Background: an optimization exercise with open tools, aiming at small area. Do not read the settings as production practice. Where RTL was checked, it was by simulation tests only, not by an equivalence proof against the original. Not every run is shown, and edits may drop behaviour that the tests do not exercise. For runs 2 to 12, only the layout was checked, not whether the RTL still works.

run_1/power_grid.png
Scale: 2 px per µm. Pins as bars on the die edge.
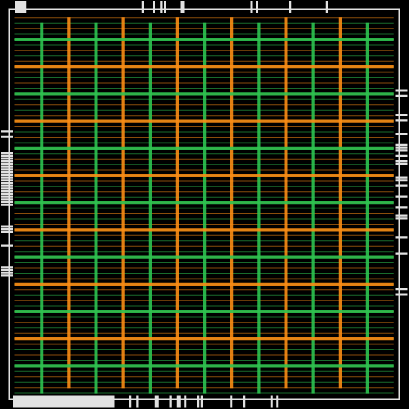
run_1/placement_by_type.png
Scale: 3 px per µm.
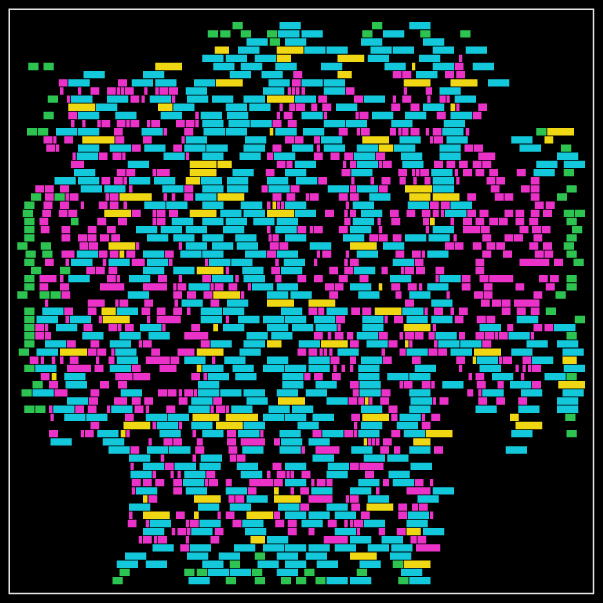
run_1/clk_routes.png
Scale: 4 px per µm.
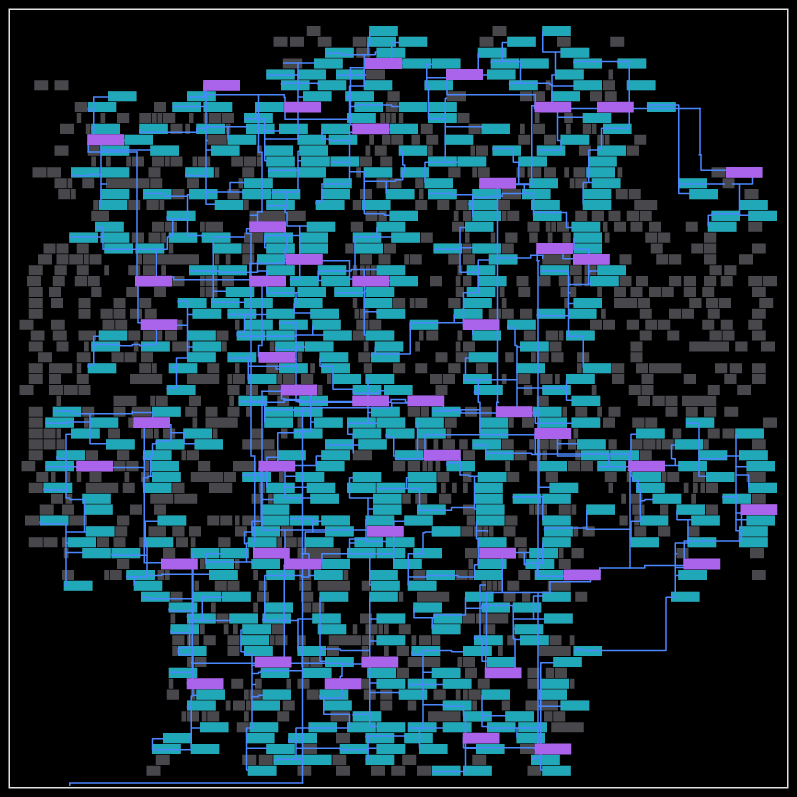
===== design/flow/config.mk =====
export PLATFORM = sky130hd
export DESIGN_NAME = aes_bp_graph_coloring
export DESIGN_NICKNAME = aes_bp_graph_coloring
export VERILOG_FILES = /design/flow/design.v
export SDC_FILE = /design/flow/constraint.sdc
export NUM_CORES = 4
export LEC_CHECK = 0
export CAP_MARGIN = 20
export CORE_MARGIN = 2
export CORE_UTILIZATION = 40
export SLEW_MARGIN = 20

===== design/flow/constraint.sdc =====
create_clock -name core_clock -period 5.0 [get_ports {clk}]
set_input_delay 1.0000 -clock core_clock [delete_from_list [all_inputs] [get_ports {clk}]]
set_output_delay 1.0000 -clock core_clock [all_outputs]
set_load 0.01 [all_outputs]

===== design/flow/design.v =====
module xor_module (
    input   x_share0,
    input   x_share1,
    input   y_share0,
    input   y_share1,
    output  z_share0,
    output  z_share1
);
    assign z_share0 = x_share0 ^ y_share0;
    assign z_share1 = x_share1 ^ y_share1;
endmodule
module reg_module (
    input   clk,
    input   input_share0,
    input   input_share1,
    output reg  output_share0,
    output reg  output_share1
);
    always @(posedge clk) begin
        output_share0 <= input_share0;
        output_share1 <= input_share1;
    end
endmodule
module reg_26bits (
    input clk,
    input  [25:0] input_share0,
    output [25:0] output_share0
);
    reg [25:0] reg_share0;
    always @(posedge clk) begin
        reg_share0 <= input_share0;
    end
    assign output_share0 = reg_share0;
endmodule
module hpc3_and_module (
    input   clk,
    input   x_share0,
    input   x_share1,
    input   y_share0,
    input   y_share1,
    input   randa,
    input   randb,
    output  z_share0,
    output  z_share1
);
    reg t0,t1,t2,t3,t4,t5,t6,t7;
    always @(posedge clk) begin
        t0 <= x_share0 & y_share0;
        t1 <= (~x_share0 & randa) ^ randb;
        t2 <= x_share0;
        t3 <= y_share1 ^ randa;
        t4 <= x_share1 & y_share1;
        t5 <= (~x_share1 & randa) ^ randb;
        t6 <= x_share1;
        t7 <= y_share0 ^ randa;
    end
    assign z_share0 = t0 ^ t1 ^ (t2 & t3);
    assign z_share1 = t4 ^ t5 ^ (t6 & t7);
endmodule
`timescale 1ns / 1ps
module aes_bp_graph_coloring (
  input           clk,
  input  [7:0] share0_in,
  input  [7:0] share1_in,
  input  [51:0] rand_bit_share0,
  input  [51:0] rand_bit_share1,
  output [7:0] o_share0,
  output [7:0] o_share1
);
  wire   [25:0] stage2a_share0, stage3a_share0, stage4a_share0;
  wire   [25:0] stage2b_share0, stage3b_share0, stage4b_share0;
  reg_26bits rand_stage1a (.clk(clk), .input_share0(rand_bit_share0[25:0]), .output_share0(stage2a_share0));
  reg_26bits rand_stage2a (.clk(clk), .input_share0(stage2a_share0), .output_share0(stage3a_share0));
  reg_26bits rand_stage3a (.clk(clk), .input_share0(stage3a_share0), .output_share0(stage4a_share0));
  reg_26bits rand_stage1b (.clk(clk), .input_share0(rand_bit_share0[51:26]), .output_share0(stage2b_share0));
  reg_26bits rand_stage2b (.clk(clk), .input_share0(stage2b_share0), .output_share0(stage3b_share0));
  reg_26bits rand_stage3b (.clk(clk), .input_share0(stage3b_share0), .output_share0(stage4b_share0));
  xor_module u_xor_t1_d0 (.x_share0(share0_in[7]), .x_share1(share1_in[7]), .y_share0(share0_in[4]), .y_share1(share1_in[4]), .z_share0(d0_t1_s0), .z_share1(d0_t1_s1));
  xor_module u_xor_t2_d0 (.x_share0(share0_in[7]), .x_share1(share1_in[7]), .y_share0(share0_in[2]), .y_share1(share1_in[2]), .z_share0(d0_t2_s0), .z_share1(d0_t2_s1));
  xor_module u_xor_t3_d0 (.x_share0(share0_in[7]), .x_share1(share1_in[7]), .y_share0(share0_in[1]), .y_share1(share1_in[1]), .z_share0(d0_t3_s0), .z_share1(d0_t3_s1));
  xor_module u_xor_t4_d0 (.x_share0(share0_in[4]), .x_share1(share1_in[4]), .y_share0(share0_in[2]), .y_share1(share1_in[2]), .z_share0(d0_t4_s0), .z_share1(d0_t4_s1));
  xor_module u_xor_t5_d0 (.x_share0(share0_in[3]), .x_share1(share1_in[3]), .y_share0(share0_in[1]), .y_share1(share1_in[1]), .z_share0(d0_t5_s0), .z_share1(d0_t5_s1));
  xor_module u_xor_t6_d0 (.x_share0(d0_t1_s0), .x_share1(d0_t1_s1), .y_share0(d0_t5_s0), .y_share1(d0_t5_s1), .z_share0(d0_t6_s0), .z_share1(d0_t6_s1));
  xor_module u_xor_t7_d0 (.x_share0(share0_in[6]), .x_share1(share1_in[6]), .y_share0(share0_in[5]), .y_share1(share1_in[5]), .z_share0(d0_t7_s0), .z_share1(d0_t7_s1));
  xor_module u_xor_t8_d0 (.x_share0(share0_in[0]), .x_share1(share1_in[0]), .y_share0(d0_t6_s0), .y_share1(d0_t6_s1), .z_share0(d0_t8_s0), .z_share1(d0_t8_s1));
  xor_module u_xor_t9_d0 (.x_share0(share0_in[0]), .x_share1(share1_in[0]), .y_share0(d0_t7_s0), .y_share1(d0_t7_s1), .z_share0(d0_t9_s0), .z_share1(d0_t9_s1));
  xor_module u_xor_t10_d0 (.x_share0(d0_t6_s0), .x_share1(d0_t6_s1), .y_share0(d0_t7_s0), .y_share1(d0_t7_s1), .z_share0(d0_t10_s0), .z_share1(d0_t10_s1));
  xor_module u_xor_t11_d0 (.x_share0(share0_in[6]), .x_share1(share1_in[6]), .y_share0(share0_in[2]), .y_share1(share1_in[2]), .z_share0(d0_t11_s0), .z_share1(d0_t11_s1));
  xor_module u_xor_t12_d0 (.x_share0(share0_in[5]), .x_share1(share1_in[5]), .y_share0(share0_in[2]), .y_share1(share1_in[2]), .z_share0(d0_t12_s0), .z_share1(d0_t12_s1));
  xor_module u_xor_t13_d0 (.x_share0(d0_t3_s0), .x_share1(d0_t3_s1), .y_share0(d0_t4_s0), .y_share1(d0_t4_s1), .z_share0(d0_t13_s0), .z_share1(d0_t13_s1));
  xor_module u_xor_t14_d0 (.x_share0(d0_t6_s0), .x_share1(d0_t6_s1), .y_share0(d0_t11_s0), .y_share1(d0_t11_s1), .z_share0(d0_t14_s0), .z_share1(d0_t14_s1));
  xor_module u_xor_t15_d0 (.x_share0(d0_t5_s0), .x_share1(d0_t5_s1), .y_share0(d0_t11_s0), .y_share1(d0_t11_s1), .z_share0(d0_t15_s0), .z_share1(d0_t15_s1));
  xor_module u_xor_t16_d0 (.x_share0(d0_t5_s0), .x_share1(d0_t5_s1), .y_share0(d0_t12_s0), .y_share1(d0_t12_s1), .z_share0(d0_t16_s0), .z_share1(d0_t16_s1));
  xor_module u_xor_t17_d0 (.x_share0(d0_t9_s0), .x_share1(d0_t9_s1), .y_share0(d0_t16_s0), .y_share1(d0_t16_s1), .z_share0(d0_t17_s0), .z_share1(d0_t17_s1));
  xor_module u_xor_t18_d0 (.x_share0(share0_in[4]), .x_share1(share1_in[4]), .y_share0(share0_in[0]), .y_share1(share1_in[0]), .z_share0(d0_t18_s0), .z_share1(d0_t18_s1));
  xor_module u_xor_t19_d0 (.x_share0(d0_t7_s0), .x_share1(d0_t7_s1), .y_share0(d0_t18_s0), .y_share1(d0_t18_s1), .z_share0(d0_t19_s0), .z_share1(d0_t19_s1));
  xor_module u_xor_t20_d0 (.x_share0(d0_t1_s0), .x_share1(d0_t1_s1), .y_share0(d0_t19_s0), .y_share1(d0_t19_s1), .z_share0(d0_t20_s0), .z_share1(d0_t20_s1));
  xor_module u_xor_t21_d0 (.x_share0(share0_in[1]), .x_share1(share1_in[1]), .y_share0(share0_in[0]), .y_share1(share1_in[0]), .z_share0(d0_t21_s0), .z_share1(d0_t21_s1));
  xor_module u_xor_t22_d0 (.x_share0(d0_t7_s0), .x_share1(d0_t7_s1), .y_share0(d0_t21_s0), .y_share1(d0_t21_s1), .z_share0(d0_t22_s0), .z_share1(d0_t22_s1));
  xor_module u_xor_t23_d0 (.x_share0(d0_t2_s0), .x_share1(d0_t2_s1), .y_share0(d0_t22_s0), .y_share1(d0_t22_s1), .z_share0(d0_t23_s0), .z_share1(d0_t23_s1));
  xor_module u_xor_t24_d0 (.x_share0(d0_t2_s0), .x_share1(d0_t2_s1), .y_share0(d0_t10_s0), .y_share1(d0_t10_s1), .z_share0(d0_t24_s0), .z_share1(d0_t24_s1));
  xor_module u_xor_t25_d0 (.x_share0(d0_t20_s0), .x_share1(d0_t20_s1), .y_share0(d0_t17_s0), .y_share1(d0_t17_s1), .z_share0(d0_t25_s0), .z_share1(d0_t25_s1));
  xor_module u_xor_t26_d0 (.x_share0(d0_t3_s0), .x_share1(d0_t3_s1), .y_share0(d0_t16_s0), .y_share1(d0_t16_s1), .z_share0(d0_t26_s0), .z_share1(d0_t26_s1));
  xor_module u_xor_t27_d0 (.x_share0(d0_t1_s0), .x_share1(d0_t1_s1), .y_share0(d0_t12_s0), .y_share1(d0_t12_s1), .z_share0(d0_t27_s0), .z_share1(d0_t27_s1));
  reg_module u_reg_t14_d1 (.clk(clk), .input_share0(d0_t14_s0), .input_share1(d0_t14_s1), .output_share0(d1_t14_s0), .output_share1(d1_t14_s1));
  reg_module u_reg_t26_d1 (.clk(clk), .input_share0(d0_t26_s0), .input_share1(d0_t26_s1), .output_share0(d1_t26_s0), .output_share1(d1_t26_s1));
  reg_module u_reg_t24_d1 (.clk(clk), .input_share0(d0_t24_s0), .input_share1(d0_t24_s1), .output_share0(d1_t24_s0), .output_share1(d1_t24_s1));
  reg_module u_reg_t25_d1 (.clk(clk), .input_share0(d0_t25_s0), .input_share1(d0_t25_s1), .output_share0(d1_t25_s0), .output_share1(d1_t25_s1));
  reg_module u_reg_t6_d1 (.clk(clk), .input_share0(d0_t6_s0), .input_share1(d0_t6_s1), .output_share0(d1_t6_s0), .output_share1(d1_t6_s1));
  reg_module u_reg_t8_d1 (.clk(clk), .input_share0(d0_t8_s0), .input_share1(d0_t8_s1), .output_share0(d1_t8_s0), .output_share1(d1_t8_s1));
  reg_module u_reg_i0_d1 (.clk(clk), .input_share0(share0_in[0]), .input_share1(share1_in[0]), .output_share0(d1_i0_s0), .output_share1(d1_i0_s1));
  reg_module u_reg_t16_d1 (.clk(clk), .input_share0(d0_t16_s0), .input_share1(d0_t16_s1), .output_share0(d1_t16_s0), .output_share1(d1_t16_s1));
  reg_module u_reg_t9_d1 (.clk(clk), .input_share0(d0_t9_s0), .input_share1(d0_t9_s1), .output_share0(d1_t9_s0), .output_share1(d1_t9_s1));
  reg_module u_reg_t17_d1 (.clk(clk), .input_share0(d0_t17_s0), .input_share1(d0_t17_s1), .output_share0(d1_t17_s0), .output_share1(d1_t17_s1));
  reg_module u_reg_t15_d1 (.clk(clk), .input_share0(d0_t15_s0), .input_share1(d0_t15_s1), .output_share0(d1_t15_s0), .output_share1(d1_t15_s1));
  reg_module u_reg_t27_d1 (.clk(clk), .input_share0(d0_t27_s0), .input_share1(d0_t27_s1), .output_share0(d1_t27_s0), .output_share1(d1_t27_s1));
  reg_module u_reg_t10_d1 (.clk(clk), .input_share0(d0_t10_s0), .input_share1(d0_t10_s1), .output_share0(d1_t10_s0), .output_share1(d1_t10_s1));
  reg_module u_reg_t13_d1 (.clk(clk), .input_share0(d0_t13_s0), .input_share1(d0_t13_s1), .output_share0(d1_t13_s0), .output_share1(d1_t13_s1));
  reg_module u_reg_t23_d1 (.clk(clk), .input_share0(d0_t23_s0), .input_share1(d0_t23_s1), .output_share0(d1_t23_s0), .output_share1(d1_t23_s1));
  reg_module u_reg_t19_d1 (.clk(clk), .input_share0(d0_t19_s0), .input_share1(d0_t19_s1), .output_share0(d1_t19_s0), .output_share1(d1_t19_s1));
  reg_module u_reg_t3_d1 (.clk(clk), .input_share0(d0_t3_s0), .input_share1(d0_t3_s1), .output_share0(d1_t3_s0), .output_share1(d1_t3_s1));
  reg_module u_reg_t22_d1 (.clk(clk), .input_share0(d0_t22_s0), .input_share1(d0_t22_s1), .output_share0(d1_t22_s0), .output_share1(d1_t22_s1));
  reg_module u_reg_t20_d1 (.clk(clk), .input_share0(d0_t20_s0), .input_share1(d0_t20_s1), .output_share0(d1_t20_s0), .output_share1(d1_t20_s1));
  reg_module u_reg_t1_d1 (.clk(clk), .input_share0(d0_t1_s0), .input_share1(d0_t1_s1), .output_share0(d1_t1_s0), .output_share1(d1_t1_s1));
  reg_module u_reg_t4_d1 (.clk(clk), .input_share0(d0_t4_s0), .input_share1(d0_t4_s1), .output_share0(d1_t4_s0), .output_share1(d1_t4_s1));
  reg_module u_reg_t2_d1 (.clk(clk), .input_share0(d0_t2_s0), .input_share1(d0_t2_s1), .output_share0(d1_t2_s0), .output_share1(d1_t2_s1));
  hpc3_and_module u_and_m1_d1 (.clk(clk), .x_share0(d0_t13_s0), .x_share1(d0_t13_s1), .y_share0(d0_t6_s0), .y_share1(d0_t6_s1),         .randa(ra_m1),  .randb(rb_m1), .z_share0(d1_m1_s0), .z_share1(d1_m1_s1));
  hpc3_and_module u_and_m2_d1 (.clk(clk), .x_share0(d0_t23_s0), .x_share1(d0_t23_s1), .y_share0(d0_t8_s0), .y_share1(d0_t8_s1),         .randa(ra_m2),  .randb(rb_m2), .z_share0(d1_m2_s0), .z_share1(d1_m2_s1));
  hpc3_and_module u_and_m4_d1 (.clk(clk), .x_share0(d0_t19_s0), .x_share1(d0_t19_s1), .y_share0(share0_in[0]), .y_share1(share1_in[0]), .randa(ra_m4),  .randb(rb_m4), .z_share0(d1_m4_s0), .z_share1(d1_m4_s1));
  hpc3_and_module u_and_m6_d1 (.clk(clk), .x_share0(d0_t3_s0), .x_share1(d0_t3_s1), .y_share0(d0_t16_s0), .y_share1(d0_t16_s1),         .randa(ra_m6),  .randb(rb_m6), .z_share0(d1_m6_s0), .z_share1(d1_m6_s1));
  hpc3_and_module u_and_m7_d1 (.clk(clk), .x_share0(d0_t22_s0), .x_share1(d0_t22_s1), .y_share0(d0_t9_s0), .y_share1(d0_t9_s1),         .randa(ra_m7),  .randb(rb_m7), .z_share0(d1_m7_s0), .z_share1(d1_m7_s1));
  hpc3_and_module u_and_m9_d1 (.clk(clk), .x_share0(d0_t20_s0), .x_share1(d0_t20_s1), .y_share0(d0_t17_s0), .y_share1(d0_t17_s1),       .randa(ra_m9),  .randb(rb_m9), .z_share0(d1_m9_s0), .z_share1(d1_m9_s1));
  hpc3_and_module u_and_m11_d1 (.clk(clk), .x_share0(d0_t1_s0), .x_share1(d0_t1_s1), .y_share0(d0_t15_s0), .y_share1(d0_t15_s1),        .randa(ra_m11), .randb(rb_m11), .z_share0(d1_m11_s0), .z_share1(d1_m11_s1));
  hpc3_and_module u_and_m12_d1 (.clk(clk), .x_share0(d0_t4_s0), .x_share1(d0_t4_s1), .y_share0(d0_t27_s0), .y_share1(d0_t27_s1),        .randa(ra_m12), .randb(rb_m12), .z_share0(d1_m12_s0), .z_share1(d1_m12_s1));
  hpc3_and_module u_and_m14_d1 (.clk(clk), .x_share0(d0_t2_s0), .x_share1(d0_t2_s1), .y_share0(d0_t10_s0), .y_share1(d0_t10_s1),        .randa(ra_m14), .randb(rb_m14), .z_share0(d1_m14_s0), .z_share1(d1_m14_s1));
  assign ra_m1 = rand_bit_share0[0];
  assign ra_m2 = rand_bit_share0[1];
  assign ra_m4 = rand_bit_share0[2];
  assign ra_m6 = rand_bit_share0[3];
  assign ra_m7 = rand_bit_share0[4];
  assign ra_m9 = rand_bit_share0[5];
  assign ra_m11 = rand_bit_share0[6];
  assign ra_m12 = rand_bit_share0[7];
  assign ra_m14 = rand_bit_share0[8];
  assign rb_m1 =  rand_bit_share0[26+0];
  assign rb_m2 =  rand_bit_share0[26+1];
  assign rb_m4 =  rand_bit_share0[26+2];
  assign rb_m6 =  rand_bit_share0[26+3];
  assign rb_m7 =  rand_bit_share0[26+4];
  assign rb_m9 =  rand_bit_share0[26+5];
  assign rb_m11 = rand_bit_share0[26+6];
  assign rb_m12 = rand_bit_share0[26+7];
  assign rb_m14 = rand_bit_share0[26+8];
  xor_module u_xor_m3_d1 (.x_share0(d1_t14_s0), .x_share1(d1_t14_s1), .y_share0(d1_m1_s0), .y_share1(d1_m1_s1), .z_share0(d1_m3_s0), .z_share1(d1_m3_s1));
  xor_module u_xor_m5_d1 (.x_share0(d1_m4_s0), .x_share1(d1_m4_s1), .y_share0(d1_m1_s0), .y_share1(d1_m1_s1), .z_share0(d1_m5_s0), .z_share1(d1_m5_s1));
  xor_module u_xor_m8_d1 (.x_share0(d1_t26_s0), .x_share1(d1_t26_s1), .y_share0(d1_m6_s0), .y_share1(d1_m6_s1), .z_share0(d1_m8_s0), .z_share1(d1_m8_s1));
  xor_module u_xor_m10_d1 (.x_share0(d1_m9_s0), .x_share1(d1_m9_s1), .y_share0(d1_m6_s0), .y_share1(d1_m6_s1), .z_share0(d1_m10_s0), .z_share1(d1_m10_s1));
  xor_module u_xor_m13_d1 (.x_share0(d1_m12_s0), .x_share1(d1_m12_s1), .y_share0(d1_m11_s0), .y_share1(d1_m11_s1), .z_share0(d1_m13_s0), .z_share1(d1_m13_s1));
  xor_module u_xor_m15_d1 (.x_share0(d1_m14_s0), .x_share1(d1_m14_s1), .y_share0(d1_m11_s0), .y_share1(d1_m11_s1), .z_share0(d1_m15_s0), .z_share1(d1_m15_s1));
  xor_module u_xor_m16_d1 (.x_share0(d1_m3_s0), .x_share1(d1_m3_s1), .y_share0(d1_m2_s0), .y_share1(d1_m2_s1), .z_share0(d1_m16_s0), .z_share1(d1_m16_s1));
  xor_module u_xor_m17_d1 (.x_share0(d1_m5_s0), .x_share1(d1_m5_s1), .y_share0(d1_t24_s0), .y_share1(d1_t24_s1), .z_share0(d1_m17_s0), .z_share1(d1_m17_s1));
  xor_module u_xor_m18_d1 (.x_share0(d1_m8_s0), .x_share1(d1_m8_s1), .y_share0(d1_m7_s0), .y_share1(d1_m7_s1), .z_share0(d1_m18_s0), .z_share1(d1_m18_s1));
  xor_module u_xor_m19_d1 (.x_share0(d1_m10_s0), .x_share1(d1_m10_s1), .y_share0(d1_m15_s0), .y_share1(d1_m15_s1), .z_share0(d1_m19_s0), .z_share1(d1_m19_s1));
  xor_module u_xor_m20_d1 (.x_share0(d1_m16_s0), .x_share1(d1_m16_s1), .y_share0(d1_m13_s0), .y_share1(d1_m13_s1), .z_share0(d1_m20_s0), .z_share1(d1_m20_s1));
  xor_module u_xor_m21_d1 (.x_share0(d1_m17_s0), .x_share1(d1_m17_s1), .y_share0(d1_m15_s0), .y_share1(d1_m15_s1), .z_share0(d1_m21_s0), .z_share1(d1_m21_s1));
  xor_module u_xor_m22_d1 (.x_share0(d1_m18_s0), .x_share1(d1_m18_s1), .y_share0(d1_m13_s0), .y_share1(d1_m13_s1), .z_share0(d1_m22_s0), .z_share1(d1_m22_s1));
  xor_module u_xor_m23_d1 (.x_share0(d1_m19_s0), .x_share1(d1_m19_s1), .y_share0(d1_t25_s0), .y_share1(d1_t25_s1), .z_share0(d1_m23_s0), .z_share1(d1_m23_s1));
  xor_module u_xor_m24_d1 (.x_share0(d1_m22_s0), .x_share1(d1_m22_s1), .y_share0(d1_m23_s0), .y_share1(d1_m23_s1), .z_share0(d1_m24_s0), .z_share1(d1_m24_s1));
  xor_module u_xor_m27_d1 (.x_share0(d1_m20_s0), .x_share1(d1_m20_s1), .y_share0(d1_m21_s0), .y_share1(d1_m21_s1), .z_share0(d1_m27_s0), .z_share1(d1_m27_s1));
  reg_module u_reg_m21_d2 (.clk(clk), .input_share0(d1_m21_s0), .input_share1(d1_m21_s1), .output_share0(d2_m21_s0), .output_share1(d2_m21_s1));
  reg_module u_reg_m23_d2 (.clk(clk), .input_share0(d1_m23_s0), .input_share1(d1_m23_s1), .output_share0(d2_m23_s0), .output_share1(d2_m23_s1));
  reg_module u_reg_m27_d2 (.clk(clk), .input_share0(d1_m27_s0), .input_share1(d1_m27_s1), .output_share0(d2_m27_s0), .output_share1(d2_m27_s1));
  reg_module u_reg_m24_d2 (.clk(clk), .input_share0(d1_m24_s0), .input_share1(d1_m24_s1), .output_share0(d2_m24_s0), .output_share1(d2_m24_s1));
  reg_module u_reg_t6_d2 (.clk(clk), .input_share0(d1_t6_s0), .input_share1(d1_t6_s1), .output_share0(d2_t6_s0), .output_share1(d2_t6_s1));
  reg_module u_reg_t8_d2 (.clk(clk), .input_share0(d1_t8_s0), .input_share1(d1_t8_s1), .output_share0(d2_t8_s0), .output_share1(d2_t8_s1));
  reg_module u_reg_i0_d2 (.clk(clk), .input_share0(d1_i0_s0), .input_share1(d1_i0_s1), .output_share0(d2_i0_s0), .output_share1(d2_i0_s1));
  reg_module u_reg_t16_d2 (.clk(clk), .input_share0(d1_t16_s0), .input_share1(d1_t16_s1), .output_share0(d2_t16_s0), .output_share1(d2_t16_s1));
  reg_module u_reg_t9_d2 (.clk(clk), .input_share0(d1_t9_s0), .input_share1(d1_t9_s1), .output_share0(d2_t9_s0), .output_share1(d2_t9_s1));
  reg_module u_reg_t17_d2 (.clk(clk), .input_share0(d1_t17_s0), .input_share1(d1_t17_s1), .output_share0(d2_t17_s0), .output_share1(d2_t17_s1));
  reg_module u_reg_t15_d2 (.clk(clk), .input_share0(d1_t15_s0), .input_share1(d1_t15_s1), .output_share0(d2_t15_s0), .output_share1(d2_t15_s1));
  reg_module u_reg_t27_d2 (.clk(clk), .input_share0(d1_t27_s0), .input_share1(d1_t27_s1), .output_share0(d2_t27_s0), .output_share1(d2_t27_s1));
  reg_module u_reg_t10_d2 (.clk(clk), .input_share0(d1_t10_s0), .input_share1(d1_t10_s1), .output_share0(d2_t10_s0), .output_share1(d2_t10_s1));
  reg_module u_reg_t13_d2 (.clk(clk), .input_share0(d1_t13_s0), .input_share1(d1_t13_s1), .output_share0(d2_t13_s0), .output_share1(d2_t13_s1));
  reg_module u_reg_t23_d2 (.clk(clk), .input_share0(d1_t23_s0), .input_share1(d1_t23_s1), .output_share0(d2_t23_s0), .output_share1(d2_t23_s1));
  reg_module u_reg_t19_d2 (.clk(clk), .input_share0(d1_t19_s0), .input_share1(d1_t19_s1), .output_share0(d2_t19_s0), .output_share1(d2_t19_s1));
  reg_module u_reg_t3_d2 (.clk(clk), .input_share0(d1_t3_s0), .input_share1(d1_t3_s1), .output_share0(d2_t3_s0), .output_share1(d2_t3_s1));
  reg_module u_reg_t22_d2 (.clk(clk), .input_share0(d1_t22_s0), .input_share1(d1_t22_s1), .output_share0(d2_t22_s0), .output_share1(d2_t22_s1));
  reg_module u_reg_t20_d2 (.clk(clk), .input_share0(d1_t20_s0), .input_share1(d1_t20_s1), .output_share0(d2_t20_s0), .output_share1(d2_t20_s1));
  reg_module u_reg_t1_d2 (.clk(clk), .input_share0(d1_t1_s0), .input_share1(d1_t1_s1), .output_share0(d2_t1_s0), .output_share1(d2_t1_s1));
  reg_module u_reg_t4_d2 (.clk(clk), .input_share0(d1_t4_s0), .input_share1(d1_t4_s1), .output_share0(d2_t4_s0), .output_share1(d2_t4_s1));
  reg_module u_reg_t2_d2 (.clk(clk), .input_share0(d1_t2_s0), .input_share1(d1_t2_s1), .output_share0(d2_t2_s0), .output_share1(d2_t2_s1));
  hpc3_and_module u_and_m25_d2 (.clk(clk), .x_share0(d1_m22_s0), .x_share1(d1_m22_s1), .y_share0(d1_m20_s0), .y_share1(d1_m20_s1), .randa(ra_m25), .randb(rb_m25), .z_share0(d2_m25_s0), .z_share1(d2_m25_s1));
  hpc3_and_module u_and_m31_d2 (.clk(clk), .x_share0(d1_m20_s0), .x_share1(d1_m20_s1), .y_share0(d1_m23_s0), .y_share1(d1_m23_s1), .randa(ra_m31), .randb(rb_m31), .z_share0(d2_m31_s0), .z_share1(d2_m31_s1));
  hpc3_and_module u_and_m34_d2 (.clk(clk), .x_share0(d1_m21_s0), .x_share1(d1_m21_s1), .y_share0(d1_m22_s0), .y_share1(d1_m22_s1), .randa(ra_m34), .randb(rb_m34), .z_share0(d2_m34_s0), .z_share1(d2_m34_s1));
  assign ra_m25 = stage2a_share0[9];
  assign ra_m31 = stage2a_share0[14];
  assign ra_m34 = stage2a_share0[17];
  assign rb_m25 = stage2b_share0[9];
  assign rb_m31 = stage2b_share0[14];
  assign rb_m34 = stage2b_share0[17];
  xor_module u_xor_m26_d2 (.x_share0(d2_m21_s0), .x_share1(d2_m21_s1), .y_share0(d2_m25_s0), .y_share1(d2_m25_s1), .z_share0(d2_m26_s0), .z_share1(d2_m26_s1));
  xor_module u_xor_m28_d2 (.x_share0(d2_m23_s0), .x_share1(d2_m23_s1), .y_share0(d2_m25_s0), .y_share1(d2_m25_s1), .z_share0(d2_m28_s0), .z_share1(d2_m28_s1));
  xor_module u_xor_m33_d2 (.x_share0(d2_m27_s0), .x_share1(d2_m27_s1), .y_share0(d2_m25_s0), .y_share1(d2_m25_s1), .z_share0(d2_m33_s0), .z_share1(d2_m33_s1));
  xor_module u_xor_m36_d2 (.x_share0(d2_m24_s0), .x_share1(d2_m24_s1), .y_share0(d2_m25_s0), .y_share1(d2_m25_s1), .z_share0(d2_m36_s0), .z_share1(d2_m36_s1));
  reg_module u_reg_m21_d3 (.clk(clk), .input_share0(d2_m21_s0), .input_share1(d2_m21_s1), .output_share0(d3_m21_s0), .output_share1(d3_m21_s1));
  reg_module u_reg_m33_d3 (.clk(clk), .input_share0(d2_m33_s0), .input_share1(d2_m33_s1), .output_share0(d3_m33_s0), .output_share1(d3_m33_s1));
  reg_module u_reg_m23_d3 (.clk(clk), .input_share0(d2_m23_s0), .input_share1(d2_m23_s1), .output_share0(d3_m23_s0), .output_share1(d3_m23_s1));
  reg_module u_reg_m36_d3 (.clk(clk), .input_share0(d2_m36_s0), .input_share1(d2_m36_s1), .output_share0(d3_m36_s0), .output_share1(d3_m36_s1));
  reg_module u_reg_t6_d3 (.clk(clk), .input_share0(d2_t6_s0), .input_share1(d2_t6_s1), .output_share0(d3_t6_s0), .output_share1(d3_t6_s1));
  reg_module u_reg_t8_d3 (.clk(clk), .input_share0(d2_t8_s0), .input_share1(d2_t8_s1), .output_share0(d3_t8_s0), .output_share1(d3_t8_s1));
  reg_module u_reg_i0_d3 (.clk(clk), .input_share0(d2_i0_s0), .input_share1(d2_i0_s1), .output_share0(d3_i0_s0), .output_share1(d3_i0_s1));
  reg_module u_reg_t16_d3 (.clk(clk), .input_share0(d2_t16_s0), .input_share1(d2_t16_s1), .output_share0(d3_t16_s0), .output_share1(d3_t16_s1));
  reg_module u_reg_t9_d3 (.clk(clk), .input_share0(d2_t9_s0), .input_share1(d2_t9_s1), .output_share0(d3_t9_s0), .output_share1(d3_t9_s1));
  reg_module u_reg_t17_d3 (.clk(clk), .input_share0(d2_t17_s0), .input_share1(d2_t17_s1), .output_share0(d3_t17_s0), .output_share1(d3_t17_s1));
  reg_module u_reg_t15_d3 (.clk(clk), .input_share0(d2_t15_s0), .input_share1(d2_t15_s1), .output_share0(d3_t15_s0), .output_share1(d3_t15_s1));
  reg_module u_reg_t27_d3 (.clk(clk), .input_share0(d2_t27_s0), .input_share1(d2_t27_s1), .output_share0(d3_t27_s0), .output_share1(d3_t27_s1));
  reg_module u_reg_t10_d3 (.clk(clk), .input_share0(d2_t10_s0), .input_share1(d2_t10_s1), .output_share0(d3_t10_s0), .output_share1(d3_t10_s1));
  reg_module u_reg_t13_d3 (.clk(clk), .input_share0(d2_t13_s0), .input_share1(d2_t13_s1), .output_share0(d3_t13_s0), .output_share1(d3_t13_s1));
  reg_module u_reg_t23_d3 (.clk(clk), .input_share0(d2_t23_s0), .input_share1(d2_t23_s1), .output_share0(d3_t23_s0), .output_share1(d3_t23_s1));
  reg_module u_reg_t19_d3 (.clk(clk), .input_share0(d2_t19_s0), .input_share1(d2_t19_s1), .output_share0(d3_t19_s0), .output_share1(d3_t19_s1));
  reg_module u_reg_t3_d3 (.clk(clk), .input_share0(d2_t3_s0), .input_share1(d2_t3_s1), .output_share0(d3_t3_s0), .output_share1(d3_t3_s1));
  reg_module u_reg_t22_d3 (.clk(clk), .input_share0(d2_t22_s0), .input_share1(d2_t22_s1), .output_share0(d3_t22_s0), .output_share1(d3_t22_s1));
  reg_module u_reg_t20_d3 (.clk(clk), .input_share0(d2_t20_s0), .input_share1(d2_t20_s1), .output_share0(d3_t20_s0), .output_share1(d3_t20_s1));
  reg_module u_reg_t1_d3 (.clk(clk), .input_share0(d2_t1_s0), .input_share1(d2_t1_s1), .output_share0(d3_t1_s0), .output_share1(d3_t1_s1));
  reg_module u_reg_t4_d3 (.clk(clk), .input_share0(d2_t4_s0), .input_share1(d2_t4_s1), .output_share0(d3_t4_s0), .output_share1(d3_t4_s1));
  reg_module u_reg_t2_d3 (.clk(clk), .input_share0(d2_t2_s0), .input_share1(d2_t2_s1), .output_share0(d3_t2_s0), .output_share1(d3_t2_s1));
  hpc3_and_module u_and_m29_d3 (.clk(clk), .x_share0(d2_m28_s0), .x_share1(d2_m28_s1), .y_share0(d2_m27_s0), .y_share1(d2_m27_s1), .randa(ra_m29), .randb(rb_m29), .z_share0(d3_m29_s0), .z_share1(d3_m29_s1));
  hpc3_and_module u_and_m30_d3 (.clk(clk), .x_share0(d2_m26_s0), .x_share1(d2_m26_s1), .y_share0(d2_m24_s0), .y_share1(d2_m24_s1), .randa(ra_m30), .randb(rb_m30), .z_share0(d3_m30_s0), .z_share1(d3_m30_s1));
  hpc3_and_module u_and_m32_d3 (.clk(clk), .x_share0(d2_m27_s0), .x_share1(d2_m27_s1), .y_share0(d2_m31_s0), .y_share1(d2_m31_s1), .randa(ra_m32), .randb(rb_m32), .z_share0(d3_m32_s0), .z_share1(d3_m32_s1));
  hpc3_and_module u_and_m35_d3 (.clk(clk), .x_share0(d2_m24_s0), .x_share1(d2_m24_s1), .y_share0(d2_m34_s0), .y_share1(d2_m34_s1), .randa(ra_m35), .randb(rb_m35), .z_share0(d3_m35_s0), .z_share1(d3_m35_s1));
  assign ra_m29 = stage3a_share0[10];
  assign ra_m30 = stage3a_share0[11];
  assign ra_m32 = stage3a_share0[12];
  assign ra_m35 = stage3a_share0[13];
  assign rb_m29 = stage3b_share0[10];
  assign rb_m30 = stage3b_share0[11];
  assign rb_m32 = stage3b_share0[12];
  assign rb_m35 = stage3b_share0[13];
  xor_module u_xor_m37_d3 (.x_share0(d3_m21_s0), .x_share1(d3_m21_s1), .y_share0(d3_m29_s0), .y_share1(d3_m29_s1), .z_share0(d3_m37_s0), .z_share1(d3_m37_s1));
  xor_module u_xor_m38_d3 (.x_share0(d3_m32_s0), .x_share1(d3_m32_s1), .y_share0(d3_m33_s0), .y_share1(d3_m33_s1), .z_share0(d3_m38_s0), .z_share1(d3_m38_s1));
  xor_module u_xor_m39_d3 (.x_share0(d3_m23_s0), .x_share1(d3_m23_s1), .y_share0(d3_m30_s0), .y_share1(d3_m30_s1), .z_share0(d3_m39_s0), .z_share1(d3_m39_s1));
  xor_module u_xor_m40_d3 (.x_share0(d3_m35_s0), .x_share1(d3_m35_s1), .y_share0(d3_m36_s0), .y_share1(d3_m36_s1), .z_share0(d3_m40_s0), .z_share1(d3_m40_s1));
  xor_module u_xor_m41_d3 (.x_share0(d3_m38_s0), .x_share1(d3_m38_s1), .y_share0(d3_m40_s0), .y_share1(d3_m40_s1), .z_share0(d3_m41_s0), .z_share1(d3_m41_s1));
  xor_module u_xor_m42_d3 (.x_share0(d3_m37_s0), .x_share1(d3_m37_s1), .y_share0(d3_m39_s0), .y_share1(d3_m39_s1), .z_share0(d3_m42_s0), .z_share1(d3_m42_s1));
  xor_module u_xor_m43_d3 (.x_share0(d3_m37_s0), .x_share1(d3_m37_s1), .y_share0(d3_m38_s0), .y_share1(d3_m38_s1), .z_share0(d3_m43_s0), .z_share1(d3_m43_s1));
  xor_module u_xor_m44_d3 (.x_share0(d3_m39_s0), .x_share1(d3_m39_s1), .y_share0(d3_m40_s0), .y_share1(d3_m40_s1), .z_share0(d3_m44_s0), .z_share1(d3_m44_s1));
  xor_module u_xor_m45_d3 (.x_share0(d3_m42_s0), .x_share1(d3_m42_s1), .y_share0(d3_m41_s0), .y_share1(d3_m41_s1), .z_share0(d3_m45_s0), .z_share1(d3_m45_s1));
  hpc3_and_module u_and_m46_d4 (.clk(clk), .x_share0(d3_m44_s0), .x_share1(d3_m44_s1), .y_share0(d3_t6_s0), .y_share1(d3_t6_s1),   .randa(ra_m46), .randb(rb_m46), .z_share0(d4_m46_s0), .z_share1(d4_m46_s1));
  hpc3_and_module u_and_m47_d4 (.clk(clk), .x_share0(d3_m40_s0), .x_share1(d3_m40_s1), .y_share0(d3_t8_s0), .y_share1(d3_t8_s1),   .randa(ra_m47), .randb(rb_m47), .z_share0(d4_m47_s0), .z_share1(d4_m47_s1));
  hpc3_and_module u_and_m48_d4 (.clk(clk), .x_share0(d3_m39_s0), .x_share1(d3_m39_s1), .y_share0(d3_i0_s0), .y_share1(d3_i0_s1),   .randa(ra_m48), .randb(rb_m48), .z_share0(d4_m48_s0), .z_share1(d4_m48_s1));
  hpc3_and_module u_and_m49_d4 (.clk(clk), .x_share0(d3_m43_s0), .x_share1(d3_m43_s1), .y_share0(d3_t16_s0), .y_share1(d3_t16_s1), .randa(ra_m49), .randb(rb_m49), .z_share0(d4_m49_s0), .z_share1(d4_m49_s1));
  hpc3_and_module u_and_m50_d4 (.clk(clk), .x_share0(d3_m38_s0), .x_share1(d3_m38_s1), .y_share0(d3_t9_s0), .y_share1(d3_t9_s1),   .randa(ra_m50), .randb(rb_m50), .z_share0(d4_m50_s0), .z_share1(d4_m50_s1));
  hpc3_and_module u_and_m51_d4 (.clk(clk), .x_share0(d3_m37_s0), .x_share1(d3_m37_s1), .y_share0(d3_t17_s0), .y_share1(d3_t17_s1), .randa(ra_m51), .randb(rb_m51), .z_share0(d4_m51_s0), .z_share1(d4_m51_s1));
  hpc3_and_module u_and_m52_d4 (.clk(clk), .x_share0(d3_m42_s0), .x_share1(d3_m42_s1), .y_share0(d3_t15_s0), .y_share1(d3_t15_s1), .randa(ra_m52), .randb(rb_m52), .z_share0(d4_m52_s0), .z_share1(d4_m52_s1));
  hpc3_and_module u_and_m53_d4 (.clk(clk), .x_share0(d3_m45_s0), .x_share1(d3_m45_s1), .y_share0(d3_t27_s0), .y_share1(d3_t27_s1), .randa(ra_m53), .randb(rb_m53), .z_share0(d4_m53_s0), .z_share1(d4_m53_s1));
  hpc3_and_module u_and_m54_d4 (.clk(clk), .x_share0(d3_m41_s0), .x_share1(d3_m41_s1), .y_share0(d3_t10_s0), .y_share1(d3_t10_s1), .randa(ra_m54), .randb(rb_m54), .z_share0(d4_m54_s0), .z_share1(d4_m54_s1));
  hpc3_and_module u_and_m55_d4 (.clk(clk), .x_share0(d3_m44_s0), .x_share1(d3_m44_s1), .y_share0(d3_t13_s0), .y_share1(d3_t13_s1), .randa(ra_m55), .randb(rb_m55), .z_share0(d4_m55_s0), .z_share1(d4_m55_s1));
  hpc3_and_module u_and_m56_d4 (.clk(clk), .x_share0(d3_m40_s0), .x_share1(d3_m40_s1), .y_share0(d3_t23_s0), .y_share1(d3_t23_s1), .randa(ra_m56), .randb(rb_m56), .z_share0(d4_m56_s0), .z_share1(d4_m56_s1));
  hpc3_and_module u_and_m57_d4 (.clk(clk), .x_share0(d3_m39_s0), .x_share1(d3_m39_s1), .y_share0(d3_t19_s0), .y_share1(d3_t19_s1), .randa(ra_m57), .randb(rb_m57), .z_share0(d4_m57_s0), .z_share1(d4_m57_s1));
  hpc3_and_module u_and_m58_d4 (.clk(clk), .x_share0(d3_m43_s0), .x_share1(d3_m43_s1), .y_share0(d3_t3_s0), .y_share1(d3_t3_s1),   .randa(ra_m58), .randb(rb_m58), .z_share0(d4_m58_s0), .z_share1(d4_m58_s1));
  hpc3_and_module u_and_m59_d4 (.clk(clk), .x_share0(d3_m38_s0), .x_share1(d3_m38_s1), .y_share0(d3_t22_s0), .y_share1(d3_t22_s1), .randa(ra_m59), .randb(rb_m59), .z_share0(d4_m59_s0), .z_share1(d4_m59_s1));
  hpc3_and_module u_and_m60_d4 (.clk(clk), .x_share0(d3_m37_s0), .x_share1(d3_m37_s1), .y_share0(d3_t20_s0), .y_share1(d3_t20_s1), .randa(ra_m60), .randb(rb_m60), .z_share0(d4_m60_s0), .z_share1(d4_m60_s1));
  hpc3_and_module u_and_m61_d4 (.clk(clk), .x_share0(d3_m42_s0), .x_share1(d3_m42_s1), .y_share0(d3_t1_s0), .y_share1(d3_t1_s1),   .randa(ra_m61), .randb(rb_m61), .z_share0(d4_m61_s0), .z_share1(d4_m61_s1));
  hpc3_and_module u_and_m62_d4 (.clk(clk), .x_share0(d3_m45_s0), .x_share1(d3_m45_s1), .y_share0(d3_t4_s0), .y_share1(d3_t4_s1),   .randa(ra_m62), .randb(rb_m62), .z_share0(d4_m62_s0), .z_share1(d4_m62_s1));
  hpc3_and_module u_and_m63_d4 (.clk(clk), .x_share0(d3_m41_s0), .x_share1(d3_m41_s1), .y_share0(d3_t2_s0), .y_share1(d3_t2_s1),   .randa(ra_m63), .randb(rb_m63), .z_share0(d4_m63_s0), .z_share1(d4_m63_s1));
  assign ra_m46 = stage4a_share0[14];
  assign ra_m47 = stage4a_share0[20];
  assign ra_m48 = stage4a_share0[17];
  assign ra_m49 = stage4a_share0[18];
  assign ra_m50 = stage4a_share0[19];
  assign ra_m51 = stage4a_share0[24];
  assign ra_m52 = stage4a_share0[24];
  assign ra_m53 = stage4a_share0[15];
  assign ra_m54 = stage4a_share0[20];
  assign ra_m55 = stage4a_share0[23];
  assign ra_m56 = stage4a_share0[22];
  assign ra_m57 = stage4a_share0[24];
  assign ra_m58 = stage4a_share0[23];
  assign ra_m59 = stage4a_share0[22];
  assign ra_m60 = stage4a_share0[25];
  assign ra_m61 = stage4a_share0[21];
  assign ra_m62 = stage4a_share0[16];
  assign ra_m63 = stage4a_share0[15];
  assign rb_m46 = stage4b_share0[14];
  assign rb_m47 = stage4b_share0[20];
  assign rb_m48 = stage4b_share0[17];
  assign rb_m49 = stage4b_share0[18];
  assign rb_m50 = stage4b_share0[19];
  assign rb_m51 = stage4b_share0[24];
  assign rb_m52 = stage4b_share0[24];
  assign rb_m53 = stage4b_share0[15];
  assign rb_m54 = stage4b_share0[20];
  assign rb_m55 = stage4b_share0[23];
  assign rb_m56 = stage4b_share0[22];
  assign rb_m57 = stage4b_share0[24];
  assign rb_m58 = stage4b_share0[23];
  assign rb_m59 = stage4b_share0[22];
  assign rb_m60 = stage4b_share0[25];
  assign rb_m61 = stage4b_share0[21];
  assign rb_m62 = stage4b_share0[16];
  assign rb_m63 = stage4b_share0[15];
  xor_module u_xor_l0_d4 (.x_share0(d4_m61_s0), .x_share1(d4_m61_s1), .y_share0(d4_m62_s0), .y_share1(d4_m62_s1), .z_share0(d4_l0_s0), .z_share1(d4_l0_s1));
  xor_module u_xor_l1_d4 (.x_share0(d4_m50_s0), .x_share1(d4_m50_s1), .y_share0(d4_m56_s0), .y_share1(d4_m56_s1), .z_share0(d4_l1_s0), .z_share1(d4_l1_s1));
  xor_module u_xor_l2_d4 (.x_share0(d4_m46_s0), .x_share1(d4_m46_s1), .y_share0(d4_m48_s0), .y_share1(d4_m48_s1), .z_share0(d4_l2_s0), .z_share1(d4_l2_s1));
  xor_module u_xor_l3_d4 (.x_share0(d4_m47_s0), .x_share1(d4_m47_s1), .y_share0(d4_m55_s0), .y_share1(d4_m55_s1), .z_share0(d4_l3_s0), .z_share1(d4_l3_s1));
  xor_module u_xor_l4_d4 (.x_share0(d4_m54_s0), .x_share1(d4_m54_s1), .y_share0(d4_m58_s0), .y_share1(d4_m58_s1), .z_share0(d4_l4_s0), .z_share1(d4_l4_s1));
  xor_module u_xor_l5_d4 (.x_share0(d4_m49_s0), .x_share1(d4_m49_s1), .y_share0(d4_m61_s0), .y_share1(d4_m61_s1), .z_share0(d4_l5_s0), .z_share1(d4_l5_s1));
  xor_module u_xor_l6_d4 (.x_share0(d4_m62_s0), .x_share1(d4_m62_s1), .y_share0(d4_l5_s0), .y_share1(d4_l5_s1), .z_share0(d4_l6_s0), .z_share1(d4_l6_s1));
  xor_module u_xor_l7_d4 (.x_share0(d4_m46_s0), .x_share1(d4_m46_s1), .y_share0(d4_l3_s0), .y_share1(d4_l3_s1), .z_share0(d4_l7_s0), .z_share1(d4_l7_s1));
  xor_module u_xor_l8_d4 (.x_share0(d4_m51_s0), .x_share1(d4_m51_s1), .y_share0(d4_m59_s0), .y_share1(d4_m59_s1), .z_share0(d4_l8_s0), .z_share1(d4_l8_s1));
  xor_module u_xor_l9_d4 (.x_share0(d4_m52_s0), .x_share1(d4_m52_s1), .y_share0(d4_m53_s0), .y_share1(d4_m53_s1), .z_share0(d4_l9_s0), .z_share1(d4_l9_s1));
  xor_module u_xor_l10_d4 (.x_share0(d4_m53_s0), .x_share1(d4_m53_s1), .y_share0(d4_l4_s0), .y_share1(d4_l4_s1), .z_share0(d4_l10_s0), .z_share1(d4_l10_s1));
  xor_module u_xor_l11_d4 (.x_share0(d4_m60_s0), .x_share1(d4_m60_s1), .y_share0(d4_l2_s0), .y_share1(d4_l2_s1), .z_share0(d4_l11_s0), .z_share1(d4_l11_s1));
  xor_module u_xor_l12_d4 (.x_share0(d4_m48_s0), .x_share1(d4_m48_s1), .y_share0(d4_m51_s0), .y_share1(d4_m51_s1), .z_share0(d4_l12_s0), .z_share1(d4_l12_s1));
  xor_module u_xor_l13_d4 (.x_share0(d4_m50_s0), .x_share1(d4_m50_s1), .y_share0(d4_l0_s0), .y_share1(d4_l0_s1), .z_share0(d4_l13_s0), .z_share1(d4_l13_s1));
  xor_module u_xor_l14_d4 (.x_share0(d4_m52_s0), .x_share1(d4_m52_s1), .y_share0(d4_m61_s0), .y_share1(d4_m61_s1), .z_share0(d4_l14_s0), .z_share1(d4_l14_s1));
  xor_module u_xor_l15_d4 (.x_share0(d4_m55_s0), .x_share1(d4_m55_s1), .y_share0(d4_l1_s0), .y_share1(d4_l1_s1), .z_share0(d4_l15_s0), .z_share1(d4_l15_s1));
  xor_module u_xor_l16_d4 (.x_share0(d4_m56_s0), .x_share1(d4_m56_s1), .y_share0(d4_l0_s0), .y_share1(d4_l0_s1), .z_share0(d4_l16_s0), .z_share1(d4_l16_s1));
  xor_module u_xor_l17_d4 (.x_share0(d4_m57_s0), .x_share1(d4_m57_s1), .y_share0(d4_l1_s0), .y_share1(d4_l1_s1), .z_share0(d4_l17_s0), .z_share1(d4_l17_s1));
  xor_module u_xor_l18_d4 (.x_share0(d4_m58_s0), .x_share1(d4_m58_s1), .y_share0(d4_l8_s0), .y_share1(d4_l8_s1), .z_share0(d4_l18_s0), .z_share1(d4_l18_s1));
  xor_module u_xor_l19_d4 (.x_share0(d4_m63_s0), .x_share1(d4_m63_s1), .y_share0(d4_l4_s0), .y_share1(d4_l4_s1), .z_share0(d4_l19_s0), .z_share1(d4_l19_s1));
  xor_module u_xor_l20_d4 (.x_share0(d4_l0_s0), .x_share1(d4_l0_s1), .y_share0(d4_l1_s0), .y_share1(d4_l1_s1), .z_share0(d4_l20_s0), .z_share1(d4_l20_s1));
  xor_module u_xor_l21_d4 (.x_share0(d4_l1_s0), .x_share1(d4_l1_s1), .y_share0(d4_l7_s0), .y_share1(d4_l7_s1), .z_share0(d4_l21_s0), .z_share1(d4_l21_s1));
  xor_module u_xor_l22_d4 (.x_share0(d4_l3_s0), .x_share1(d4_l3_s1), .y_share0(d4_l12_s0), .y_share1(d4_l12_s1), .z_share0(d4_l22_s0), .z_share1(d4_l22_s1));
  xor_module u_xor_l23_d4 (.x_share0(d4_l18_s0), .x_share1(d4_l18_s1), .y_share0(d4_l2_s0), .y_share1(d4_l2_s1), .z_share0(d4_l23_s0), .z_share1(d4_l23_s1));
  xor_module u_xor_l24_d4 (.x_share0(d4_l15_s0), .x_share1(d4_l15_s1), .y_share0(d4_l9_s0), .y_share1(d4_l9_s1), .z_share0(d4_l24_s0), .z_share1(d4_l24_s1));
  xor_module u_xor_l25_d4 (.x_share0(d4_l6_s0), .x_share1(d4_l6_s1), .y_share0(d4_l10_s0), .y_share1(d4_l10_s1), .z_share0(d4_l25_s0), .z_share1(d4_l25_s1));
  xor_module u_xor_l26_d4 (.x_share0(d4_l7_s0), .x_share1(d4_l7_s1), .y_share0(d4_l9_s0), .y_share1(d4_l9_s1), .z_share0(d4_l26_s0), .z_share1(d4_l26_s1));
  xor_module u_xor_l27_d4 (.x_share0(d4_l8_s0), .x_share1(d4_l8_s1), .y_share0(d4_l10_s0), .y_share1(d4_l10_s1), .z_share0(d4_l27_s0), .z_share1(d4_l27_s1));
  xor_module u_xor_l28_d4 (.x_share0(d4_l11_s0), .x_share1(d4_l11_s1), .y_share0(d4_l14_s0), .y_share1(d4_l14_s1), .z_share0(d4_l28_s0), .z_share1(d4_l28_s1));
  xor_module u_xor_l29_d4 (.x_share0(d4_l11_s0), .x_share1(d4_l11_s1), .y_share0(d4_l17_s0), .y_share1(d4_l17_s1), .z_share0(d4_l29_s0), .z_share1(d4_l29_s1));
  xor_module u_xor_o7_d4 (.x_share0(d4_l6_s0), .x_share1(d4_l6_s1), .y_share0(d4_l24_s0), .y_share1(d4_l24_s1), .z_share0(d4_o7_s0), .z_share1(d4_o7_s1));
  xor_module u_xor_o6_d4 (.x_share0(d4_l16_s0), .x_share1(d4_l16_s1), .y_share0(d4_l26_s0), .y_share1(d4_l26_s1), .z_share0(d4_o6_s0), .z_share1(d4_o6_s1));
  xor_module u_xor_o5_d4 (.x_share0(d4_l19_s0), .x_share1(d4_l19_s1), .y_share0(d4_l28_s0), .y_share1(d4_l28_s1), .z_share0(d4_o5_s0), .z_share1(d4_o5_s1));
  xor_module u_xor_o4_d4 (.x_share0(d4_l6_s0), .x_share1(d4_l6_s1), .y_share0(d4_l21_s0), .y_share1(d4_l21_s1), .z_share0(d4_o4_s0), .z_share1(d4_o4_s1));
  xor_module u_xor_o3_d4 (.x_share0(d4_l20_s0), .x_share1(d4_l20_s1), .y_share0(d4_l22_s0), .y_share1(d4_l22_s1), .z_share0(d4_o3_s0), .z_share1(d4_o3_s1));
  xor_module u_xor_o2_d4 (.x_share0(d4_l25_s0), .x_share1(d4_l25_s1), .y_share0(d4_l29_s0), .y_share1(d4_l29_s1), .z_share0(d4_o2_s0), .z_share1(d4_o2_s1));
  xor_module u_xor_o1_d4 (.x_share0(d4_l13_s0), .x_share1(d4_l13_s1), .y_share0(d4_l27_s0), .y_share1(d4_l27_s1), .z_share0(d4_o1_s0), .z_share1(d4_o1_s1));
  xor_module u_xor_o0_d4 (.x_share0(d4_l6_s0), .x_share1(d4_l6_s1), .y_share0(d4_l23_s0), .y_share1(d4_l23_s1), .z_share0(d4_o0_s0), .z_share1(d4_o0_s1));
  assign o_share0[0] = d4_o0_s0 ^ 1'b1;
  assign o_share1[0] = d4_o0_s1;
  assign o_share0[1] = d4_o1_s0 ^ 1'b1;
  assign o_share1[1] = d4_o1_s1;
  assign o_share0[2] = d4_o2_s0;
  assign o_share1[2] = d4_o2_s1;
  assign o_share0[3] = d4_o3_s0;
  assign o_share1[3] = d4_o3_s1;
  assign o_share0[4] = d4_o4_s0;
  assign o_share1[4] = d4_o4_s1;
  assign o_share0[5] = d4_o5_s0 ^ 1'b1;
  assign o_share1[5] = d4_o5_s1;
  assign o_share0[6] = d4_o6_s0 ^ 1'b1;
  assign o_share1[6] = d4_o6_s1;
  assign o_share0[7] = d4_o7_s0;
  assign o_share1[7] = d4_o7_s1;
endmodule

===== design/flow/run.sh =====
#!/bin/bash
# synth_recipe.tcl (not shown) runs the flow's synth.tcl, then flattens the netlist and writes it again
# the make line also repeats each setting of config.mk as NAME=value (left out here)
make -C /OpenROAD-flow-scripts/flow DESIGN_CONFIG=/design/flow/config.mk WORK_HOME=/design/flow/orfs CLKGATE_MAP_FILE= SYNTH_SCRIPT=/design/flow/synth_recipe.tcl finish

==> summary.txt, run 1 <==
hold path depth - 0
TritonRoute pass-1 iters - 4
Worst Reg2Reg Path Length in Cells - 6
Hold Path Origin - rand_stage2b.reg_share0[16]$_DFF_P_
CTS H-tree lvls - 2
Seq/Total Area, Yosys - 63.0%
startpoint types - register
clk slew on worst S/H paths - 0.06 ns
number of gates resized after CTS - 0
setup TNS - 0 ns
crit path capture type - primary output
area growth from synthesis to layout - 19.5%
hpwl dp - 18700 µm
Synth area leaders - dfxtp_1 (63%), xnor2_1 (18%), xor2_1 (6.9%)
largest net degree at the start of global routing - 15
Max-Cap Viols - 0
initial antenna violation count - 0
worst-path fanout max - 3
synthesized area - 14500 µm²
Rel. slew slack - 48.6%
Max clock buf depth - 3
final hold violations - 0
starting density of the core - 40.7%
port buffer count - 84
status - no timing/DRC/antenna violations
CTS tree - yes
Fillers - 3311
placed cells - 1690
vias per cell - 4.01
CTS Sinks - 456
hold endpoint - rand_stage3b.reg_share0[16]$_DFF_P_
Place WS - 1.46 ns
HP Class - register to register
FF-to-FF End - u_and_m25_d2.t5$_DFF_P_
Nets - 1403
setup ws final - 0.937 ns
Max Clk Rate - 246 MHz
Yosys cell types - 18
die area - 37700 µm²
r2r setup slk - 2.87 ns
Inserted Clock Buffers - 45
# IOs - 137
share of cells above drive strength 1 - 6.55%
WP data arrival - 3.06 ns
Vias - 7101
Post-Synthesis Cells - 1170
Final period util - 81.3%
## Picture notes: power_grid.png
| net | colour |
|---|---|
| VDD | orange |
| VSS | green |
met1 rails: 70
signal pins: 137
Die H: 194 µm
core box area: 35600 µm²
Die X: 194 µm

## Picture notes: placement_by_type.png
| class | colour | cells |
|---|---|---|
| other buffers and delay cells | green | 85 |
| combinational and other logic | magenta | 688 |
| clock drivers and dummy loads | yellow | 83 |
| flops | cyan | 456 |
final instance area: 17300 µm²
final core utilization: 48.6%
std cell rows: 69
sequential share of cell area: 52.8%

## Picture notes: clk_routes.png
[clock wires] blue | length: 4760 µm
[flip-flops] cyan | count: 456
[clock drivers] purple | count: 45
routed clock nets: 46
clk latency of the worst-skew pair: 0.56 ns
setup skew after layout: 0.0135 ns

[run 1: cells in the mapped netlist, drive strengths merged]
master / instances
clkbuf: 8
buf: 18
nand2: 126
inv: 55
nor2b: 2
nand2b: 4
xnor2: 299
xor2: 114
ha: 6
nor2: 22
dfxtp: 456
xnor3: 16
and2: 44
[run 1: cell families after synthesis]
kind of cell	after synthesis	synth area share, %
flip-flops	456	63.0
XOR/XNOR	429	28.0
AND/OR/NAND/NOR	198	6.00
buffers and inverters	81	2.43
adder cells (fa/ha/maj)	6	0.518
[run 1: sequential cells by signal (all words and copies together), names as in the netlist, 12 cells and up]
signal	cells
rand_stage3b.reg_share0	12
rand_stage2b.reg_share0	16
rand_stage2a.reg_share0	16
rand_stage1a.reg_share0	17
rand_stage3a.reg_share0	12
rand_stage1b.reg_share0	17
[run 1: worst max-delay path, cell delays in order, from the launching register on]
cell and delay [ns]:
dfxtp_1 0.31, xor2_1 0.16, xnor2_1 0.38, xnor2_2 0.22, xnor3_2 0.55, xnor2_4 0.17, xnor2_1 0.18, clkdlybuf4s50_1 0.55
[run 1: worst max path at each step]
stage,start,endpoint,slack (ns),depth (start not counted)
detailed placement,u_and_m61_d4.t1$_DFF_P_,o_share0[7],1.46,7
global route,u_and_m46_d4.t0$_DFF_P_,o_share0[2],0.77,7
finish,u_and_m61_d4.t1$_DFF_P_,o_share0[2],0.94,7
global placement,u_and_m61_d4.t1$_DFF_P_,o_share0[2],1.47,7
floorplan,u_and_m61_d4.t1$_DFF_P_,o_share0[2],2.08,7
CTS,u_and_m61_d4.t1$_DFF_P_,o_share0[7],0.86,7
[run 1: layout by cell type, fill, tap and decap left out]
master,n
inv_1,55
clkinv_8,1
xor2_1,114
clkbuf_1,8
dfxtp_1,456
xnor2_4,1
clkinv_4,1
inv_16,1
buf_4,1
nand2_1,126
xnor3_1,15
clkbuf_16,46
xnor2_1,290
nand2b_1,4
xnor2_2,8
nor2b_1,2
xnor3_2,1
inv_6,1
clkbuf_8,12
ha_1,6
and2_1,44
clkdlybuf4s50_1,84
clkinv_2,10
nor2_1,22
bufinv_16,3
[run 1: layer usage]
layer / vias up / part of all wire [%] / wire, µm / global-route usage, %
li1: 3720 / - / - / -
met1: 3226 / 49 / 12000 / 17.5
met2: 116 / 45 / 11100 / 21.4
met3: 39 / 3.7 / 920 / 2.49
met4: 0 / 2.5 / 611 / 5.33
met5: - / 0 / 0 / 0
[run 1: cell type report]
| class | instances | area (µm²) | area share, % |
|---|---|---|---|
| timing repair buffer | 85 | 848 | 4.90 |
| clock inverter | 17 | 194 | 1.12 |
| clock buffer | 66 | 1350 | 7.78 |
| sequential | 456 | 9130 | 52.8 |
| inverter | 55 | 206 | 1.19 |
| tap | 461 | 577 | 3.33 |
| multi-input combinational | 633 | 5000 | 28.9 |
[run 1: stage by stage]
step / hold slack [ns] / area, µm²
5_1_grt: 0.326 / 17300
6_report: 0.324 / 17300
3_3_place_gp: 0.311 / 15800
4_1_cts: 0.323 / 17300
2_1_floorplan: 0.310 / 14500
3_5_place_dp: 0.312 / 15800
run_1/clock_tree.png
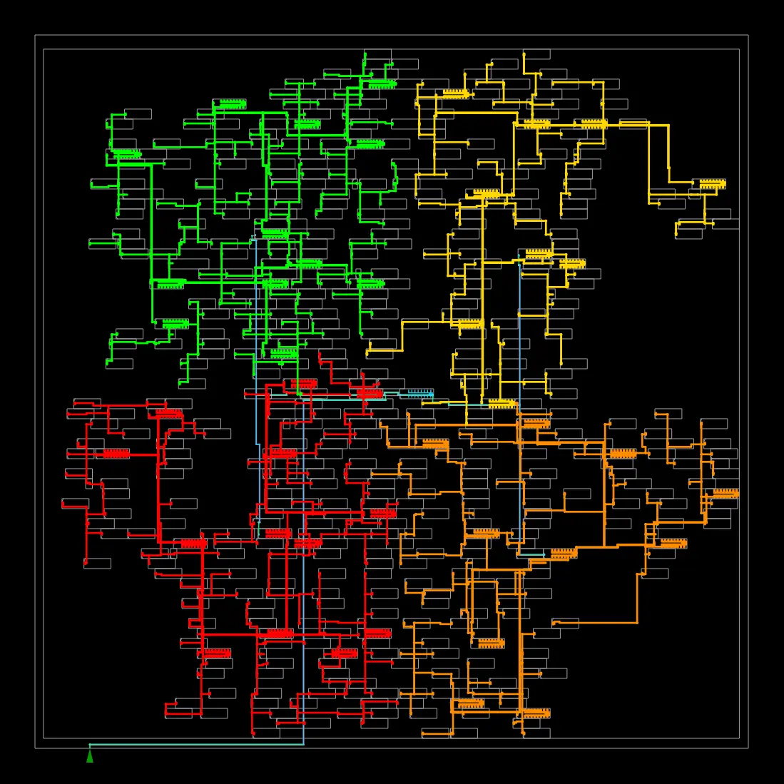

==> run 2: a larger rewrite; changed files in full <==
==> design/flow/design.v <==
module xor_module (
    input   x_share0,
    input   x_share1,
    input   y_share0,
    input   y_share1,
    output  z_share0,
    output  z_share1
);
    assign z_share0 = x_share0 ^ y_share0;
    assign z_share1 = x_share1 ^ y_share1;
endmodule
module reg_module (
    input   clk,
    input   input_share0,
    input   input_share1,
    output reg  output_share0,
    output reg  output_share1
);
    always @(posedge clk) begin
        output_share0 <= input_share0;
        output_share1 <= input_share1;
    end
endmodule
module reg_26bits (
    input clk,
    input  [25:0] input_share0,
    output [25:0] output_share0
);
    reg [25:0] reg_share0;
    always @(posedge clk) begin
        reg_share0 <= input_share0;
    end
    assign output_share0 = reg_share0;
endmodule
module hpc3_and_module (
    input   clk,
    input   x_share0,
    input   x_share1,
    input   y_share0,
    input   y_share1,
    input   randa,
    input   randb,
    output  z_share0,
    output  z_share1
);
    reg t0,t1,t2,t3,t4,t5,t6,t7;
    always @(posedge clk) begin
        t0 <= x_share0 & y_share0;
        t1 <= (~x_share0 & randa) ^ randb;
        t2 <= x_share0;
        t3 <= y_share1 ^ randa;
        t4 <= x_share1 & y_share1;
        t5 <= (~x_share1 & randa) ^ randb;
        t6 <= x_share1;
        t7 <= y_share0 ^ randa;
    end
    assign z_share0 = t0 ^ t1 ^ (t2 & t3);
    assign z_share1 = t4 ^ t5 ^ (t6 & t7);
endmodule
`timescale 1ns / 1ps
module aes_bp_graph_coloring (
  input           clk,
  input  [7:0] share0_in,
  input  [7:0] share1_in,
  input  [51:0] rand_bit_share0,
  input  [51:0] rand_bit_share1,
  output [7:0] o_share0,
  output [7:0] o_share1
);
  reg ra1_9;
  reg ra1_10;
  reg ra2_10;
  reg ra1_11;
  reg ra2_11;
  reg ra1_12;
  reg ra2_12;
  reg ra1_13;
  reg ra2_13;
  reg ra1_14;
  reg ra2_14;
  reg ra3_14;
  reg ra1_15;
  reg ra2_15;
  reg ra3_15;
  reg ra1_16;
  reg ra2_16;
  reg ra3_16;
  reg ra1_17;
  reg ra2_17;
  reg ra3_17;
  reg ra1_18;
  reg ra2_18;
  reg ra3_18;
  reg ra1_19;
  reg ra2_19;
  reg ra3_19;
  reg ra1_20;
  reg ra2_20;
  reg ra3_20;
  reg ra1_21;
  reg ra2_21;
  reg ra3_21;
  reg ra1_22;
  reg ra2_22;
  reg ra3_22;
  reg ra1_23;
  reg ra2_23;
  reg ra3_23;
  reg ra1_24;
  reg ra2_24;
  reg ra3_24;
  reg ra1_25;
  reg ra2_25;
  reg ra3_25;
  reg rb1_9;
  reg rb1_10;
  reg rb2_10;
  reg rb1_11;
  reg rb2_11;
  reg rb1_12;
  reg rb2_12;
  reg rb1_13;
  reg rb2_13;
  reg rb1_14;
  reg rb1_17;
  wire rc_0_0;
  reg rc_0_1;
  reg rc_0_2;
  reg rc_0_3;
  wire rc_1_0;
  reg rc_1_1;
  reg rc_1_2;
  reg rc_1_3;
  wire rc_2_0;
  reg rc_2_1;
  reg rc_2_2;
  reg rc_2_3;
  wire rc_3_0;
  reg rc_3_1;
  reg rc_3_2;
  reg rc_3_3;
  wire rc_4_0;
  reg rc_4_1;
  reg rc_4_2;
  reg rc_4_3;
  wire rc_5_0;
  reg rc_5_1;
  reg rc_5_2;
  reg rc_5_3;
  wire rc_6_0;
  reg rc_6_1;
  reg rc_6_2;
  reg rc_6_3;
  wire R_0;
  wire R_1;
  wire R_2;
  wire R_3;
  wire R_4;
  wire R_5;
  wire R_6;
  wire R_7;
  reg in1_0_0;
  reg in1_0_1;
  reg in1_0_2;
  reg in1_0_3;
  reg in1_0_4;
  reg in1_0_5;
  reg in1_0_6;
  reg in1_0_7;
  reg in2_0_0;
  reg in2_0_1;
  reg in2_0_2;
  reg in2_0_3;
  reg in2_0_4;
  reg in2_0_5;
  reg in2_0_6;
  reg in2_0_7;
  reg in3_0_0;
  reg in3_0_1;
  reg in3_0_2;
  reg in3_0_3;
  reg in3_0_4;
  reg in3_0_5;
  reg in3_0_6;
  reg in3_0_7;
  wire m1_x0_p;
  wire m1_mx0;
  reg m1_t3_0;
  wire m2_x0_p;
  wire m2_mx0;
  reg m2_t3_0;
  wire m4_x0_p;
  wire m4_mx0;
  reg m4_t3_0;
  wire m6_x0_p;
  wire m6_mx0;
  reg m6_t3_0;
  wire m7_x0_p;
  wire m7_mx0;
  reg m7_t3_0;
  wire m9_x0_p;
  wire m9_mx0;
  reg m9_t3_0;
  wire m11_x0_p;
  wire m11_mx0;
  reg m11_t3_0;
  wire m12_x0_p;
  wire m12_mx0;
  reg m12_t3_0;
  wire m14_x0_p;
  wire m14_mx0;
  reg m14_t3_0;
  reg Tm20_0;
  reg Tm21_0;
  reg Tm22_0;
  reg Tm23_0;
  wire m1_p0;
  wire m2_p0;
  wire m4_p0;
  wire m6_p0;
  wire m7_p0;
  wire m9_p0;
  wire m11_p0;
  wire m12_p0;
  wire m14_p0;
  wire m20_0;
  wire m21_0;
  wire m22_0;
  wire m23_0;
  wire m25_x0_p;
  wire m25_mx0;
  reg m25_t3_0;
  reg m25_t01_0;
  wire m31_x0_p;
  wire m31_mx0;
  reg m31_t3_0;
  reg m31_t01_0;
  wire m34_x0_p;
  wire m34_mx0;
  reg m34_t3_0;
  reg m34_t01_0;
  reg m20_r2_0;
  reg m21_r2_0;
  reg m22_r2_0;
  reg m23_r2_0;
  wire m25_0;
  wire m31_0;
  wire m34_0;
  wire m29_x0_p;
  wire m29_mx0;
  reg m29_t3_0;
  reg m29_xc_0;
  wire m30_x0_p;
  wire m30_mx0;
  reg m30_t3_0;
  reg m30_xc_0;
  wire m32_x0_p;
  wire m32_mx0;
  reg m32_t3_0;
  reg m32_xc_0;
  wire m35_x0_p;
  wire m35_mx0;
  reg m35_t3_0;
  reg m35_xc_0;
  reg Tm37_0;
  reg Tm38_0;
  reg Tm39_0;
  reg Tm40_0;
  wire m37_0;
  wire m38_0;
  wire m39_0;
  wire m40_0;
  wire m41_0;
  wire m42_0;
  wire m43_0;
  wire m44_0;
  wire m45_0;
  wire m46_mx0;
  reg m46_t3_0;
  wire m47_mx0;
  reg m47_t3_0;
  wire m48_mx0;
  reg m48_t3_0;
  wire m49_mx0;
  reg m49_t3_0;
  wire m50_mx0;
  reg m50_t3_0;
  wire m51_mx0;
  reg m51_t3_0;
  wire m52_mx0;
  reg m52_t3_0;
  wire m53_mx0;
  reg m53_t3_0;
  wire m54_mx0;
  reg m54_t3_0;
  wire m55_mx0;
  reg m55_t3_0;
  wire m56_mx0;
  reg m56_t3_0;
  wire m57_mx0;
  reg m57_t3_0;
  wire m58_mx0;
  reg m58_t3_0;
  wire m59_mx0;
  reg m59_t3_0;
  wire m60_mx0;
  reg m60_t3_0;
  wire m61_mx0;
  reg m61_t3_0;
  wire m62_mx0;
  reg m62_t3_0;
  wire m63_mx0;
  reg m63_t3_0;
  reg m37_r4_0;
  reg m38_r4_0;
  reg m39_r4_0;
  reg m40_r4_0;
  reg T0_0;
  reg T1_0;
  reg T2_0;
  reg T3_0;
  reg T4_0;
  reg T5_0;
  reg T6_0;
  reg T7_0;
  wire m37_q0;
  wire m38_q0;
  wire m39_q0;
  wire m40_q0;
  wire m41_q0;
  wire m42_q0;
  wire m43_q0;
  wire m44_q0;
  wire m45_q0;
  reg in1_1_0;
  reg in1_1_1;
  reg in1_1_2;
  reg in1_1_3;
  reg in1_1_4;
  reg in1_1_5;
  reg in1_1_6;
  reg in1_1_7;
  reg in2_1_0;
  reg in2_1_1;
  reg in2_1_2;
  reg in2_1_3;
  reg in2_1_4;
  reg in2_1_5;
  reg in2_1_6;
  reg in2_1_7;
  reg in3_1_0;
  reg in3_1_1;
  reg in3_1_2;
  reg in3_1_3;
  reg in3_1_4;
  reg in3_1_5;
  reg in3_1_6;
  reg in3_1_7;
  wire m1_x1_p;
  wire m1_mx1;
  reg m1_t3_1;
  wire m2_x1_p;
  wire m2_mx1;
  reg m2_t3_1;
  wire m4_x1_p;
  wire m4_mx1;
  reg m4_t3_1;
  wire m6_x1_p;
  wire m6_mx1;
  reg m6_t3_1;
  wire m7_x1_p;
  wire m7_mx1;
  reg m7_t3_1;
  wire m9_x1_p;
  wire m9_mx1;
  reg m9_t3_1;
  wire m11_x1_p;
  wire m11_mx1;
  reg m11_t3_1;
  wire m12_x1_p;
  wire m12_mx1;
  reg m12_t3_1;
  wire m14_x1_p;
  wire m14_mx1;
  reg m14_t3_1;
  reg Tm20_1;
  reg Tm21_1;
  reg Tm22_1;
  reg Tm23_1;
  wire m1_p1;
  wire m2_p1;
  wire m4_p1;
  wire m6_p1;
  wire m7_p1;
  wire m9_p1;
  wire m11_p1;
  wire m12_p1;
  wire m14_p1;
  wire m20_1;
  wire m21_1;
  wire m22_1;
  wire m23_1;
  wire m25_x1_p;
  wire m25_mx1;
  reg m25_t3_1;
  reg m25_t01_1;
  wire m31_x1_p;
  wire m31_mx1;
  reg m31_t3_1;
  reg m31_t01_1;
  wire m34_x1_p;
  wire m34_mx1;
  reg m34_t3_1;
  reg m34_t01_1;
  reg m20_r2_1;
  reg m21_r2_1;
  reg m22_r2_1;
  reg m23_r2_1;
  wire m25_1;
  wire m31_1;
  wire m34_1;
  wire m29_x1_p;
  wire m29_mx1;
  reg m29_t3_1;
  reg m29_xc_1;
  wire m30_x1_p;
  wire m30_mx1;
  reg m30_t3_1;
  reg m30_xc_1;
  wire m32_x1_p;
  wire m32_mx1;
  reg m32_t3_1;
  reg m32_xc_1;
  wire m35_x1_p;
  wire m35_mx1;
  reg m35_t3_1;
  reg m35_xc_1;
  reg Tm37_1;
  reg Tm38_1;
  reg Tm39_1;
  reg Tm40_1;
  wire m37_1;
  wire m38_1;
  wire m39_1;
  wire m40_1;
  wire m41_1;
  wire m42_1;
  wire m43_1;
  wire m44_1;
  wire m45_1;
  wire m46_mx1;
  reg m46_t3_1;
  wire m47_mx1;
  reg m47_t3_1;
  wire m48_mx1;
  reg m48_t3_1;
  wire m49_mx1;
  reg m49_t3_1;
  wire m50_mx1;
  reg m50_t3_1;
  wire m51_mx1;
  reg m51_t3_1;
  wire m52_mx1;
  reg m52_t3_1;
  wire m53_mx1;
  reg m53_t3_1;
  wire m54_mx1;
  reg m54_t3_1;
  wire m55_mx1;
  reg m55_t3_1;
  wire m56_mx1;
  reg m56_t3_1;
  wire m57_mx1;
  reg m57_t3_1;
  wire m58_mx1;
  reg m58_t3_1;
  wire m59_mx1;
  reg m59_t3_1;
  wire m60_mx1;
  reg m60_t3_1;
  wire m61_mx1;
  reg m61_t3_1;
  wire m62_mx1;
  reg m62_t3_1;
  wire m63_mx1;
  reg m63_t3_1;
  reg m37_r4_1;
  reg m38_r4_1;
  reg m39_r4_1;
  reg m40_r4_1;
  reg T0_1;
  reg T1_1;
  reg T2_1;
  reg T3_1;
  reg T4_1;
  reg T5_1;
  reg T6_1;
  reg T7_1;
  wire m37_q1;
  wire m38_q1;
  wire m39_q1;
  wire m40_q1;
  wire m41_q1;
  wire m42_q1;
  wire m43_q1;
  wire m44_q1;
  wire m45_q1;
  assign rc_0_0 = rand_bit_share0[40] ^ rand_bit_share0[42] ^ rand_bit_share0[43] ^ rand_bit_share0[44] ^ rand_bit_share0[47] ^ rand_bit_share0[48] ^ rand_bit_share0[49] ^ rand_bit_share0[50];
  assign rc_1_0 = rand_bit_share0[41] ^ rand_bit_share0[42] ^ rand_bit_share0[45] ^ rand_bit_share0[46] ^ rand_bit_share0[47] ^ rand_bit_share0[48] ^ rand_bit_share0[49] ^ rand_bit_share0[50];
  assign rc_2_0 = rand_bit_share0[40] ^ rand_bit_share0[41] ^ rand_bit_share0[42] ^ rand_bit_share0[43] ^ rand_bit_share0[44] ^ rand_bit_share0[45] ^ rand_bit_share0[46] ^ rand_bit_share0[47] ^ rand_bit_share0[48] ^ rand_bit_share0[49] ^ rand_bit_share0[50] ^ rand_bit_share0[51];
  assign rc_3_0 = rand_bit_share0[42] ^ rand_bit_share0[43] ^ rand_bit_share0[45] ^ rand_bit_share0[46] ^ rand_bit_share0[47] ^ rand_bit_share0[48] ^ rand_bit_share0[49] ^ rand_bit_share0[50];
  assign rc_4_0 = rand_bit_share0[40] ^ rand_bit_share0[42] ^ rand_bit_share0[44] ^ rand_bit_share0[45] ^ rand_bit_share0[46] ^ rand_bit_share0[47] ^ rand_bit_share0[48] ^ rand_bit_share0[49];
  assign rc_5_0 = rand_bit_share0[40] ^ rand_bit_share0[41] ^ rand_bit_share0[43] ^ rand_bit_share0[46] ^ rand_bit_share0[47] ^ rand_bit_share0[49] ^ rand_bit_share0[50] ^ rand_bit_share0[51];
  assign rc_6_0 = rand_bit_share0[40] ^ rand_bit_share0[41] ^ rand_bit_share0[42] ^ rand_bit_share0[46] ^ rand_bit_share0[47] ^ rand_bit_share0[48] ^ rand_bit_share0[49] ^ rand_bit_share0[50];
  assign R_0 = rc_0_3;
  assign R_1 = rc_1_3;
  assign R_2 = rc_2_3;
  assign R_3 = rc_3_3;
  assign R_4 = rc_4_3;
  assign R_5 = rc_5_3;
  assign R_6 = rc_6_3;
  assign R_7 = rc_0_3 ^ rc_3_3 ^ rc_6_3;
  assign m1_x0_p = share0_in[1] ^ share0_in[2] ^ share0_in[4] ^ share0_in[7];
  assign m1_mx0 = (m1_x0_p & (share0_in[1] ^ share0_in[3] ^ share0_in[4] ^ share0_in[7])) | (~m1_x0_p & rand_bit_share0[0]);
  assign m2_x0_p = share0_in[0] ^ share0_in[1] ^ share0_in[2] ^ share0_in[5] ^ share0_in[6] ^ share0_in[7];
  assign m2_mx0 = (m2_x0_p & (share0_in[0] ^ share0_in[1] ^ share0_in[3] ^ share0_in[4] ^ share0_in[7])) | (~m2_x0_p & rand_bit_share0[1]);
  assign m4_x0_p = share0_in[0] ^ share0_in[4] ^ share0_in[5] ^ share0_in[6];
  assign m4_mx0 = (m4_x0_p & (share0_in[0])) | (~m4_x0_p & rand_bit_share0[2]);
  assign m6_x0_p = share0_in[1] ^ share0_in[7];
  assign m6_mx0 = (m6_x0_p & (share0_in[1] ^ share0_in[2] ^ share0_in[3] ^ share0_in[5])) | (~m6_x0_p & rand_bit_share0[3]);
  assign m7_x0_p = share0_in[0] ^ share0_in[1] ^ share0_in[5] ^ share0_in[6];
  assign m7_mx0 = (m7_x0_p & (share0_in[0] ^ share0_in[5] ^ share0_in[6])) | (~m7_x0_p & rand_bit_share0[4]);
  assign m9_x0_p = share0_in[0] ^ share0_in[5] ^ share0_in[6] ^ share0_in[7];
  assign m9_mx0 = (m9_x0_p & (share0_in[0] ^ share0_in[1] ^ share0_in[2] ^ share0_in[3] ^ share0_in[6])) | (~m9_x0_p & rand_bit_share0[5]);
  assign m11_x0_p = share0_in[4] ^ share0_in[7];
  assign m11_mx0 = (m11_x0_p & (share0_in[1] ^ share0_in[2] ^ share0_in[3] ^ share0_in[6])) | (~m11_x0_p & rand_bit_share0[6]);
  assign m12_x0_p = share0_in[2] ^ share0_in[4];
  assign m12_mx0 = (m12_x0_p & (share0_in[2] ^ share0_in[4] ^ share0_in[5] ^ share0_in[7])) | (~m12_x0_p & rand_bit_share0[7]);
  assign m14_x0_p = share0_in[2] ^ share0_in[7];
  assign m14_mx0 = (m14_x0_p & (share0_in[1] ^ share0_in[3] ^ share0_in[4] ^ share0_in[5] ^ share0_in[6] ^ share0_in[7])) | (~m14_x0_p & rand_bit_share0[8]);
  assign m1_p0 = (in1_0_1 ^ in1_0_2 ^ in1_0_4 ^ in1_0_7) & m1_t3_0;
  assign m2_p0 = (in1_0_0 ^ in1_0_1 ^ in1_0_2 ^ in1_0_5 ^ in1_0_6 ^ in1_0_7) & m2_t3_0;
  assign m4_p0 = (in1_0_0 ^ in1_0_4 ^ in1_0_5 ^ in1_0_6) & m4_t3_0;
  assign m6_p0 = (in1_0_1 ^ in1_0_7) & m6_t3_0;
  assign m7_p0 = (in1_0_0 ^ in1_0_1 ^ in1_0_5 ^ in1_0_6) & m7_t3_0;
  assign m9_p0 = (in1_0_0 ^ in1_0_5 ^ in1_0_6 ^ in1_0_7) & m9_t3_0;
  assign m11_p0 = (in1_0_4 ^ in1_0_7) & m11_t3_0;
  assign m12_p0 = (in1_0_2 ^ in1_0_4) & m12_t3_0;
  assign m14_p0 = (in1_0_2 ^ in1_0_7) & m14_t3_0;
  assign m20_0 = Tm20_0 ^ m1_p0 ^ m2_p0 ^ m11_p0 ^ m12_p0;
  assign m21_0 = Tm21_0 ^ m1_p0 ^ m4_p0 ^ m11_p0 ^ m14_p0;
  assign m22_0 = Tm22_0 ^ m6_p0 ^ m7_p0 ^ m11_p0 ^ m12_p0;
  assign m23_0 = Tm23_0 ^ m6_p0 ^ m9_p0 ^ m11_p0 ^ m14_p0;
  assign m25_x0_p = m22_0;
  assign m25_mx0 = (m25_x0_p & (m20_0)) | (~m25_x0_p & ra1_9);
  assign m31_x0_p = m20_0;
  assign m31_mx0 = (m31_x0_p & (m23_0)) | (~m31_x0_p & ra1_14);
  assign m34_x0_p = m21_0;
  assign m34_mx0 = (m34_x0_p & (m22_0)) | (~m34_x0_p & ra1_17);
  assign m25_0 = m25_t01_0 ^ ((m22_r2_0) & m25_t3_0);
  assign m31_0 = m31_t01_0 ^ ((m20_r2_0) & m31_t3_0);
  assign m34_0 = m34_t01_0 ^ ((m21_r2_0) & m34_t3_0);
  assign m29_x0_p = m23_r2_0 ^ m25_0;
  assign m29_mx0 = (m29_x0_p & (m20_r2_0 ^ m21_r2_0)) | (~m29_x0_p & ra2_10);
  assign m30_x0_p = m21_r2_0 ^ m25_0;
  assign m30_mx0 = (m30_x0_p & (m22_r2_0 ^ m23_r2_0)) | (~m30_x0_p & ra2_11);
  assign m32_x0_p = m20_r2_0 ^ m21_r2_0;
  assign m32_mx0 = (m32_x0_p & (m31_0)) | (~m32_x0_p & ra2_12);
  assign m35_x0_p = m22_r2_0 ^ m23_r2_0;
  assign m35_mx0 = (m35_x0_p & (m34_0)) | (~m35_x0_p & ra2_13);
  assign m37_0 = Tm37_0 ^ (m29_xc_0 & m29_t3_0);
  assign m38_0 = Tm38_0 ^ (m32_xc_0 & m32_t3_0);
  assign m39_0 = Tm39_0 ^ (m30_xc_0 & m30_t3_0);
  assign m40_0 = Tm40_0 ^ (m35_xc_0 & m35_t3_0);
  assign m41_0 = m38_0 ^ m40_0;
  assign m42_0 = m37_0 ^ m39_0;
  assign m43_0 = m37_0 ^ m38_0;
  assign m44_0 = m39_0 ^ m40_0;
  assign m45_0 = m37_0 ^ m38_0 ^ m39_0 ^ m40_0;
  assign m46_mx0 = (m44_0 & (in3_0_1 ^ in3_0_3 ^ in3_0_4 ^ in3_0_7)) | (~m44_0 & ra3_14);
  assign m47_mx0 = (m40_0 & (in3_0_0 ^ in3_0_1 ^ in3_0_3 ^ in3_0_4 ^ in3_0_7)) | (~m40_0 & ra3_20);
  assign m48_mx0 = (m39_0 & (in3_0_0)) | (~m39_0 & ra3_17);
  assign m49_mx0 = (m43_0 & (in3_0_1 ^ in3_0_2 ^ in3_0_3 ^ in3_0_5)) | (~m43_0 & ra3_18);
  assign m50_mx0 = (m38_0 & (in3_0_0 ^ in3_0_5 ^ in3_0_6)) | (~m38_0 & ra3_19);
  assign m51_mx0 = (m37_0 & (in3_0_0 ^ in3_0_1 ^ in3_0_2 ^ in3_0_3 ^ in3_0_6)) | (~m37_0 & ra3_24);
  assign m52_mx0 = (m42_0 & (in3_0_1 ^ in3_0_2 ^ in3_0_3 ^ in3_0_6)) | (~m42_0 & ra3_24);
  assign m53_mx0 = (m45_0 & (in3_0_2 ^ in3_0_4 ^ in3_0_5 ^ in3_0_7)) | (~m45_0 & ra3_15);
  assign m54_mx0 = (m41_0 & (in3_0_1 ^ in3_0_3 ^ in3_0_4 ^ in3_0_5 ^ in3_0_6 ^ in3_0_7)) | (~m41_0 & ra3_20);
  assign m55_mx0 = (m44_0 & (in3_0_1 ^ in3_0_2 ^ in3_0_4 ^ in3_0_7)) | (~m44_0 & ra3_23);
  assign m56_mx0 = (m40_0 & (in3_0_0 ^ in3_0_1 ^ in3_0_2 ^ in3_0_5 ^ in3_0_6 ^ in3_0_7)) | (~m40_0 & ra3_22);
  assign m57_mx0 = (m39_0 & (in3_0_0 ^ in3_0_4 ^ in3_0_5 ^ in3_0_6)) | (~m39_0 & ra3_24);
  assign m58_mx0 = (m43_0 & (in3_0_1 ^ in3_0_7)) | (~m43_0 & ra3_23);
  assign m59_mx0 = (m38_0 & (in3_0_0 ^ in3_0_1 ^ in3_0_5 ^ in3_0_6)) | (~m38_0 & ra3_22);
  assign m60_mx0 = (m37_0 & (in3_0_0 ^ in3_0_5 ^ in3_0_6 ^ in3_0_7)) | (~m37_0 & ra3_25);
  assign m61_mx0 = (m42_0 & (in3_0_4 ^ in3_0_7)) | (~m42_0 & ra3_21);
  assign m62_mx0 = (m45_0 & (in3_0_2 ^ in3_0_4)) | (~m45_0 & ra3_16);
  assign m63_mx0 = (m41_0 & (in3_0_2 ^ in3_0_7)) | (~m41_0 & ra3_15);
  assign m37_q0 = m37_r4_0;
  assign m38_q0 = m38_r4_0;
  assign m39_q0 = m39_r4_0;
  assign m40_q0 = m40_r4_0;
  assign m41_q0 = m38_r4_0 ^ m40_r4_0;
  assign m42_q0 = m37_r4_0 ^ m39_r4_0;
  assign m43_q0 = m37_r4_0 ^ m38_r4_0;
  assign m44_q0 = m39_r4_0 ^ m40_r4_0;
  assign m45_q0 = m37_r4_0 ^ m38_r4_0 ^ m39_r4_0 ^ m40_r4_0;
  assign m1_x1_p = share1_in[1] ^ share1_in[2] ^ share1_in[4] ^ share1_in[7];
  assign m1_mx1 = (m1_x1_p & (share1_in[1] ^ share1_in[3] ^ share1_in[4] ^ share1_in[7])) | (~m1_x1_p & rand_bit_share0[0]);
  assign m2_x1_p = share1_in[0] ^ share1_in[1] ^ share1_in[2] ^ share1_in[5] ^ share1_in[6] ^ share1_in[7];
  assign m2_mx1 = (m2_x1_p & (share1_in[0] ^ share1_in[1] ^ share1_in[3] ^ share1_in[4] ^ share1_in[7])) | (~m2_x1_p & rand_bit_share0[1]);
  assign m4_x1_p = share1_in[0] ^ share1_in[4] ^ share1_in[5] ^ share1_in[6];
  assign m4_mx1 = (m4_x1_p & (share1_in[0])) | (~m4_x1_p & rand_bit_share0[2]);
  assign m6_x1_p = share1_in[1] ^ share1_in[7];
  assign m6_mx1 = (m6_x1_p & (share1_in[1] ^ share1_in[2] ^ share1_in[3] ^ share1_in[5])) | (~m6_x1_p & rand_bit_share0[3]);
  assign m7_x1_p = share1_in[0] ^ share1_in[1] ^ share1_in[5] ^ share1_in[6];
  assign m7_mx1 = (m7_x1_p & (share1_in[0] ^ share1_in[5] ^ share1_in[6])) | (~m7_x1_p & rand_bit_share0[4]);
  assign m9_x1_p = share1_in[0] ^ share1_in[5] ^ share1_in[6] ^ share1_in[7];
  assign m9_mx1 = (m9_x1_p & (share1_in[0] ^ share1_in[1] ^ share1_in[2] ^ share1_in[3] ^ share1_in[6])) | (~m9_x1_p & rand_bit_share0[5]);
  assign m11_x1_p = share1_in[4] ^ share1_in[7];
  assign m11_mx1 = (m11_x1_p & (share1_in[1] ^ share1_in[2] ^ share1_in[3] ^ share1_in[6])) | (~m11_x1_p & rand_bit_share0[6]);
  assign m12_x1_p = share1_in[2] ^ share1_in[4];
  assign m12_mx1 = (m12_x1_p & (share1_in[2] ^ share1_in[4] ^ share1_in[5] ^ share1_in[7])) | (~m12_x1_p & rand_bit_share0[7]);
  assign m14_x1_p = share1_in[2] ^ share1_in[7];
  assign m14_mx1 = (m14_x1_p & (share1_in[1] ^ share1_in[3] ^ share1_in[4] ^ share1_in[5] ^ share1_in[6] ^ share1_in[7])) | (~m14_x1_p & rand_bit_share0[8]);
  assign m1_p1 = (in1_1_1 ^ in1_1_2 ^ in1_1_4 ^ in1_1_7) & m1_t3_1;
  assign m2_p1 = (in1_1_0 ^ in1_1_1 ^ in1_1_2 ^ in1_1_5 ^ in1_1_6 ^ in1_1_7) & m2_t3_1;
  assign m4_p1 = (in1_1_0 ^ in1_1_4 ^ in1_1_5 ^ in1_1_6) & m4_t3_1;
  assign m6_p1 = (in1_1_1 ^ in1_1_7) & m6_t3_1;
  assign m7_p1 = (in1_1_0 ^ in1_1_1 ^ in1_1_5 ^ in1_1_6) & m7_t3_1;
  assign m9_p1 = (in1_1_0 ^ in1_1_5 ^ in1_1_6 ^ in1_1_7) & m9_t3_1;
  assign m11_p1 = (in1_1_4 ^ in1_1_7) & m11_t3_1;
  assign m12_p1 = (in1_1_2 ^ in1_1_4) & m12_t3_1;
  assign m14_p1 = (in1_1_2 ^ in1_1_7) & m14_t3_1;
  assign m20_1 = Tm20_1 ^ m1_p1 ^ m2_p1 ^ m11_p1 ^ m12_p1;
  assign m21_1 = Tm21_1 ^ m1_p1 ^ m4_p1 ^ m11_p1 ^ m14_p1;
  assign m22_1 = Tm22_1 ^ m6_p1 ^ m7_p1 ^ m11_p1 ^ m12_p1;
  assign m23_1 = Tm23_1 ^ m6_p1 ^ m9_p1 ^ m11_p1 ^ m14_p1;
  assign m25_x1_p = m22_1;
  assign m25_mx1 = (m25_x1_p & (m20_1)) | (~m25_x1_p & ra1_9);
  assign m31_x1_p = m20_1;
  assign m31_mx1 = (m31_x1_p & (m23_1)) | (~m31_x1_p & ra1_14);
  assign m34_x1_p = m21_1;
  assign m34_mx1 = (m34_x1_p & (m22_1)) | (~m34_x1_p & ra1_17);
  assign m25_1 = m25_t01_1 ^ ((m22_r2_1) & m25_t3_1);
  assign m31_1 = m31_t01_1 ^ ((m20_r2_1) & m31_t3_1);
  assign m34_1 = m34_t01_1 ^ ((m21_r2_1) & m34_t3_1);
  assign m29_x1_p = m23_r2_1 ^ m25_1;
  assign m29_mx1 = (m29_x1_p & (m20_r2_1 ^ m21_r2_1)) | (~m29_x1_p & ra2_10);
  assign m30_x1_p = m21_r2_1 ^ m25_1;
  assign m30_mx1 = (m30_x1_p & (m22_r2_1 ^ m23_r2_1)) | (~m30_x1_p & ra2_11);
  assign m32_x1_p = m20_r2_1 ^ m21_r2_1;
  assign m32_mx1 = (m32_x1_p & (m31_1)) | (~m32_x1_p & ra2_12);
  assign m35_x1_p = m22_r2_1 ^ m23_r2_1;
  assign m35_mx1 = (m35_x1_p & (m34_1)) | (~m35_x1_p & ra2_13);
  assign m37_1 = Tm37_1 ^ (m29_xc_1 & m29_t3_1);
  assign m38_1 = Tm38_1 ^ (m32_xc_1 & m32_t3_1);
  assign m39_1 = Tm39_1 ^ (m30_xc_1 & m30_t3_1);
  assign m40_1 = Tm40_1 ^ (m35_xc_1 & m35_t3_1);
  assign m41_1 = m38_1 ^ m40_1;
  assign m42_1 = m37_1 ^ m39_1;
  assign m43_1 = m37_1 ^ m38_1;
  assign m44_1 = m39_1 ^ m40_1;
  assign m45_1 = m37_1 ^ m38_1 ^ m39_1 ^ m40_1;
  assign m46_mx1 = (m44_1 & (in3_1_1 ^ in3_1_3 ^ in3_1_4 ^ in3_1_7)) | (~m44_1 & ra3_14);
  assign m47_mx1 = (m40_1 & (in3_1_0 ^ in3_1_1 ^ in3_1_3 ^ in3_1_4 ^ in3_1_7)) | (~m40_1 & ra3_20);
  assign m48_mx1 = (m39_1 & (in3_1_0)) | (~m39_1 & ra3_17);
  assign m49_mx1 = (m43_1 & (in3_1_1 ^ in3_1_2 ^ in3_1_3 ^ in3_1_5)) | (~m43_1 & ra3_18);
  assign m50_mx1 = (m38_1 & (in3_1_0 ^ in3_1_5 ^ in3_1_6)) | (~m38_1 & ra3_19);
  assign m51_mx1 = (m37_1 & (in3_1_0 ^ in3_1_1 ^ in3_1_2 ^ in3_1_3 ^ in3_1_6)) | (~m37_1 & ra3_24);
  assign m52_mx1 = (m42_1 & (in3_1_1 ^ in3_1_2 ^ in3_1_3 ^ in3_1_6)) | (~m42_1 & ra3_24);
  assign m53_mx1 = (m45_1 & (in3_1_2 ^ in3_1_4 ^ in3_1_5 ^ in3_1_7)) | (~m45_1 & ra3_15);
  assign m54_mx1 = (m41_1 & (in3_1_1 ^ in3_1_3 ^ in3_1_4 ^ in3_1_5 ^ in3_1_6 ^ in3_1_7)) | (~m41_1 & ra3_20);
  assign m55_mx1 = (m44_1 & (in3_1_1 ^ in3_1_2 ^ in3_1_4 ^ in3_1_7)) | (~m44_1 & ra3_23);
  assign m56_mx1 = (m40_1 & (in3_1_0 ^ in3_1_1 ^ in3_1_2 ^ in3_1_5 ^ in3_1_6 ^ in3_1_7)) | (~m40_1 & ra3_22);
  assign m57_mx1 = (m39_1 & (in3_1_0 ^ in3_1_4 ^ in3_1_5 ^ in3_1_6)) | (~m39_1 & ra3_24);
  assign m58_mx1 = (m43_1 & (in3_1_1 ^ in3_1_7)) | (~m43_1 & ra3_23);
  assign m59_mx1 = (m38_1 & (in3_1_0 ^ in3_1_1 ^ in3_1_5 ^ in3_1_6)) | (~m38_1 & ra3_22);
  assign m60_mx1 = (m37_1 & (in3_1_0 ^ in3_1_5 ^ in3_1_6 ^ in3_1_7)) | (~m37_1 & ra3_25);
  assign m61_mx1 = (m42_1 & (in3_1_4 ^ in3_1_7)) | (~m42_1 & ra3_21);
  assign m62_mx1 = (m45_1 & (in3_1_2 ^ in3_1_4)) | (~m45_1 & ra3_16);
  assign m63_mx1 = (m41_1 & (in3_1_2 ^ in3_1_7)) | (~m41_1 & ra3_15);
  assign m37_q1 = m37_r4_1;
  assign m38_q1 = m38_r4_1;
  assign m39_q1 = m39_r4_1;
  assign m40_q1 = m40_r4_1;
  assign m41_q1 = m38_r4_1 ^ m40_r4_1;
  assign m42_q1 = m37_r4_1 ^ m39_r4_1;
  assign m43_q1 = m37_r4_1 ^ m38_r4_1;
  assign m44_q1 = m39_r4_1 ^ m40_r4_1;
  assign m45_q1 = m37_r4_1 ^ m38_r4_1 ^ m39_r4_1 ^ m40_r4_1;
  assign o_share0[0] = T0_0 ^ (m44_q0 & (m46_t3_0)) ^ (m39_q0 & (m48_t3_0)) ^ (m43_q0 & (m49_t3_0 ^ m58_t3_0)) ^ (m37_q0 & (m51_t3_0)) ^ (m38_q0 & (m59_t3_0)) ^ (m42_q0 & (m61_t3_0)) ^ (m45_q0 & (m62_t3_0)) ^ 1'b1;
  assign o_share0[1] = T1_0 ^ (m38_q0 & (m50_t3_0 ^ m59_t3_0)) ^ (m37_q0 & (m51_t3_0)) ^ (m45_q0 & (m53_t3_0 ^ m62_t3_0)) ^ (m41_q0 & (m54_t3_0)) ^ (m43_q0 & (m58_t3_0)) ^ (m42_q0 & (m61_t3_0)) ^ 1'b1;
  assign o_share0[2] = T2_0 ^ (m44_q0 & (m46_t3_0)) ^ (m39_q0 & (m48_t3_0 ^ m57_t3_0)) ^ (m43_q0 & (m49_t3_0 ^ m58_t3_0)) ^ (m38_q0 & (m50_t3_0)) ^ (m45_q0 & (m53_t3_0 ^ m62_t3_0)) ^ (m41_q0 & (m54_t3_0)) ^ (m40_q0 & (m56_t3_0)) ^ (m37_q0 & (m60_t3_0)) ^ (m42_q0 & (m61_t3_0));
  assign o_share0[3] = T3_0 ^ (m40_q0 & (m47_t3_0 ^ m56_t3_0)) ^ (m39_q0 & (m48_t3_0)) ^ (m38_q0 & (m50_t3_0)) ^ (m37_q0 & (m51_t3_0)) ^ (m44_q0 & (m55_t3_0)) ^ (m42_q0 & (m61_t3_0)) ^ (m45_q0 & (m62_t3_0));
  assign o_share0[4] = T4_0 ^ (m44_q0 & (m46_t3_0 ^ m55_t3_0)) ^ (m40_q0 & (m47_t3_0 ^ m56_t3_0)) ^ (m43_q0 & (m49_t3_0)) ^ (m38_q0 & (m50_t3_0)) ^ (m42_q0 & (m61_t3_0)) ^ (m45_q0 & (m62_t3_0));
  assign o_share0[5] = T5_0 ^ (m44_q0 & (m46_t3_0)) ^ (m39_q0 & (m48_t3_0)) ^ (m42_q0 & (m52_t3_0 ^ m61_t3_0)) ^ (m41_q0 & (m54_t3_0 ^ m63_t3_0)) ^ (m43_q0 & (m58_t3_0)) ^ (m37_q0 & (m60_t3_0)) ^ 1'b1;
  assign o_share0[6] = T6_0 ^ (m44_q0 & (m46_t3_0 ^ m55_t3_0)) ^ (m40_q0 & (m47_t3_0 ^ m56_t3_0)) ^ (m42_q0 & (m52_t3_0 ^ m61_t3_0)) ^ (m45_q0 & (m53_t3_0 ^ m62_t3_0)) ^ 1'b1;
  assign o_share0[7] = T7_0 ^ (m43_q0 & (m49_t3_0)) ^ (m38_q0 & (m50_t3_0)) ^ (m42_q0 & (m52_t3_0 ^ m61_t3_0)) ^ (m45_q0 & (m53_t3_0 ^ m62_t3_0)) ^ (m44_q0 & (m55_t3_0)) ^ (m40_q0 & (m56_t3_0));
  assign o_share1[0] = T0_1 ^ (m44_q1 & (m46_t3_1)) ^ (m39_q1 & (m48_t3_1)) ^ (m43_q1 & (m49_t3_1 ^ m58_t3_1)) ^ (m37_q1 & (m51_t3_1)) ^ (m38_q1 & (m59_t3_1)) ^ (m42_q1 & (m61_t3_1)) ^ (m45_q1 & (m62_t3_1));
  assign o_share1[1] = T1_1 ^ (m38_q1 & (m50_t3_1 ^ m59_t3_1)) ^ (m37_q1 & (m51_t3_1)) ^ (m45_q1 & (m53_t3_1 ^ m62_t3_1)) ^ (m41_q1 & (m54_t3_1)) ^ (m43_q1 & (m58_t3_1)) ^ (m42_q1 & (m61_t3_1));
  assign o_share1[2] = T2_1 ^ (m44_q1 & (m46_t3_1)) ^ (m39_q1 & (m48_t3_1 ^ m57_t3_1)) ^ (m43_q1 & (m49_t3_1 ^ m58_t3_1)) ^ (m38_q1 & (m50_t3_1)) ^ (m45_q1 & (m53_t3_1 ^ m62_t3_1)) ^ (m41_q1 & (m54_t3_1)) ^ (m40_q1 & (m56_t3_1)) ^ (m37_q1 & (m60_t3_1)) ^ (m42_q1 & (m61_t3_1));
  assign o_share1[3] = T3_1 ^ (m40_q1 & (m47_t3_1 ^ m56_t3_1)) ^ (m39_q1 & (m48_t3_1)) ^ (m38_q1 & (m50_t3_1)) ^ (m37_q1 & (m51_t3_1)) ^ (m44_q1 & (m55_t3_1)) ^ (m42_q1 & (m61_t3_1)) ^ (m45_q1 & (m62_t3_1));
  assign o_share1[4] = T4_1 ^ (m44_q1 & (m46_t3_1 ^ m55_t3_1)) ^ (m40_q1 & (m47_t3_1 ^ m56_t3_1)) ^ (m43_q1 & (m49_t3_1)) ^ (m38_q1 & (m50_t3_1)) ^ (m42_q1 & (m61_t3_1)) ^ (m45_q1 & (m62_t3_1));
  assign o_share1[5] = T5_1 ^ (m44_q1 & (m46_t3_1)) ^ (m39_q1 & (m48_t3_1)) ^ (m42_q1 & (m52_t3_1 ^ m61_t3_1)) ^ (m41_q1 & (m54_t3_1 ^ m63_t3_1)) ^ (m43_q1 & (m58_t3_1)) ^ (m37_q1 & (m60_t3_1));
  assign o_share1[6] = T6_1 ^ (m44_q1 & (m46_t3_1 ^ m55_t3_1)) ^ (m40_q1 & (m47_t3_1 ^ m56_t3_1)) ^ (m42_q1 & (m52_t3_1 ^ m61_t3_1)) ^ (m45_q1 & (m53_t3_1 ^ m62_t3_1));
  assign o_share1[7] = T7_1 ^ (m43_q1 & (m49_t3_1)) ^ (m38_q1 & (m50_t3_1)) ^ (m42_q1 & (m52_t3_1 ^ m61_t3_1)) ^ (m45_q1 & (m53_t3_1 ^ m62_t3_1)) ^ (m44_q1 & (m55_t3_1)) ^ (m40_q1 & (m56_t3_1));
  always @(posedge clk) begin
    ra1_9 <= rand_bit_share0[9];
    ra1_10 <= rand_bit_share0[10];
    ra2_10 <= ra1_10;
    ra1_11 <= rand_bit_share0[11];
    ra2_11 <= ra1_11;
    ra1_12 <= rand_bit_share0[12];
    ra2_12 <= ra1_12;
    ra1_13 <= rand_bit_share0[13];
    ra2_13 <= ra1_13;
    ra1_14 <= rand_bit_share0[14];
    ra2_14 <= ra1_14;
    ra3_14 <= ra2_14;
    ra1_15 <= rand_bit_share0[15];
    ra2_15 <= ra1_15;
    ra3_15 <= ra2_15;
    ra1_16 <= rand_bit_share0[16];
    ra2_16 <= ra1_16;
    ra3_16 <= ra2_16;
    ra1_17 <= rand_bit_share0[17];
    ra2_17 <= ra1_17;
    ra3_17 <= ra2_17;
    ra1_18 <= rand_bit_share0[18];
    ra2_18 <= ra1_18;
    ra3_18 <= ra2_18;
    ra1_19 <= rand_bit_share0[19];
    ra2_19 <= ra1_19;
    ra3_19 <= ra2_19;
    ra1_20 <= rand_bit_share0[20];
    ra2_20 <= ra1_20;
    ra3_20 <= ra2_20;
    ra1_21 <= rand_bit_share0[21];
    ra2_21 <= ra1_21;
    ra3_21 <= ra2_21;
    ra1_22 <= rand_bit_share0[22];
    ra2_22 <= ra1_22;
    ra3_22 <= ra2_22;
    ra1_23 <= rand_bit_share0[23];
    ra2_23 <= ra1_23;
    ra3_23 <= ra2_23;
    ra1_24 <= rand_bit_share0[24];
    ra2_24 <= ra1_24;
    ra3_24 <= ra2_24;
    ra1_25 <= rand_bit_share0[25];
    ra2_25 <= ra1_25;
    ra3_25 <= ra2_25;
    rb1_9 <= rand_bit_share0[35];
    rb1_10 <= rand_bit_share0[36];
    rb2_10 <= rb1_10;
    rb1_11 <= rand_bit_share0[37];
    rb2_11 <= rb1_11;
    rb1_12 <= rand_bit_share0[38];
    rb2_12 <= rb1_12;
    rb1_13 <= rand_bit_share0[39];
    rb2_13 <= rb1_13;
    rb1_14 <= rand_bit_share0[40];
    rb1_17 <= rand_bit_share0[43];
    rc_0_1 <= rc_0_0;
    rc_0_2 <= rc_0_1;
    rc_0_3 <= rc_0_2;
    rc_1_1 <= rc_1_0;
    rc_1_2 <= rc_1_1;
    rc_1_3 <= rc_1_2;
    rc_2_1 <= rc_2_0;
    rc_2_2 <= rc_2_1;
    rc_2_3 <= rc_2_2;
    rc_3_1 <= rc_3_0;
    rc_3_2 <= rc_3_1;
    rc_3_3 <= rc_3_2;
    rc_4_1 <= rc_4_0;
    rc_4_2 <= rc_4_1;
    rc_4_3 <= rc_4_2;
    rc_5_1 <= rc_5_0;
    rc_5_2 <= rc_5_1;
    rc_5_3 <= rc_5_2;
    rc_6_1 <= rc_6_0;
    rc_6_2 <= rc_6_1;
    rc_6_3 <= rc_6_2;
    in1_0_0 <= share0_in[0];
    in1_0_1 <= share0_in[1];
    in1_0_2 <= share0_in[2];
    in1_0_3 <= share0_in[3];
    in1_0_4 <= share0_in[4];
    in1_0_5 <= share0_in[5];
    in1_0_6 <= share0_in[6];
    in1_0_7 <= share0_in[7];
    in2_0_0 <= in1_0_0;
    in2_0_1 <= in1_0_1;
    in2_0_2 <= in1_0_2;
    in2_0_3 <= in1_0_3;
    in2_0_4 <= in1_0_4;
    in2_0_5 <= in1_0_5;
    in2_0_6 <= in1_0_6;
    in2_0_7 <= in1_0_7;
    in3_0_0 <= in2_0_0;
    in3_0_1 <= in2_0_1;
    in3_0_2 <= in2_0_2;
    in3_0_3 <= in2_0_3;
    in3_0_4 <= in2_0_4;
    in3_0_5 <= in2_0_5;
    in3_0_6 <= in2_0_6;
    in3_0_7 <= in2_0_7;
    m1_t3_0 <= share1_in[1] ^ share1_in[3] ^ share1_in[4] ^ share1_in[7] ^ rand_bit_share0[0];
    m2_t3_0 <= share1_in[0] ^ share1_in[1] ^ share1_in[3] ^ share1_in[4] ^ share1_in[7] ^ rand_bit_share0[1];
    m4_t3_0 <= share1_in[0] ^ rand_bit_share0[2];
    m6_t3_0 <= share1_in[1] ^ share1_in[2] ^ share1_in[3] ^ share1_in[5] ^ rand_bit_share0[3];
    m7_t3_0 <= share1_in[0] ^ share1_in[5] ^ share1_in[6] ^ rand_bit_share0[4];
    m9_t3_0 <= share1_in[0] ^ share1_in[1] ^ share1_in[2] ^ share1_in[3] ^ share1_in[6] ^ rand_bit_share0[5];
    m11_t3_0 <= share1_in[1] ^ share1_in[2] ^ share1_in[3] ^ share1_in[6] ^ rand_bit_share0[6];
    m12_t3_0 <= share1_in[2] ^ share1_in[4] ^ share1_in[5] ^ share1_in[7] ^ rand_bit_share0[7];
    m14_t3_0 <= share1_in[1] ^ share1_in[3] ^ share1_in[4] ^ share1_in[5] ^ share1_in[6] ^ share1_in[7] ^ rand_bit_share0[8];
    Tm20_0 <= share0_in[1] ^ share0_in[2] ^ share0_in[3] ^ share0_in[4] ^ share0_in[6] ^ share0_in[7] ^ m1_mx0 ^ rand_bit_share0[26] ^ m2_mx0 ^ rand_bit_share0[27] ^ m11_mx0 ^ rand_bit_share0[32] ^ m12_mx0 ^ rand_bit_share0[33];
    Tm21_0 <= share0_in[1] ^ share0_in[2] ^ share0_in[3] ^ share0_in[4] ^ share0_in[5] ^ share0_in[6] ^ m1_mx0 ^ rand_bit_share0[26] ^ m4_mx0 ^ rand_bit_share0[28] ^ m11_mx0 ^ rand_bit_share0[32] ^ m14_mx0 ^ rand_bit_share0[34];
    Tm22_0 <= share0_in[2] ^ share0_in[3] ^ share0_in[5] ^ share0_in[7] ^ m6_mx0 ^ rand_bit_share0[29] ^ m7_mx0 ^ rand_bit_share0[30] ^ m11_mx0 ^ rand_bit_share0[32] ^ m12_mx0 ^ rand_bit_share0[33];
    Tm23_0 <= share0_in[1] ^ share0_in[2] ^ share0_in[3] ^ share0_in[5] ^ share0_in[7] ^ m6_mx0 ^ rand_bit_share0[29] ^ m9_mx0 ^ rand_bit_share0[31] ^ m11_mx0 ^ rand_bit_share0[32] ^ m14_mx0 ^ rand_bit_share0[34];
    m25_t3_0 <= m20_1 ^ ra1_9;
    m25_t01_0 <= m25_mx0 ^ rb1_9;
    m31_t3_0 <= m23_1 ^ ra1_14;
    m31_t01_0 <= m31_mx0 ^ rb1_14;
    m34_t3_0 <= m22_1 ^ ra1_17;
    m34_t01_0 <= m34_mx0 ^ rb1_17;
    m20_r2_0 <= m20_0;
    m21_r2_0 <= m21_0;
    m22_r2_0 <= m22_0;
    m23_r2_0 <= m23_0;
    m29_t3_0 <= m20_r2_1 ^ m21_r2_1 ^ ra2_10;
    m29_xc_0 <= m23_r2_0 ^ m25_0;
    m30_t3_0 <= m22_r2_1 ^ m23_r2_1 ^ ra2_11;
    m30_xc_0 <= m21_r2_0 ^ m25_0;
    m32_t3_0 <= m31_1 ^ ra2_12;
    m32_xc_0 <= m20_r2_0 ^ m21_r2_0;
    m35_t3_0 <= m34_1 ^ ra2_13;
    m35_xc_0 <= m22_r2_0 ^ m23_r2_0;
    Tm37_0 <= m21_r2_0 ^ m29_mx0 ^ rb2_10;
    Tm38_0 <= m20_r2_0 ^ m21_r2_0 ^ m25_0 ^ m32_mx0 ^ rb2_12;
    Tm39_0 <= m23_r2_0 ^ m30_mx0 ^ rb2_11;
    Tm40_0 <= m22_r2_0 ^ m23_r2_0 ^ m25_0 ^ m35_mx0 ^ rb2_13;
    m46_t3_0 <= in3_1_1 ^ in3_1_3 ^ in3_1_4 ^ in3_1_7 ^ ra3_14;
    m47_t3_0 <= in3_1_0 ^ in3_1_1 ^ in3_1_3 ^ in3_1_4 ^ in3_1_7 ^ ra3_20;
    m48_t3_0 <= in3_1_0 ^ ra3_17;
    m49_t3_0 <= in3_1_1 ^ in3_1_2 ^ in3_1_3 ^ in3_1_5 ^ ra3_18;
    m50_t3_0 <= in3_1_0 ^ in3_1_5 ^ in3_1_6 ^ ra3_19;
    m51_t3_0 <= in3_1_0 ^ in3_1_1 ^ in3_1_2 ^ in3_1_3 ^ in3_1_6 ^ ra3_24;
    m52_t3_0 <= in3_1_1 ^ in3_1_2 ^ in3_1_3 ^ in3_1_6 ^ ra3_24;
    m53_t3_0 <= in3_1_2 ^ in3_1_4 ^ in3_1_5 ^ in3_1_7 ^ ra3_15;
    m54_t3_0 <= in3_1_1 ^ in3_1_3 ^ in3_1_4 ^ in3_1_5 ^ in3_1_6 ^ in3_1_7 ^ ra3_20;
    m55_t3_0 <= in3_1_1 ^ in3_1_2 ^ in3_1_4 ^ in3_1_7 ^ ra3_23;
    m56_t3_0 <= in3_1_0 ^ in3_1_1 ^ in3_1_2 ^ in3_1_5 ^ in3_1_6 ^ in3_1_7 ^ ra3_22;
    m57_t3_0 <= in3_1_0 ^ in3_1_4 ^ in3_1_5 ^ in3_1_6 ^ ra3_24;
    m58_t3_0 <= in3_1_1 ^ in3_1_7 ^ ra3_23;
    m59_t3_0 <= in3_1_0 ^ in3_1_1 ^ in3_1_5 ^ in3_1_6 ^ ra3_22;
    m60_t3_0 <= in3_1_0 ^ in3_1_5 ^ in3_1_6 ^ in3_1_7 ^ ra3_25;
    m61_t3_0 <= in3_1_4 ^ in3_1_7 ^ ra3_21;
    m62_t3_0 <= in3_1_2 ^ in3_1_4 ^ ra3_16;
    m63_t3_0 <= in3_1_2 ^ in3_1_7 ^ ra3_15;
    m37_r4_0 <= m37_0;
    m38_r4_0 <= m38_0;
    m39_r4_0 <= m39_0;
    m40_r4_0 <= m40_0;
    T0_0 <= m46_mx0 ^ m48_mx0 ^ ((m43_0 & ((in3_0_1 ^ in3_0_2 ^ in3_0_3 ^ in3_0_5) ^ (in3_0_1 ^ in3_0_7))) | (~m43_0 & (ra3_18 ^ ra3_23))) ^ m51_mx0 ^ m59_mx0 ^ m61_mx0 ^ m62_mx0 ^ R_0;
    T1_0 <= ((m38_0 & ((in3_0_0 ^ in3_0_5 ^ in3_0_6) ^ (in3_0_0 ^ in3_0_1 ^ in3_0_5 ^ in3_0_6))) | (~m38_0 & (ra3_19 ^ ra3_22))) ^ m51_mx0 ^ ((m45_0 & ((in3_0_2 ^ in3_0_4 ^ in3_0_5 ^ in3_0_7) ^ (in3_0_2 ^ in3_0_4))) | (~m45_0 & (ra3_15 ^ ra3_16))) ^ m54_mx0 ^ m58_mx0 ^ m61_mx0 ^ R_1;
    T2_0 <= m46_mx0 ^ ((m39_0 & ((in3_0_0) ^ (in3_0_0 ^ in3_0_4 ^ in3_0_5 ^ in3_0_6))) | (~m39_0 & (ra3_17 ^ ra3_24))) ^ ((m43_0 & ((in3_0_1 ^ in3_0_2 ^ in3_0_3 ^ in3_0_5) ^ (in3_0_1 ^ in3_0_7))) | (~m43_0 & (ra3_18 ^ ra3_23))) ^ m50_mx0 ^ ((m45_0 & ((in3_0_2 ^ in3_0_4 ^ in3_0_5 ^ in3_0_7) ^ (in3_0_2 ^ in3_0_4))) | (~m45_0 & (ra3_15 ^ ra3_16))) ^ m54_mx0 ^ m56_mx0 ^ m60_mx0 ^ m61_mx0 ^ R_2;
    T3_0 <= ((m40_0 & ((in3_0_0 ^ in3_0_1 ^ in3_0_3 ^ in3_0_4 ^ in3_0_7) ^ (in3_0_0 ^ in3_0_1 ^ in3_0_2 ^ in3_0_5 ^ in3_0_6 ^ in3_0_7))) | (~m40_0 & (ra3_20 ^ ra3_22))) ^ m48_mx0 ^ m50_mx0 ^ m51_mx0 ^ m55_mx0 ^ m61_mx0 ^ m62_mx0 ^ R_3;
    T4_0 <= ((m44_0 & ((in3_0_1 ^ in3_0_3 ^ in3_0_4 ^ in3_0_7) ^ (in3_0_1 ^ in3_0_2 ^ in3_0_4 ^ in3_0_7))) | (~m44_0 & (ra3_14 ^ ra3_23))) ^ ((m40_0 & ((in3_0_0 ^ in3_0_1 ^ in3_0_3 ^ in3_0_4 ^ in3_0_7) ^ (in3_0_0 ^ in3_0_1 ^ in3_0_2 ^ in3_0_5 ^ in3_0_6 ^ in3_0_7))) | (~m40_0 & (ra3_20 ^ ra3_22))) ^ m49_mx0 ^ m50_mx0 ^ m61_mx0 ^ m62_mx0 ^ R_4;
    T5_0 <= m46_mx0 ^ m48_mx0 ^ ((m42_0 & ((in3_0_1 ^ in3_0_2 ^ in3_0_3 ^ in3_0_6) ^ (in3_0_4 ^ in3_0_7))) | (~m42_0 & (ra3_24 ^ ra3_21))) ^ ((m41_0 & ((in3_0_1 ^ in3_0_3 ^ in3_0_4 ^ in3_0_5 ^ in3_0_6 ^ in3_0_7) ^ (in3_0_2 ^ in3_0_7))) | (~m41_0 & (ra3_20 ^ ra3_15))) ^ m58_mx0 ^ m60_mx0 ^ R_5;
    T6_0 <= ((m44_0 & ((in3_0_1 ^ in3_0_3 ^ in3_0_4 ^ in3_0_7) ^ (in3_0_1 ^ in3_0_2 ^ in3_0_4 ^ in3_0_7))) | (~m44_0 & (ra3_14 ^ ra3_23))) ^ ((m40_0 & ((in3_0_0 ^ in3_0_1 ^ in3_0_3 ^ in3_0_4 ^ in3_0_7) ^ (in3_0_0 ^ in3_0_1 ^ in3_0_2 ^ in3_0_5 ^ in3_0_6 ^ in3_0_7))) | (~m40_0 & (ra3_20 ^ ra3_22))) ^ ((m42_0 & ((in3_0_1 ^ in3_0_2 ^ in3_0_3 ^ in3_0_6) ^ (in3_0_4 ^ in3_0_7))) | (~m42_0 & (ra3_24 ^ ra3_21))) ^ ((m45_0 & ((in3_0_2 ^ in3_0_4 ^ in3_0_5 ^ in3_0_7) ^ (in3_0_2 ^ in3_0_4))) | (~m45_0 & (ra3_15 ^ ra3_16))) ^ R_6;
    T7_0 <= m49_mx0 ^ m50_mx0 ^ ((m42_0 & ((in3_0_1 ^ in3_0_2 ^ in3_0_3 ^ in3_0_6) ^ (in3_0_4 ^ in3_0_7))) | (~m42_0 & (ra3_24 ^ ra3_21))) ^ ((m45_0 & ((in3_0_2 ^ in3_0_4 ^ in3_0_5 ^ in3_0_7) ^ (in3_0_2 ^ in3_0_4))) | (~m45_0 & (ra3_15 ^ ra3_16))) ^ m55_mx0 ^ m56_mx0 ^ R_7;
    in1_1_0 <= share1_in[0];
    in1_1_1 <= share1_in[1];
    in1_1_2 <= share1_in[2];
    in1_1_3 <= share1_in[3];
    in1_1_4 <= share1_in[4];
    in1_1_5 <= share1_in[5];
    in1_1_6 <= share1_in[6];
    in1_1_7 <= share1_in[7];
    in2_1_0 <= in1_1_0;
    in2_1_1 <= in1_1_1;
    in2_1_2 <= in1_1_2;
    in2_1_3 <= in1_1_3;
    in2_1_4 <= in1_1_4;
    in2_1_5 <= in1_1_5;
    in2_1_6 <= in1_1_6;
    in2_1_7 <= in1_1_7;
    in3_1_0 <= in2_1_0;
    in3_1_1 <= in2_1_1;
    in3_1_2 <= in2_1_2;
    in3_1_3 <= in2_1_3;
    in3_1_4 <= in2_1_4;
    in3_1_5 <= in2_1_5;
    in3_1_6 <= in2_1_6;
    in3_1_7 <= in2_1_7;
    m1_t3_1 <= share0_in[1] ^ share0_in[3] ^ share0_in[4] ^ share0_in[7] ^ rand_bit_share0[0];
    m2_t3_1 <= share0_in[0] ^ share0_in[1] ^ share0_in[3] ^ share0_in[4] ^ share0_in[7] ^ rand_bit_share0[1];
    m4_t3_1 <= share0_in[0] ^ rand_bit_share0[2];
    m6_t3_1 <= share0_in[1] ^ share0_in[2] ^ share0_in[3] ^ share0_in[5] ^ rand_bit_share0[3];
    m7_t3_1 <= share0_in[0] ^ share0_in[5] ^ share0_in[6] ^ rand_bit_share0[4];
    m9_t3_1 <= share0_in[0] ^ share0_in[1] ^ share0_in[2] ^ share0_in[3] ^ share0_in[6] ^ rand_bit_share0[5];
    m11_t3_1 <= share0_in[1] ^ share0_in[2] ^ share0_in[3] ^ share0_in[6] ^ rand_bit_share0[6];
    m12_t3_1 <= share0_in[2] ^ share0_in[4] ^ share0_in[5] ^ share0_in[7] ^ rand_bit_share0[7];
    m14_t3_1 <= share0_in[1] ^ share0_in[3] ^ share0_in[4] ^ share0_in[5] ^ share0_in[6] ^ share0_in[7] ^ rand_bit_share0[8];
    Tm20_1 <= share1_in[1] ^ share1_in[2] ^ share1_in[3] ^ share1_in[4] ^ share1_in[6] ^ share1_in[7] ^ m1_mx1 ^ rand_bit_share0[26] ^ m2_mx1 ^ rand_bit_share0[27] ^ m11_mx1 ^ rand_bit_share0[32] ^ m12_mx1 ^ rand_bit_share0[33];
    Tm21_1 <= share1_in[1] ^ share1_in[2] ^ share1_in[3] ^ share1_in[4] ^ share1_in[5] ^ share1_in[6] ^ m1_mx1 ^ rand_bit_share0[26] ^ m4_mx1 ^ rand_bit_share0[28] ^ m11_mx1 ^ rand_bit_share0[32] ^ m14_mx1 ^ rand_bit_share0[34];
    Tm22_1 <= share1_in[2] ^ share1_in[3] ^ share1_in[5] ^ share1_in[7] ^ m6_mx1 ^ rand_bit_share0[29] ^ m7_mx1 ^ rand_bit_share0[30] ^ m11_mx1 ^ rand_bit_share0[32] ^ m12_mx1 ^ rand_bit_share0[33];
    Tm23_1 <= share1_in[1] ^ share1_in[2] ^ share1_in[3] ^ share1_in[5] ^ share1_in[7] ^ m6_mx1 ^ rand_bit_share0[29] ^ m9_mx1 ^ rand_bit_share0[31] ^ m11_mx1 ^ rand_bit_share0[32] ^ m14_mx1 ^ rand_bit_share0[34];
    m25_t3_1 <= m20_0 ^ ra1_9;
    m25_t01_1 <= m25_mx1 ^ rb1_9;
    m31_t3_1 <= m23_0 ^ ra1_14;
    m31_t01_1 <= m31_mx1 ^ rb1_14;
    m34_t3_1 <= m22_0 ^ ra1_17;
    m34_t01_1 <= m34_mx1 ^ rb1_17;
    m20_r2_1 <= m20_1;
    m21_r2_1 <= m21_1;
    m22_r2_1 <= m22_1;
    m23_r2_1 <= m23_1;
    m29_t3_1 <= m20_r2_0 ^ m21_r2_0 ^ ra2_10;
    m29_xc_1 <= m23_r2_1 ^ m25_1;
    m30_t3_1 <= m22_r2_0 ^ m23_r2_0 ^ ra2_11;
    m30_xc_1 <= m21_r2_1 ^ m25_1;
    m32_t3_1 <= m31_0 ^ ra2_12;
    m32_xc_1 <= m20_r2_1 ^ m21_r2_1;
    m35_t3_1 <= m34_0 ^ ra2_13;
    m35_xc_1 <= m22_r2_1 ^ m23_r2_1;
    Tm37_1 <= m21_r2_1 ^ m29_mx1 ^ rb2_10;
    Tm38_1 <= m20_r2_1 ^ m21_r2_1 ^ m25_1 ^ m32_mx1 ^ rb2_12;
    Tm39_1 <= m23_r2_1 ^ m30_mx1 ^ rb2_11;
    Tm40_1 <= m22_r2_1 ^ m23_r2_1 ^ m25_1 ^ m35_mx1 ^ rb2_13;
    m46_t3_1 <= in3_0_1 ^ in3_0_3 ^ in3_0_4 ^ in3_0_7 ^ ra3_14;
    m47_t3_1 <= in3_0_0 ^ in3_0_1 ^ in3_0_3 ^ in3_0_4 ^ in3_0_7 ^ ra3_20;
    m48_t3_1 <= in3_0_0 ^ ra3_17;
    m49_t3_1 <= in3_0_1 ^ in3_0_2 ^ in3_0_3 ^ in3_0_5 ^ ra3_18;
    m50_t3_1 <= in3_0_0 ^ in3_0_5 ^ in3_0_6 ^ ra3_19;
    m51_t3_1 <= in3_0_0 ^ in3_0_1 ^ in3_0_2 ^ in3_0_3 ^ in3_0_6 ^ ra3_24;
    m52_t3_1 <= in3_0_1 ^ in3_0_2 ^ in3_0_3 ^ in3_0_6 ^ ra3_24;
    m53_t3_1 <= in3_0_2 ^ in3_0_4 ^ in3_0_5 ^ in3_0_7 ^ ra3_15;
    m54_t3_1 <= in3_0_1 ^ in3_0_3 ^ in3_0_4 ^ in3_0_5 ^ in3_0_6 ^ in3_0_7 ^ ra3_20;
    m55_t3_1 <= in3_0_1 ^ in3_0_2 ^ in3_0_4 ^ in3_0_7 ^ ra3_23;
    m56_t3_1 <= in3_0_0 ^ in3_0_1 ^ in3_0_2 ^ in3_0_5 ^ in3_0_6 ^ in3_0_7 ^ ra3_22;
    m57_t3_1 <= in3_0_0 ^ in3_0_4 ^ in3_0_5 ^ in3_0_6 ^ ra3_24;
    m58_t3_1 <= in3_0_1 ^ in3_0_7 ^ ra3_23;
    m59_t3_1 <= in3_0_0 ^ in3_0_1 ^ in3_0_5 ^ in3_0_6 ^ ra3_22;
    m60_t3_1 <= in3_0_0 ^ in3_0_5 ^ in3_0_6 ^ in3_0_7 ^ ra3_25;
    m61_t3_1 <= in3_0_4 ^ in3_0_7 ^ ra3_21;
    m62_t3_1 <= in3_0_2 ^ in3_0_4 ^ ra3_16;
    m63_t3_1 <= in3_0_2 ^ in3_0_7 ^ ra3_15;
    m37_r4_1 <= m37_1;
    m38_r4_1 <= m38_1;
    m39_r4_1 <= m39_1;
    m40_r4_1 <= m40_1;
    T0_1 <= m46_mx1 ^ m48_mx1 ^ ((m43_1 & ((in3_1_1 ^ in3_1_2 ^ in3_1_3 ^ in3_1_5) ^ (in3_1_1 ^ in3_1_7))) | (~m43_1 & (ra3_18 ^ ra3_23))) ^ m51_mx1 ^ m59_mx1 ^ m61_mx1 ^ m62_mx1 ^ R_0;
    T1_1 <= ((m38_1 & ((in3_1_0 ^ in3_1_5 ^ in3_1_6) ^ (in3_1_0 ^ in3_1_1 ^ in3_1_5 ^ in3_1_6))) | (~m38_1 & (ra3_19 ^ ra3_22))) ^ m51_mx1 ^ ((m45_1 & ((in3_1_2 ^ in3_1_4 ^ in3_1_5 ^ in3_1_7) ^ (in3_1_2 ^ in3_1_4))) | (~m45_1 & (ra3_15 ^ ra3_16))) ^ m54_mx1 ^ m58_mx1 ^ m61_mx1 ^ R_1;
    T2_1 <= m46_mx1 ^ ((m39_1 & ((in3_1_0) ^ (in3_1_0 ^ in3_1_4 ^ in3_1_5 ^ in3_1_6))) | (~m39_1 & (ra3_17 ^ ra3_24))) ^ ((m43_1 & ((in3_1_1 ^ in3_1_2 ^ in3_1_3 ^ in3_1_5) ^ (in3_1_1 ^ in3_1_7))) | (~m43_1 & (ra3_18 ^ ra3_23))) ^ m50_mx1 ^ ((m45_1 & ((in3_1_2 ^ in3_1_4 ^ in3_1_5 ^ in3_1_7) ^ (in3_1_2 ^ in3_1_4))) | (~m45_1 & (ra3_15 ^ ra3_16))) ^ m54_mx1 ^ m56_mx1 ^ m60_mx1 ^ m61_mx1 ^ R_2;
    T3_1 <= ((m40_1 & ((in3_1_0 ^ in3_1_1 ^ in3_1_3 ^ in3_1_4 ^ in3_1_7) ^ (in3_1_0 ^ in3_1_1 ^ in3_1_2 ^ in3_1_5 ^ in3_1_6 ^ in3_1_7))) | (~m40_1 & (ra3_20 ^ ra3_22))) ^ m48_mx1 ^ m50_mx1 ^ m51_mx1 ^ m55_mx1 ^ m61_mx1 ^ m62_mx1 ^ R_3;
    T4_1 <= ((m44_1 & ((in3_1_1 ^ in3_1_3 ^ in3_1_4 ^ in3_1_7) ^ (in3_1_1 ^ in3_1_2 ^ in3_1_4 ^ in3_1_7))) | (~m44_1 & (ra3_14 ^ ra3_23))) ^ ((m40_1 & ((in3_1_0 ^ in3_1_1 ^ in3_1_3 ^ in3_1_4 ^ in3_1_7) ^ (in3_1_0 ^ in3_1_1 ^ in3_1_2 ^ in3_1_5 ^ in3_1_6 ^ in3_1_7))) | (~m40_1 & (ra3_20 ^ ra3_22))) ^ m49_mx1 ^ m50_mx1 ^ m61_mx1 ^ m62_mx1 ^ R_4;
    T5_1 <= m46_mx1 ^ m48_mx1 ^ ((m42_1 & ((in3_1_1 ^ in3_1_2 ^ in3_1_3 ^ in3_1_6) ^ (in3_1_4 ^ in3_1_7))) | (~m42_1 & (ra3_24 ^ ra3_21))) ^ ((m41_1 & ((in3_1_1 ^ in3_1_3 ^ in3_1_4 ^ in3_1_5 ^ in3_1_6 ^ in3_1_7) ^ (in3_1_2 ^ in3_1_7))) | (~m41_1 & (ra3_20 ^ ra3_15))) ^ m58_mx1 ^ m60_mx1 ^ R_5;
    T6_1 <= ((m44_1 & ((in3_1_1 ^ in3_1_3 ^ in3_1_4 ^ in3_1_7) ^ (in3_1_1 ^ in3_1_2 ^ in3_1_4 ^ in3_1_7))) | (~m44_1 & (ra3_14 ^ ra3_23))) ^ ((m40_1 & ((in3_1_0 ^ in3_1_1 ^ in3_1_3 ^ in3_1_4 ^ in3_1_7) ^ (in3_1_0 ^ in3_1_1 ^ in3_1_2 ^ in3_1_5 ^ in3_1_6 ^ in3_1_7))) | (~m40_1 & (ra3_20 ^ ra3_22))) ^ ((m42_1 & ((in3_1_1 ^ in3_1_2 ^ in3_1_3 ^ in3_1_6) ^ (in3_1_4 ^ in3_1_7))) | (~m42_1 & (ra3_24 ^ ra3_21))) ^ ((m45_1 & ((in3_1_2 ^ in3_1_4 ^ in3_1_5 ^ in3_1_7) ^ (in3_1_2 ^ in3_1_4))) | (~m45_1 & (ra3_15 ^ ra3_16))) ^ R_6;
    T7_1 <= m49_mx1 ^ m50_mx1 ^ ((m42_1 & ((in3_1_1 ^ in3_1_2 ^ in3_1_3 ^ in3_1_6) ^ (in3_1_4 ^ in3_1_7))) | (~m42_1 & (ra3_24 ^ ra3_21))) ^ ((m45_1 & ((in3_1_2 ^ in3_1_4 ^ in3_1_5 ^ in3_1_7) ^ (in3_1_2 ^ in3_1_4))) | (~m45_1 & (ra3_15 ^ ra3_16))) ^ m55_mx1 ^ m56_mx1 ^ R_7;
  end
endmodule
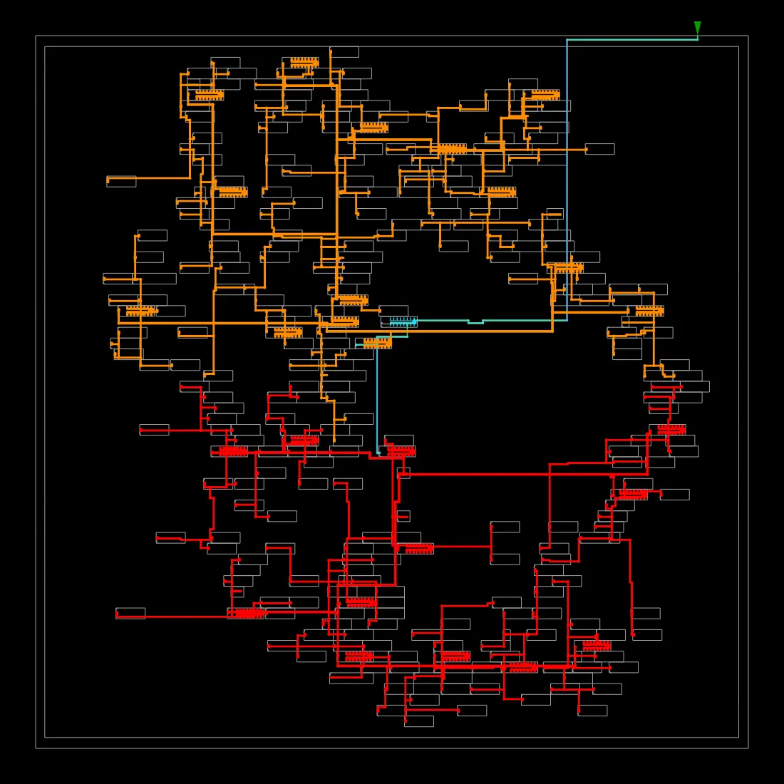
run_2/clock_tree.png
num sequential: 255
root buffer cell: clkbuf_16
Inserted Clock Buffers: 27
CTS H-tree lvls: 1
CTS Sinks: 255

==> run 2 against run 1 <==
Still clean on timing, DRC and antenna. Final area decreased by 17%. Worst hold slack got worse by 0.013 ns. Register-to-register slack got worse by 0.77 ns. Clock skew increased by 0.010 ns. Synthesized cell count decreased by 4.3%. Cell count decreased by 9.2%. Critical path depth unchanged. Highest routed layer unchanged.
==> summary.txt, run 2 <==
Ys Warns - 1
RSZ-0062 raised after global routing - no
Max stage delay on crit path - 0.61 ns (+0.06 ns)
std cell rows - 64 (-7.2%)
crit path capture type - primary output
final hold violations - 0 (unchanged)
port buffer count - 84 (unchanged)
die area - 32200 µm² (-15%)
starting density of the core - 40.5% (-0.21 points)
Slowest-stage cell, CP - dfxtp_1
mean area per synthesized cell - 11.0 µm²
CP most frequent cell - xnor2_1
Die H - 180 µm (-7.6%)
number of synthesized flops with an enable pin - 0 (unchanged)
Seq/Total Area, Yosys - 41.4% (-22 points)
initial antenna violation count - 0 (unchanged)
Synth area leaders - dfxtp_1 (41%), xnor2_1 (23%), xor2_1 (11%)
TritonRoute pass-1 iters - 4 (unchanged)
WP data required - 4.00 ns
core box area - 30400 µm² (-14%)
Max clock buf depth - 3 (unchanged)
total gr overflow - 0
flops & latches, synth - 255
number of gates resized after CTS - 0 (unchanged)
vias per cell - 4.39 (+9.7%)
status - no timing/DRC/antenna violations
Rel. slew slack - 46.5% (-2.1 points)
CTS tree - yes
syn_nets - 1241
Max Clk Rate - 249 MHz (+1.1%)
vias in the first global route - 7310
most frequent cell after synthesis - xnor2_1
Post-Synthesis Cells - 1120 (-4.3%)
# IOs - 137 (unchanged)
clk slew on worst S/H paths - 0.06 ns (about the same)
Worst Tran Pin Value - 0.799 ns
antenna-violating nets left - 0
area growth from synthesis to layout - 17.2%
first-pass GRT wire length - 40000 µm
RD Place Congestion - 0.906
Wirelength per Cell - 15.6 µm
Final period util - 80.4% (-0.91 points)
hpwl dp - 20500 µm (+9.8%)
setup TNS - 0 ns (unchanged)
Die X - 180 µm (-7.6%)
Yosys cell types - 48 (+30)
Total Routing Usage GR - 15.6%
final setup vio count - 0
largest net degree at the start of global routing - 16 (+1)
commonest non-fill, non-tap cell in the layout - xnor2_1
Synth async-reset ratio - 0% (unchanged)
share of cells above drive strength 1 - 7.91% (+1.4 points)
fin crit period - 4.02 ns
most frequent cells in the layout - xnor2_1 (324), dfxtp_1 (255), xor2_1 (159), clkdlybuf4s50_1 (84), nand2_1 (70)
Nets - 1314 (-6.3%)
HP Class - register to register
Post-CTS Hold Fix Bufs - 0
fin. max-slew vios - 0
Max-Cap Viols - 0 (unchanged)
crit path kind - register to primary output
Setup Fix Bufs, Post-CTS - 0
worst-path fanout max - 14 (+11)
Vias - 7071 (-0.42%)
synthesized area - 12300 µm² (-15%)
Main synth FF type - dfxtp_1
Yosys top cell by area - dfxtp_1
startpoint types - register
WP data arrival - 3.02 ns (-0.04 ns)
top cell type's share of synthesized area - 41.4%
most frequent cells after synthesis - xnor2_1 (324), dfxtp_1 (255), xor2_1 (159)
crit path cell chain - xor2_1 -> xnor2_1 -> and2_1 -> xor2_1 -> xnor2_1 -> xnor2_1 -> clkdlybuf4s50_1
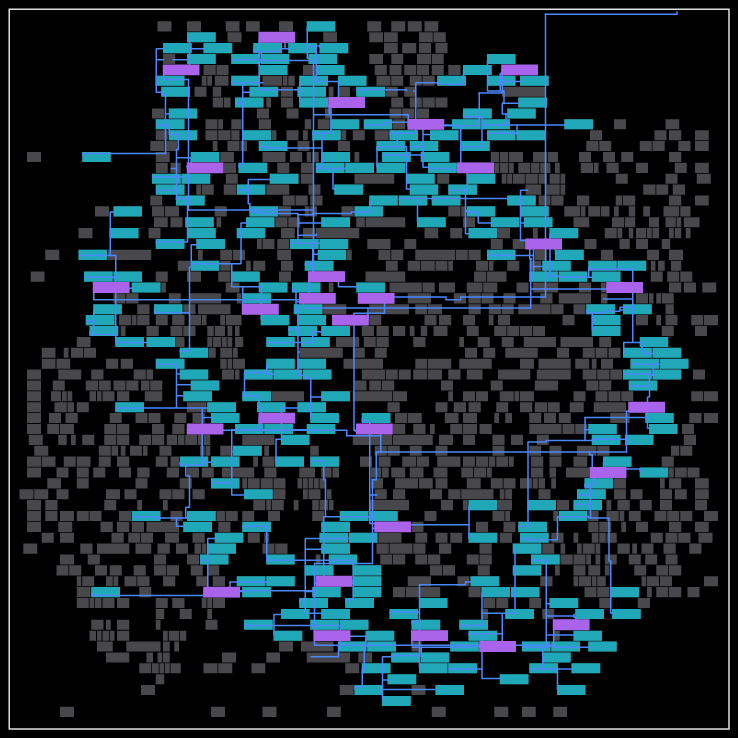
run_2/clk_routes.png
Scale: 4 px per µm.
setup skew after layout: 0.0236 ns
clk latency of the worst-skew pair: 0.54 ns

## run 2: per-layer routing
metal | share of wire [%] | track usage [%] | vias to the layer above
li1 | - | - | 3678
met1 | 43 | 19.4 | 3233
met2 | 51 | 28.5 | 125
met3 | 4.0 | 2.31 | 35
met4 | 1.8 | 3.71 | 0
met5 | 0 | 0 | -
## run 2: per-stage QoR
stage	cell area, µm²	utilization [%]	instances	setup slack, ns	hold slack, ns
4_1_cts	14400	47.5	1610	0.937	0.309
2_1_floorplan	12300	-	1120	2.20	0.310
5_1_grt	14400	47.5	1610	0.740	0.329
6_report	14400	47.5	1610	0.982	0.311
3_5_place_dp	13500	44.3	1560	1.25	0.312
3_3_place_gp	13500	44.3	1560	1.37	0.312
## run 2: cells by family after synthesis
logic type,Yosys count,synth area share (%)
XOR/XNOR,529,42.3
flip-flops,255,41.4
AND/OR/NAND/NOR,137,4.66
AO/OA/AOI/OAI,68,3.52
buffers and inverters,68,2.43
multiplexers,62,5.59
adder cells (fa/ha/maj),1,0.0812
## run 2: worst paths after layout
check / startpoint / endpoint / slack (ns) / depth (start not counted)
max: m38_r4_1$_DFF_P_ / o_share1[2] / 0.98 / 7
min: in2_0_3$_DFF_P_ / in3_0_3$_DFF_P_ / 0.31 / 0
max reg2reg: m29_t3_1$_DFF_P_ / T7_1$_DFF_P_ / 2.10 / 7
min reg2reg: in2_0_3$_DFF_P_ / in3_0_3$_DFF_P_ / 0.31 / 0
## run 2: final cells by class
type | count | area, µm²
Fill cell | 2860 | 16000
Tap cell | 396 | 495
Sequential cell | 255 | 5100
Timing Repair Buffer | 84 | 841
Clock inverter | 19 | 255
Inverter | 28 | 105
Multi-Input combinational cell | 797 | 6920
Clock buffer | 31 | 721
## run 2: worst max-delay path: cells and delay by family, from the launching register on
| kind | cells | cell delay (ns) |
|---|---|---|
| xor gates and xnor gates | 5 | 1.13 |
| buffers and inverters | 1 | 0.54 |
| DFF | 1 | 0.61 |
| and+or+nand+nor | 1 | 0.20 |
run_2/wires.png
Scale: 2 px per µm. Only two layers are drawn.
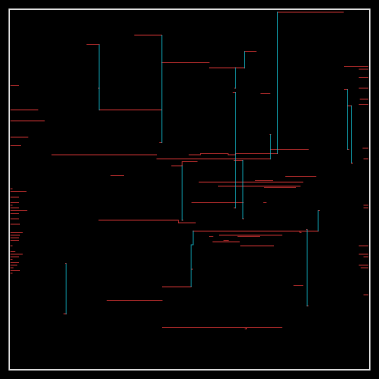

## Run 3: large edit since run 2, in outline
design/flow/design.v: 964 -> 1842 lines; modules unchanged: 4
  aes_bp_graph_coloring: edited, 904 -> 1782 lines
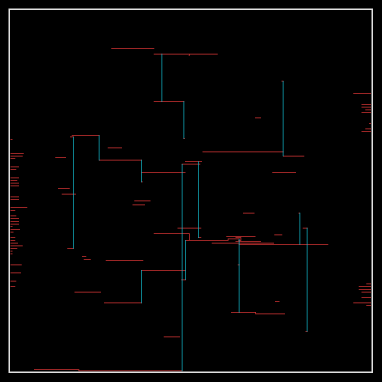
run_3/wires.png
Scale: 2 px per µm. Only two layers are drawn.
| layer | colour | wire length |
|---|---|---|
| metal 4 | cyan | 440 µm |
| metal 3 | red | 795 µm |
Total Routed Length: 26200 µm
Wirelength per Cell: 15.7 µm
Total Routing Usage GR: 15.9%
Vias: 7719

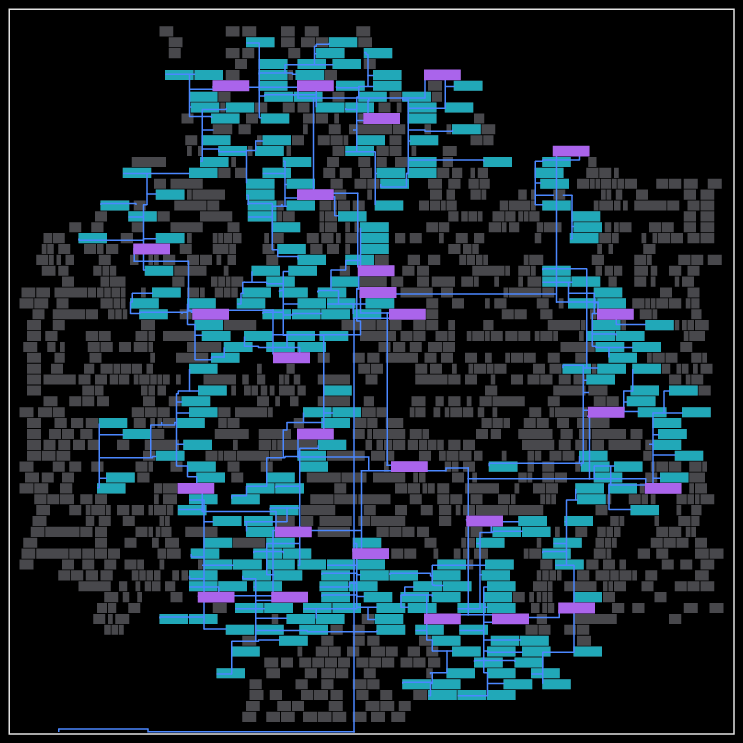
run_3/clk_routes.png
Scale: 4 px per µm.
[clock wires] blue | length: 2730 µm
[clock drivers] purple | count: 26
[flip-flops] cyan | count: 255
routed clock nets: 27
setup skew after layout: 0.00825 ns
clk latency of the worst-skew pair: 0.52 ns

==> run 3 against run 2 <==
Utilization about the same. Die area grew 1.4%. Global-route usage grew 0.27 points. Clock skew shrank 0.015 ns. Via count up 9.2%. First-iteration DRC count rose by 35%. Critical path type unchanged. Critical endpoint unchanged. Largest cell class unchanged.
==> summary.txt, run 3 <==
status - no timing/DRC/antenna violations
die area - 32700 µm² (+1.4%)
Place WS - 1.07 ns (-0.182 ns)
r2r setup slk - 1.74 ns (-0.36 ns)
Worst Tran Pin Value - 0.764 ns (-0.0348 ns)
most frequent cells after synthesis - xnor2_1 (277), dfxtp_1 (255), xor2_1 (127)
top routing layer in use - met4
area growth from synthesis to layout - 16.4%
DR WL met3 - 794 µm (-21%)
TritonRoute pass-1 iters - 4 (unchanged)
Max stage delay on crit path - 0.55 ns (-0.06 ns)
worst-path fanout max - 10 (-4)
vias per cell - 4.62 (+5.3%)
FF-to-FF End - T2_0$_DFF_P_
Max-Cap Viols - 0 (unchanged)
flops & latches, synth - 255 (unchanged)
Hold Path Origin - in0_d2_4$_DFF_P_
top cell type's share of synthesized area - 40.8% (-0.58 points)
Reg2Reg Launch Point - m35_t3_0$_DFF_P_
Rel. slew slack - 48.7% (+2.1 points)
Main synth FF type - dfxtp_1
mean area per synthesized cell - 10.7 µm² (-3.2%)
total gr overflow - 0 (unchanged)
Slowest-stage cell, CP - clkdlybuf4s50_1
Seq/Total Area, Yosys - 40.8% (-0.58 points)
post-synthesis compound-gate area fraction - 7.39% (+3.9 points)
most frequent cells in the layout - xnor2_1 (277), dfxtp_1 (255), xor2_1 (127), nand2_1 (96), clkdlybuf4s50_1 (84)
Synth area leaders - dfxtp_1 (41%), xnor2_1 (19%), xor2_1 (8.9%)
syn_nets - 1294 (+4.3%)
main combinational cell family by area after synthesis - XOR/XNOR gates
Die H - 181 µm (+0.70%)
WP data required - 4.00 ns (about the same)
fin crit period - 4.36 ns (+0.343 ns)
clk slew on worst S/H paths - 0.07 ns (about the same)
Max Clk Rate - 229 MHz (-7.9%)
largest net degree at the start of global routing - 16 (unchanged)
CTS tree - yes
setup ws final - 0.640 ns (-0.343 ns)
number of synthesized flops with an enable pin - 0 (unchanged)
Ys Warns - 1 (unchanged)
Post-CTS Hold Fix Bufs - 0 (unchanged)
crit path kind - register to primary output
Final period util - 87.2% (+6.9 points)
Inserted Clock Buffers - 26 (-3.7%)
final hold violations - 0 (unchanged)
Fillers - 2828 (-1.1%)
HP Class - register to register
antenna-violating nets left - 0 (unchanged)
commonest non-fill, non-tap cell in the layout - xnor2_1
core box area - 30700 µm² (+0.79%)
share of cells above drive strength 1 - 5.73% (-2.2 points)
Yosys top cell by area - dfxtp_1
adder-cell area share of the yosys netlist - 0.240% (+0.16 points)
Routed met2 length - 13500 µm (+5.3%)
WP data arrival - 3.36 ns (+0.34 ns)
Setup Fix Bufs, Post-CTS - 0 (unchanged)
# IOs - 137 (unchanged)
CTS H-tree lvls - 1 (unchanged)
crit path cell chain - xnor2_1 -> nor2_1 -> o21bai_1 -> a32o_1 -> xor2_1 -> xnor2_1 -> xor2_1 -> clkdlybuf4s50_1
first-pass GRT wire length - 40800 µm (+2.1%)
Nets - 1375 (+4.6%)
fin. max-slew vios - 0 (unchanged)
Worst Reg2Reg Path Length in Cells - 8 (+1)
Die X - 181 µm (+0.70%)
Yosys cell types - 73 (+52%)
port buffer count - 84 (unchanged)
## run 3: changes by cell type in the layout (fill, tap and decap cells not counted), sizes merged, moves of 11 or more
cell,delta
mux2i,-39
nand3,+18
xor2,-42
xnor3,+27
nand2,+25
o211ai,+11
xor3,+11
o21ai,+14
xnor2,-61
## run 3: metrics by stage
stage	instance area [µm²]	hold WS (ns)	util (%)	instances
after CTS	14600	0.324	47.5	1669
final	14600	0.324	47.5	1669
after global placement	13700	0.310	44.6	1622
after floorplan	12500	0.310	-	1173
after global routing	14600	0.329	47.5	1669
after detailed placement	13700	0.312	44.6	1622
## run 3: worst max-delay path, delay by kind of cell, from the launching register on
| family | cells | cell delay (ns) |
|---|---|---|
| xor+xnor | 4 | 1.25 |
| flops | 1 | 0.42 |
| compound gates | 2 | 0.46 |
| buf+inv | 1 | 0.55 |
| simple gates | 1 | 0.15 |
## run 3: layout make-up
type	instances	area share, %
flip-flops and latches	255	35.1
well taps	396	3.40
clock buffers	33	5.00
clock inverters	14	0.937
multi-input cells	842	48.6
repair buffers	85	5.83
inverters	44	1.13
## run 3: per-layer routing
| layer | up-vias | GRT usage, % |
|---|---|---|
| li1 | 3988 | - |
| met1 | 3572 | 19.4 |
| met2 | 128 | 29.5 |
| met3 | 31 | 2.10 |
| met4 | 0 | 3.77 |
| met5 | - | 0 |
## run 3: cells by family after synthesis
| kind of cell | count (synthesis) |
|---|---|
| AO/OA/AOI/OAI | 134 |
| XOR/XNOR | 464 |
| flip-flops | 255 |
| multiplexers | 16 |
| adder cells (fa/ha/maj) | 3 |
| buffers and inverters | 76 |
| AND/OR/NAND/NOR | 225 |
## run 3: how the worst max path moves through the flow
stage / slack, ns / depth (start not counted) / from / end
CTS: 0.59 / 8 / m40_r4_1$_DFF_P_ / o_share1[2]
detailed placement: 1.07 / 8 / share0_in[7] / Tm21_0$_DFF_P_
floorplan: 1.87 / 8 / m39_r4_1$_DFF_P_ / o_share1[2]
global route: 0.46 / 8 / m39_r4_1$_DFF_P_ / o_share1[2]
global placement: 1.08 / 8 / share0_in[7] / Tm23_0$_DFF_P_
finish: 0.64 / 8 / m40_r4_1$_DFF_P_ / o_share1[2]
run_3/placement_by_type.png
Scale: 3 px per µm.
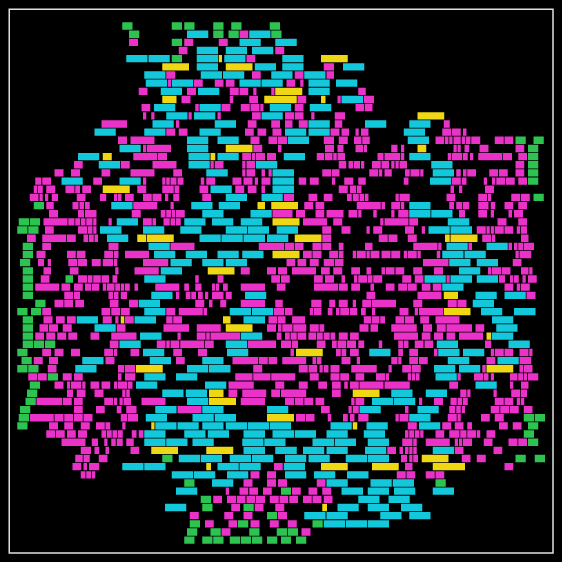

## Run 4: what changed since run 3
--- a/design/flow/config.mk
+++ b/design/flow/config.mk
@@ -8,4 +8,5 @@
 export CAP_MARGIN = 20
 export CORE_MARGIN = 2
 export CORE_UTILIZATION = 40
+export CTS_BUF_LIST = sky130_fd_sc_hd__clkbuf_2
 export SLEW_MARGIN = 20
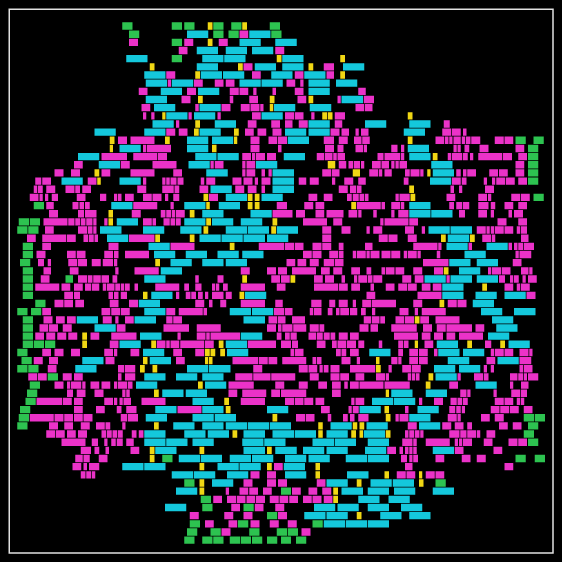
run_4/placement_by_type.png
Scale: 3 px per µm.
std cell rows: 64
sequential share of cell area: 35.8%

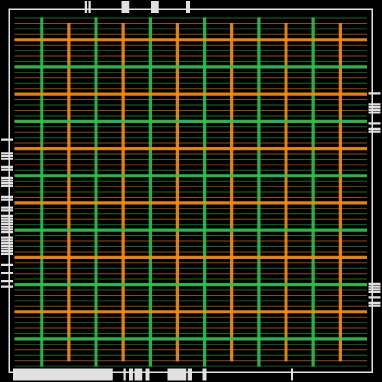
run_4/power_grid.png
Scale: 2 px per µm. Pins as bars on the die edge.
Die H: 181 µm
core box area: 30700 µm²
Die X: 181 µm

==> run 4 against run 3 <==
Critical endpoint unchanged. Cell count increased by 4.2%. Synthesized area stayed put. Maximum frequency fell by 6.3%. Still clean on timing, DRC and antenna. Non-clock buffer count is the same. Flip-flop and latch count unchanged. Sequential share of layout area increased by 0.72 points. Worst setup slack worse by 0.29 ns. Largest cell class unchanged. Routed wire length is 0.82% higher. Die area unchanged. Register-to-register slack barely moved.
==> summary.txt, run 4 <==
hold path depth - 0
most frequent cells after synthesis - xnor2_1 (277), dfxtp_1 (255), xor2_1 (127)
Main synth FF type - dfxtp_1
Yosys cell types - 73 (unchanged)
Final period util - 93.1% (+5.9 points)
most frequent cells in the layout - xnor2_1 (277), dfxtp_1 (255), xor2_1 (127), nand2_1 (96), clkbuf_2 (96)
startpoint types - register
setup skew after layout - 0.0570 ns (+0.0487 ns)
TritonRoute pass-1 iters - 5 (+1)
WP data required - 4.00 ns (about the same)
Total Routing Usage GR - 16.3% (+0.41 points)
Hold Path Origin - in0_d2_1$_DFF_P_
synthesized area - 12500 µm²
FF-to-FF End - T2_0$_DFF_P_
crit path capture type - primary output
hold endpoint - in0_d3_1$_DFF_P_
Synth async-reset ratio - 0%
top cell type's share of synthesized area - 40.8% (unchanged)
commonest non-fill, non-tap cell in the layout - xnor2_1
HP Class - register to register
largest net degree at the start of global routing - 16 (unchanged)
Rel. slew slack - 51.3% (+2.6 points)
flops & latches, synth - 255 (unchanged)
mean area per synthesized cell - 10.7 µm² (unchanged)
number of gates resized after CTS - 0
total gr overflow - 0 (unchanged)
setup TNS - 0 ns
Max Clk Rate - 215 MHz (-6.3%)
vias in the first global route - 7878
final hold violations - 0 (unchanged)
fin crit period - 4.65 ns (+0.293 ns)
r2r setup slk - 1.74 ns (about the same)
Nets - 1415 (+2.9%)
fin. max-slew vios - 0 (unchanged)
Post-Synthesis Cells - 1173
initial antenna violation count - 1
DRC - 0
starting density of the core - 40.8%
hpwl dp - 21400 µm
Vias - 7968 (+3.2%)
final setup vio count - 0
antenna-violating nets left - 0 (unchanged)
clk latency of the worst-skew pair - 0.81 ns (+0.29 ns)
CTS H-tree lvls - 3 (+2)
Max-Cap Viols - 0 (unchanged)
Ys Warns - 1 (unchanged)
number of synthesized flops with an enable pin - 0 (unchanged)
status - no timing/DRC/antenna violations
most frequent cell after synthesis - xnor2_1
Total Routed Length - 26400 µm (+0.82%)
WP data arrival - 3.65 ns (+0.29 ns)
Post-CTS Hold Fix Bufs - 0 (unchanged)
Seq/Total Area, Yosys - 40.8% (unchanged)
Yosys top cell by area - dfxtp_1
root buffer cell - clkbuf_2
vias per cell - 4.58 (-0.93%)
Wirelength per Cell - 15.2 µm (-3.2%)
syn_nets - 1294 (unchanged)
hold_ws - 0.319 ns (-0.00449 ns)
Worst Tran Pin Value - 0.725 ns (-0.0390 ns)
first-pass GRT wire length - 41400 µm (+1.3%)
# IOs - 137 (unchanged)
Reg2Reg Launch Point - m35_xc_0$_DFF_P_
share of cells above drive strength 1 - 9.91% (+4.2 points)
CTS Sinks - 255
RSZ-0062 raised after global routing - no
clk slew on worst S/H paths - 0.09 ns (+0.02 ns)
Worst Reg2Reg Path Length in Cells - 8 (unchanged)
die area - 32700 µm² (unchanged)
1st-iter DRT viols - 308
Max clock buf depth - 3
Synth area leaders - dfxtp_1 (41%), xnor2_1 (19%), xor2_1 (8.9%)
Inserted Clock Buffers - 66 (+150%)
CTS tree - yes
crit path kind - register to primary output
RD Place Congestion - 0.874
port buffer count - 84 (unchanged)
area growth from synthesis to layout - 14.1%
Setup Fix Bufs, Post-CTS - 0 (unchanged)
worst-path fanout max - 10 (unchanged)
-- run 4: cell types whose count changed in the layout (fill, tap and decap cells not counted), sizes merged --
cell and delta:
clkbuf +63, inv +1, clkinv +7, diode +1, bufinv -2
-- run 4: how the worst max path moves through the flow --
| stage | start | to | slack (ns) | cells after the start |
|---|---|---|---|---|
| 6_report | m40_r4_1$_DFF_P_ | o_share1[2] | 0.35 | 8 |
| 5_1_grt | m39_r4_1$_DFF_P_ | o_share1[2] | 0.1 | 8 |
| 4_1_cts | m40_r4_1$_DFF_P_ | o_share1[2] | 0.23 | 8 |
| 3_5_place_dp | share0_in[7] | Tm21_0$_DFF_P_ | 1.07 | 8 |
| 3_3_place_gp | share0_in[7] | Tm23_0$_DFF_P_ | 1.08 | 8 |
| 2_1_floorplan | m39_r4_1$_DFF_P_ | o_share1[2] | 1.87 | 8 |
-- run 4: cell type report --
class / instances / area [µm²]
fillers: 2904 / 16400
multi-input cells: 842 / 7070
flip-flops and latches: 255 / 5100
repair buffers: 85 / 848
well taps: 396 / 495
clock buffers: 96 / 480
inverters: 44 / 165
clock inverters: 20 / 87.6
diodes: 1 / 2.50
-- run 4: cells by family (layout without fill, tap and decap cells) --
group / Yosys count / count (layout) / synth area share, %
xor+xnor: 464 / 464 / 39.2
flops: 255 / 255 / 40.8
simple gates: 225 / 225 / 8.49
compound gates: 134 / 134 / 7.39
buf+inv: 76 / 245 / 2.58
mux: 16 / 16 / 1.30
fa+ha+maj: 3 / 3 / 0.240
other cells: 0 / 1 / 0
-- run 4: stage by stage --
step | cell area (µm²) | cells | util [%] | setup WS [ns]
6_report | 14300 | 1739 | 46.5 | 0.347
4_1_cts | 14300 | 1738 | 46.5 | 0.234
5_1_grt | 14300 | 1739 | 46.5 | 0.0971
3_5_place_dp | 13700 | 1622 | 44.6 | 1.07
3_3_place_gp | 13700 | 1622 | 44.6 | 1.08
2_1_floorplan | 12500 | 1173 | - | 1.87
-- run 4: critical path, cell delays in order (launching register included) --
cell and delay, ns:
dfxtp_1 0.43, xnor2_1 0.48, nor2_1 0.15, o21bai_1 0.19, a32o_1 0.28, xor2_1 0.21
xnor2_1 0.38, xor2_1 0.18, clkdlybuf4s50_1 0.55
-- run 4: layer usage --
metal	part of all wire (%)	track usage, %	wire length [µm]	vias up
li1	-	-	-	4106
met5	0	0	0	-
met1	42	19.0	11200	3656
met2	51	29.2	13500	170
met3	4.4	3.18	1160	36
met4	2.3	6.65	599	0
run_4/clock_tree.png
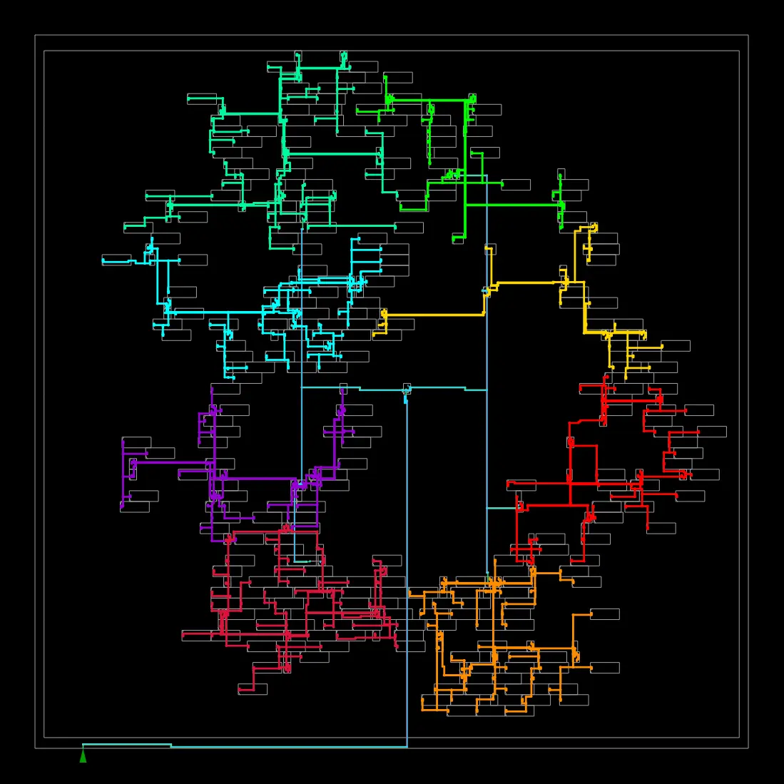

## Run 5: what changed since run 4
--- a/design/flow/config.mk
+++ b/design/flow/config.mk
@@ -7,6 +7,6 @@
 export LEC_CHECK = 0
 export CAP_MARGIN = 20
 export CORE_MARGIN = 2
-export CORE_UTILIZATION = 40
-export CTS_BUF_LIST = sky130_fd_sc_hd__clkbuf_2
+export CORE_UTILIZATION = 60
+export CTS_BUF_LIST = sky130_fd_sc_hd__clkbuf_1 sky130_fd_sc_hd__clkbuf_2 sky130_fd_sc_hd__clkbuf_4
 export SLEW_MARGIN = 20
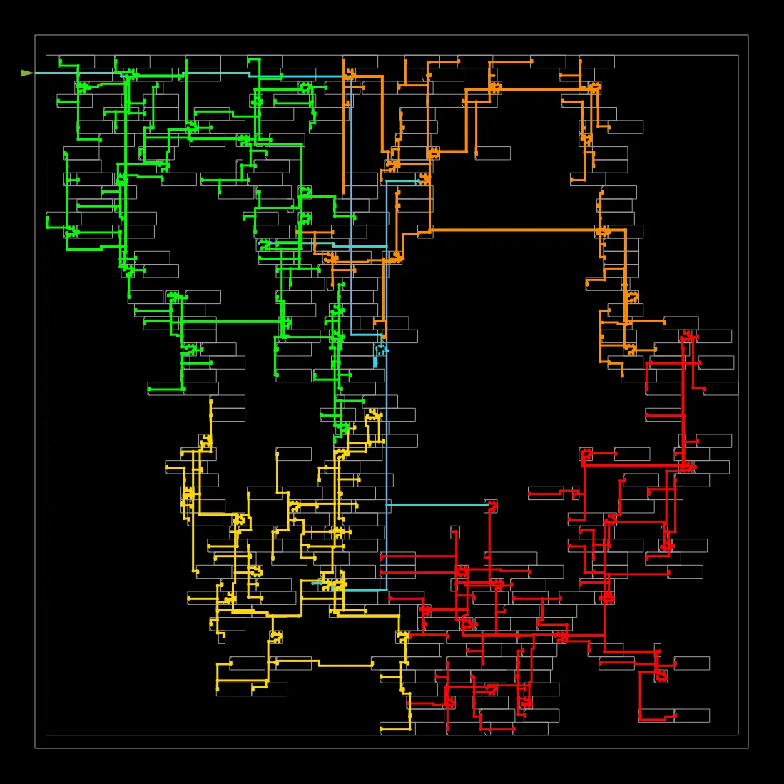
run_5/clock_tree.png
CTS H-tree lvls: 2
Inserted Clock Buffers: 61

==> run 5 against run 4 <==
Utilization grew 23 points. Still clean.
==> summary.txt, run 5 <==
fin. max-slew vios - 0 (unchanged)
Setup Fix Bufs, Post-CTS - 0 (unchanged)
Worst Reg2Reg Path Length in Cells - 8 (unchanged)
antenna-violating nets left - 0 (unchanged)
CP most frequent cell - xor2_1
WP depth - 8 (unchanged)
port buffer count - 84 (unchanged)
status - no timing/DRC/antenna violations
Nets - 1411 (-0.28%)
crit path capture type - primary output
hold path depth - 0 (unchanged)
setup skew after layout - 0.0601 ns (+0.00307 ns)
Total Routing Usage GR - 24.3% (+8.0 points)
Yosys top cell by area - dfxtp_1
Max Clk Rate - 224 MHz (+4.1%)
RSZ-0062 raised after global routing - no
Synth async-reset ratio - 0% (unchanged)
fin crit period - 4.47 ns (-0.182 ns)
Final period util - 89.4% (-3.6 points)
HP Class - register to register
setup TNS - 0 ns (unchanged)
clk latency of the worst-skew pair - 0.69 ns (-0.12 ns)
commonest non-fill, non-tap cell in the layout - xnor2_1
largest net degree at the start of global routing - 19 (+3)
most frequent cell after synthesis - xnor2_1
adder-cell area share of the yosys netlist - 0.240% (unchanged)
Die X - 148 µm (-18%)
Yosys cell types - 73 (unchanged)
most frequent cells after synthesis - xnor2_1 (277), dfxtp_1 (255), xor2_1 (127)
Post-CTS Hold Fix Bufs - 0 (unchanged)
starting density of the core - 61.4% (+21 points)
mux cell area share after synthesis - 1.30% (unchanged)
vias per cell - 4.98 (+8.6%)
Vias - 7985 (+0.21%)
area growth from synthesis to layout - 13.7%
main combinational cell family by area after synthesis - XOR/XNOR gates
post-synthesis compound-gate area fraction - 7.39% (unchanged)
Main synth FF type - dfxtp_1
Post-Synthesis Cells - 1173 (unchanged)
crit path cell chain - xor2_1 -> nor2_1 -> o21bai_1 -> a32o_1 -> xor2_1 -> xnor2_1 -> xor2_1 -> clkdlybuf4s50_1
WP data required - 4.00 ns (about the same)
final hold violations - 0 (unchanged)
hpwl dp - 20600 µm (-3.9%)
syn_nets - 1294 (unchanged)
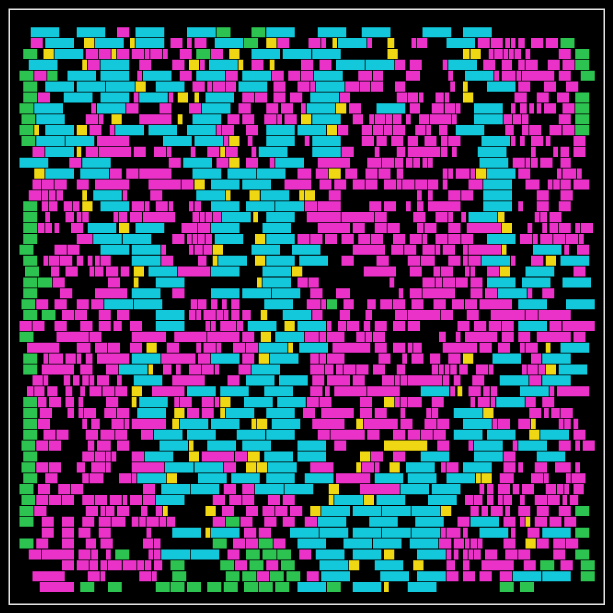
run_5/placement_by_type.png
Scale: 4 px per µm.
| class | colour | cells |
|---|---|---|
| combinational and other logic | magenta | 886 |
| flops | cyan | 255 |
| other buffers and delay cells | green | 86 |
| clock drivers and dummy loads | yellow | 106 |
core box area: 20400 µm²
std cell rows: 52
final core utilization: 69.8%

## run 5: cell counts after synthesis
Identical to the previous run, type by type.
## run 5: final timing paths
| path | start | slack, ns | to |
|---|---|---|---|
| setup / recovery | m39_r4_1$_DFF_P_ | 0.53 | o_share1[2] |
| hold / removal | ra23_d2$_DFF_P_ | 0.28 | ra23_d3$_DFF_P_ |
| setup reg to reg | Tm40_0$_DFF_P_ | 1.88 | T2_0$_DFF_P_ |
| hold reg to reg | ra23_d2$_DFF_P_ | 0.28 | ra23_d3$_DFF_P_ |
## run 5: through the flow
stage | instance area [µm²] | worst slack (ns) | utilization, % | instances | hold slack, ns
after floorplan | 12500 | 1.87 | - | 1173 | 0.310
after global placement | 13500 | 1.10 | 66.5 | 1497 | 0.310
after detailed placement | 13500 | 1.04 | 66.5 | 1497 | 0.312
after CTS | 14200 | 0.445 | 69.8 | 1603 | 0.277
after global routing | 14200 | 0.256 | 69.8 | 1604 | 0.314
final | 14200 | 0.529 | 69.8 | 1604 | 0.282
## run 5: cell families after synthesis
kind of cell | Yosys count
fa+ha+maj | 3
mux | 16
simple gates | 225
flops | 255
xor+xnor | 464
buf+inv | 76
compound gates | 134
## run 5: layout make-up
cell class / count / area [µm²]
Tap cell: 270 / 338
Fill cell: 1613 / 6150
Antenna cell: 1 / 2.50
Clock buffer: 85 / 548
Sequential cell: 255 / 5100
Timing Repair Buffer: 86 / 856
Clock inverter: 21 / 123
Multi-Input combinational cell: 842 / 7070
Inverter: 44 / 165
## run 5: worst reg2reg max path: stages (launching register included)
cell and delay (ns):
dfxtp_1 0.31, a21boi_0 0.58, nor2_1 0.11, buf_4 0.20
or3_1 0.39, a31oi_2 0.32, xnor3_2 0.43, xnor3_1 0.38
xor3_1 0.23
## run 5: routing by layer
metal / global-route usage, % / routed length (µm)
met4: 9.86 / 816
met3: 3.99 / 943
met5: 0 / 0
met1: 27.4 / 10600
met2: 45.5 / 13500
run_5/wires.png
Scale: 2 px per µm. Only two layers are drawn.
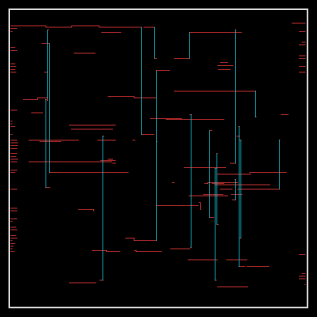

==> run 6: too many edits to list; what changed since run 5 <==
design/flow/design.v: 1842 -> 1728 lines; modules unchanged: 4
  aes_bp_graph_coloring: edited, 1782 -> 1668 lines
--- a/design/flow/config.mk
+++ b/design/flow/config.mk
@@ -8,5 +8,4 @@
 export CAP_MARGIN = 20
 export CORE_MARGIN = 2
-export CORE_UTILIZATION = 60
-export CTS_BUF_LIST = sky130_fd_sc_hd__clkbuf_1 sky130_fd_sc_hd__clkbuf_2 sky130_fd_sc_hd__clkbuf_4
+export CORE_UTILIZATION = 40
 export SLEW_MARGIN = 20
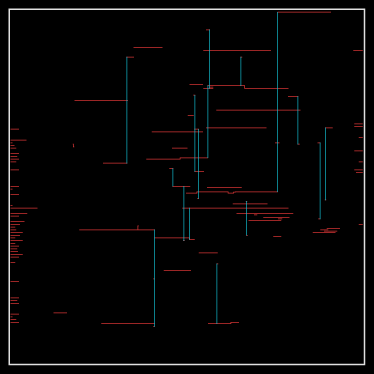
run_6/wires.png
Scale: 2 px per µm. Only two layers are drawn.
| layer | colour | wire length |
|---|---|---|
| metal 4 | cyan | 540 µm |
| metal 3 | red | 881 µm |
Wirelength per Cell: 15.2 µm
Total Routing Usage GR: 16.4%
Vias: 7628

==> run 6 against run 5 <==
Die area up 42%. Maximum frequency grew 3.5%. Cell count rose by 3.4%.
==> summary.txt, run 6 <==
Max clock buf depth - 3
area growth from synthesis to layout - 16.8%
commonest non-fill, non-tap cell in the layout - xnor2_1
final hold violations - 0 (unchanged)
Worst Tran Pin Value - 0.767 ns
std cell rows - 63 (+21%)
Synth area leaders - dfxtp_1 (43%), xnor2_1 (21%), xor2_1 (11%)
first-pass GRT wire length - 39800 µm
# IOs - 137
WP data required - 4.00 ns (about the same)
port buffer count - 84 (unchanged)
Post-Synthesis Cells - 1177 (+0.34%)
Total Routed Length - 25200 µm
WP data arrival - 3.32 ns
CTS tree - yes
Synth async-reset ratio - 0% (unchanged)
hpwl dp - 20600 µm (+0.19%)
vias in the first global route - 7444
Final period util - 86.4% (-3.0 points)
Setup Fix Bufs, Post-CTS - 0 (unchanged)
syn_nets - 1298 (+0.31%)
HP Class - register to register
Post-CTS Hold Fix Bufs - 0 (unchanged)
setup skew after layout - 0.0149 ns (-0.0451 ns)
crit path capture type - primary output
Die X - 177 µm (+19%)
hold_ws - 0.315 ns (+0.0328 ns)
starting density of the core - 40.5% (-21 points)
Yosys cell types - 63 (-14%)
synthesized area - 12000 µm²
Nets - 1372 (-2.8%)
Max-Cap Viols - 0
Yosys top cell by area - dfxtp_1
clk slew on worst S/H paths - 0.07 ns
worst-path fanout max - 9
most frequent cell after synthesis - xnor2_1
Seq/Total Area, Yosys - 42.7%
clk latency of the worst-skew pair - 0.51 ns (-0.18 ns)
status - no timing/DRC/antenna violations
Main synth FF type - dfxtp_1
most frequent cells after synthesis - xnor2_1 (292), dfxtp_1 (255), xor2_1 (144)
final setup vio count - 0
mean area per synthesized cell - 10.2 µm²
Max Clk Rate - 231 MHz (+3.5%)
RD Place Congestion - 0.872
1st-iter DRT viols - 282
startpoint types - register
antenna-violating nets left - 0 (unchanged)
initial antenna violation count - 0
RSZ-0062 raised after global routing - no
total gr overflow - 0
setup TNS - 0 ns (unchanged)
fin crit period - 4.32 ns (-0.150 ns)
root buffer cell - clkbuf_16
n_diodes - 0 (-1)
number of synthesized flops with an enable pin - 0
Ys Warns - 1
final core utilization - 47.3% (-23 points)
largest net degree at the start of global routing - 17 (-2)
fin. max-slew vios - 0 (unchanged)
DRC - 0
core box area - 29600 µm² (+45%)
CTS Sinks - 255
vias per cell - 4.60 (-7.6%)
Die H - 177 µm
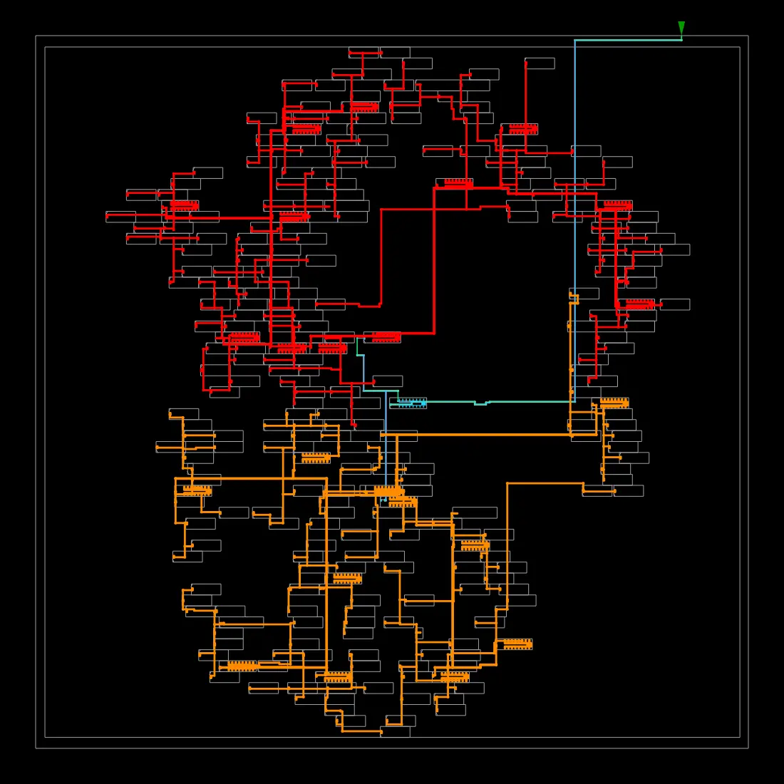
run_6/clock_tree.png
Inserted Clock Buffers: 24
CTS H-tree lvls: 1

-- run 6: changes by cell type in the layout (fill, tap and decap cells not counted), sizes merged, moves of 9 or more --
| cell | delta |
|---|---|
| clkbuf | -52 |
| xor2 | +17 |
| nand2 | +12 |
| xor3 | -9 |
| xnor2 | +20 |
| clkinv | -15 |
| xnor3 | -32 |
-- run 6: final timing paths --
path	from	cells past startpoint	endpoint	slack, ns
worst min-delay path	ra18_d2$_DFF_P_	0	ra18_d3$_DFF_P_	0.32
worst max-delay path	m39_r4_0$_DFF_P_	8	o_share0[4]	0.68
worst min register to register	ra18_d2$_DFF_P_	0	ra18_d3$_DFF_P_	0.32
worst max register to register	Tm38_1$_DFF_P_	7	T4_1$_DFF_P_	2.14
-- run 6: routing by layer --
| layer | part of all wire, % | track usage, % | up-vias |
|---|---|---|---|
| met4 | 2.1 | 4.34 | 0 |
| met5 | 0 | 0 | - |
| met1 | 43 | 19.8 | 3482 |
| met2 | 51 | 30.3 | 150 |
| met3 | 3.5 | 2.13 | 36 |
| li1 | - | - | 3960 |
-- run 6: cells by family (layout without fill, tap and decap cells) --
| group | Yosys count | after routing | share of synthesized area [%] |
|---|---|---|---|
| adder cells (fa/ha/maj) | 1 | 1 | 0.0837 |
| flip-flops | 255 | 255 | 42.7 |
| multiplexers | 17 | 17 | 1.45 |
| XOR/XNOR | 460 | 460 | 36.2 |
| buffers and inverters | 86 | 178 | 3.10 |
| AO/OA/AOI/OAI | 139 | 139 | 8.25 |
| AND/OR/NAND/NOR | 219 | 219 | 8.26 |
-- run 6: critical path, cell delays in order (launching register included) --
cell and delay, ns:
dfxtp_1 0.54, xor2_1 0.39, nor2_1 0.11, o21bai_1 0.17
a32o_1 0.27, xor2_1 0.21, xnor2_1 0.39, xnor2_1 0.17
clkdlybuf4s50_1 0.55
-- run 6: layout make-up --
cell class | count | area [µm²]
clock buffer | 33 | 676
inverter | 48 | 180
fill | 2790 | 15600
clock inverter | 11 | 183
sequential | 255 | 5100
tap | 390 | 488
multi-input combinational | 836 | 6480
timing repair buffer | 86 | 856
-- run 6: metrics by stage --
stage | cells | area [µm²] | setup WS [ns]
finish | 1659 | 14000 | 0.679
global route | 1659 | 14000 | 0.383
CTS | 1659 | 14000 | 0.629
detailed placement | 1615 | 13100 | 1.07
global placement | 1615 | 13100 | 1.10
floorplan | 1177 | 12000 | 1.94
run_6/clk_routes.png
Scale: 4 px per µm.
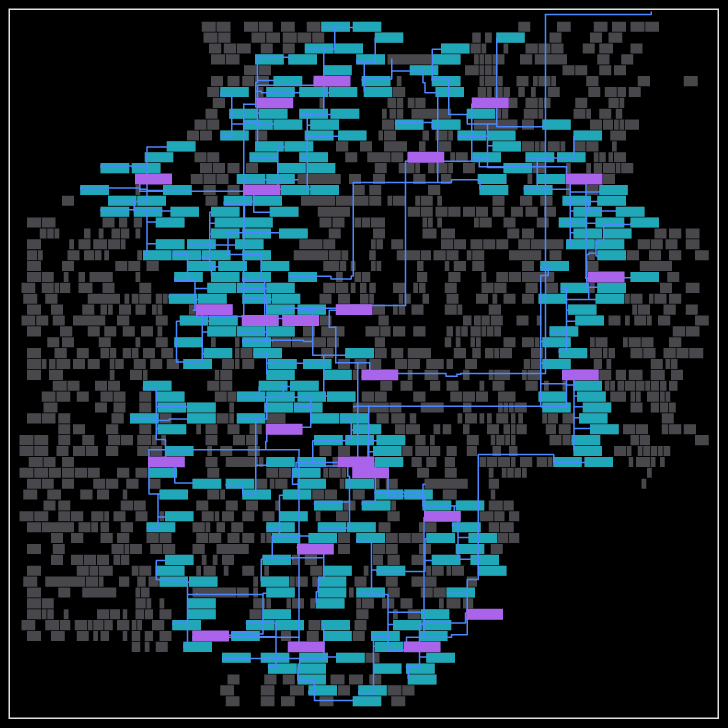

## Run 7: what changed since run 6
--- a/design/flow/config.mk
+++ b/design/flow/config.mk
@@ -8,4 +8,6 @@
 export CAP_MARGIN = 20
 export CORE_MARGIN = 2
 export CORE_UTILIZATION = 40
+export CTS_BUF_LIST = sky130_fd_sc_hd__clkbuf_4
+export CTS_CLUSTER_SIZE = 12
 export SLEW_MARGIN = 20
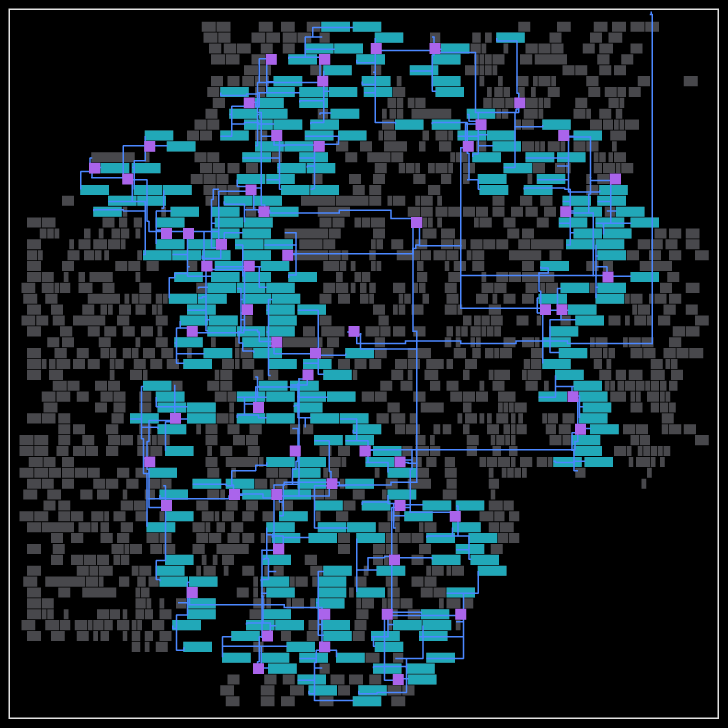
run_7/clk_routes.png
Scale: 4 px per µm.
[clock wires] blue | length: 2900 µm
[flip-flops] cyan | count: 255
[clock drivers] purple | count: 59
routed clock nets: 60
clk latency of the worst-skew pair: 0.73 ns

==> run 7 against run 6 <==
Synthesized cell count is the same. Sequential share of layout area grew 0.082 points. Global-route usage grew 0.21 points. Register-to-register slack gained 0.07 ns. Synthesized area is the same. Critical endpoint unchanged. Highest routed layer unchanged.
==> summary.txt, run 7 <==
status - no timing/DRC/antenna violations
vias in the first global route - 7739 (+4.0%)
hold_ws - 0.286 ns (-0.0294 ns)
clk slew on worst S/H paths - 0.07 ns (about the same)
final hold violations - 0 (unchanged)
Worst Tran Pin Value - 0.760 ns (-0.00629 ns)
Die H - 177 µm (unchanged)
Total Routed Length - 25300 µm (+0.35%)
setup skew after layout - 0.0723 ns (+0.0574 ns)
largest net degree at the start of global routing - 20 (+3)
CTS H-tree lvls - 2 (+1)
synthesized area - 12000 µm² (unchanged)
Vias - 7848 (+2.9%)
Final period util - 90.7% (+4.3 points)
Max clock buf depth - 3 (unchanged)
number of synthesized flops with an enable pin - 0 (unchanged)
Total Routing Usage GR - 16.6% (+0.21 points)
initial antenna violation count - 1 (+1)
# IOs - 137 (unchanged)
CTS Sinks - 255 (unchanged)
Nets - 1407 (+2.6%)
top cell type's share of synthesized area - 42.7%
Buf+Inv Stages, Crit Path - 1 (unchanged)
Yosys cell types - 63 (unchanged)
mean area per synthesized cell - 10.2 µm² (unchanged)
area post-placement - 13100 µm² (unchanged)
final instance area - 13900 µm² (-0.22%)
final setup vio count - 0 (unchanged)
RSZ-0062 raised after global routing - no
Die X - 177 µm (unchanged)
cell family with most CP delay - XOR/XNOR gates
starting density of the core - 40.5% (unchanged)
Max Clk Rate - 220 MHz (-4.8%)
crit path capture type - primary output
most frequent cells after synthesis - xnor2_1 (292), dfxtp_1 (255), xor2_1 (144)
WP data required - 4.00 ns (about the same)
total gr overflow - 0 (unchanged)
Rel. slew slack - 48.9%
RD Place Congestion - 0.872 (unchanged)
Post-Synthesis Cells - 1177 (unchanged)
HP Class - register to register
Ys Warns - 1 (unchanged)
Inserted Clock Buffers - 59 (+150%)
Synth async-reset ratio - 0% (unchanged)
most frequent cell after synthesis - xnor2_1
root buffer cell - clkbuf_4
Worst Reg2Reg Path Length in Cells - 7 (unchanged)
Setup Fix Bufs, Post-CTS - 0 (unchanged)
vias per cell - 4.55 (-1.1%)
startpoint types - register
commonest non-fill, non-tap cell in the layout - xnor2_1
Seq/Total Area, Yosys - 42.7% (unchanged)
hold path depth - 0 (unchanged)
fin crit period - 4.54 ns (+0.217 ns)
hpwl dp - 20600 µm (unchanged)
DRC - 0 (unchanged)
Slowest-stage cell, CP - clkdlybuf4s50_1
antenna-violating nets left - 0 (unchanged)
area growth from synthesis to layout - 16.6%
crit path cell chain - xor2_1 -> nor2_1 -> o21bai_1 -> a32o_1 -> xor2_1 -> xnor2_1 -> xnor2_1 -> clkdlybuf4s50_1
Max-Cap Viols - 0 (unchanged)
Synth area leaders - dfxtp_1 (43%), xnor2_1 (21%), xor2_1 (11%)
1st-iter DRT viols - 322 (+14%)
CTS tree - yes
Post-CTS Hold Fix Bufs - 0 (unchanged)
setup TNS - 0 ns (unchanged)
first-pass GRT wire length - 40100 µm (+0.85%)
Main synth FF type - dfxtp_1
port buffer count - 84 (unchanged)
std cell rows - 63 (unchanged)
syn_nets - 1298 (unchanged)
Wirelength per Cell - 14.7 µm (-3.5%)
Yosys top cell by area - dfxtp_1
WP data arrival - 3.54 ns (+0.22 ns)
worst-path fanout max - 9 (unchanged)
fin. max-slew vios - 0 (unchanged)
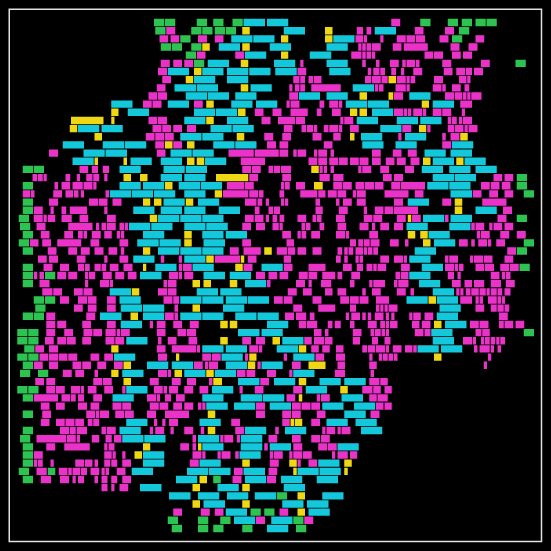
run_7/placement_by_type.png
Scale: 3 px per µm.
| class | colour | cells |
|---|---|---|
| combinational and other logic | magenta | 884 |
| flops | cyan | 255 |
| clock drivers and dummy loads | yellow | 109 |
| other buffers and delay cells | green | 86 |
core box area: 29600 µm²
final core utilization: 47.2%
sequential share of cell area: 36.6%

## run 7: metal layers
| metal | share of wire, % | GRT usage, % | vias up | wire length (µm) |
|---|---|---|---|---|
| li1 | - | - | 4080 | - |
| met4 | 1.9 | 5.30 | 0 | 472 |
| met1 | 43 | 19.3 | 3573 | 10800 |
| met5 | 0 | 0 | - | 0 |
| met2 | 51 | 30.4 | 162 | 13000 |
| met3 | 4.1 | 3.29 | 33 | 1020 |
## run 7: cells by family after synthesis
| family | synth area share, % |
|---|---|
| XOR/XNOR | 36.2 |
| flip-flops | 42.7 |
| AND/OR/NAND/NOR | 8.26 |
| AO/OA/AOI/OAI | 8.25 |
| buffers and inverters | 3.10 |
| multiplexers | 1.45 |
| adder cells (fa/ha/maj) | 0.0837 |
## run 7: metrics by stage
step | worst slack (ns) | utilization, % | std cells
2_1_floorplan | 1.94 | - | 1177
3_3_place_gp | 1.10 | 44.4 | 1615
3_5_place_dp | 1.07 | 44.4 | 1615
4_1_cts | 0.418 | 47.1 | 1724
6_report | 0.463 | 47.2 | 1725
5_1_grt | 0.149 | 47.2 | 1725
## run 7: final timing paths
| check | from | to | slack (ns) |
|---|---|---|---|
| worst max-delay path | m39_r4_0$_DFF_P_ | o_share0[4] | 0.46 |
| worst min-delay path | ra16_d2$_DFF_P_ | ra16_d3$_DFF_P_ | 0.29 |
| worst max register to register | Tm38_1$_DFF_P_ | T4_1$_DFF_P_ | 2.21 |
| worst min register to register | ra16_d2$_DFF_P_ | ra16_d3$_DFF_P_ | 0.29 |
## run 7: worst reg2reg max path, delay by kind of cell (launching register included)
family,cells,cell delay [ns]
and+or+nand+nor,1,0.36
AOI/OAI and AO/OA,3,1.30
DFF,1,0.32
xor gates and xnor gates,3,0.78
## run 7: final cells by class
cell class	count	area, µm²
fill	2831	15600
multi-input combinational	836	6480
sequential	255	5100
timing repair buffer	86	856
clock buffer	90	676
tap	390	488
inverter	48	180
clock inverter	19	149
antenna	1	2.50
run_7/clock_tree.png
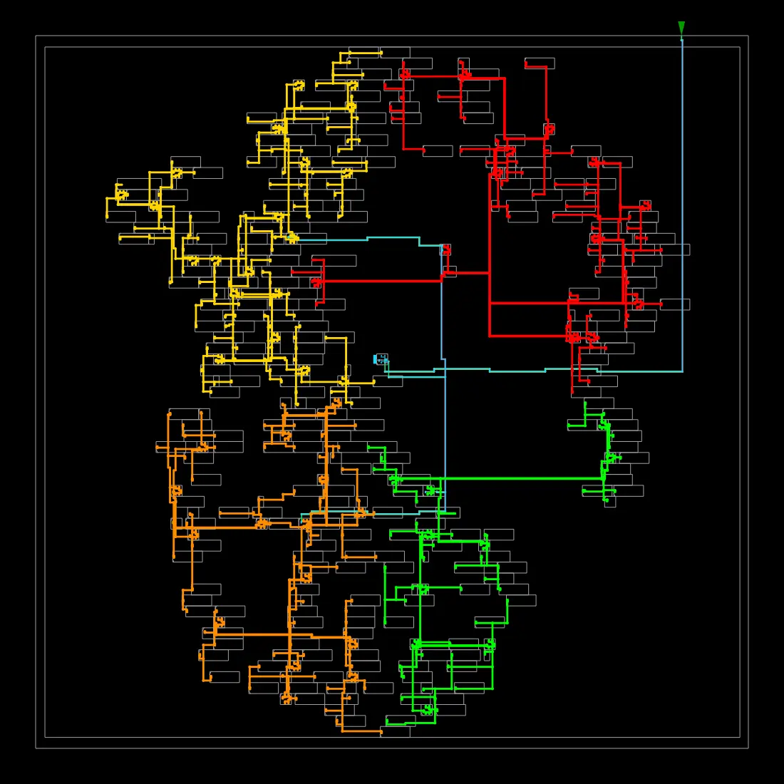

## Run 8: what changed since run 7
--- a/design/flow/config.mk
+++ b/design/flow/config.mk
@@ -5,9 +5,8 @@
 export SDC_FILE = /design/flow/constraint.sdc
 export NUM_CORES = 4
 export LEC_CHECK = 0
+export ABC_AREA = 1
 export CAP_MARGIN = 20
 export CORE_MARGIN = 2
 export CORE_UTILIZATION = 40
-export CTS_BUF_LIST = sky130_fd_sc_hd__clkbuf_4
-export CTS_CLUSTER_SIZE = 12
 export SLEW_MARGIN = 20
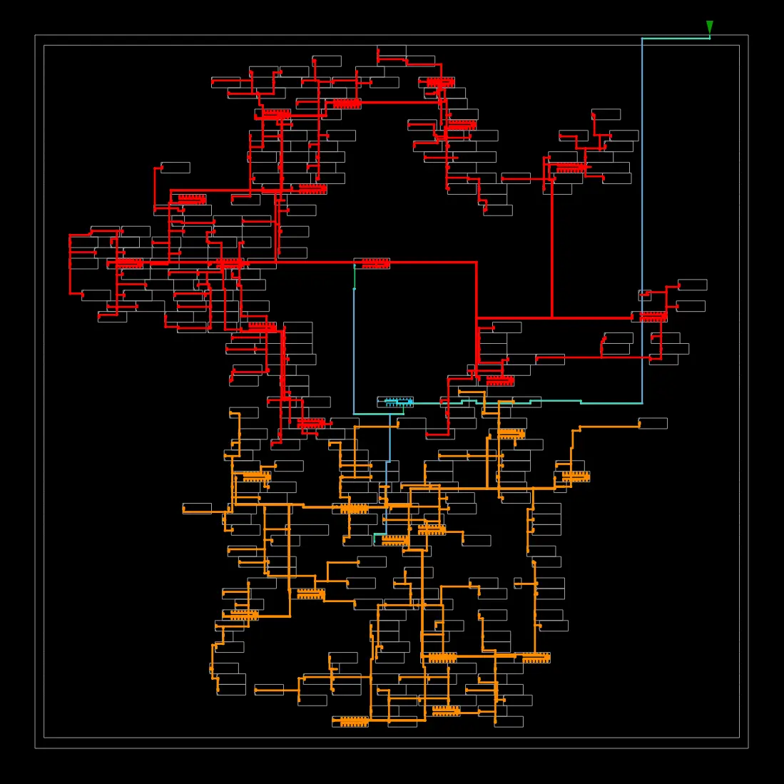
run_8/clock_tree.png
Inserted Clock Buffers: 27

==> run 8 against run 7 <==
Routed wire length is 15% higher. Still clean on timing, DRC and antenna. Critical path type unchanged. Die area up 6.0%. Non-clock buffer count shrank 2. Clock skew is 0.042 ns lower. Count of clock-buffer cells in the layout decreased by 57.
==> summary.txt, run 8 <==
synthesized area - 12700 µm² (+6.1%)
Wirelength per Cell - 13.1 µm (-11%)
clk latency of the worst-skew pair - 0.54 ns (-0.19 ns)
Total Routed Length - 29100 µm (+15%)
std cell rows - 65 (+3.2%)
mean area per synthesized cell - 7.51 µm² (-26%)
Rel. slew slack - 45.4% (-3.5 points)
Synth area leaders - dfxtp_1 (40%), nand2_1 (18%), xor2_1 (12%)
Ys Warns - 1 (unchanged)
hold path depth - 0 (unchanged)
starting density of the core - 40.4% (about the same)
n_diodes - 0 (-1)
Reg2Reg Launch Point - ra23_d3$_DFF_P_
Main synth FF type - dfxtp_1
HP Class - register to register
post-synthesis simple-gate area fraction - 30.3% (+22 points)
commonest non-fill, non-tap cell in the layout - nand2_1
multi-input logic area - 6740 µm² (+4.0%)
status - no timing/DRC/antenna violations
Routed met2 length - 13800 µm (+6.8%)
root buffer cell - clkbuf_16
Vias - 10.1k (+28%)
vias in the first global route - 9604 (+24%)
Max clock buf depth - 3 (unchanged)
Max Clk Rate - 262 MHz (+19%)
met1 wire length - 13000 µm (+20%)
Max-Cap Viols - 0 (unchanged)
top cell type's share of synthesized area - 40.2% (-2.5 points)
Nets - 1922 (+37%)
top routing layer in use - met4
r2r setup slk - 2.85 ns (+0.64 ns)
CTS Sinks - 255 (unchanged)
DRC - 0 (unchanged)
port buffer count - 84 (unchanged)
final setup vio count - 0 (unchanged)
1st-iter DRT viols - 608 (+89%)
total gr overflow - 0 (unchanged)
Worst Tran Pin Value - 0.816 ns (+0.0557 ns)
FF-to-FF End - T4_1$_DFF_P_
Setup Fix Bufs, Post-CTS - 0 (unchanged)
mux cell area share after synthesis - 0% (-1.5 points)
main combinational cell family by area after synthesis - simple AND/OR/NAND/NOR gates
initial antenna violation count - 0 (-1)
Worst Reg2Reg Path Length in Cells - 17 (+10)
worst-path fanout max - 5 (-4)
area growth from synthesis to layout - 17.6%
WP data arrival - 2.82 ns (-0.72 ns)
Yosys top cell by area - dfxtp_1
syn_nets - 1812 (+40%)
RD Place Congestion - 0.947 (+8.6%)
post-synthesis xor/xnor area fraction - 22.4% (-14 points)
CTS H-tree lvls - 1 (-1)
final hold violations - 0 (unchanged)
Total Routing Usage GR - 17.8% (+1.2 points)
most frequent cells after synthesis - nand2_1 (625), dfxtp_1 (255), inv_1 (209)
most frequent cell after synthesis - nand2_1
Die H - 182 µm (+3.0%)
final core utilization - 47.5% (+0.38 points)
number of synthesized flops with an enable pin - 0 (unchanged)
RSZ-0062 raised after global routing - no
first-pass GRT wire length - 46800 µm (+17%)
setup skew after layout - 0.0303 ns (-0.0420 ns)
# IOs - 137 (unchanged)
clk slew on worst S/H paths - 0.06 ns (about the same)
Hold Path Origin - b0_d1_t17$_DFF_P_
fin. max-slew vios - 0 (unchanged)
vias per cell - 4.54 (-0.28%)
WP data required - 4.00 ns (about the same)
Yosys cell types - 30 (-52%)
setup TNS - 0 ns (unchanged)
Seq/Total Area, Yosys - 40.2% (-2.5 points)
Post-Synthesis Cells - 1691 (+44%)
Synth async-reset ratio - 0% (unchanged)
hpwl dp - 24600 µm (+19%)
CTS tree - yes
hold endpoint - b0_d2_t17$_DFF_P_
Post-CTS Hold Fix Bufs - 0 (unchanged)
Reg area - 5100 µm² (unchanged)
antenna-violating nets left - 0 (unchanged)
largest net degree at the start of global routing - 15 (-25%)
fin crit period - 3.82 ns (-0.716 ns)
DR WL met3 - 1320 µm (+28%)
crit path capture type - primary output
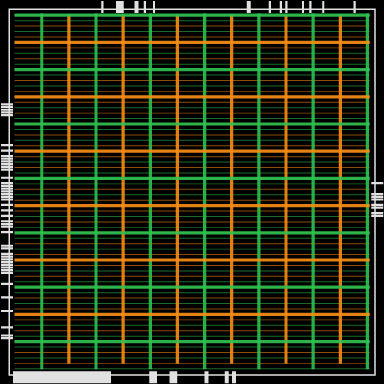
run_8/power_grid.png
Scale: 2 px per µm. Pins as bars on the die edge.
| net | colour |
|---|---|
| VDD | orange |
| VSS | green |
signal pins: 137
met4 straps: 13
met5 straps: 13
core box area: 31400 µm²

-- run 8: cell type report --
cell class | instances | share of cell area (%)
Inverter | 220 | 5.53
Clock inverter | 14 | 1.14
Sequential cell | 255 | 34.2
Tap cell | 402 | 3.37
Clock buffer | 33 | 4.95
Timing Repair Buffer | 84 | 5.63
Multi-Input combinational cell | 1213 | 45.2
-- run 8: stage by stage --
stage	hold slack (ns)	area (µm²)	instances	setup WS, ns
3_3_place_gp	0.310	14000	2174	1.74
4_1_cts	0.321	14900	2221	1.13
6_report	0.320	14900	2221	1.18
2_1_floorplan	0.310	12700	1691	2.43
3_5_place_dp	0.312	14000	2174	1.72
5_1_grt	0.324	14900	2221	0.908
-- run 8: metal layers --
metal	GRT usage, %	up-vias
li1	-	5341
met1	22.0	4425
met2	31.7	253
met3	2.24	57
met4	6.55	0
met5	0	-
-- run 8: cell families (layout without fill, tap and decap cells) --
group	Yosys count	in the layout
AND/OR/NAND/NOR	902	902
XOR/XNOR	303	303
flip-flops	255	255
buffers and inverters	223	351
AO/OA/AOI/OAI	8	8
-- run 8: worst max-delay path by stage --
stage                           from           to  depth (start not counted)
floorplan           m40_r4_1$_DFF_P_  o_share1[2]                         11
global placement    m39_r4_0$_DFF_P_  o_share0[6]                         11
detailed placement  m38_r4_0$_DFF_P_  o_share0[6]                         11
CTS                 m38_r4_0$_DFF_P_  o_share0[6]                         11
global route        m39_r4_0$_DFF_P_  o_share0[2]                         13
finish              m38_r4_0$_DFF_P_  o_share0[6]                         11
-- run 8: worst max-delay path: stages, from the launching register on --
cell and delay [ns]:
dfxtp_1 0.40, inv_1 0.08, nand2_1 0.06, nand2_1 0.08
inv_1 0.11, nand2_1 0.06, nand2_1 0.09, nand2_2 0.08
xnor2_1 0.39, xor2_1 0.22, xor2_1 0.17, clkdlybuf4s50_1 0.56
run_8/placement_by_type.png
Scale: 3 px per µm.
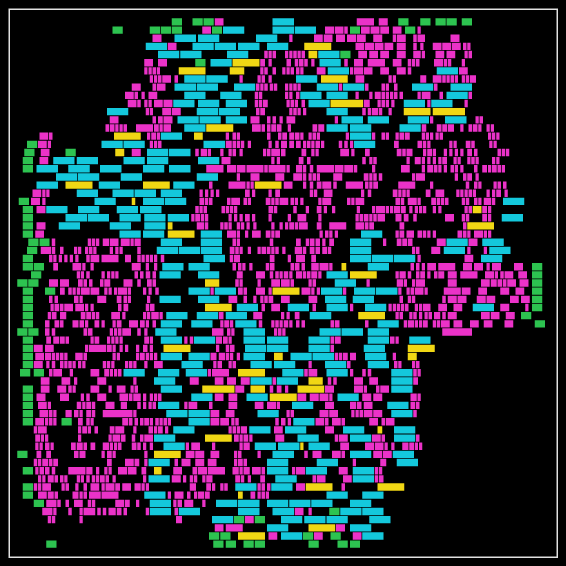

## Run 9: what changed since run 8
--- a/design/flow/config.mk
+++ b/design/flow/config.mk
@@ -5,7 +5,7 @@
 export SDC_FILE = /design/flow/constraint.sdc
 export NUM_CORES = 4
 export LEC_CHECK = 0
-export ABC_AREA = 1
+export ABC_CLOCK_PERIOD_IN_PS = 20000
 export CAP_MARGIN = 20
 export CORE_MARGIN = 2
 export CORE_UTILIZATION = 40
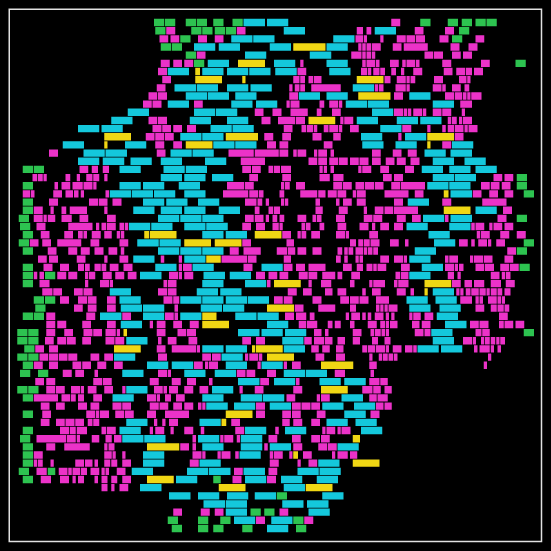
run_9/placement_by_type.png
Scale: 3 px per µm.
| class | colour | cells |
|---|---|---|
| combinational and other logic | magenta | 884 |
| clock drivers and dummy loads | yellow | 44 |
| other buffers and delay cells | green | 86 |
| flops | cyan | 255 |
core box area: 29600 µm²
final instance area: 14000 µm²
std cell rows: 63
final core utilization: 47.3%
sequential share of cell area: 36.5%

==> run 9 against run 8 <==
Still clean. Routed wire length is 13% lower. Register-to-register slack worse by 0.71 ns. Non-clock buffer count is 2 higher. Clock skew is 0.015 ns lower.
==> summary.txt, run 9 <==
commonest non-fill, non-tap cell in the layout - xnor2_1
Yosys cell types - 63 (+110%)
Setup Fix Bufs, Post-CTS - 0 (unchanged)
# IOs - 137 (unchanged)
Max Clk Rate - 231 MHz (-12%)
RSZ-0062 raised after global routing - no
antenna-violating nets left - 0 (unchanged)
Max stage delay on crit path - 0.55 ns (about the same)
final hold violations - 0 (unchanged)
worst-path fanout max - 9 (+4)
DR WL met3 - 881 µm (-33%)
syn_nets - 1298 (-28%)
fin crit period - 4.32 ns (+0.499 ns)
Post-Synthesis Cells - 1177 (-30%)
number of synthesized flops with an enable pin - 0 (unchanged)
crit path capture type - primary output
clk slew on worst S/H paths - 0.07 ns (about the same)
first-pass GRT wire length - 39800 µm (-15%)
Place WS - 1.07 ns (-0.652 ns)
met1 wire length - 10900 µm (-16%)
Rel. slew slack - 48.5% (+3.1 points)
Post-CTS Hold Fix Bufs - 0 (unchanged)
setup skew after layout - 0.0149 ns (-0.0154 ns)
Max clock buf depth - 3 (unchanged)
Nets - 1372 (-29%)
Total Routed Length - 25200 µm (-13%)
clk latency of the worst-skew pair - 0.51 ns (-0.03 ns)
Total Routing Usage GR - 16.4% (-1.4 points)
CTS H-tree lvls - 1 (unchanged)
mean area per synthesized cell - 10.2 µm² (+35%)
crit path cell chain - xor2_1 -> nor2_1 -> o21bai_1 -> a32o_1 -> xor2_1 -> xnor2_1 -> xnor2_1 -> clkdlybuf4s50_1
Routed met2 length - 12800 µm (-7.2%)
largest net degree at the start of global routing - 17 (+2)
Wirelength per Cell - 15.2 µm (+16%)
Ys Warns - 1 (unchanged)
port buffer count - 84 (unchanged)
vias per cell - 4.60 (+1.4%)
Slowest-stage cell, CP - clkdlybuf4s50_1
total gr overflow - 0 (unchanged)
fin. max-slew vios - 0 (unchanged)
initial antenna violation count - 0 (unchanged)
Yosys top cell by area - dfxtp_1
final setup vio count - 0 (unchanged)
Synth area leaders - dfxtp_1 (43%), xnor2_1 (21%), xor2_1 (11%)
Worst Tran Pin Value - 0.767 ns (-0.0494 ns)
area growth from synthesis to layout - 16.8%
RD Place Congestion - 0.872 (-7.9%)
WP data required - 4.00 ns (about the same)
Synth async-reset ratio - 0% (unchanged)
starting density of the core - 40.5% (about the same)
1st-iter DRT viols - 282 (-54%)
vias in the first global route - 7444 (-22%)
Main synth FF type - dfxtp_1
Max-Cap Viols - 0 (unchanged)
synthesized area - 12000 µm² (-5.8%)
Seq/Total Area, Yosys - 42.7% (+2.5 points)
setup TNS - 0 ns (unchanged)
most frequent cells after synthesis - xnor2_1 (292), dfxtp_1 (255), xor2_1 (144)
WP data arrival - 3.32 ns (+0.50 ns)
CTS Sinks - 255 (unchanged)
hpwl dp - 20600 µm (-16%)
top routing layer in use - met4
setup ws final - 0.679 ns (-0.499 ns)
root buffer cell - clkbuf_16
top cell type's share of synthesized area - 42.7% (+2.5 points)
Vias - 7628 (-24%)
status - no timing/DRC/antenna violations
n_diodes - 0 (unchanged)
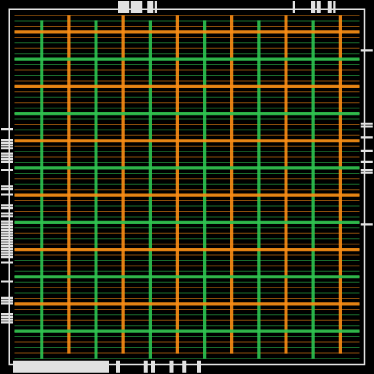
run_9/power_grid.png
Scale: 2 px per µm. Pins as bars on the die edge.
| net | colour |
|---|---|
| VSS | green |
| VDD | orange |
met1 rails: 64
rows: 63
met5 straps: 12
met4 straps: 12
signal pins: 137
Die H: 177 µm

-- run 9: cell types whose count changed in the layout (fill, tap and decap cells not counted), moves of 12 or more --
cell / previous run / this run
nand4_1: 16 / 0
nor2_1: 25 / 45
xnor2_1: 112 / 292
inv_1: 209 / 47
o21ai_0: 4 / 21
xor2_2: 16 / 1
nand3_1: 171 / 13
mux2i_1: 0 / 14
xor2_1: 168 / 144
a21oi_1: 0 / 25
o22ai_1: 0 / 14
xnor3_1: 0 / 12
nand2_1: 625 / 108
nand2_2: 31 / 0
-- run 9: cell type report --
type	instances	area, µm²
clock buffers	33	676
clock inverters	11	183
fillers	2790	15600
inverters	48	180
multi-input cells	836	6480
flip-flops and latches	255	5100
well taps	390	488
repair buffers	86	856
-- run 9: cell families after synthesis --
kind of cell | Yosys count | synth area share (%)
xor+xnor | 460 | 36.2
flops | 255 | 42.7
simple gates | 219 | 8.26
compound gates | 139 | 8.25
buf+inv | 86 | 3.10
mux | 17 | 1.45
fa+ha+maj | 1 | 0.0837
-- run 9: path summary, 6_finish.rpt --
kind / startpoint / endpoint / slack [ns] / cells past startpoint
worst max register to register: Tm38_1$_DFF_P_ / T4_1$_DFF_P_ / 2.14 / 7
worst min-delay path: ra18_d2$_DFF_P_ / ra18_d3$_DFF_P_ / 0.32 / 0
worst min register to register: ra18_d2$_DFF_P_ / ra18_d3$_DFF_P_ / 0.32 / 0
worst max-delay path: m39_r4_0$_DFF_P_ / o_share0[4] / 0.68 / 8
-- run 9: layer usage --
metal,vias up,GRT usage [%]
met5,-,0
met4,0,4.34
met3,36,2.13
met2,150,30.3
met1,3482,19.8
li1,3960,-
-- run 9: through the flow --
| stage | area [µm²] | hold WS, ns | instances | util [%] |
|---|---|---|---|---|
| 2_1_floorplan | 12000 | 0.310 | 1177 | - |
| 3_3_place_gp | 13100 | 0.310 | 1615 | 44.4 |
| 3_5_place_dp | 13100 | 0.312 | 1615 | 44.4 |
| 4_1_cts | 14000 | 0.318 | 1659 | 47.3 |
| 5_1_grt | 14000 | 0.324 | 1659 | 47.3 |
| 6_report | 14000 | 0.315 | 1659 | 47.3 |
-- run 9: critical path, delay by kind of cell (launching register included) --
kind	cells	cell delay, ns
xor gates and xnor gates	4	1.16
DFF	1	0.54
AOI/OAI and AO/OA	2	0.44
and+or+nand+nor	1	0.11
buffers and inverters	1	0.55
## Run 10: what changed since run 9
--- a/design/flow/config.mk
+++ b/design/flow/config.mk
@@ -5,6 +5,7 @@
 export SDC_FILE = /design/flow/constraint.sdc
 export NUM_CORES = 4
 export LEC_CHECK = 0
+export ABC_AREA = 1
 export ABC_CLOCK_PERIOD_IN_PS = 20000
 export CAP_MARGIN = 20
 export CORE_MARGIN = 2
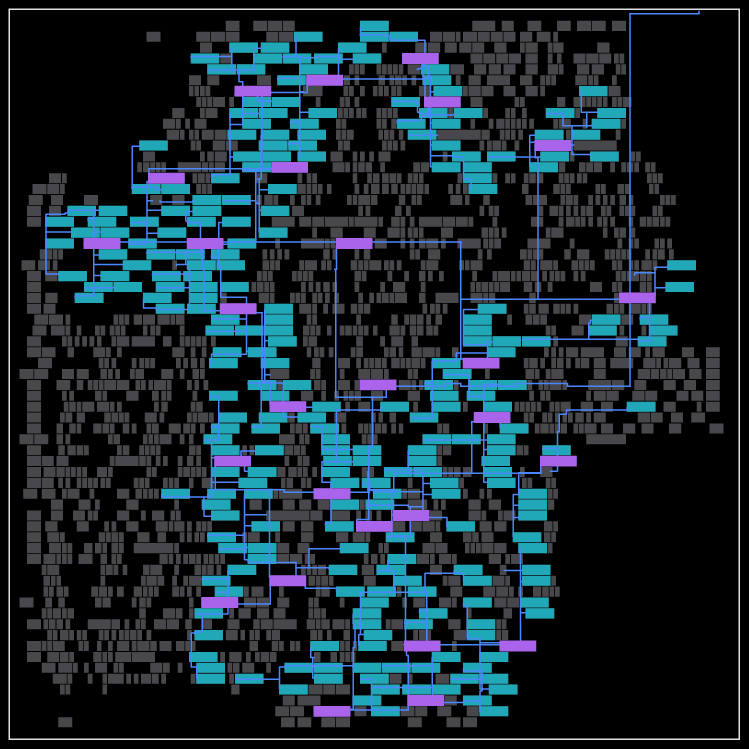
run_10/clk_routes.png
Scale: 4 px per µm.
[clock drivers] purple | count: 27
[clock wires] blue | length: 2690 µm
[flip-flops] cyan | count: 255
routed clock nets: 28
setup skew after layout: 0.0303 ns
clk latency of the worst-skew pair: 0.54 ns

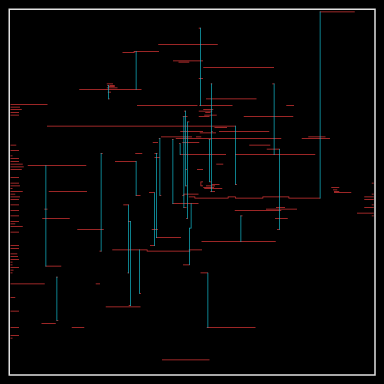
run_10/wires.png
Scale: 2 px per µm. Only two layers are drawn.
| layer | colour | wire length |
|---|---|---|
| metal 3 | red | 1320 µm |
| metal 4 | cyan | 911 µm |
Wirelength per Cell: 13.1 µm
Vias: 10.1k
Total Routed Length: 29100 µm
Total Routing Usage GR: 17.8%

==> run 10 against run 9 <==
Still clean. Utilization rose by 0.28 points. Count of clock-buffer cells in the layout did not move. Synthesized area rose by 6.1%. Worst setup slack improved by 0.50 ns. Global-route usage rose by 1.4 points. Sequential share of layout area fell by 2.3 points.
==> summary.txt, run 10 <==
n_diodes - 0 (unchanged)
Post-Synthesis Cells - 1691 (+44%)
total gr overflow - 0 (unchanged)
CTS tree - yes
TritonRoute pass-1 iters - 5
synthesized area - 12700 µm² (+6.1%)
RD Place Congestion - 0.947 (+8.6%)
initial antenna violation count - 0 (unchanged)
WP data required - 4.00 ns (about the same)
Seq/Total Area, Yosys - 40.2% (-2.5 points)
Die H - 182 µm (+3.0%)
root buffer cell - clkbuf_16
first-pass GRT wire length - 46800 µm (+18%)
most frequent cells in the layout - nand2_1 (625), dfxtp_1 (255), inv_1 (209), nand3_1 (171), xor2_1 (168)
Synth async-reset ratio - 0% (unchanged)
largest net degree at the start of global routing - 15 (-2)
std cell rows - 65 (+3.2%)
Max Clk Rate - 262 MHz (+13%)
vias in the first global route - 9604 (+29%)
Max-Cap Viols - 0 (unchanged)
WP data arrival - 2.82 ns (-0.50 ns)
commonest non-fill, non-tap cell in the layout - nand2_1
top cell type's share of synthesized area - 40.2% (-2.5 points)
vias per cell - 4.54 (-1.3%)
CTS H-tree lvls - 1 (unchanged)
die area - 33200 µm²
Setup Fix Bufs, Post-CTS - 0 (unchanged)
final hold violations - 0 (unchanged)
flops & latches, synth - 255
Main synth FF type - dfxtp_1
Die X - 182 µm
worst-path fanout max - 5 (-4)
Final period util - 76.4%
port buffer count - 84 (unchanged)
most frequent cells after synthesis - nand2_1 (625), dfxtp_1 (255), inv_1 (209)
Yosys top cell by area - dfxtp_1
Worst Tran Pin Value - 0.816 ns (+0.0494 ns)
DRC - 0
Max clock buf depth - 3 (unchanged)
antenna-violating nets left - 0 (unchanged)
Post-CTS Hold Fix Bufs - 0 (unchanged)
area growth from synthesis to layout - 17.6%
number of synthesized flops with an enable pin - 0 (unchanged)
Rel. slew slack - 45.4% (-3.1 points)
Synth area leaders - dfxtp_1 (40%), nand2_1 (18%), xor2_1 (12%)
crit path capture type - primary output
setup TNS - 0 ns (unchanged)
RSZ-0062 raised after global routing - no
core box area - 31400 µm² (+6.2%)
fin crit period - 3.82 ns (-0.499 ns)
1st-iter DRT viols - 608 (+120%)
startpoint types - register
Nets - 1922 (+40%)
CTS Sinks - 255 (unchanged)
number of gates resized after CTS - 0
Ys Warns - 1 (unchanged)
clk slew on worst S/H paths - 0.06 ns (about the same)
final setup vio count - 0 (unchanged)
hpwl dp - 24600 µm (+19%)
area post-placement - 14000 µm² (+6.9%)
Inserted Clock Buffers - 27
starting density of the core - 40.4% (about the same)
HP Class - register to register
status - no timing/DRC/antenna violations
Yosys cell types - 30 (-52%)
share of cells above drive strength 1 - 6.93%
crit path kind - register to primary output
most frequent cell after synthesis - nand2_1
# IOs - 137 (unchanged)
fin. max-slew vios - 0 (unchanged)
mean area per synthesized cell - 7.51 µm² (-26%)
final instance area - 14900 µm² (+6.8%)
syn_nets - 1812 (+40%)
==> run 10: cell count changes after synthesis, sizes merged, moves of 40 or more <==
| cell | previous run | this run |
|---|---|---|
| nand2 | 108 | 658 |
| nand3 | 13 | 174 |
| xor2 | 145 | 185 |
| xnor2 | 299 | 118 |
| inv | 47 | 220 |
==> run 10: final cells by class <==
cell class | instances | area (µm²)
clock buffers | 33 | 738
clock inverters | 14 | 170
fillers | 3088 | 16500
inverters | 220 | 826
multi-input cells | 1213 | 6740
flip-flops and latches | 255 | 5100
well taps | 402 | 503
repair buffers | 84 | 841
==> run 10: path summary, 6_finish.rpt <==
| kind | startpoint | endpoint | slack (ns) | depth (start not counted) |
|---|---|---|---|---|
| hold / removal | b0_d1_t17$_DFF_P_ | b0_d2_t17$_DFF_P_ | 0.32 | 0 |
| hold reg to reg | b0_d1_t17$_DFF_P_ | b0_d2_t17$_DFF_P_ | 0.32 | 0 |
| setup / recovery | m38_r4_0$_DFF_P_ | o_share0[6] | 1.18 | 11 |
| setup reg to reg | ra23_d3$_DFF_P_ | T4_1$_DFF_P_ | 2.85 | 17 |
==> run 10: stage by stage <==
stage	utilization (%)	std cells	setup slack, ns	hold WS, ns
2_1_floorplan	-	1691	2.43	0.310
3_3_place_gp	44.6	2174	1.74	0.310
3_5_place_dp	44.6	2174	1.72	0.312
4_1_cts	47.5	2221	1.13	0.321
5_1_grt	47.5	2221	0.908	0.324
6_report	47.5	2221	1.18	0.320
==> run 10: layer usage <==
| metal | up-vias | part of all wire, % | global-route usage [%] |
|---|---|---|---|
| met2 | 253 | 48 | 31.7 |
| li1 | 5341 | - | - |
| met3 | 57 | 4.5 | 2.24 |
| met1 | 4425 | 45 | 22.0 |
| met4 | 0 | 3.1 | 6.55 |
| met5 | - | 0 | 0 |
==> run 10: critical path, cell delays in order, from the launching register on <==
cell and delay (ns):
dfxtp_1 0.40, inv_1 0.08, nand2_1 0.06, nand2_1 0.08
inv_1 0.11, nand2_1 0.06, nand2_1 0.09, nand2_2 0.08
xnor2_1 0.39, xor2_1 0.22, xor2_1 0.17, clkdlybuf4s50_1 0.56
==> run 10: cell families after synthesis <==
| family | count (synthesis) | share of synthesized area (%) |
|---|---|---|
| xor+xnor | 303 | 22.4 |
| flops | 255 | 40.2 |
| simple gates | 902 | 30.3 |
| buf+inv | 223 | 6.67 |
| compound gates | 8 | 0.394 |
## Run 11: what changed since run 10
--- a/design/flow/config.mk
+++ b/design/flow/config.mk
@@ -5,9 +5,9 @@
 export SDC_FILE = /design/flow/constraint.sdc
 export NUM_CORES = 4
 export LEC_CHECK = 0
-export ABC_AREA = 1
-export ABC_CLOCK_PERIOD_IN_PS = 20000
 export CAP_MARGIN = 20
 export CORE_MARGIN = 2
 export CORE_UTILIZATION = 40
+export CTS_BUF_LIST = sky130_fd_sc_hd__clkbuf_8
+export CTS_CLUSTER_SIZE = 24
 export SLEW_MARGIN = 20
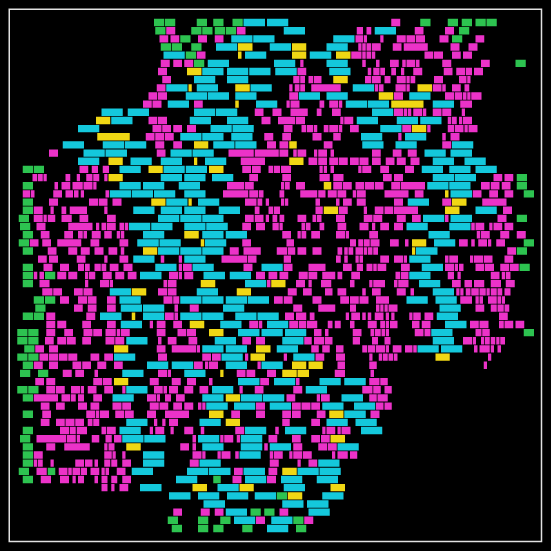
run_11/placement_by_type.png
Scale: 3 px per µm.
| class | colour | cells |
|---|---|---|
| flops | cyan | 255 |
| other buffers and delay cells | green | 86 |
| combinational and other logic | magenta | 884 |
| clock drivers and dummy loads | yellow | 64 |
sequential share of cell area: 36.7%
final instance area: 13900 µm²
final core utilization: 47.1%

==> run 11 against run 10 <==
Worst hold slack got worse by 0.0080 ns. Worst setup slack got worse by 0.53 ns. Largest cell class unchanged. Final area decreased by 6.8%. Global-route usage decreased by 1.3 points. Still clean on timing, DRC and antenna. Flip-flop and latch count unchanged. Highest routed layer unchanged. Maximum frequency decreased by 12%. First-iteration DRC count decreased by 45%.
==> summary.txt, run 11 <==
CTS tree - yes
setup TNS - 0 ns (unchanged)
Fillers - 2800 (-9.3%)
first-pass GRT wire length - 39800 µm (-15%)
WP data arrival - 3.35 ns (+0.53 ns)
port buffer count - 84 (unchanged)
syn_nets - 1298 (-28%)
vias in the first global route - 7596 (-21%)
top routing layer in use - met4
antenna-violating nets left - 0 (unchanged)
crit path cell chain - xor2_1 -> nor2_1 -> o21bai_1 -> a32o_1 -> xor2_1 -> xnor2_1 -> xnor2_1 -> clkdlybuf4s50_1
Post-CTS Hold Fix Bufs - 0 (unchanged)
worst-path fanout max - 9 (+4)
Max-Cap Viols - 0 (unchanged)
Final period util - 87.0% (+11 points)
root buffer cell - clkbuf_8
# IOs - 137 (unchanged)
Synth async-reset ratio - 0% (unchanged)
status - no timing/DRC/antenna violations
multi-input logic area - 6480 µm² (-3.8%)
Main synth FF type - dfxtp_1
Yosys top cell by area - dfxtp_1
WP depth - 8 (-3)
commonest non-fill, non-tap cell in the layout - xnor2_1
DRC - 0 (unchanged)
Worst Reg2Reg Path Length in Cells - 7 (-10)
core box area - 29600 µm² (-5.8%)
HP Class - register to register
die area - 31300 µm² (-5.7%)
most frequent cells in the layout - xnor2_1 (292), dfxtp_1 (255), xor2_1 (144), nand2_1 (108), clkdlybuf4s50_1 (84)
Nets - 1386 (-28%)
mean area per synthesized cell - 10.2 µm² (+35%)
std cell rows - 63 (-3.1%)
Die X - 177 µm (-2.9%)
Setup Fix Bufs, Post-CTS - 0 (unchanged)
Max Clk Rate - 230 MHz (-12%)
most frequent cells after synthesis - xnor2_1 (292), dfxtp_1 (255), xor2_1 (144)
top cell type's share of synthesized area - 42.7% (+2.5 points)
FF-to-FF End - T4_1$_DFF_P_
hpwl dp - 20600 µm (-16%)
Rel. slew slack - 48.6% (+3.2 points)
crit path capture type - primary output
starting density of the core - 40.5% (about the same)
Wirelength per Cell - 15.0 µm (+15%)
Reg2Reg Launch Point - Tm38_1$_DFF_P_
fin crit period - 4.35 ns (+0.529 ns)
Total Routing Usage GR - 16.5% (-1.3 points)
cell family with most CP delay - XOR/XNOR gates
Total Routed Length - 25300 µm (-13%)
Seq/Total Area, Yosys - 42.7% (+2.5 points)
fin. max-slew vios - 0 (unchanged)
largest net degree at the start of global routing - 17 (+2)
WP data required - 4.00 ns (about the same)
CTS H-tree lvls - 2 (+1)
met1 wire length - 10600 µm (-18%)
Post-Synthesis Cells - 1177 (-30%)
CTS Sinks - 255 (unchanged)
final setup vio count - 0 (unchanged)
total gr overflow - 0 (unchanged)
area growth from synthesis to layout - 16.3%
Ys Warns - 1 (unchanged)
Inserted Clock Buffers - 38 (+41%)
synthesized area - 12000 µm² (-5.8%)
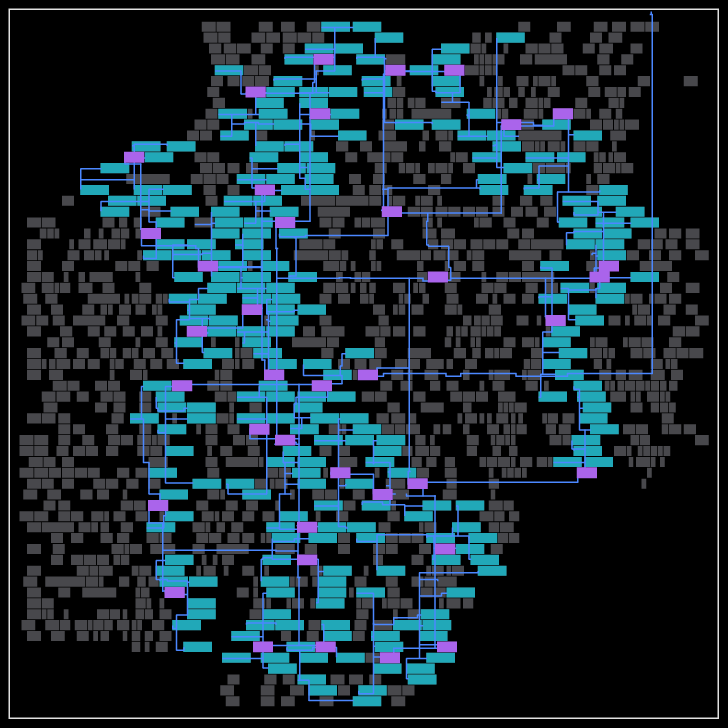
run_11/clk_routes.png
Scale: 4 px per µm.
setup skew after layout: 0.0356 ns

run 11: cell types whose count changed after synthesis, sizes merged, moves of 14 or more:
cell | previous run | this run
buf | 3 | 28
xnor3 | 0 | 14
inv | 220 | 47
nand4 | 16 | 0
nor2 | 32 | 46
o21ai | 4 | 22
xor2 | 185 | 145
xnor2 | 118 | 299
nand2 | 658 | 108
mux2i | 0 | 14
a21oi | 0 | 25
nand3 | 174 | 13
o22ai | 0 | 14
run 11: worst min-delay path by stage:
stage / from / end / slack, ns / depth (start not counted)
floorplan: b0_d1_i0$_DFF_P_ / b0_d2_i0$_DFF_P_ / 0.31 / 0
global placement: ra19_d2$_DFF_P_ / ra19_d3$_DFF_P_ / 0.31 / 0
detailed placement: b1_d2_i0$_DFF_P_ / b1_d3_i0$_DFF_P_ / 0.31 / 0
CTS: b1_d2_i0$_DFF_P_ / b1_d3_i0$_DFF_P_ / 0.32 / 0
global route: rc0_d2$_DFF_P_ / rc0_d3$_DFF_P_ / 0.33 / 0
finish: rc0_d2$_DFF_P_ / rc0_d3$_DFF_P_ / 0.31 / 0
run 11: layout make-up:
cell class / instances / share of cell area [%]
clock buffers: 49 / 4.85
well taps: 390 / 3.51
inverters: 48 / 1.30
flip-flops and latches: 255 / 36.7
multi-input cells: 836 / 46.6
clock inverters: 15 / 0.891
repair buffers: 86 / 6.15
run 11: worst register-to-register path: stages (launching register included):
cell and delay (ns):
dfxtp_1 0.32, a21boi_0 0.54, o211ai_1 0.34, and2_0 0.36, o32ai_2 0.43, xnor2_1 0.25
xor2_1 0.33, xnor2_1 0.20
run 11: per-layer routing:
layer  GRT usage (%)  vias up
met5               0        -
met4            6.13        0
met3            2.58       48
met2            30.2      154
met1            19.4     3499
li1                -     3994
run 11: cells by family (layout without fill, tap and decap cells):
group | after synthesis | in the layout | share of synthesized area [%]
simple gates | 219 | 219 | 8.26
mux | 17 | 17 | 1.45
xor+xnor | 460 | 460 | 36.2
compound gates | 139 | 139 | 8.25
buf+inv | 86 | 198 | 3.10
fa+ha+maj | 1 | 1 | 0.0837
flops | 255 | 255 | 42.7
run 11: metrics by stage:
step,std cells,setup slack [ns]
after global placement,1615,1.10
after global routing,1679,0.362
after CTS,1679,0.600
after detailed placement,1615,1.07
after floorplan,1177,1.94
final,1679,0.649
run_11/clock_tree.png
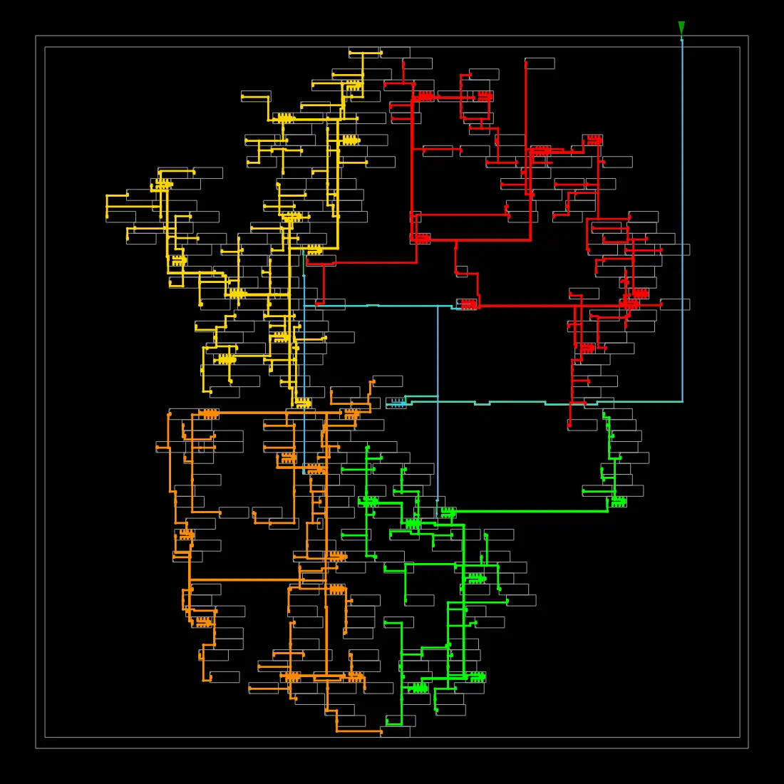

## Run 12: what changed since run 11
==> design/flow/flow/run.sh (new file) <==
#!/bin/bash
set -euo pipefail
bash standard.sh "BUFFER_PORTS_ARGS=-buffer_cell sky130_fd_sc_hd__buf_1" finish > standard_flow.log 2>&1
==> design/flow/standard.sh (new file) <==
#!/bin/bash
# synth_recipe.tcl (not shown) runs the flow's synth.tcl, then flattens the netlist and writes it again
# the make line also repeats each setting of config.mk as NAME=value (left out here)
make -C /OpenROAD-flow-scripts/flow DESIGN_CONFIG=/design/flow/config.mk WORK_HOME=/design/flow/orfs CLKGATE_MAP_FILE= SYNTH_SCRIPT=/design/flow/synth_recipe.tcl "${@:-finish}"
--- a/design/flow/config.mk
+++ b/design/flow/config.mk
@@ -8,6 +8,4 @@
 export CAP_MARGIN = 20
 export CORE_MARGIN = 2
 export CORE_UTILIZATION = 40
-export CTS_BUF_LIST = sky130_fd_sc_hd__clkbuf_8
-export CTS_CLUSTER_SIZE = 24
 export SLEW_MARGIN = 20
removed: design/flow/run.sh
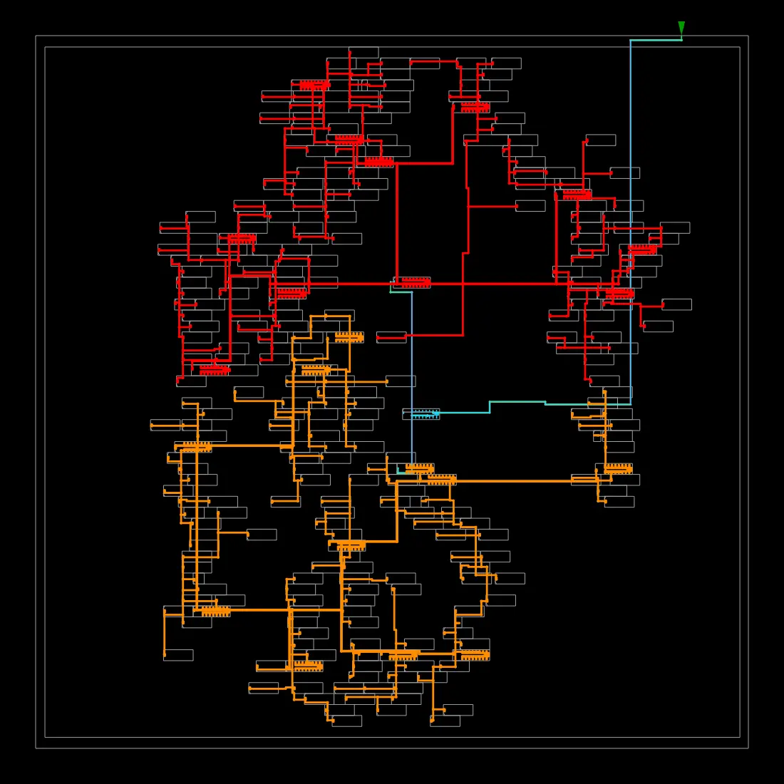
run_12/clock_tree.png
Inserted Clock Buffers: 23

==> run 12 against run 11 <==
Cell count down 1.4%. Count of clock-buffer cells in the layout down 18. Critical endpoint unchanged. Routed wire length down 2.8%. Critical path type unchanged. Die area unchanged. Via count down 1.8%. Largest cell class unchanged. Flip-flop and latch count unchanged. Maximum frequency up 11%.
==> summary.txt, run 12 <==
fin crit period - 3.92 ns (-0.434 ns)
DRC - 0 (unchanged)
most frequent cells after synthesis - xnor2_1 (292), dfxtp_1 (255), xor2_1 (144)
FF-to-FF End - T4_1$_DFF_P_
Nets - 1371 (-1.1%)
worst-path fanout max - 9 (unchanged)
main combinational cell family by area after synthesis - XOR/XNOR gates
synthesized area - 12000 µm² (unchanged)
WP data arrival - 2.92 ns (-0.43 ns)
first-pass GRT wire length - 38700 µm (-2.9%)
port buffer count - 84 (unchanged)
Setup Fix Bufs, Post-CTS - 0 (unchanged)
total gr overflow - 0 (unchanged)
post-synthesis compound-gate area fraction - 8.25% (unchanged)
fin. max-slew vios - 0 (unchanged)
CTS Sinks - 255 (unchanged)
top cell type's share of synthesized area - 42.7% (unchanged)
most frequent cells in the layout - xnor2_1 (292), dfxtp_1 (255), xor2_1 (144), nand2_1 (108), buf_1 (84)
setup skew after layout - 0.0129 ns (-0.0227 ns)
HP Class - register to register
post-synthesis simple-gate area fraction - 8.26% (unchanged)
Main synth FF type - dfxtp_1
status - no timing/DRC/antenna violations
post-synthesis xor/xnor area fraction - 36.2% (unchanged)
setup TNS - 0 ns (unchanged)
Total Routed Length - 24600 µm (-2.8%)
Reg2Reg Launch Point - Tm38_1$_DFF_P_
std cell rows - 63 (unchanged)
root buffer cell - clkbuf_16
adder-cell area share of the yosys netlist - 0.0837% (unchanged)
commonest non-fill, non-tap cell in the layout - xnor2_1
CTS H-tree lvls - 1 (-1)
final setup vio count - 0 (unchanged)
Post-Synthesis Cells - 1177 (unchanged)
core box area - 29600 µm² (unchanged)
Max Clk Rate - 255 MHz (+11%)
mux cell area share after synthesis - 1.45% (unchanged)
Synth async-reset ratio - 0% (unchanged)
Worst Reg2Reg Path Length in Cells - 7 (unchanged)
Die X - 177 µm (unchanged)
die area - 31300 µm² (unchanged)
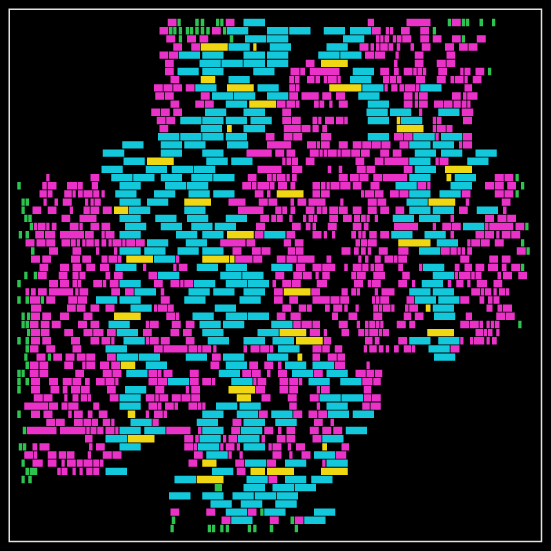
run_12/placement_by_type.png
Scale: 3 px per µm.
final core utilization: 45.2%
sequential share of cell area: 38.2%
final instance area: 13300 µm²

[run 12: cell counts after synthesis]
No cell type changed its count.
[run 12: final cells by class]
| cell class | instances | area, µm² |
|---|---|---|
| Timing Repair Buffer | 86 | 330 |
| Inverter | 48 | 180 |
| Clock inverter | 9 | 97.6 |
| Sequential cell | 255 | 5100 |
| Clock buffer | 31 | 666 |
| Tap cell | 390 | 488 |
| Fill cell | 2869 | 16200 |
| Multi-Input combinational cell | 836 | 6480 |
[run 12: per-layer routing]
metal	up-vias	global-route usage (%)	share of wire, %
li1	3946	-	-
met1	3446	19.1	44
met4	0	4.34	2.1
met5	-	0	0
met2	131	29.4	50
met3	32	1.80	3.4
[run 12: kinds of logic after synthesis]
| family | Yosys count |
|---|---|
| adder cells (fa/ha/maj) | 1 |
| AO/OA/AOI/OAI | 139 |
| flip-flops | 255 |
| AND/OR/NAND/NOR | 219 |
| multiplexers | 17 |
| XOR/XNOR | 460 |
| buffers and inverters | 86 |
[run 12: stage by stage]
| stage | std cells | setup slack, ns |
|---|---|---|
| after CTS | 1655 | 1.03 |
| after floorplan | 1177 | 1.94 |
| after global placement | 1615 | 1.43 |
| final | 1655 | 1.08 |
| after detailed placement | 1615 | 1.40 |
| after global routing | 1655 | 0.809 |
[run 12: worst min-delay path by stage]
stage / start / to / depth (start not counted)
after floorplan: b0_d1_i0$_DFF_P_ / b0_d2_i0$_DFF_P_ / 0
after global placement: ra19_d2$_DFF_P_ / ra19_d3$_DFF_P_ / 0
after detailed placement: b1_d1_i0$_DFF_P_ / b1_d2_i0$_DFF_P_ / 0
after CTS: ra19_d2$_DFF_P_ / ra19_d3$_DFF_P_ / 0
after global routing: b0_d2_t20$_DFF_P_ / b0_d3_t20$_DFF_P_ / 0
final: ra19_d2$_DFF_P_ / ra19_d3$_DFF_P_ / 0
[run 12: worst max-delay path: stages, from the launching register on]
cell and delay [ns]:
dfxtp_1 0.53, xor2_1 0.38, nor2_1 0.12, o21bai_1 0.18, a32o_1 0.27, xor2_1 0.21, xnor2_1 0.40, xnor2_1 0.16
buf_1 0.17
run_12/clk_routes.png
Scale: 4 px per µm.
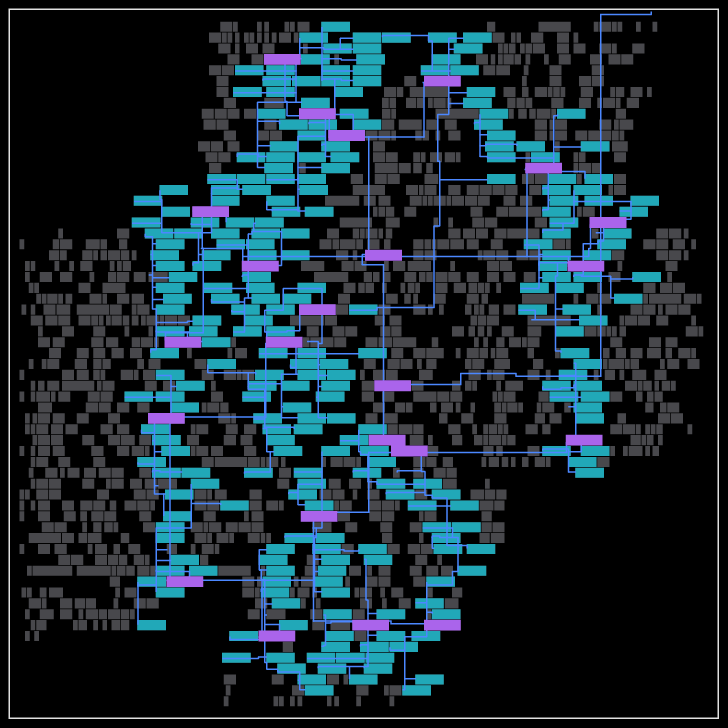

--- run 13: outline of the changes from run 12 ---
design/flow/design.v: 1728 -> 1846 lines; modules unchanged: 4
  aes_bp_graph_coloring: edited, 1668 -> 1780 lines
  gxor2: new, 1 lines
  gxnor2: new, 1 lines
  gand2: new, 1 lines
  gandx: new, 1 lines
  ginv: new, 1 lines
  gbuf_: new, 1 lines
==> module gxor2 as of run 13 <==
module gxor2 (input a, input b, output z); assign z = a ^ b; endmodule
==> module gbuf_ as of run 13 <==
module gbuf_ (input a, output z); assign z = a; endmodule
==> module gand2 as of run 13 <==
module gand2 (input a, input b, output z); assign z = a & b; endmodule
==> module gxnor2 as of run 13 <==
module gxnor2 (input a, input b, output z); assign z = ~(a ^ b); endmodule
==> module ginv as of run 13 <==
module ginv (input a, output z); assign z = ~a; endmodule
==> module gandx as of run 13 <==
module gandx (input a, input b, input c, output z); assign z = (a & b) ^ c; endmodule
==> design/flow/run.sh (new file) <==
#!/bin/bash
# synth_recipe.tcl (not shown) runs the flow's synth.tcl, then flattens the netlist and writes it again
# the make line also repeats each setting of config.mk as NAME=value (left out here)
make -C /OpenROAD-flow-scripts/flow DESIGN_CONFIG=/design/flow/config.mk WORK_HOME=/design/flow/orfs CLKGATE_MAP_FILE= SYNTH_SCRIPT=/design/flow/synth_recipe.tcl finish
--- a/design/flow/config.mk
+++ b/design/flow/config.mk
@@ -10,2 +10,3 @@
 export CORE_UTILIZATION = 40
 export SLEW_MARGIN = 20
+export SYNTH_HIERARCHICAL = 1
removed: design/flow/flow/run.sh
removed: design/flow/standard.sh
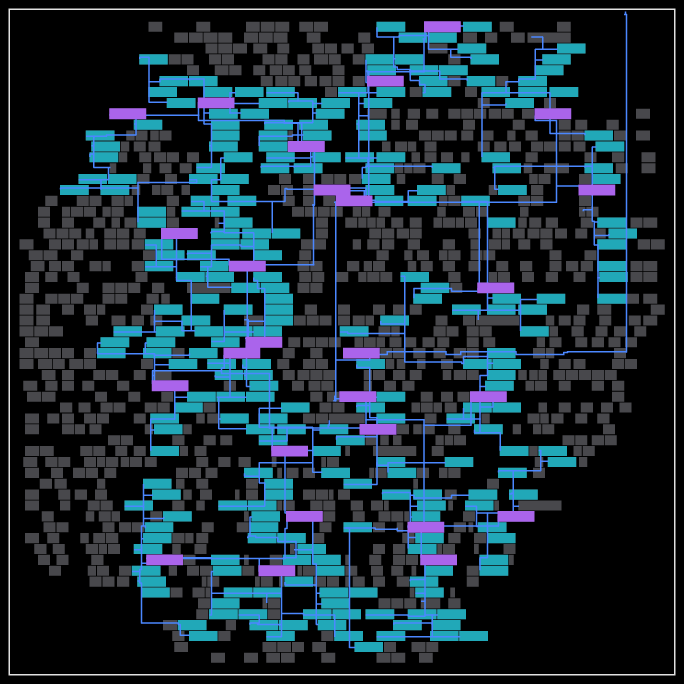
run_13/clk_routes.png
Scale: 4 px per µm.
[clock drivers] purple | count: 26
[clock wires] blue | length: 2710 µm
[flip-flops] cyan | count: 255
routed clock nets: 27
clk latency of the worst-skew pair: 0.52 ns
setup skew after layout: 0.0206 ns

==> run 13 against run 12 <==
Synthesized cell count is 22% lower. Global-route usage is 1.2 points lower. Final area is 4.6% lower. First-iteration DRC count is 45% lower. Maximum frequency is 9.5% lower. Die area is 12% lower. Clock skew is 0.0076 ns higher.
==> summary.txt, run 13 <==
status - no timing/DRC/antenna violations
top cell type's share of synthesized area - 48.6% (+5.9 points)
most frequent cell after synthesis - xor2_1
Reg2Reg Launch Point - m30_xc_1$_DFF_P_
largest net degree at the start of global routing - 15
setup ws final - 0.672 ns (-0.411 ns)
std cell rows - 59 (-6.3%)
Nets - 1154 (-16%)
CTS Sinks - 255 (unchanged)
CP most frequent cell - xor2_1
total gr overflow - 0 (unchanged)
Max-Cap Viols - 0
root buffer cell - clkbuf_16
flops & latches, synth - 255
Main synth FF type - dfxtp_1
HP Class - register to register
setup TNS - 0 ns (unchanged)
most frequent cells after synthesis - xor2_1 (495), dfxtp_1 (255), and2_1 (108)
FF-to-FF End - T2_1$_DFF_P_
Hold Path Origin - b0_d2_t1$_DFF_P_
first-pass GRT wire length - 31600 µm (-18%)
Max Clk Rate - 231 MHz (-9.5%)
hold endpoint - b0_d3_t1$_DFF_P_
RD Place Congestion - 0.855
Max stage delay on crit path - 0.55 ns (+0.02 ns)
fin. max-slew vios - 0 (unchanged)
WP data arrival - 3.33 ns (+0.41 ns)
area growth from synthesis to layout - 21.2%
Post-Synthesis Cells - 918 (-22%)
Total Routed Length - 20100 µm (-18%)
worst-path fanout max - 4 (-5)
Setup Fix Bufs, Post-CTS - 0 (unchanged)
DRC - 0 (unchanged)
Place WS - 0.708 ns (-0.694 ns)
vias in the first global route - 5907
Slowest-stage cell, CP - clkdlybuf4s50_1
CTS H-tree lvls - 1 (unchanged)
port buffer count - 84 (unchanged)
Synth async-reset ratio - 0% (unchanged)
commonest non-fill, non-tap cell in the layout - xor2_1
final core utilization - 49.1% (+4.0 points)
crit path cell chain - xor2_1 -> and2_1 -> xor2_1 -> xor2_1 -> xor2_1 -> xor2_1 -> xor2_1 -> clkdlybuf4s50_1
initial antenna violation count - 0
synthesized area - 10500 µm² (-12%)
Worst Reg2Reg Path Length in Cells - 9 (+2)
hold path depth - 0 (unchanged)
Seq/Total Area, Yosys - 48.6%
fin crit period - 4.33 ns (+0.411 ns)
Inserted Clock Buffers - 26 (+13%)
die area - 27600 µm² (-12%)
starting density of the core - 40.5%
final setup vio count - 0 (unchanged)
Total Routing Usage GR - 14.6%
most frequent cells in the layout - xor2_1 (495), dfxtp_1 (255), and2_1 (108), clkdlybuf4s50_1 (84), xnor2_1 (32)
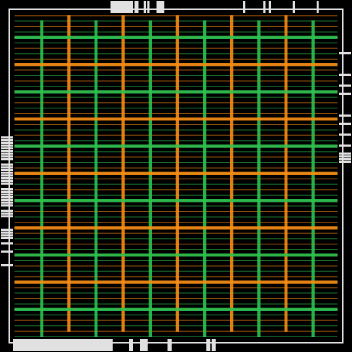
run_13/power_grid.png
Scale: 2 px per µm. Pins as bars on the die edge.
| net | colour |
|---|---|
| VDD | orange |
| VSS | green |
met4 straps: 11
rows: 59
met5 straps: 11
signal pins: 137
met1 rails: 60
Die X: 166 µm
core box area: 25900 µm²

==> run 13: cell count changes after synthesis, sizes merged, moves of 13 or more <==
cell / change
a21oi: -25
and2: +104
buf: -28
inv: -47
mux2i: -14
nand2: -80
nand3: -13
nor2: -46
o21ai: -22
o22ai: -14
xnor2: -267
xnor3: -14
xor2: +350
==> run 13: per-module statistics from Yosys, one instance, submodules excluded <==
module,cell area (µm²),flops+latches,cells,times used
aes_bp_graph_coloring,5100,255,255,1
gandx,12.5,0,2,28
gxnor2,8.76,0,1,4
gxor2,8.76,0,1,495
gand2,6.26,0,1,108
==> run 13: metrics by stage <==
step,instance area [µm²],std cells,hold WS (ns)
2_1_floorplan,10500,918,0.310
3_3_place_gp,11800,1340,0.310
3_5_place_dp,11800,1340,0.312
4_1_cts,12700,1387,0.309
5_1_grt,12700,1387,0.310
6_report,12700,1387,0.305
==> run 13: cells by family (layout without fill, tap and decap cells) <==
group	after synthesis	count (layout)	share of synthesized area, %
xor+xnor	527	527	44.0
buf+inv	0	134	0
flops	255	255	48.6
simple gates	136	136	7.43
==> run 13: cell type report <==
| class | instances | area [µm²] |
|---|---|---|
| clock buffers | 37 | 763 |
| clock inverters | 10 | 181 |
| fillers | 2372 | 13200 |
| multi-input cells | 663 | 5400 |
| flip-flops and latches | 255 | 5100 |
| well taps | 335 | 419 |
| repair buffers | 87 | 863 |
==> run 13: worst max-delay path: cells and delay by family, from the launching register on <==
| family | cells | cell delay [ns] |
|---|---|---|
| XOR/XNOR | 6 | 1.58 |
| flip-flops | 1 | 0.41 |
| AND/OR/NAND/NOR | 1 | 0.26 |
| buffers and inverters | 1 | 0.55 |
==> run 13: layer usage <==
| layer | vias to the layer above | GRT usage, % | routed length (µm) | part of all wire, % |
|---|---|---|---|---|
| met4 | 0 | 5.33 | 572 | 2.8 |
| met2 | 100 | 26.8 | 10200 | 51 |
| met1 | 2492 | 17.3 | 8610 | 43 |
| met5 | - | 0 | 0 | 0 |
| li1 | 3029 | - | - | - |
| met3 | 33 | 2.26 | 737 | 3.7 |
==> run 13: worst max path at each step <==
stage	start	to	slack, ns	depth (start not counted)
floorplan	share0_in[3]	Tm20_0$_DFF_P_	1.83	10
global placement	share0_in[1]	Tm20_0$_DFF_P_	0.75	11
detailed placement	share0_in[1]	Tm20_0$_DFF_P_	0.71	11
CTS	m39_r4_0$_DFF_P_	o_share0[2]	0.66	8
global route	m40_r4_0$_DFF_P_	o_share0[2]	0.45	8
finish	m39_r4_0$_DFF_P_	o_share0[2]	0.67	8
run_13/clock_tree.png
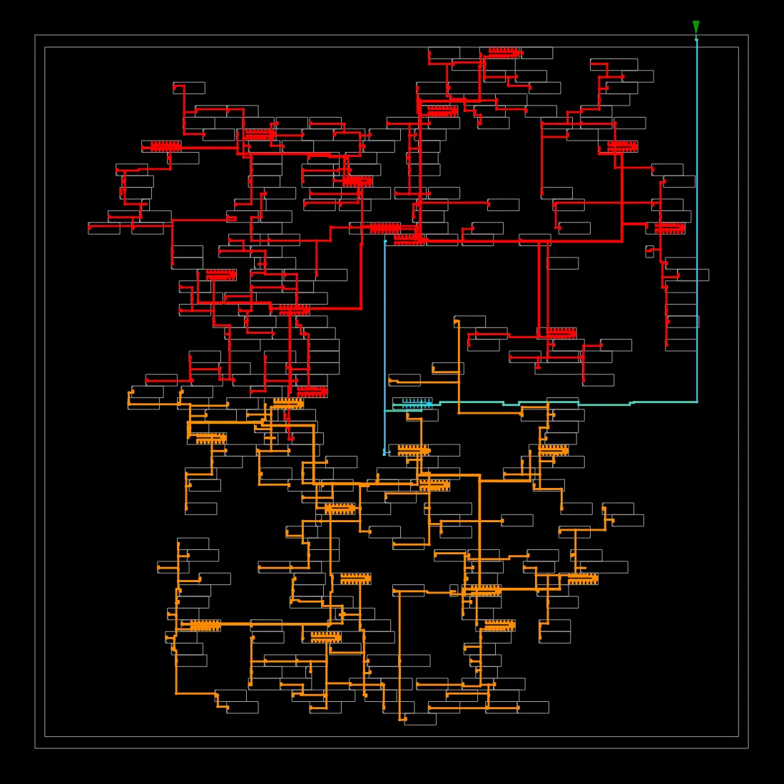

## Run 14: what changed since run 13
==> design/flow/flow/run.sh (new file) <==
#!/bin/bash
set -euo pipefail
bash standard.sh "BUFFER_PORTS_ARGS=-buffer_cell sky130_fd_sc_hd__buf_1" finish > standard_flow.log 2>&1
==> design/flow/standard.sh (new file) <==
#!/bin/bash
# synth_recipe.tcl (not shown) runs the flow's synth.tcl, then flattens the netlist and writes it again
# the make line also repeats each setting of config.mk as NAME=value (left out here)
make -C /OpenROAD-flow-scripts/flow DESIGN_CONFIG=/design/flow/config.mk WORK_HOME=/design/flow/orfs CLKGATE_MAP_FILE= SYNTH_SCRIPT=/design/flow/synth_recipe.tcl "${@:-finish}"
removed: design/flow/run.sh
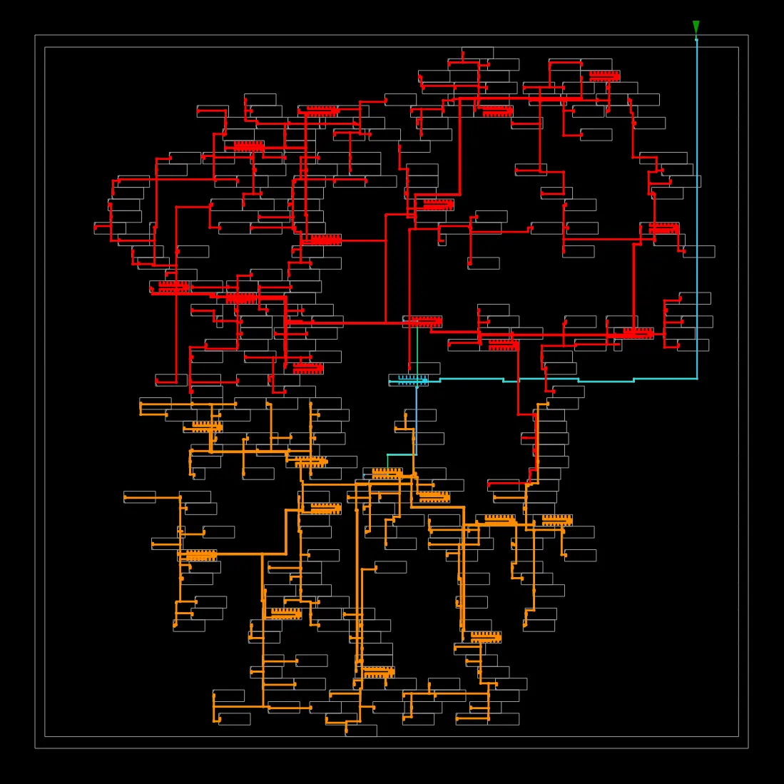
run_14/clock_tree.png
Inserted Clock Buffers: 25

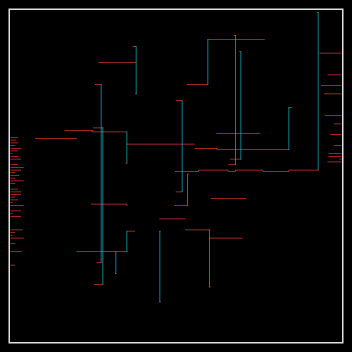
run_14/wires.png
Scale: 2 px per µm. Only two layers are drawn.
| layer | colour | wire length |
|---|---|---|
| metal 3 | red | 633 µm |
| metal 4 | cyan | 595 µm |
Total Routed Length: 19400 µm
Wirelength per Cell: 14.0 µm
Total Routing Usage GR: 14.2%
Vias: 5617

==> run 14 against run 13 <==
Still clean. Critical path depth did not move. Final area is 5.0% lower. Routed wire length decreased by 3.6%. Flip-flop and latch count did not move. Via count shrank 0.65%. Cell count barely moved. Register-to-register slack worse by 0.06 ns. Critical path type unchanged.
==> summary.txt, run 14 <==
hold_ws - 0.316 ns (+0.0110 ns)
Max stage delay on crit path - 0.50 ns (-0.05 ns)
initial antenna violation count - 0 (unchanged)
worst-path fanout max - 4 (unchanged)
crit path cell chain - xor2_1 -> and2_1 -> xor2_1 -> xor2_1 -> xor2_1 -> xor2_1 -> xor2_1 -> buf_1
DRC - 0 (unchanged)
status - no timing/DRC/antenna violations
largest net degree at the start of global routing - 15 (unchanged)
number of gates resized after CTS - 0
Slowest-stage cell, CP - xor2_1
top cell type's share of synthesized area - 48.6% (unchanged)
root buffer cell - clkbuf_16
die area - 27600 µm² (unchanged)
fin. max-slew vios - 0 (unchanged)
Seq/Total Area, Yosys - 48.6% (unchanged)
cell family with most CP delay - XOR/XNOR gates
Reg2Reg Launch Point - m35_t3_1$_DFF_P_
Post-Synthesis Cells - 918 (unchanged)
Rel. slew slack - 49.3%
HP Class - register to register
Max-Cap Viols - 0 (unchanged)
WP data arrival - 2.92 ns (-0.41 ns)
CTS H-tree lvls - 1 (unchanged)
setup ws final - 1.08 ns (+0.413 ns)
first-pass GRT wire length - 30800 µm (-2.7%)
Hold Path Origin - b1_d1_i0$_DFF_P_
Nets - 1153 (-0.087%)
most frequent cell after synthesis - xor2_1
Worst Reg2Reg Path Length in Cells - 9 (unchanged)
RD Place Congestion - 0.821 (-4.0%)
FF-to-FF End - T2_1$_DFF_P_
most frequent cells after synthesis - xor2_1 (495), dfxtp_1 (255), and2_1 (108)
Main synth FF type - dfxtp_1
port buffer count - 84 (unchanged)
CP most frequent cell - xor2_1
setup skew after layout - 0.0280 ns (+0.00744 ns)
hold endpoint - b1_d2_i0$_DFF_P_
vias in the first global route - 5837 (-1.2%)
Die X - 166 µm (unchanged)
Place WS - 1.08 ns (+0.369 ns)
Setup Fix Bufs, Post-CTS - 0 (unchanged)
Fillers - 2432 (+2.5%)
final setup vio count - 0 (unchanged)
Synth async-reset ratio - 0% (unchanged)
total gr overflow - 0 (unchanged)
fin crit period - 3.92 ns (-0.413 ns)
commonest non-fill, non-tap cell in the layout - xor2_1
most frequent cells in the layout - xor2_1 (495), dfxtp_1 (255), and2_1 (108), buf_1 (84), xnor2_1 (32)
core box area - 25900 µm² (unchanged)
final instance area - 12100 µm² (-5.0%)
Buf+Inv Stages, Crit Path - 1 (unchanged)
hold path depth - 0 (unchanged)
std cell rows - 59 (unchanged)
starting density of the core - 40.5% (unchanged)
clk latency of the worst-skew pair - 0.52 ns (about the same)
synthesized area - 10500 µm² (unchanged)
area post-placement - 11300 µm² (-4.5%)
run 14: cell counts after synthesis:
Identical to the previous run, type by type.
run 14: area by class of cell:
type                            instances  area [µm²]  area share [%]
Sequential cell                       255        5100            42.2
Clock inverter                          7        91.3           0.755
Tap cell                              335         419            3.46
Multi-Input combinational cell        663        5400            44.6
Timing Repair Buffer                   87         338            2.79
Clock buffer                           39         748            6.18
run 14: cells by family (layout without fill, tap and decap cells):
family / count (synthesis) / in the layout / share of synthesized area (%)
buf+inv: 0 / 133 / 0
xor+xnor: 527 / 527 / 44.0
simple gates: 136 / 136 / 7.43
flops: 255 / 255 / 48.6
run 14: worst max-delay path by stage:
| stage | from | endpoint | slack (ns) | cells after the start |
|---|---|---|---|---|
| after global placement | share0_in[1] | Tm21_0$_DFF_P_ | 1.08 | 11 |
| final | m39_r4_0$_DFF_P_ | o_share0[2] | 1.08 | 8 |
| after floorplan | share0_in[3] | Tm20_0$_DFF_P_ | 1.83 | 10 |
| after global routing | m39_r4_0$_DFF_P_ | o_share0[2] | 0.88 | 8 |
| after CTS | m39_r4_0$_DFF_P_ | o_share0[2] | 1.04 | 8 |
| after detailed placement | share0_in[1] | Tm20_0$_DFF_P_ | 1.08 | 11 |
run 14: per-layer routing:
| metal | GRT usage, % | vias to the layer above | share of wire [%] |
|---|---|---|---|
| met1 | 17.7 | 2460 | 44 |
| met5 | 0 | - | 0 |
| li1 | - | 3029 | - |
| met4 | 5.10 | 0 | 3.1 |
| met2 | 25.1 | 95 | 49 |
| met3 | 2.05 | 33 | 3.3 |
run 14: through the flow:
stage	utilization, %	std cells
after floorplan	-	918
after global placement	43.4	1340
after detailed placement	43.4	1340
after CTS	46.7	1386
after global routing	46.7	1386
final	46.7	1386
run 14: per-module statistics from Yosys, one instance, submodules excluded:
module                 times used  cells  flip-flops and latches  cell area (µm²)
gandx                          28      2                       0             12.5
aes_bp_graph_coloring           1    255                     255             5100
gxor2                         495      1                       0             8.76
gand2                         108      1                       0             6.26
gxnor2                          4      1                       0             8.76
run_14/placement_by_type.png
Scale: 3 px per µm.
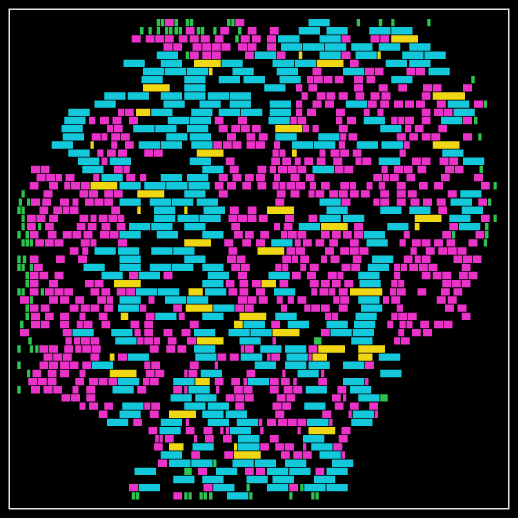

## Run 15: large edit since run 14, in outline
design/flow/design.v: 1846 -> 1881 lines; modules unchanged: 8
  aes_bp_graph_coloring: edited, 1780 -> 1816 lines
  gnand2: new, 1 lines
  removed: gandx, gbuf_
==> module gnand2 as of run 15 <==
module gnand2 (input a, input b, output z); assign z = ~(a & b); endmodule
==> design/flow/flow/run.sh (replaced) <==
#!/bin/bash
set -euo pipefail
bash standard.sh "BUFFER_PORTS_ARGS=-buffer_cell sky130_fd_sc_hd__buf_1" "CTS_ARGS=-sink_clustering_enable -repair_clock_nets -dont_use_dummy_load -buf_list sky130_fd_sc_hd__clkbuf_8 -sink_clustering_size 20 -sink_clustering_max_diameter 80" finish > standard_flow.log 2>&1
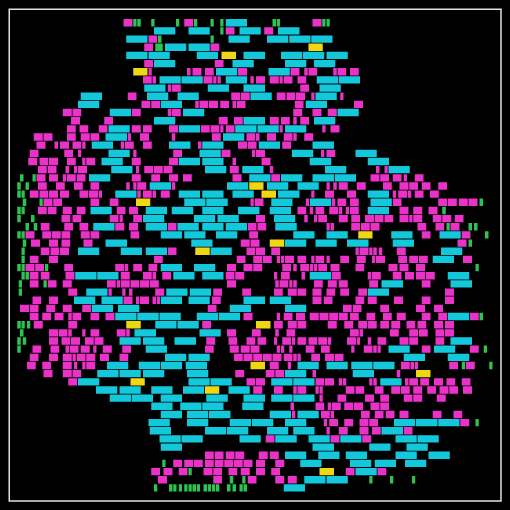
run_15/placement_by_type.png
Scale: 3 px per µm.
| class | colour | cells |
|---|---|---|
| clock drivers | yellow | 16 |
| other buffers and delay cells | green | 85 |
| flops | cyan | 255 |
| combinational and other logic | magenta | 655 |
final core utilization: 44.4%
sequential share of cell area: 45.9%

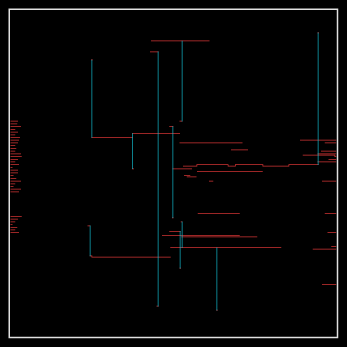
run_15/wires.png
Scale: 2 px per µm. Only two layers are drawn.
| layer | colour | wire length |
|---|---|---|
| metal 3 | red | 655 µm |
| metal 4 | cyan | 413 µm |
Vias: 5433
Total Routing Usage GR: 14.4%
Total Routed Length: 18700 µm
Wirelength per Cell: 13.9 µm

==> run 15 against run 14 <==
Still clean on timing, DRC and antenna. Non-clock buffer count is 2 lower. Synthesized cell count is 0.87% lower. Global-route usage is 0.20 points higher. Critical path type unchanged.
==> summary.txt, run 15 <==
main combinational cell family by area after synthesis - XOR/XNOR gates
initial antenna violation count - 0 (unchanged)
Non-Filler Instances - 1341 (-3.2%)
most frequent cells in the layout - xor2_1 (489), dfxtp_1 (255), nand2_1 (136), buf_1 (84), xnor2_1 (30)
RD Place Congestion - 0.838 (+2.1%)
most frequent cells after synthesis - xor2_1 (489), dfxtp_1 (255), nand2_1 (136)
placed cells - 1325 (-1.1%)
WP data arrival - 2.87 ns (-0.05 ns)
vias in the first global route - 5550 (-4.9%)
core box area - 25000 µm² (-3.4%)
number of gates resized after CTS - 0 (unchanged)
adder-cell area share of the yosys netlist - 0% (unchanged)
post-synthesis compound-gate area fraction - 0% (unchanged)
hold_ws - 0.310 ns (-0.00600 ns)
final setup vio count - 0 (unchanged)
mux cell area share after synthesis - 0% (unchanged)
fin crit period - 3.87 ns (-0.0484 ns)
CP most frequent cell - xor2_1
top cell type's share of synthesized area - 50.2% (+1.6 points)
Max-Cap Viols - 0 (unchanged)
root buffer cell - clkbuf_8
die area - 26700 µm² (-3.2%)
most frequent cell after synthesis - xor2_1
Die X - 163 µm (-1.6%)
first-pass GRT wire length - 29500 µm (-4.2%)
HP Class - register to register
Seq/Total Area, Yosys - 50.2% (+1.6 points)
post-synthesis xor/xnor area fraction - 44.7% (+0.78 points)
setup skew after layout - 0.0468 ns (+0.0188 ns)
DRC - 0 (unchanged)
Rel. slew slack - 45.5% (-3.8 points)
std cell rows - 58 (-1.7%)
post-synthesis simple-gate area fraction - 5.02% (-2.4 points)
Inserted Clock Buffers - 16 (-36%)
Nets - 1134 (-1.6%)
CTS H-tree lvls - 1 (unchanged)
Synth async-reset ratio - 0% (unchanged)
commonest non-fill, non-tap cell in the layout - xor2_1
clk latency of the worst-skew pair - 0.51 ns (about the same)
status - no timing/DRC/antenna violations
crit path cell chain - xor2_1 -> nand2_1 -> xor2_1 -> xor2_1 -> xor2_1 -> xor2_1 -> xor2_1 -> buf_1
Post-Synthesis Cells - 910 (-0.87%)
==> run 15: worst paths after layout <==
check / startpoint / to / slack, ns / cells after the start
hold / removal: ra22_d2$_DFF_P_ / ra22_d3$_DFF_P_ / 0.31 / 0
hold reg to reg: ra22_d2$_DFF_P_ / ra22_d3$_DFF_P_ / 0.31 / 0
setup / recovery: m39_r4_1$_DFF_P_ / o_share1[2] / 1.13 / 8
setup reg to reg: m30_xc_0$_DFF_P_ / T2_0$_DFF_P_ / 2.17 / 9
==> run 15: per-module statistics from Yosys (local to each module, per instance) <==
module	flip-flops and latches	cells inside
gnand2	0	1
gxnor2	0	1
gxor2	0	1
aes_bp_graph_coloring	255	255
==> run 15: cell families after synthesis <==
family,after synthesis
xor gates and xnor gates,519
DFF,255
and+or+nand+nor,136
==> run 15: worst max-delay path: cells and delay by family, from the launching register on <==
| family | cells | cell delay [ns] |
|---|---|---|
| buf+inv | 1 | 0.17 |
| simple gates | 1 | 0.18 |
| xor+xnor | 6 | 1.55 |
| flops | 1 | 0.46 |
==> run 15: layout make-up <==
class	instances	area, µm²
clock buffers	16	220
multi-input cells	655	5060
flip-flops and latches	255	5100
well taps	330	413
repair buffers	85	323
fillers	2448	13900
==> run 15: per-stage QoR <==
step | instance area, µm² | utilization (%) | worst slack (ns)
5_1_grt | 11100 | 44.4 | 0.802
3_3_place_gp | 10900 | 43.5 | 1.11
2_1_floorplan | 10200 | - | 1.86
6_report | 11100 | 44.4 | 1.13
4_1_cts | 11100 | 44.4 | 1.04
3_5_place_dp | 10900 | 43.5 | 1.03
==> run 15: per-layer routing <==
layer	track usage [%]	vias to the layer above	routed length (µm)
li1	-	2947	-
met1	18.9	2373	8510
met2	25.0	91	9110
met3	1.75	22	655
met4	4.02	0	412
met5	0	-	0
run_15/clock_tree.png
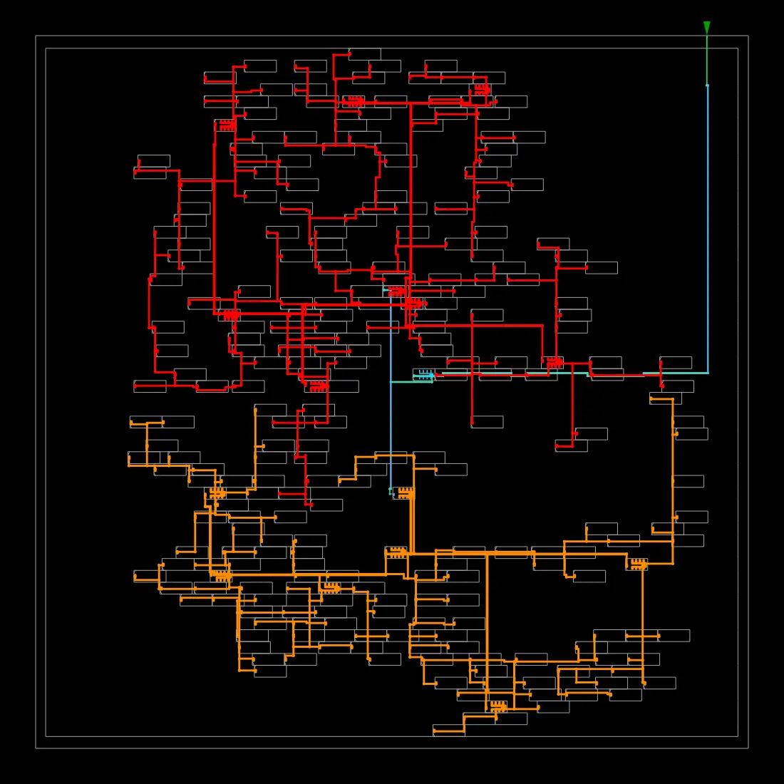

## Run 16: what changed since run 15
==> design/flow/flow/run.sh (replaced) <==
#!/bin/bash
set -euo pipefail
bash standard.sh "BUFFER_PORTS_ARGS=-buffer_cell sky130_fd_sc_hd__buf_1" "CTS_ARGS=-sink_clustering_enable -repair_clock_nets -dont_use_dummy_load" finish > standard_flow.log 2>&1
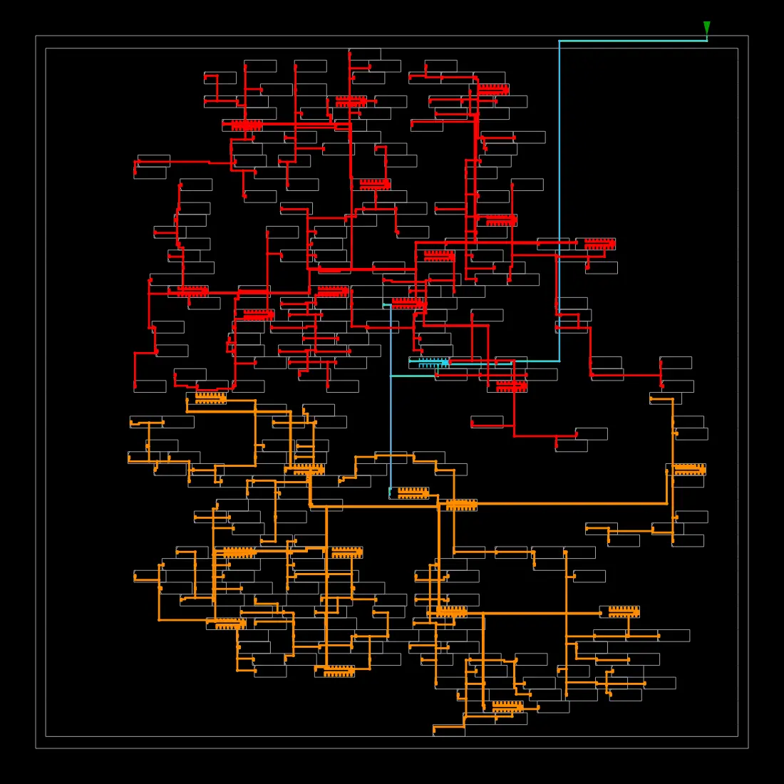
run_16/clock_tree.png

==> run 16 against run 15 <==
Still clean on timing, DRC and antenna. First-iteration DRC count rose by 17%. Sequential share of layout area fell by 1.6 points. Count of clock-buffer cells in the layout rose by 9. Non-clock buffer count did not move. Maximum frequency rose by 1.1%. Die area did not move. Flip-flop and latch count did not move. Cell count rose by 0.67%. Synthesized cell count did not move. Worst hold slack got worse by 0.0038 ns. Clock skew fell by 0.029 ns. Register-to-register slack barely moved. Critical path type unchanged. Critical endpoint unchanged.
==> summary.txt, run 16 <==
cell family with most CP delay - XOR/XNOR gates
setup ws final - 1.18 ns (+0.0434 ns)
vias in the first global route - 5650 (+1.8%)
Total Routed Length - 18800 µm (+0.40%)
Max-Cap Viols - 0 (unchanged)
Wirelength per Cell - 13.9 µm (-0.27%)
Post-Synthesis Cells - 910 (unchanged)
status - no timing/DRC/antenna violations
RD Place Congestion - 0.838 (unchanged)
DRC - 0 (unchanged)
top cell type's share of synthesized area - 50.2% (unchanged)
most frequent cell after synthesis - xor2_1
Vias - 5504 (+1.3%)
number of gates resized after CTS - 0 (unchanged)
std cell rows - 58 (unchanged)
HP Class - register to register
hold_ws - 0.306 ns (-0.00379 ns)
final setup vio count - 0 (unchanged)
busiest grt layer - met2
most frequent cells in the layout - xor2_1 (489), dfxtp_1 (255), nand2_1 (136), buf_1 (84), xnor2_1 (30)
Place WS - 1.03 ns (unchanged)
Seq/Total Area, Yosys - 50.2% (unchanged)
Global Route met1 Usage - 18.8% (-0.12 points)
WP depth - 8 (unchanged)
Total Routing Usage GR - 14.5% (+0.11 points)
CTS H-tree lvls - 1 (unchanged)
final instance area - 11500 µm² (+3.6%)
WP data arrival - 2.82 ns (-0.05 ns)
commonest non-fill, non-tap cell in the layout - xor2_1
met2 Track Usage GR - 25.2% (+0.25 points)
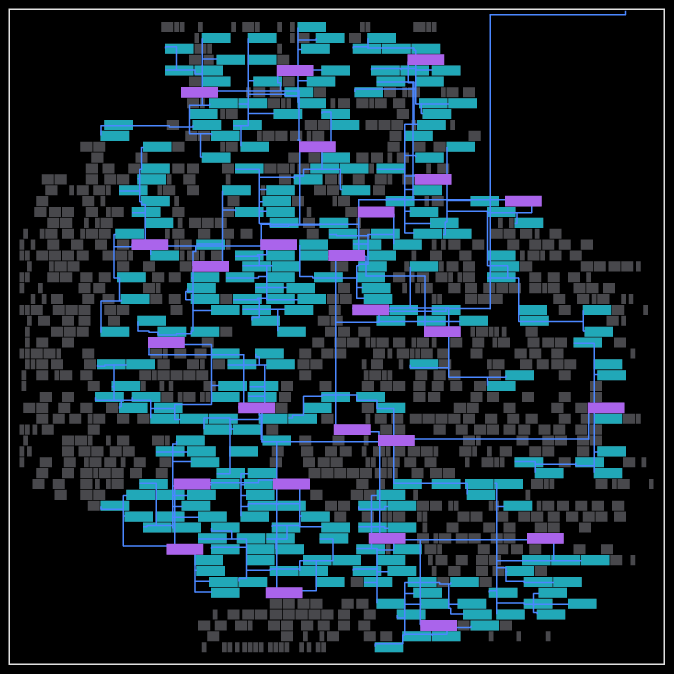
run_16/clk_routes.png
Scale: 4 px per µm.
[clock wires] blue | length: 2580 µm
[flip-flops] cyan | count: 255
[clock drivers] purple | count: 25
routed clock nets: 26
clk latency of the worst-skew pair: 0.51 ns
setup skew after layout: 0.0178 ns

[run 16: final timing paths]
| path | startpoint | endpoint | slack [ns] |
|---|---|---|---|
| min reg2reg | ra22_d2$_DFF_P_ | ra22_d3$_DFF_P_ | 0.31 |
| max | m39_r4_1$_DFF_P_ | o_share1[2] | 1.18 |
| max reg2reg | m32_t3_0$_DFF_P_ | T2_0$_DFF_P_ | 2.16 |
| min | ra22_d2$_DFF_P_ | ra22_d3$_DFF_P_ | 0.31 |
[run 16: final cells by class]
cell class	instances	area [µm²]	share of cell area [%]
Clock buffer	25	626	5.43
Timing Repair Buffer	85	323	2.80
Multi-Input combinational cell	655	5060	43.9
Tap cell	330	413	3.58
Sequential cell	255	5100	44.3
[run 16: worst register-to-register path, stage by stage, from the launching register on]
cell and delay (ns):
dfxtp_1 0.31, nand2_1 0.06, xnor2_1 0.60, xor2_1 0.35, xor2_1 0.21, nand2_1 0.13, xor2_1 0.48, xor2_1 0.23
xor2_1 0.19, xor2_1 0.21
[run 16: kinds of logic (layout without fill, tap and decap cells)]
| family | count (synthesis) | after routing | share of synthesized area, % |
|---|---|---|---|
| xor gates and xnor gates | 519 | 519 | 44.7 |
| DFF | 255 | 255 | 50.2 |
| and+or+nand+nor | 136 | 136 | 5.02 |
| buffers and inverters | 0 | 110 | 0 |
[run 16: metal layers]
| metal | part of all wire (%) | up-vias |
|---|---|---|
| li1 | - | 2972 |
| met1 | 45 | 2418 |
| met5 | 0 | - |
| met2 | 49 | 91 |
| met3 | 3.9 | 23 |
| met4 | 2.1 | 0 |
[run 16: Yosys stat by module (local to each module, per instance)]
module	cells	times used	flip-flops and latches
aes_bp_graph_coloring	255	1	255
gnand2	1	136	0
gxor2	1	489	0
gxnor2	1	30	0

==> re-timing with driven ports <==
In the flow no input, the clock included, has a driving cell. The finished layouts below were timed again as built, in two steps.
Step 1 assumes that a clkbuf_16 drives the clock port and a buf_2 every other input.
Step 2 times the ports against the registers' clock, not the clock port: input delays grow and output delays shrink by t, the midpoint of the rising clock arrivals with the driver on.
Three values: ideal ports, drivers, drivers and shift; two values: the first two.
run	t (ns)	setup slack, ns	worst setup path at the end	clock arrival spread, ns	worst data-port slew with drivers (ns)
run 1	0.599	0.937 / 0.887 / 1.486	register to output	0.015 / 0.015	0.05
run 2	0.571	0.982 / 0.935 / 1.295	input to register	0.026 / 0.025	0.04
run 3	0.568	0.640 / 0.587 / 1.051	input to register	0.011 / 0.011	0.04
run 4	0.822	0.347 / 0.307 / 1.049	input to register	0.057 / 0.057	0.04
run 5	0.703	0.529 / 0.489 / 1.017	input to register	0.062 / 0.062	0.04
run 6	0.558	0.679 / 0.628 / 1.061	input to register	0.017 / 0.017	0.04
run 7	0.738	0.463 / 0.419 / 1.044	input to register	0.072 / 0.072	0.04
run 8	0.582	1.178 / 1.124 / 1.706	register to output	0.031 / 0.032	0.04
run 9	0.558	0.679 / 0.628 / 1.061	input to register	0.017 / 0.017	0.04
run 10	0.582	1.178 / 1.124 / 1.706	register to output	0.031 / 0.032	0.04
run 11	0.570	0.649 / 0.603 / 1.079	input to register	0.039 / 0.039	0.04
run 12	0.551	1.083 / 1.032 / 1.392	input to register	0.013 / 0.014	0.03
run 13	0.560	0.672 / 0.622 / 0.746	input to register	0.024 / 0.024	0.04
run 14	0.556	1.085 / 1.036 / 1.089	input to register	0.029 / 0.029	0.04
run 15	0.531	1.133 / 1.091 / 1.083	input to register	0.049 / 0.050	0.04
run 16	0.541	1.176 / 1.133 / 1.060	input to register	0.020 / 0.020	0.04
After both steps every run listed still meets setup and hold. The setup slack of run 16, which loses most, moves by -0.043 ns with the drivers and by -0.116 ns with both steps.
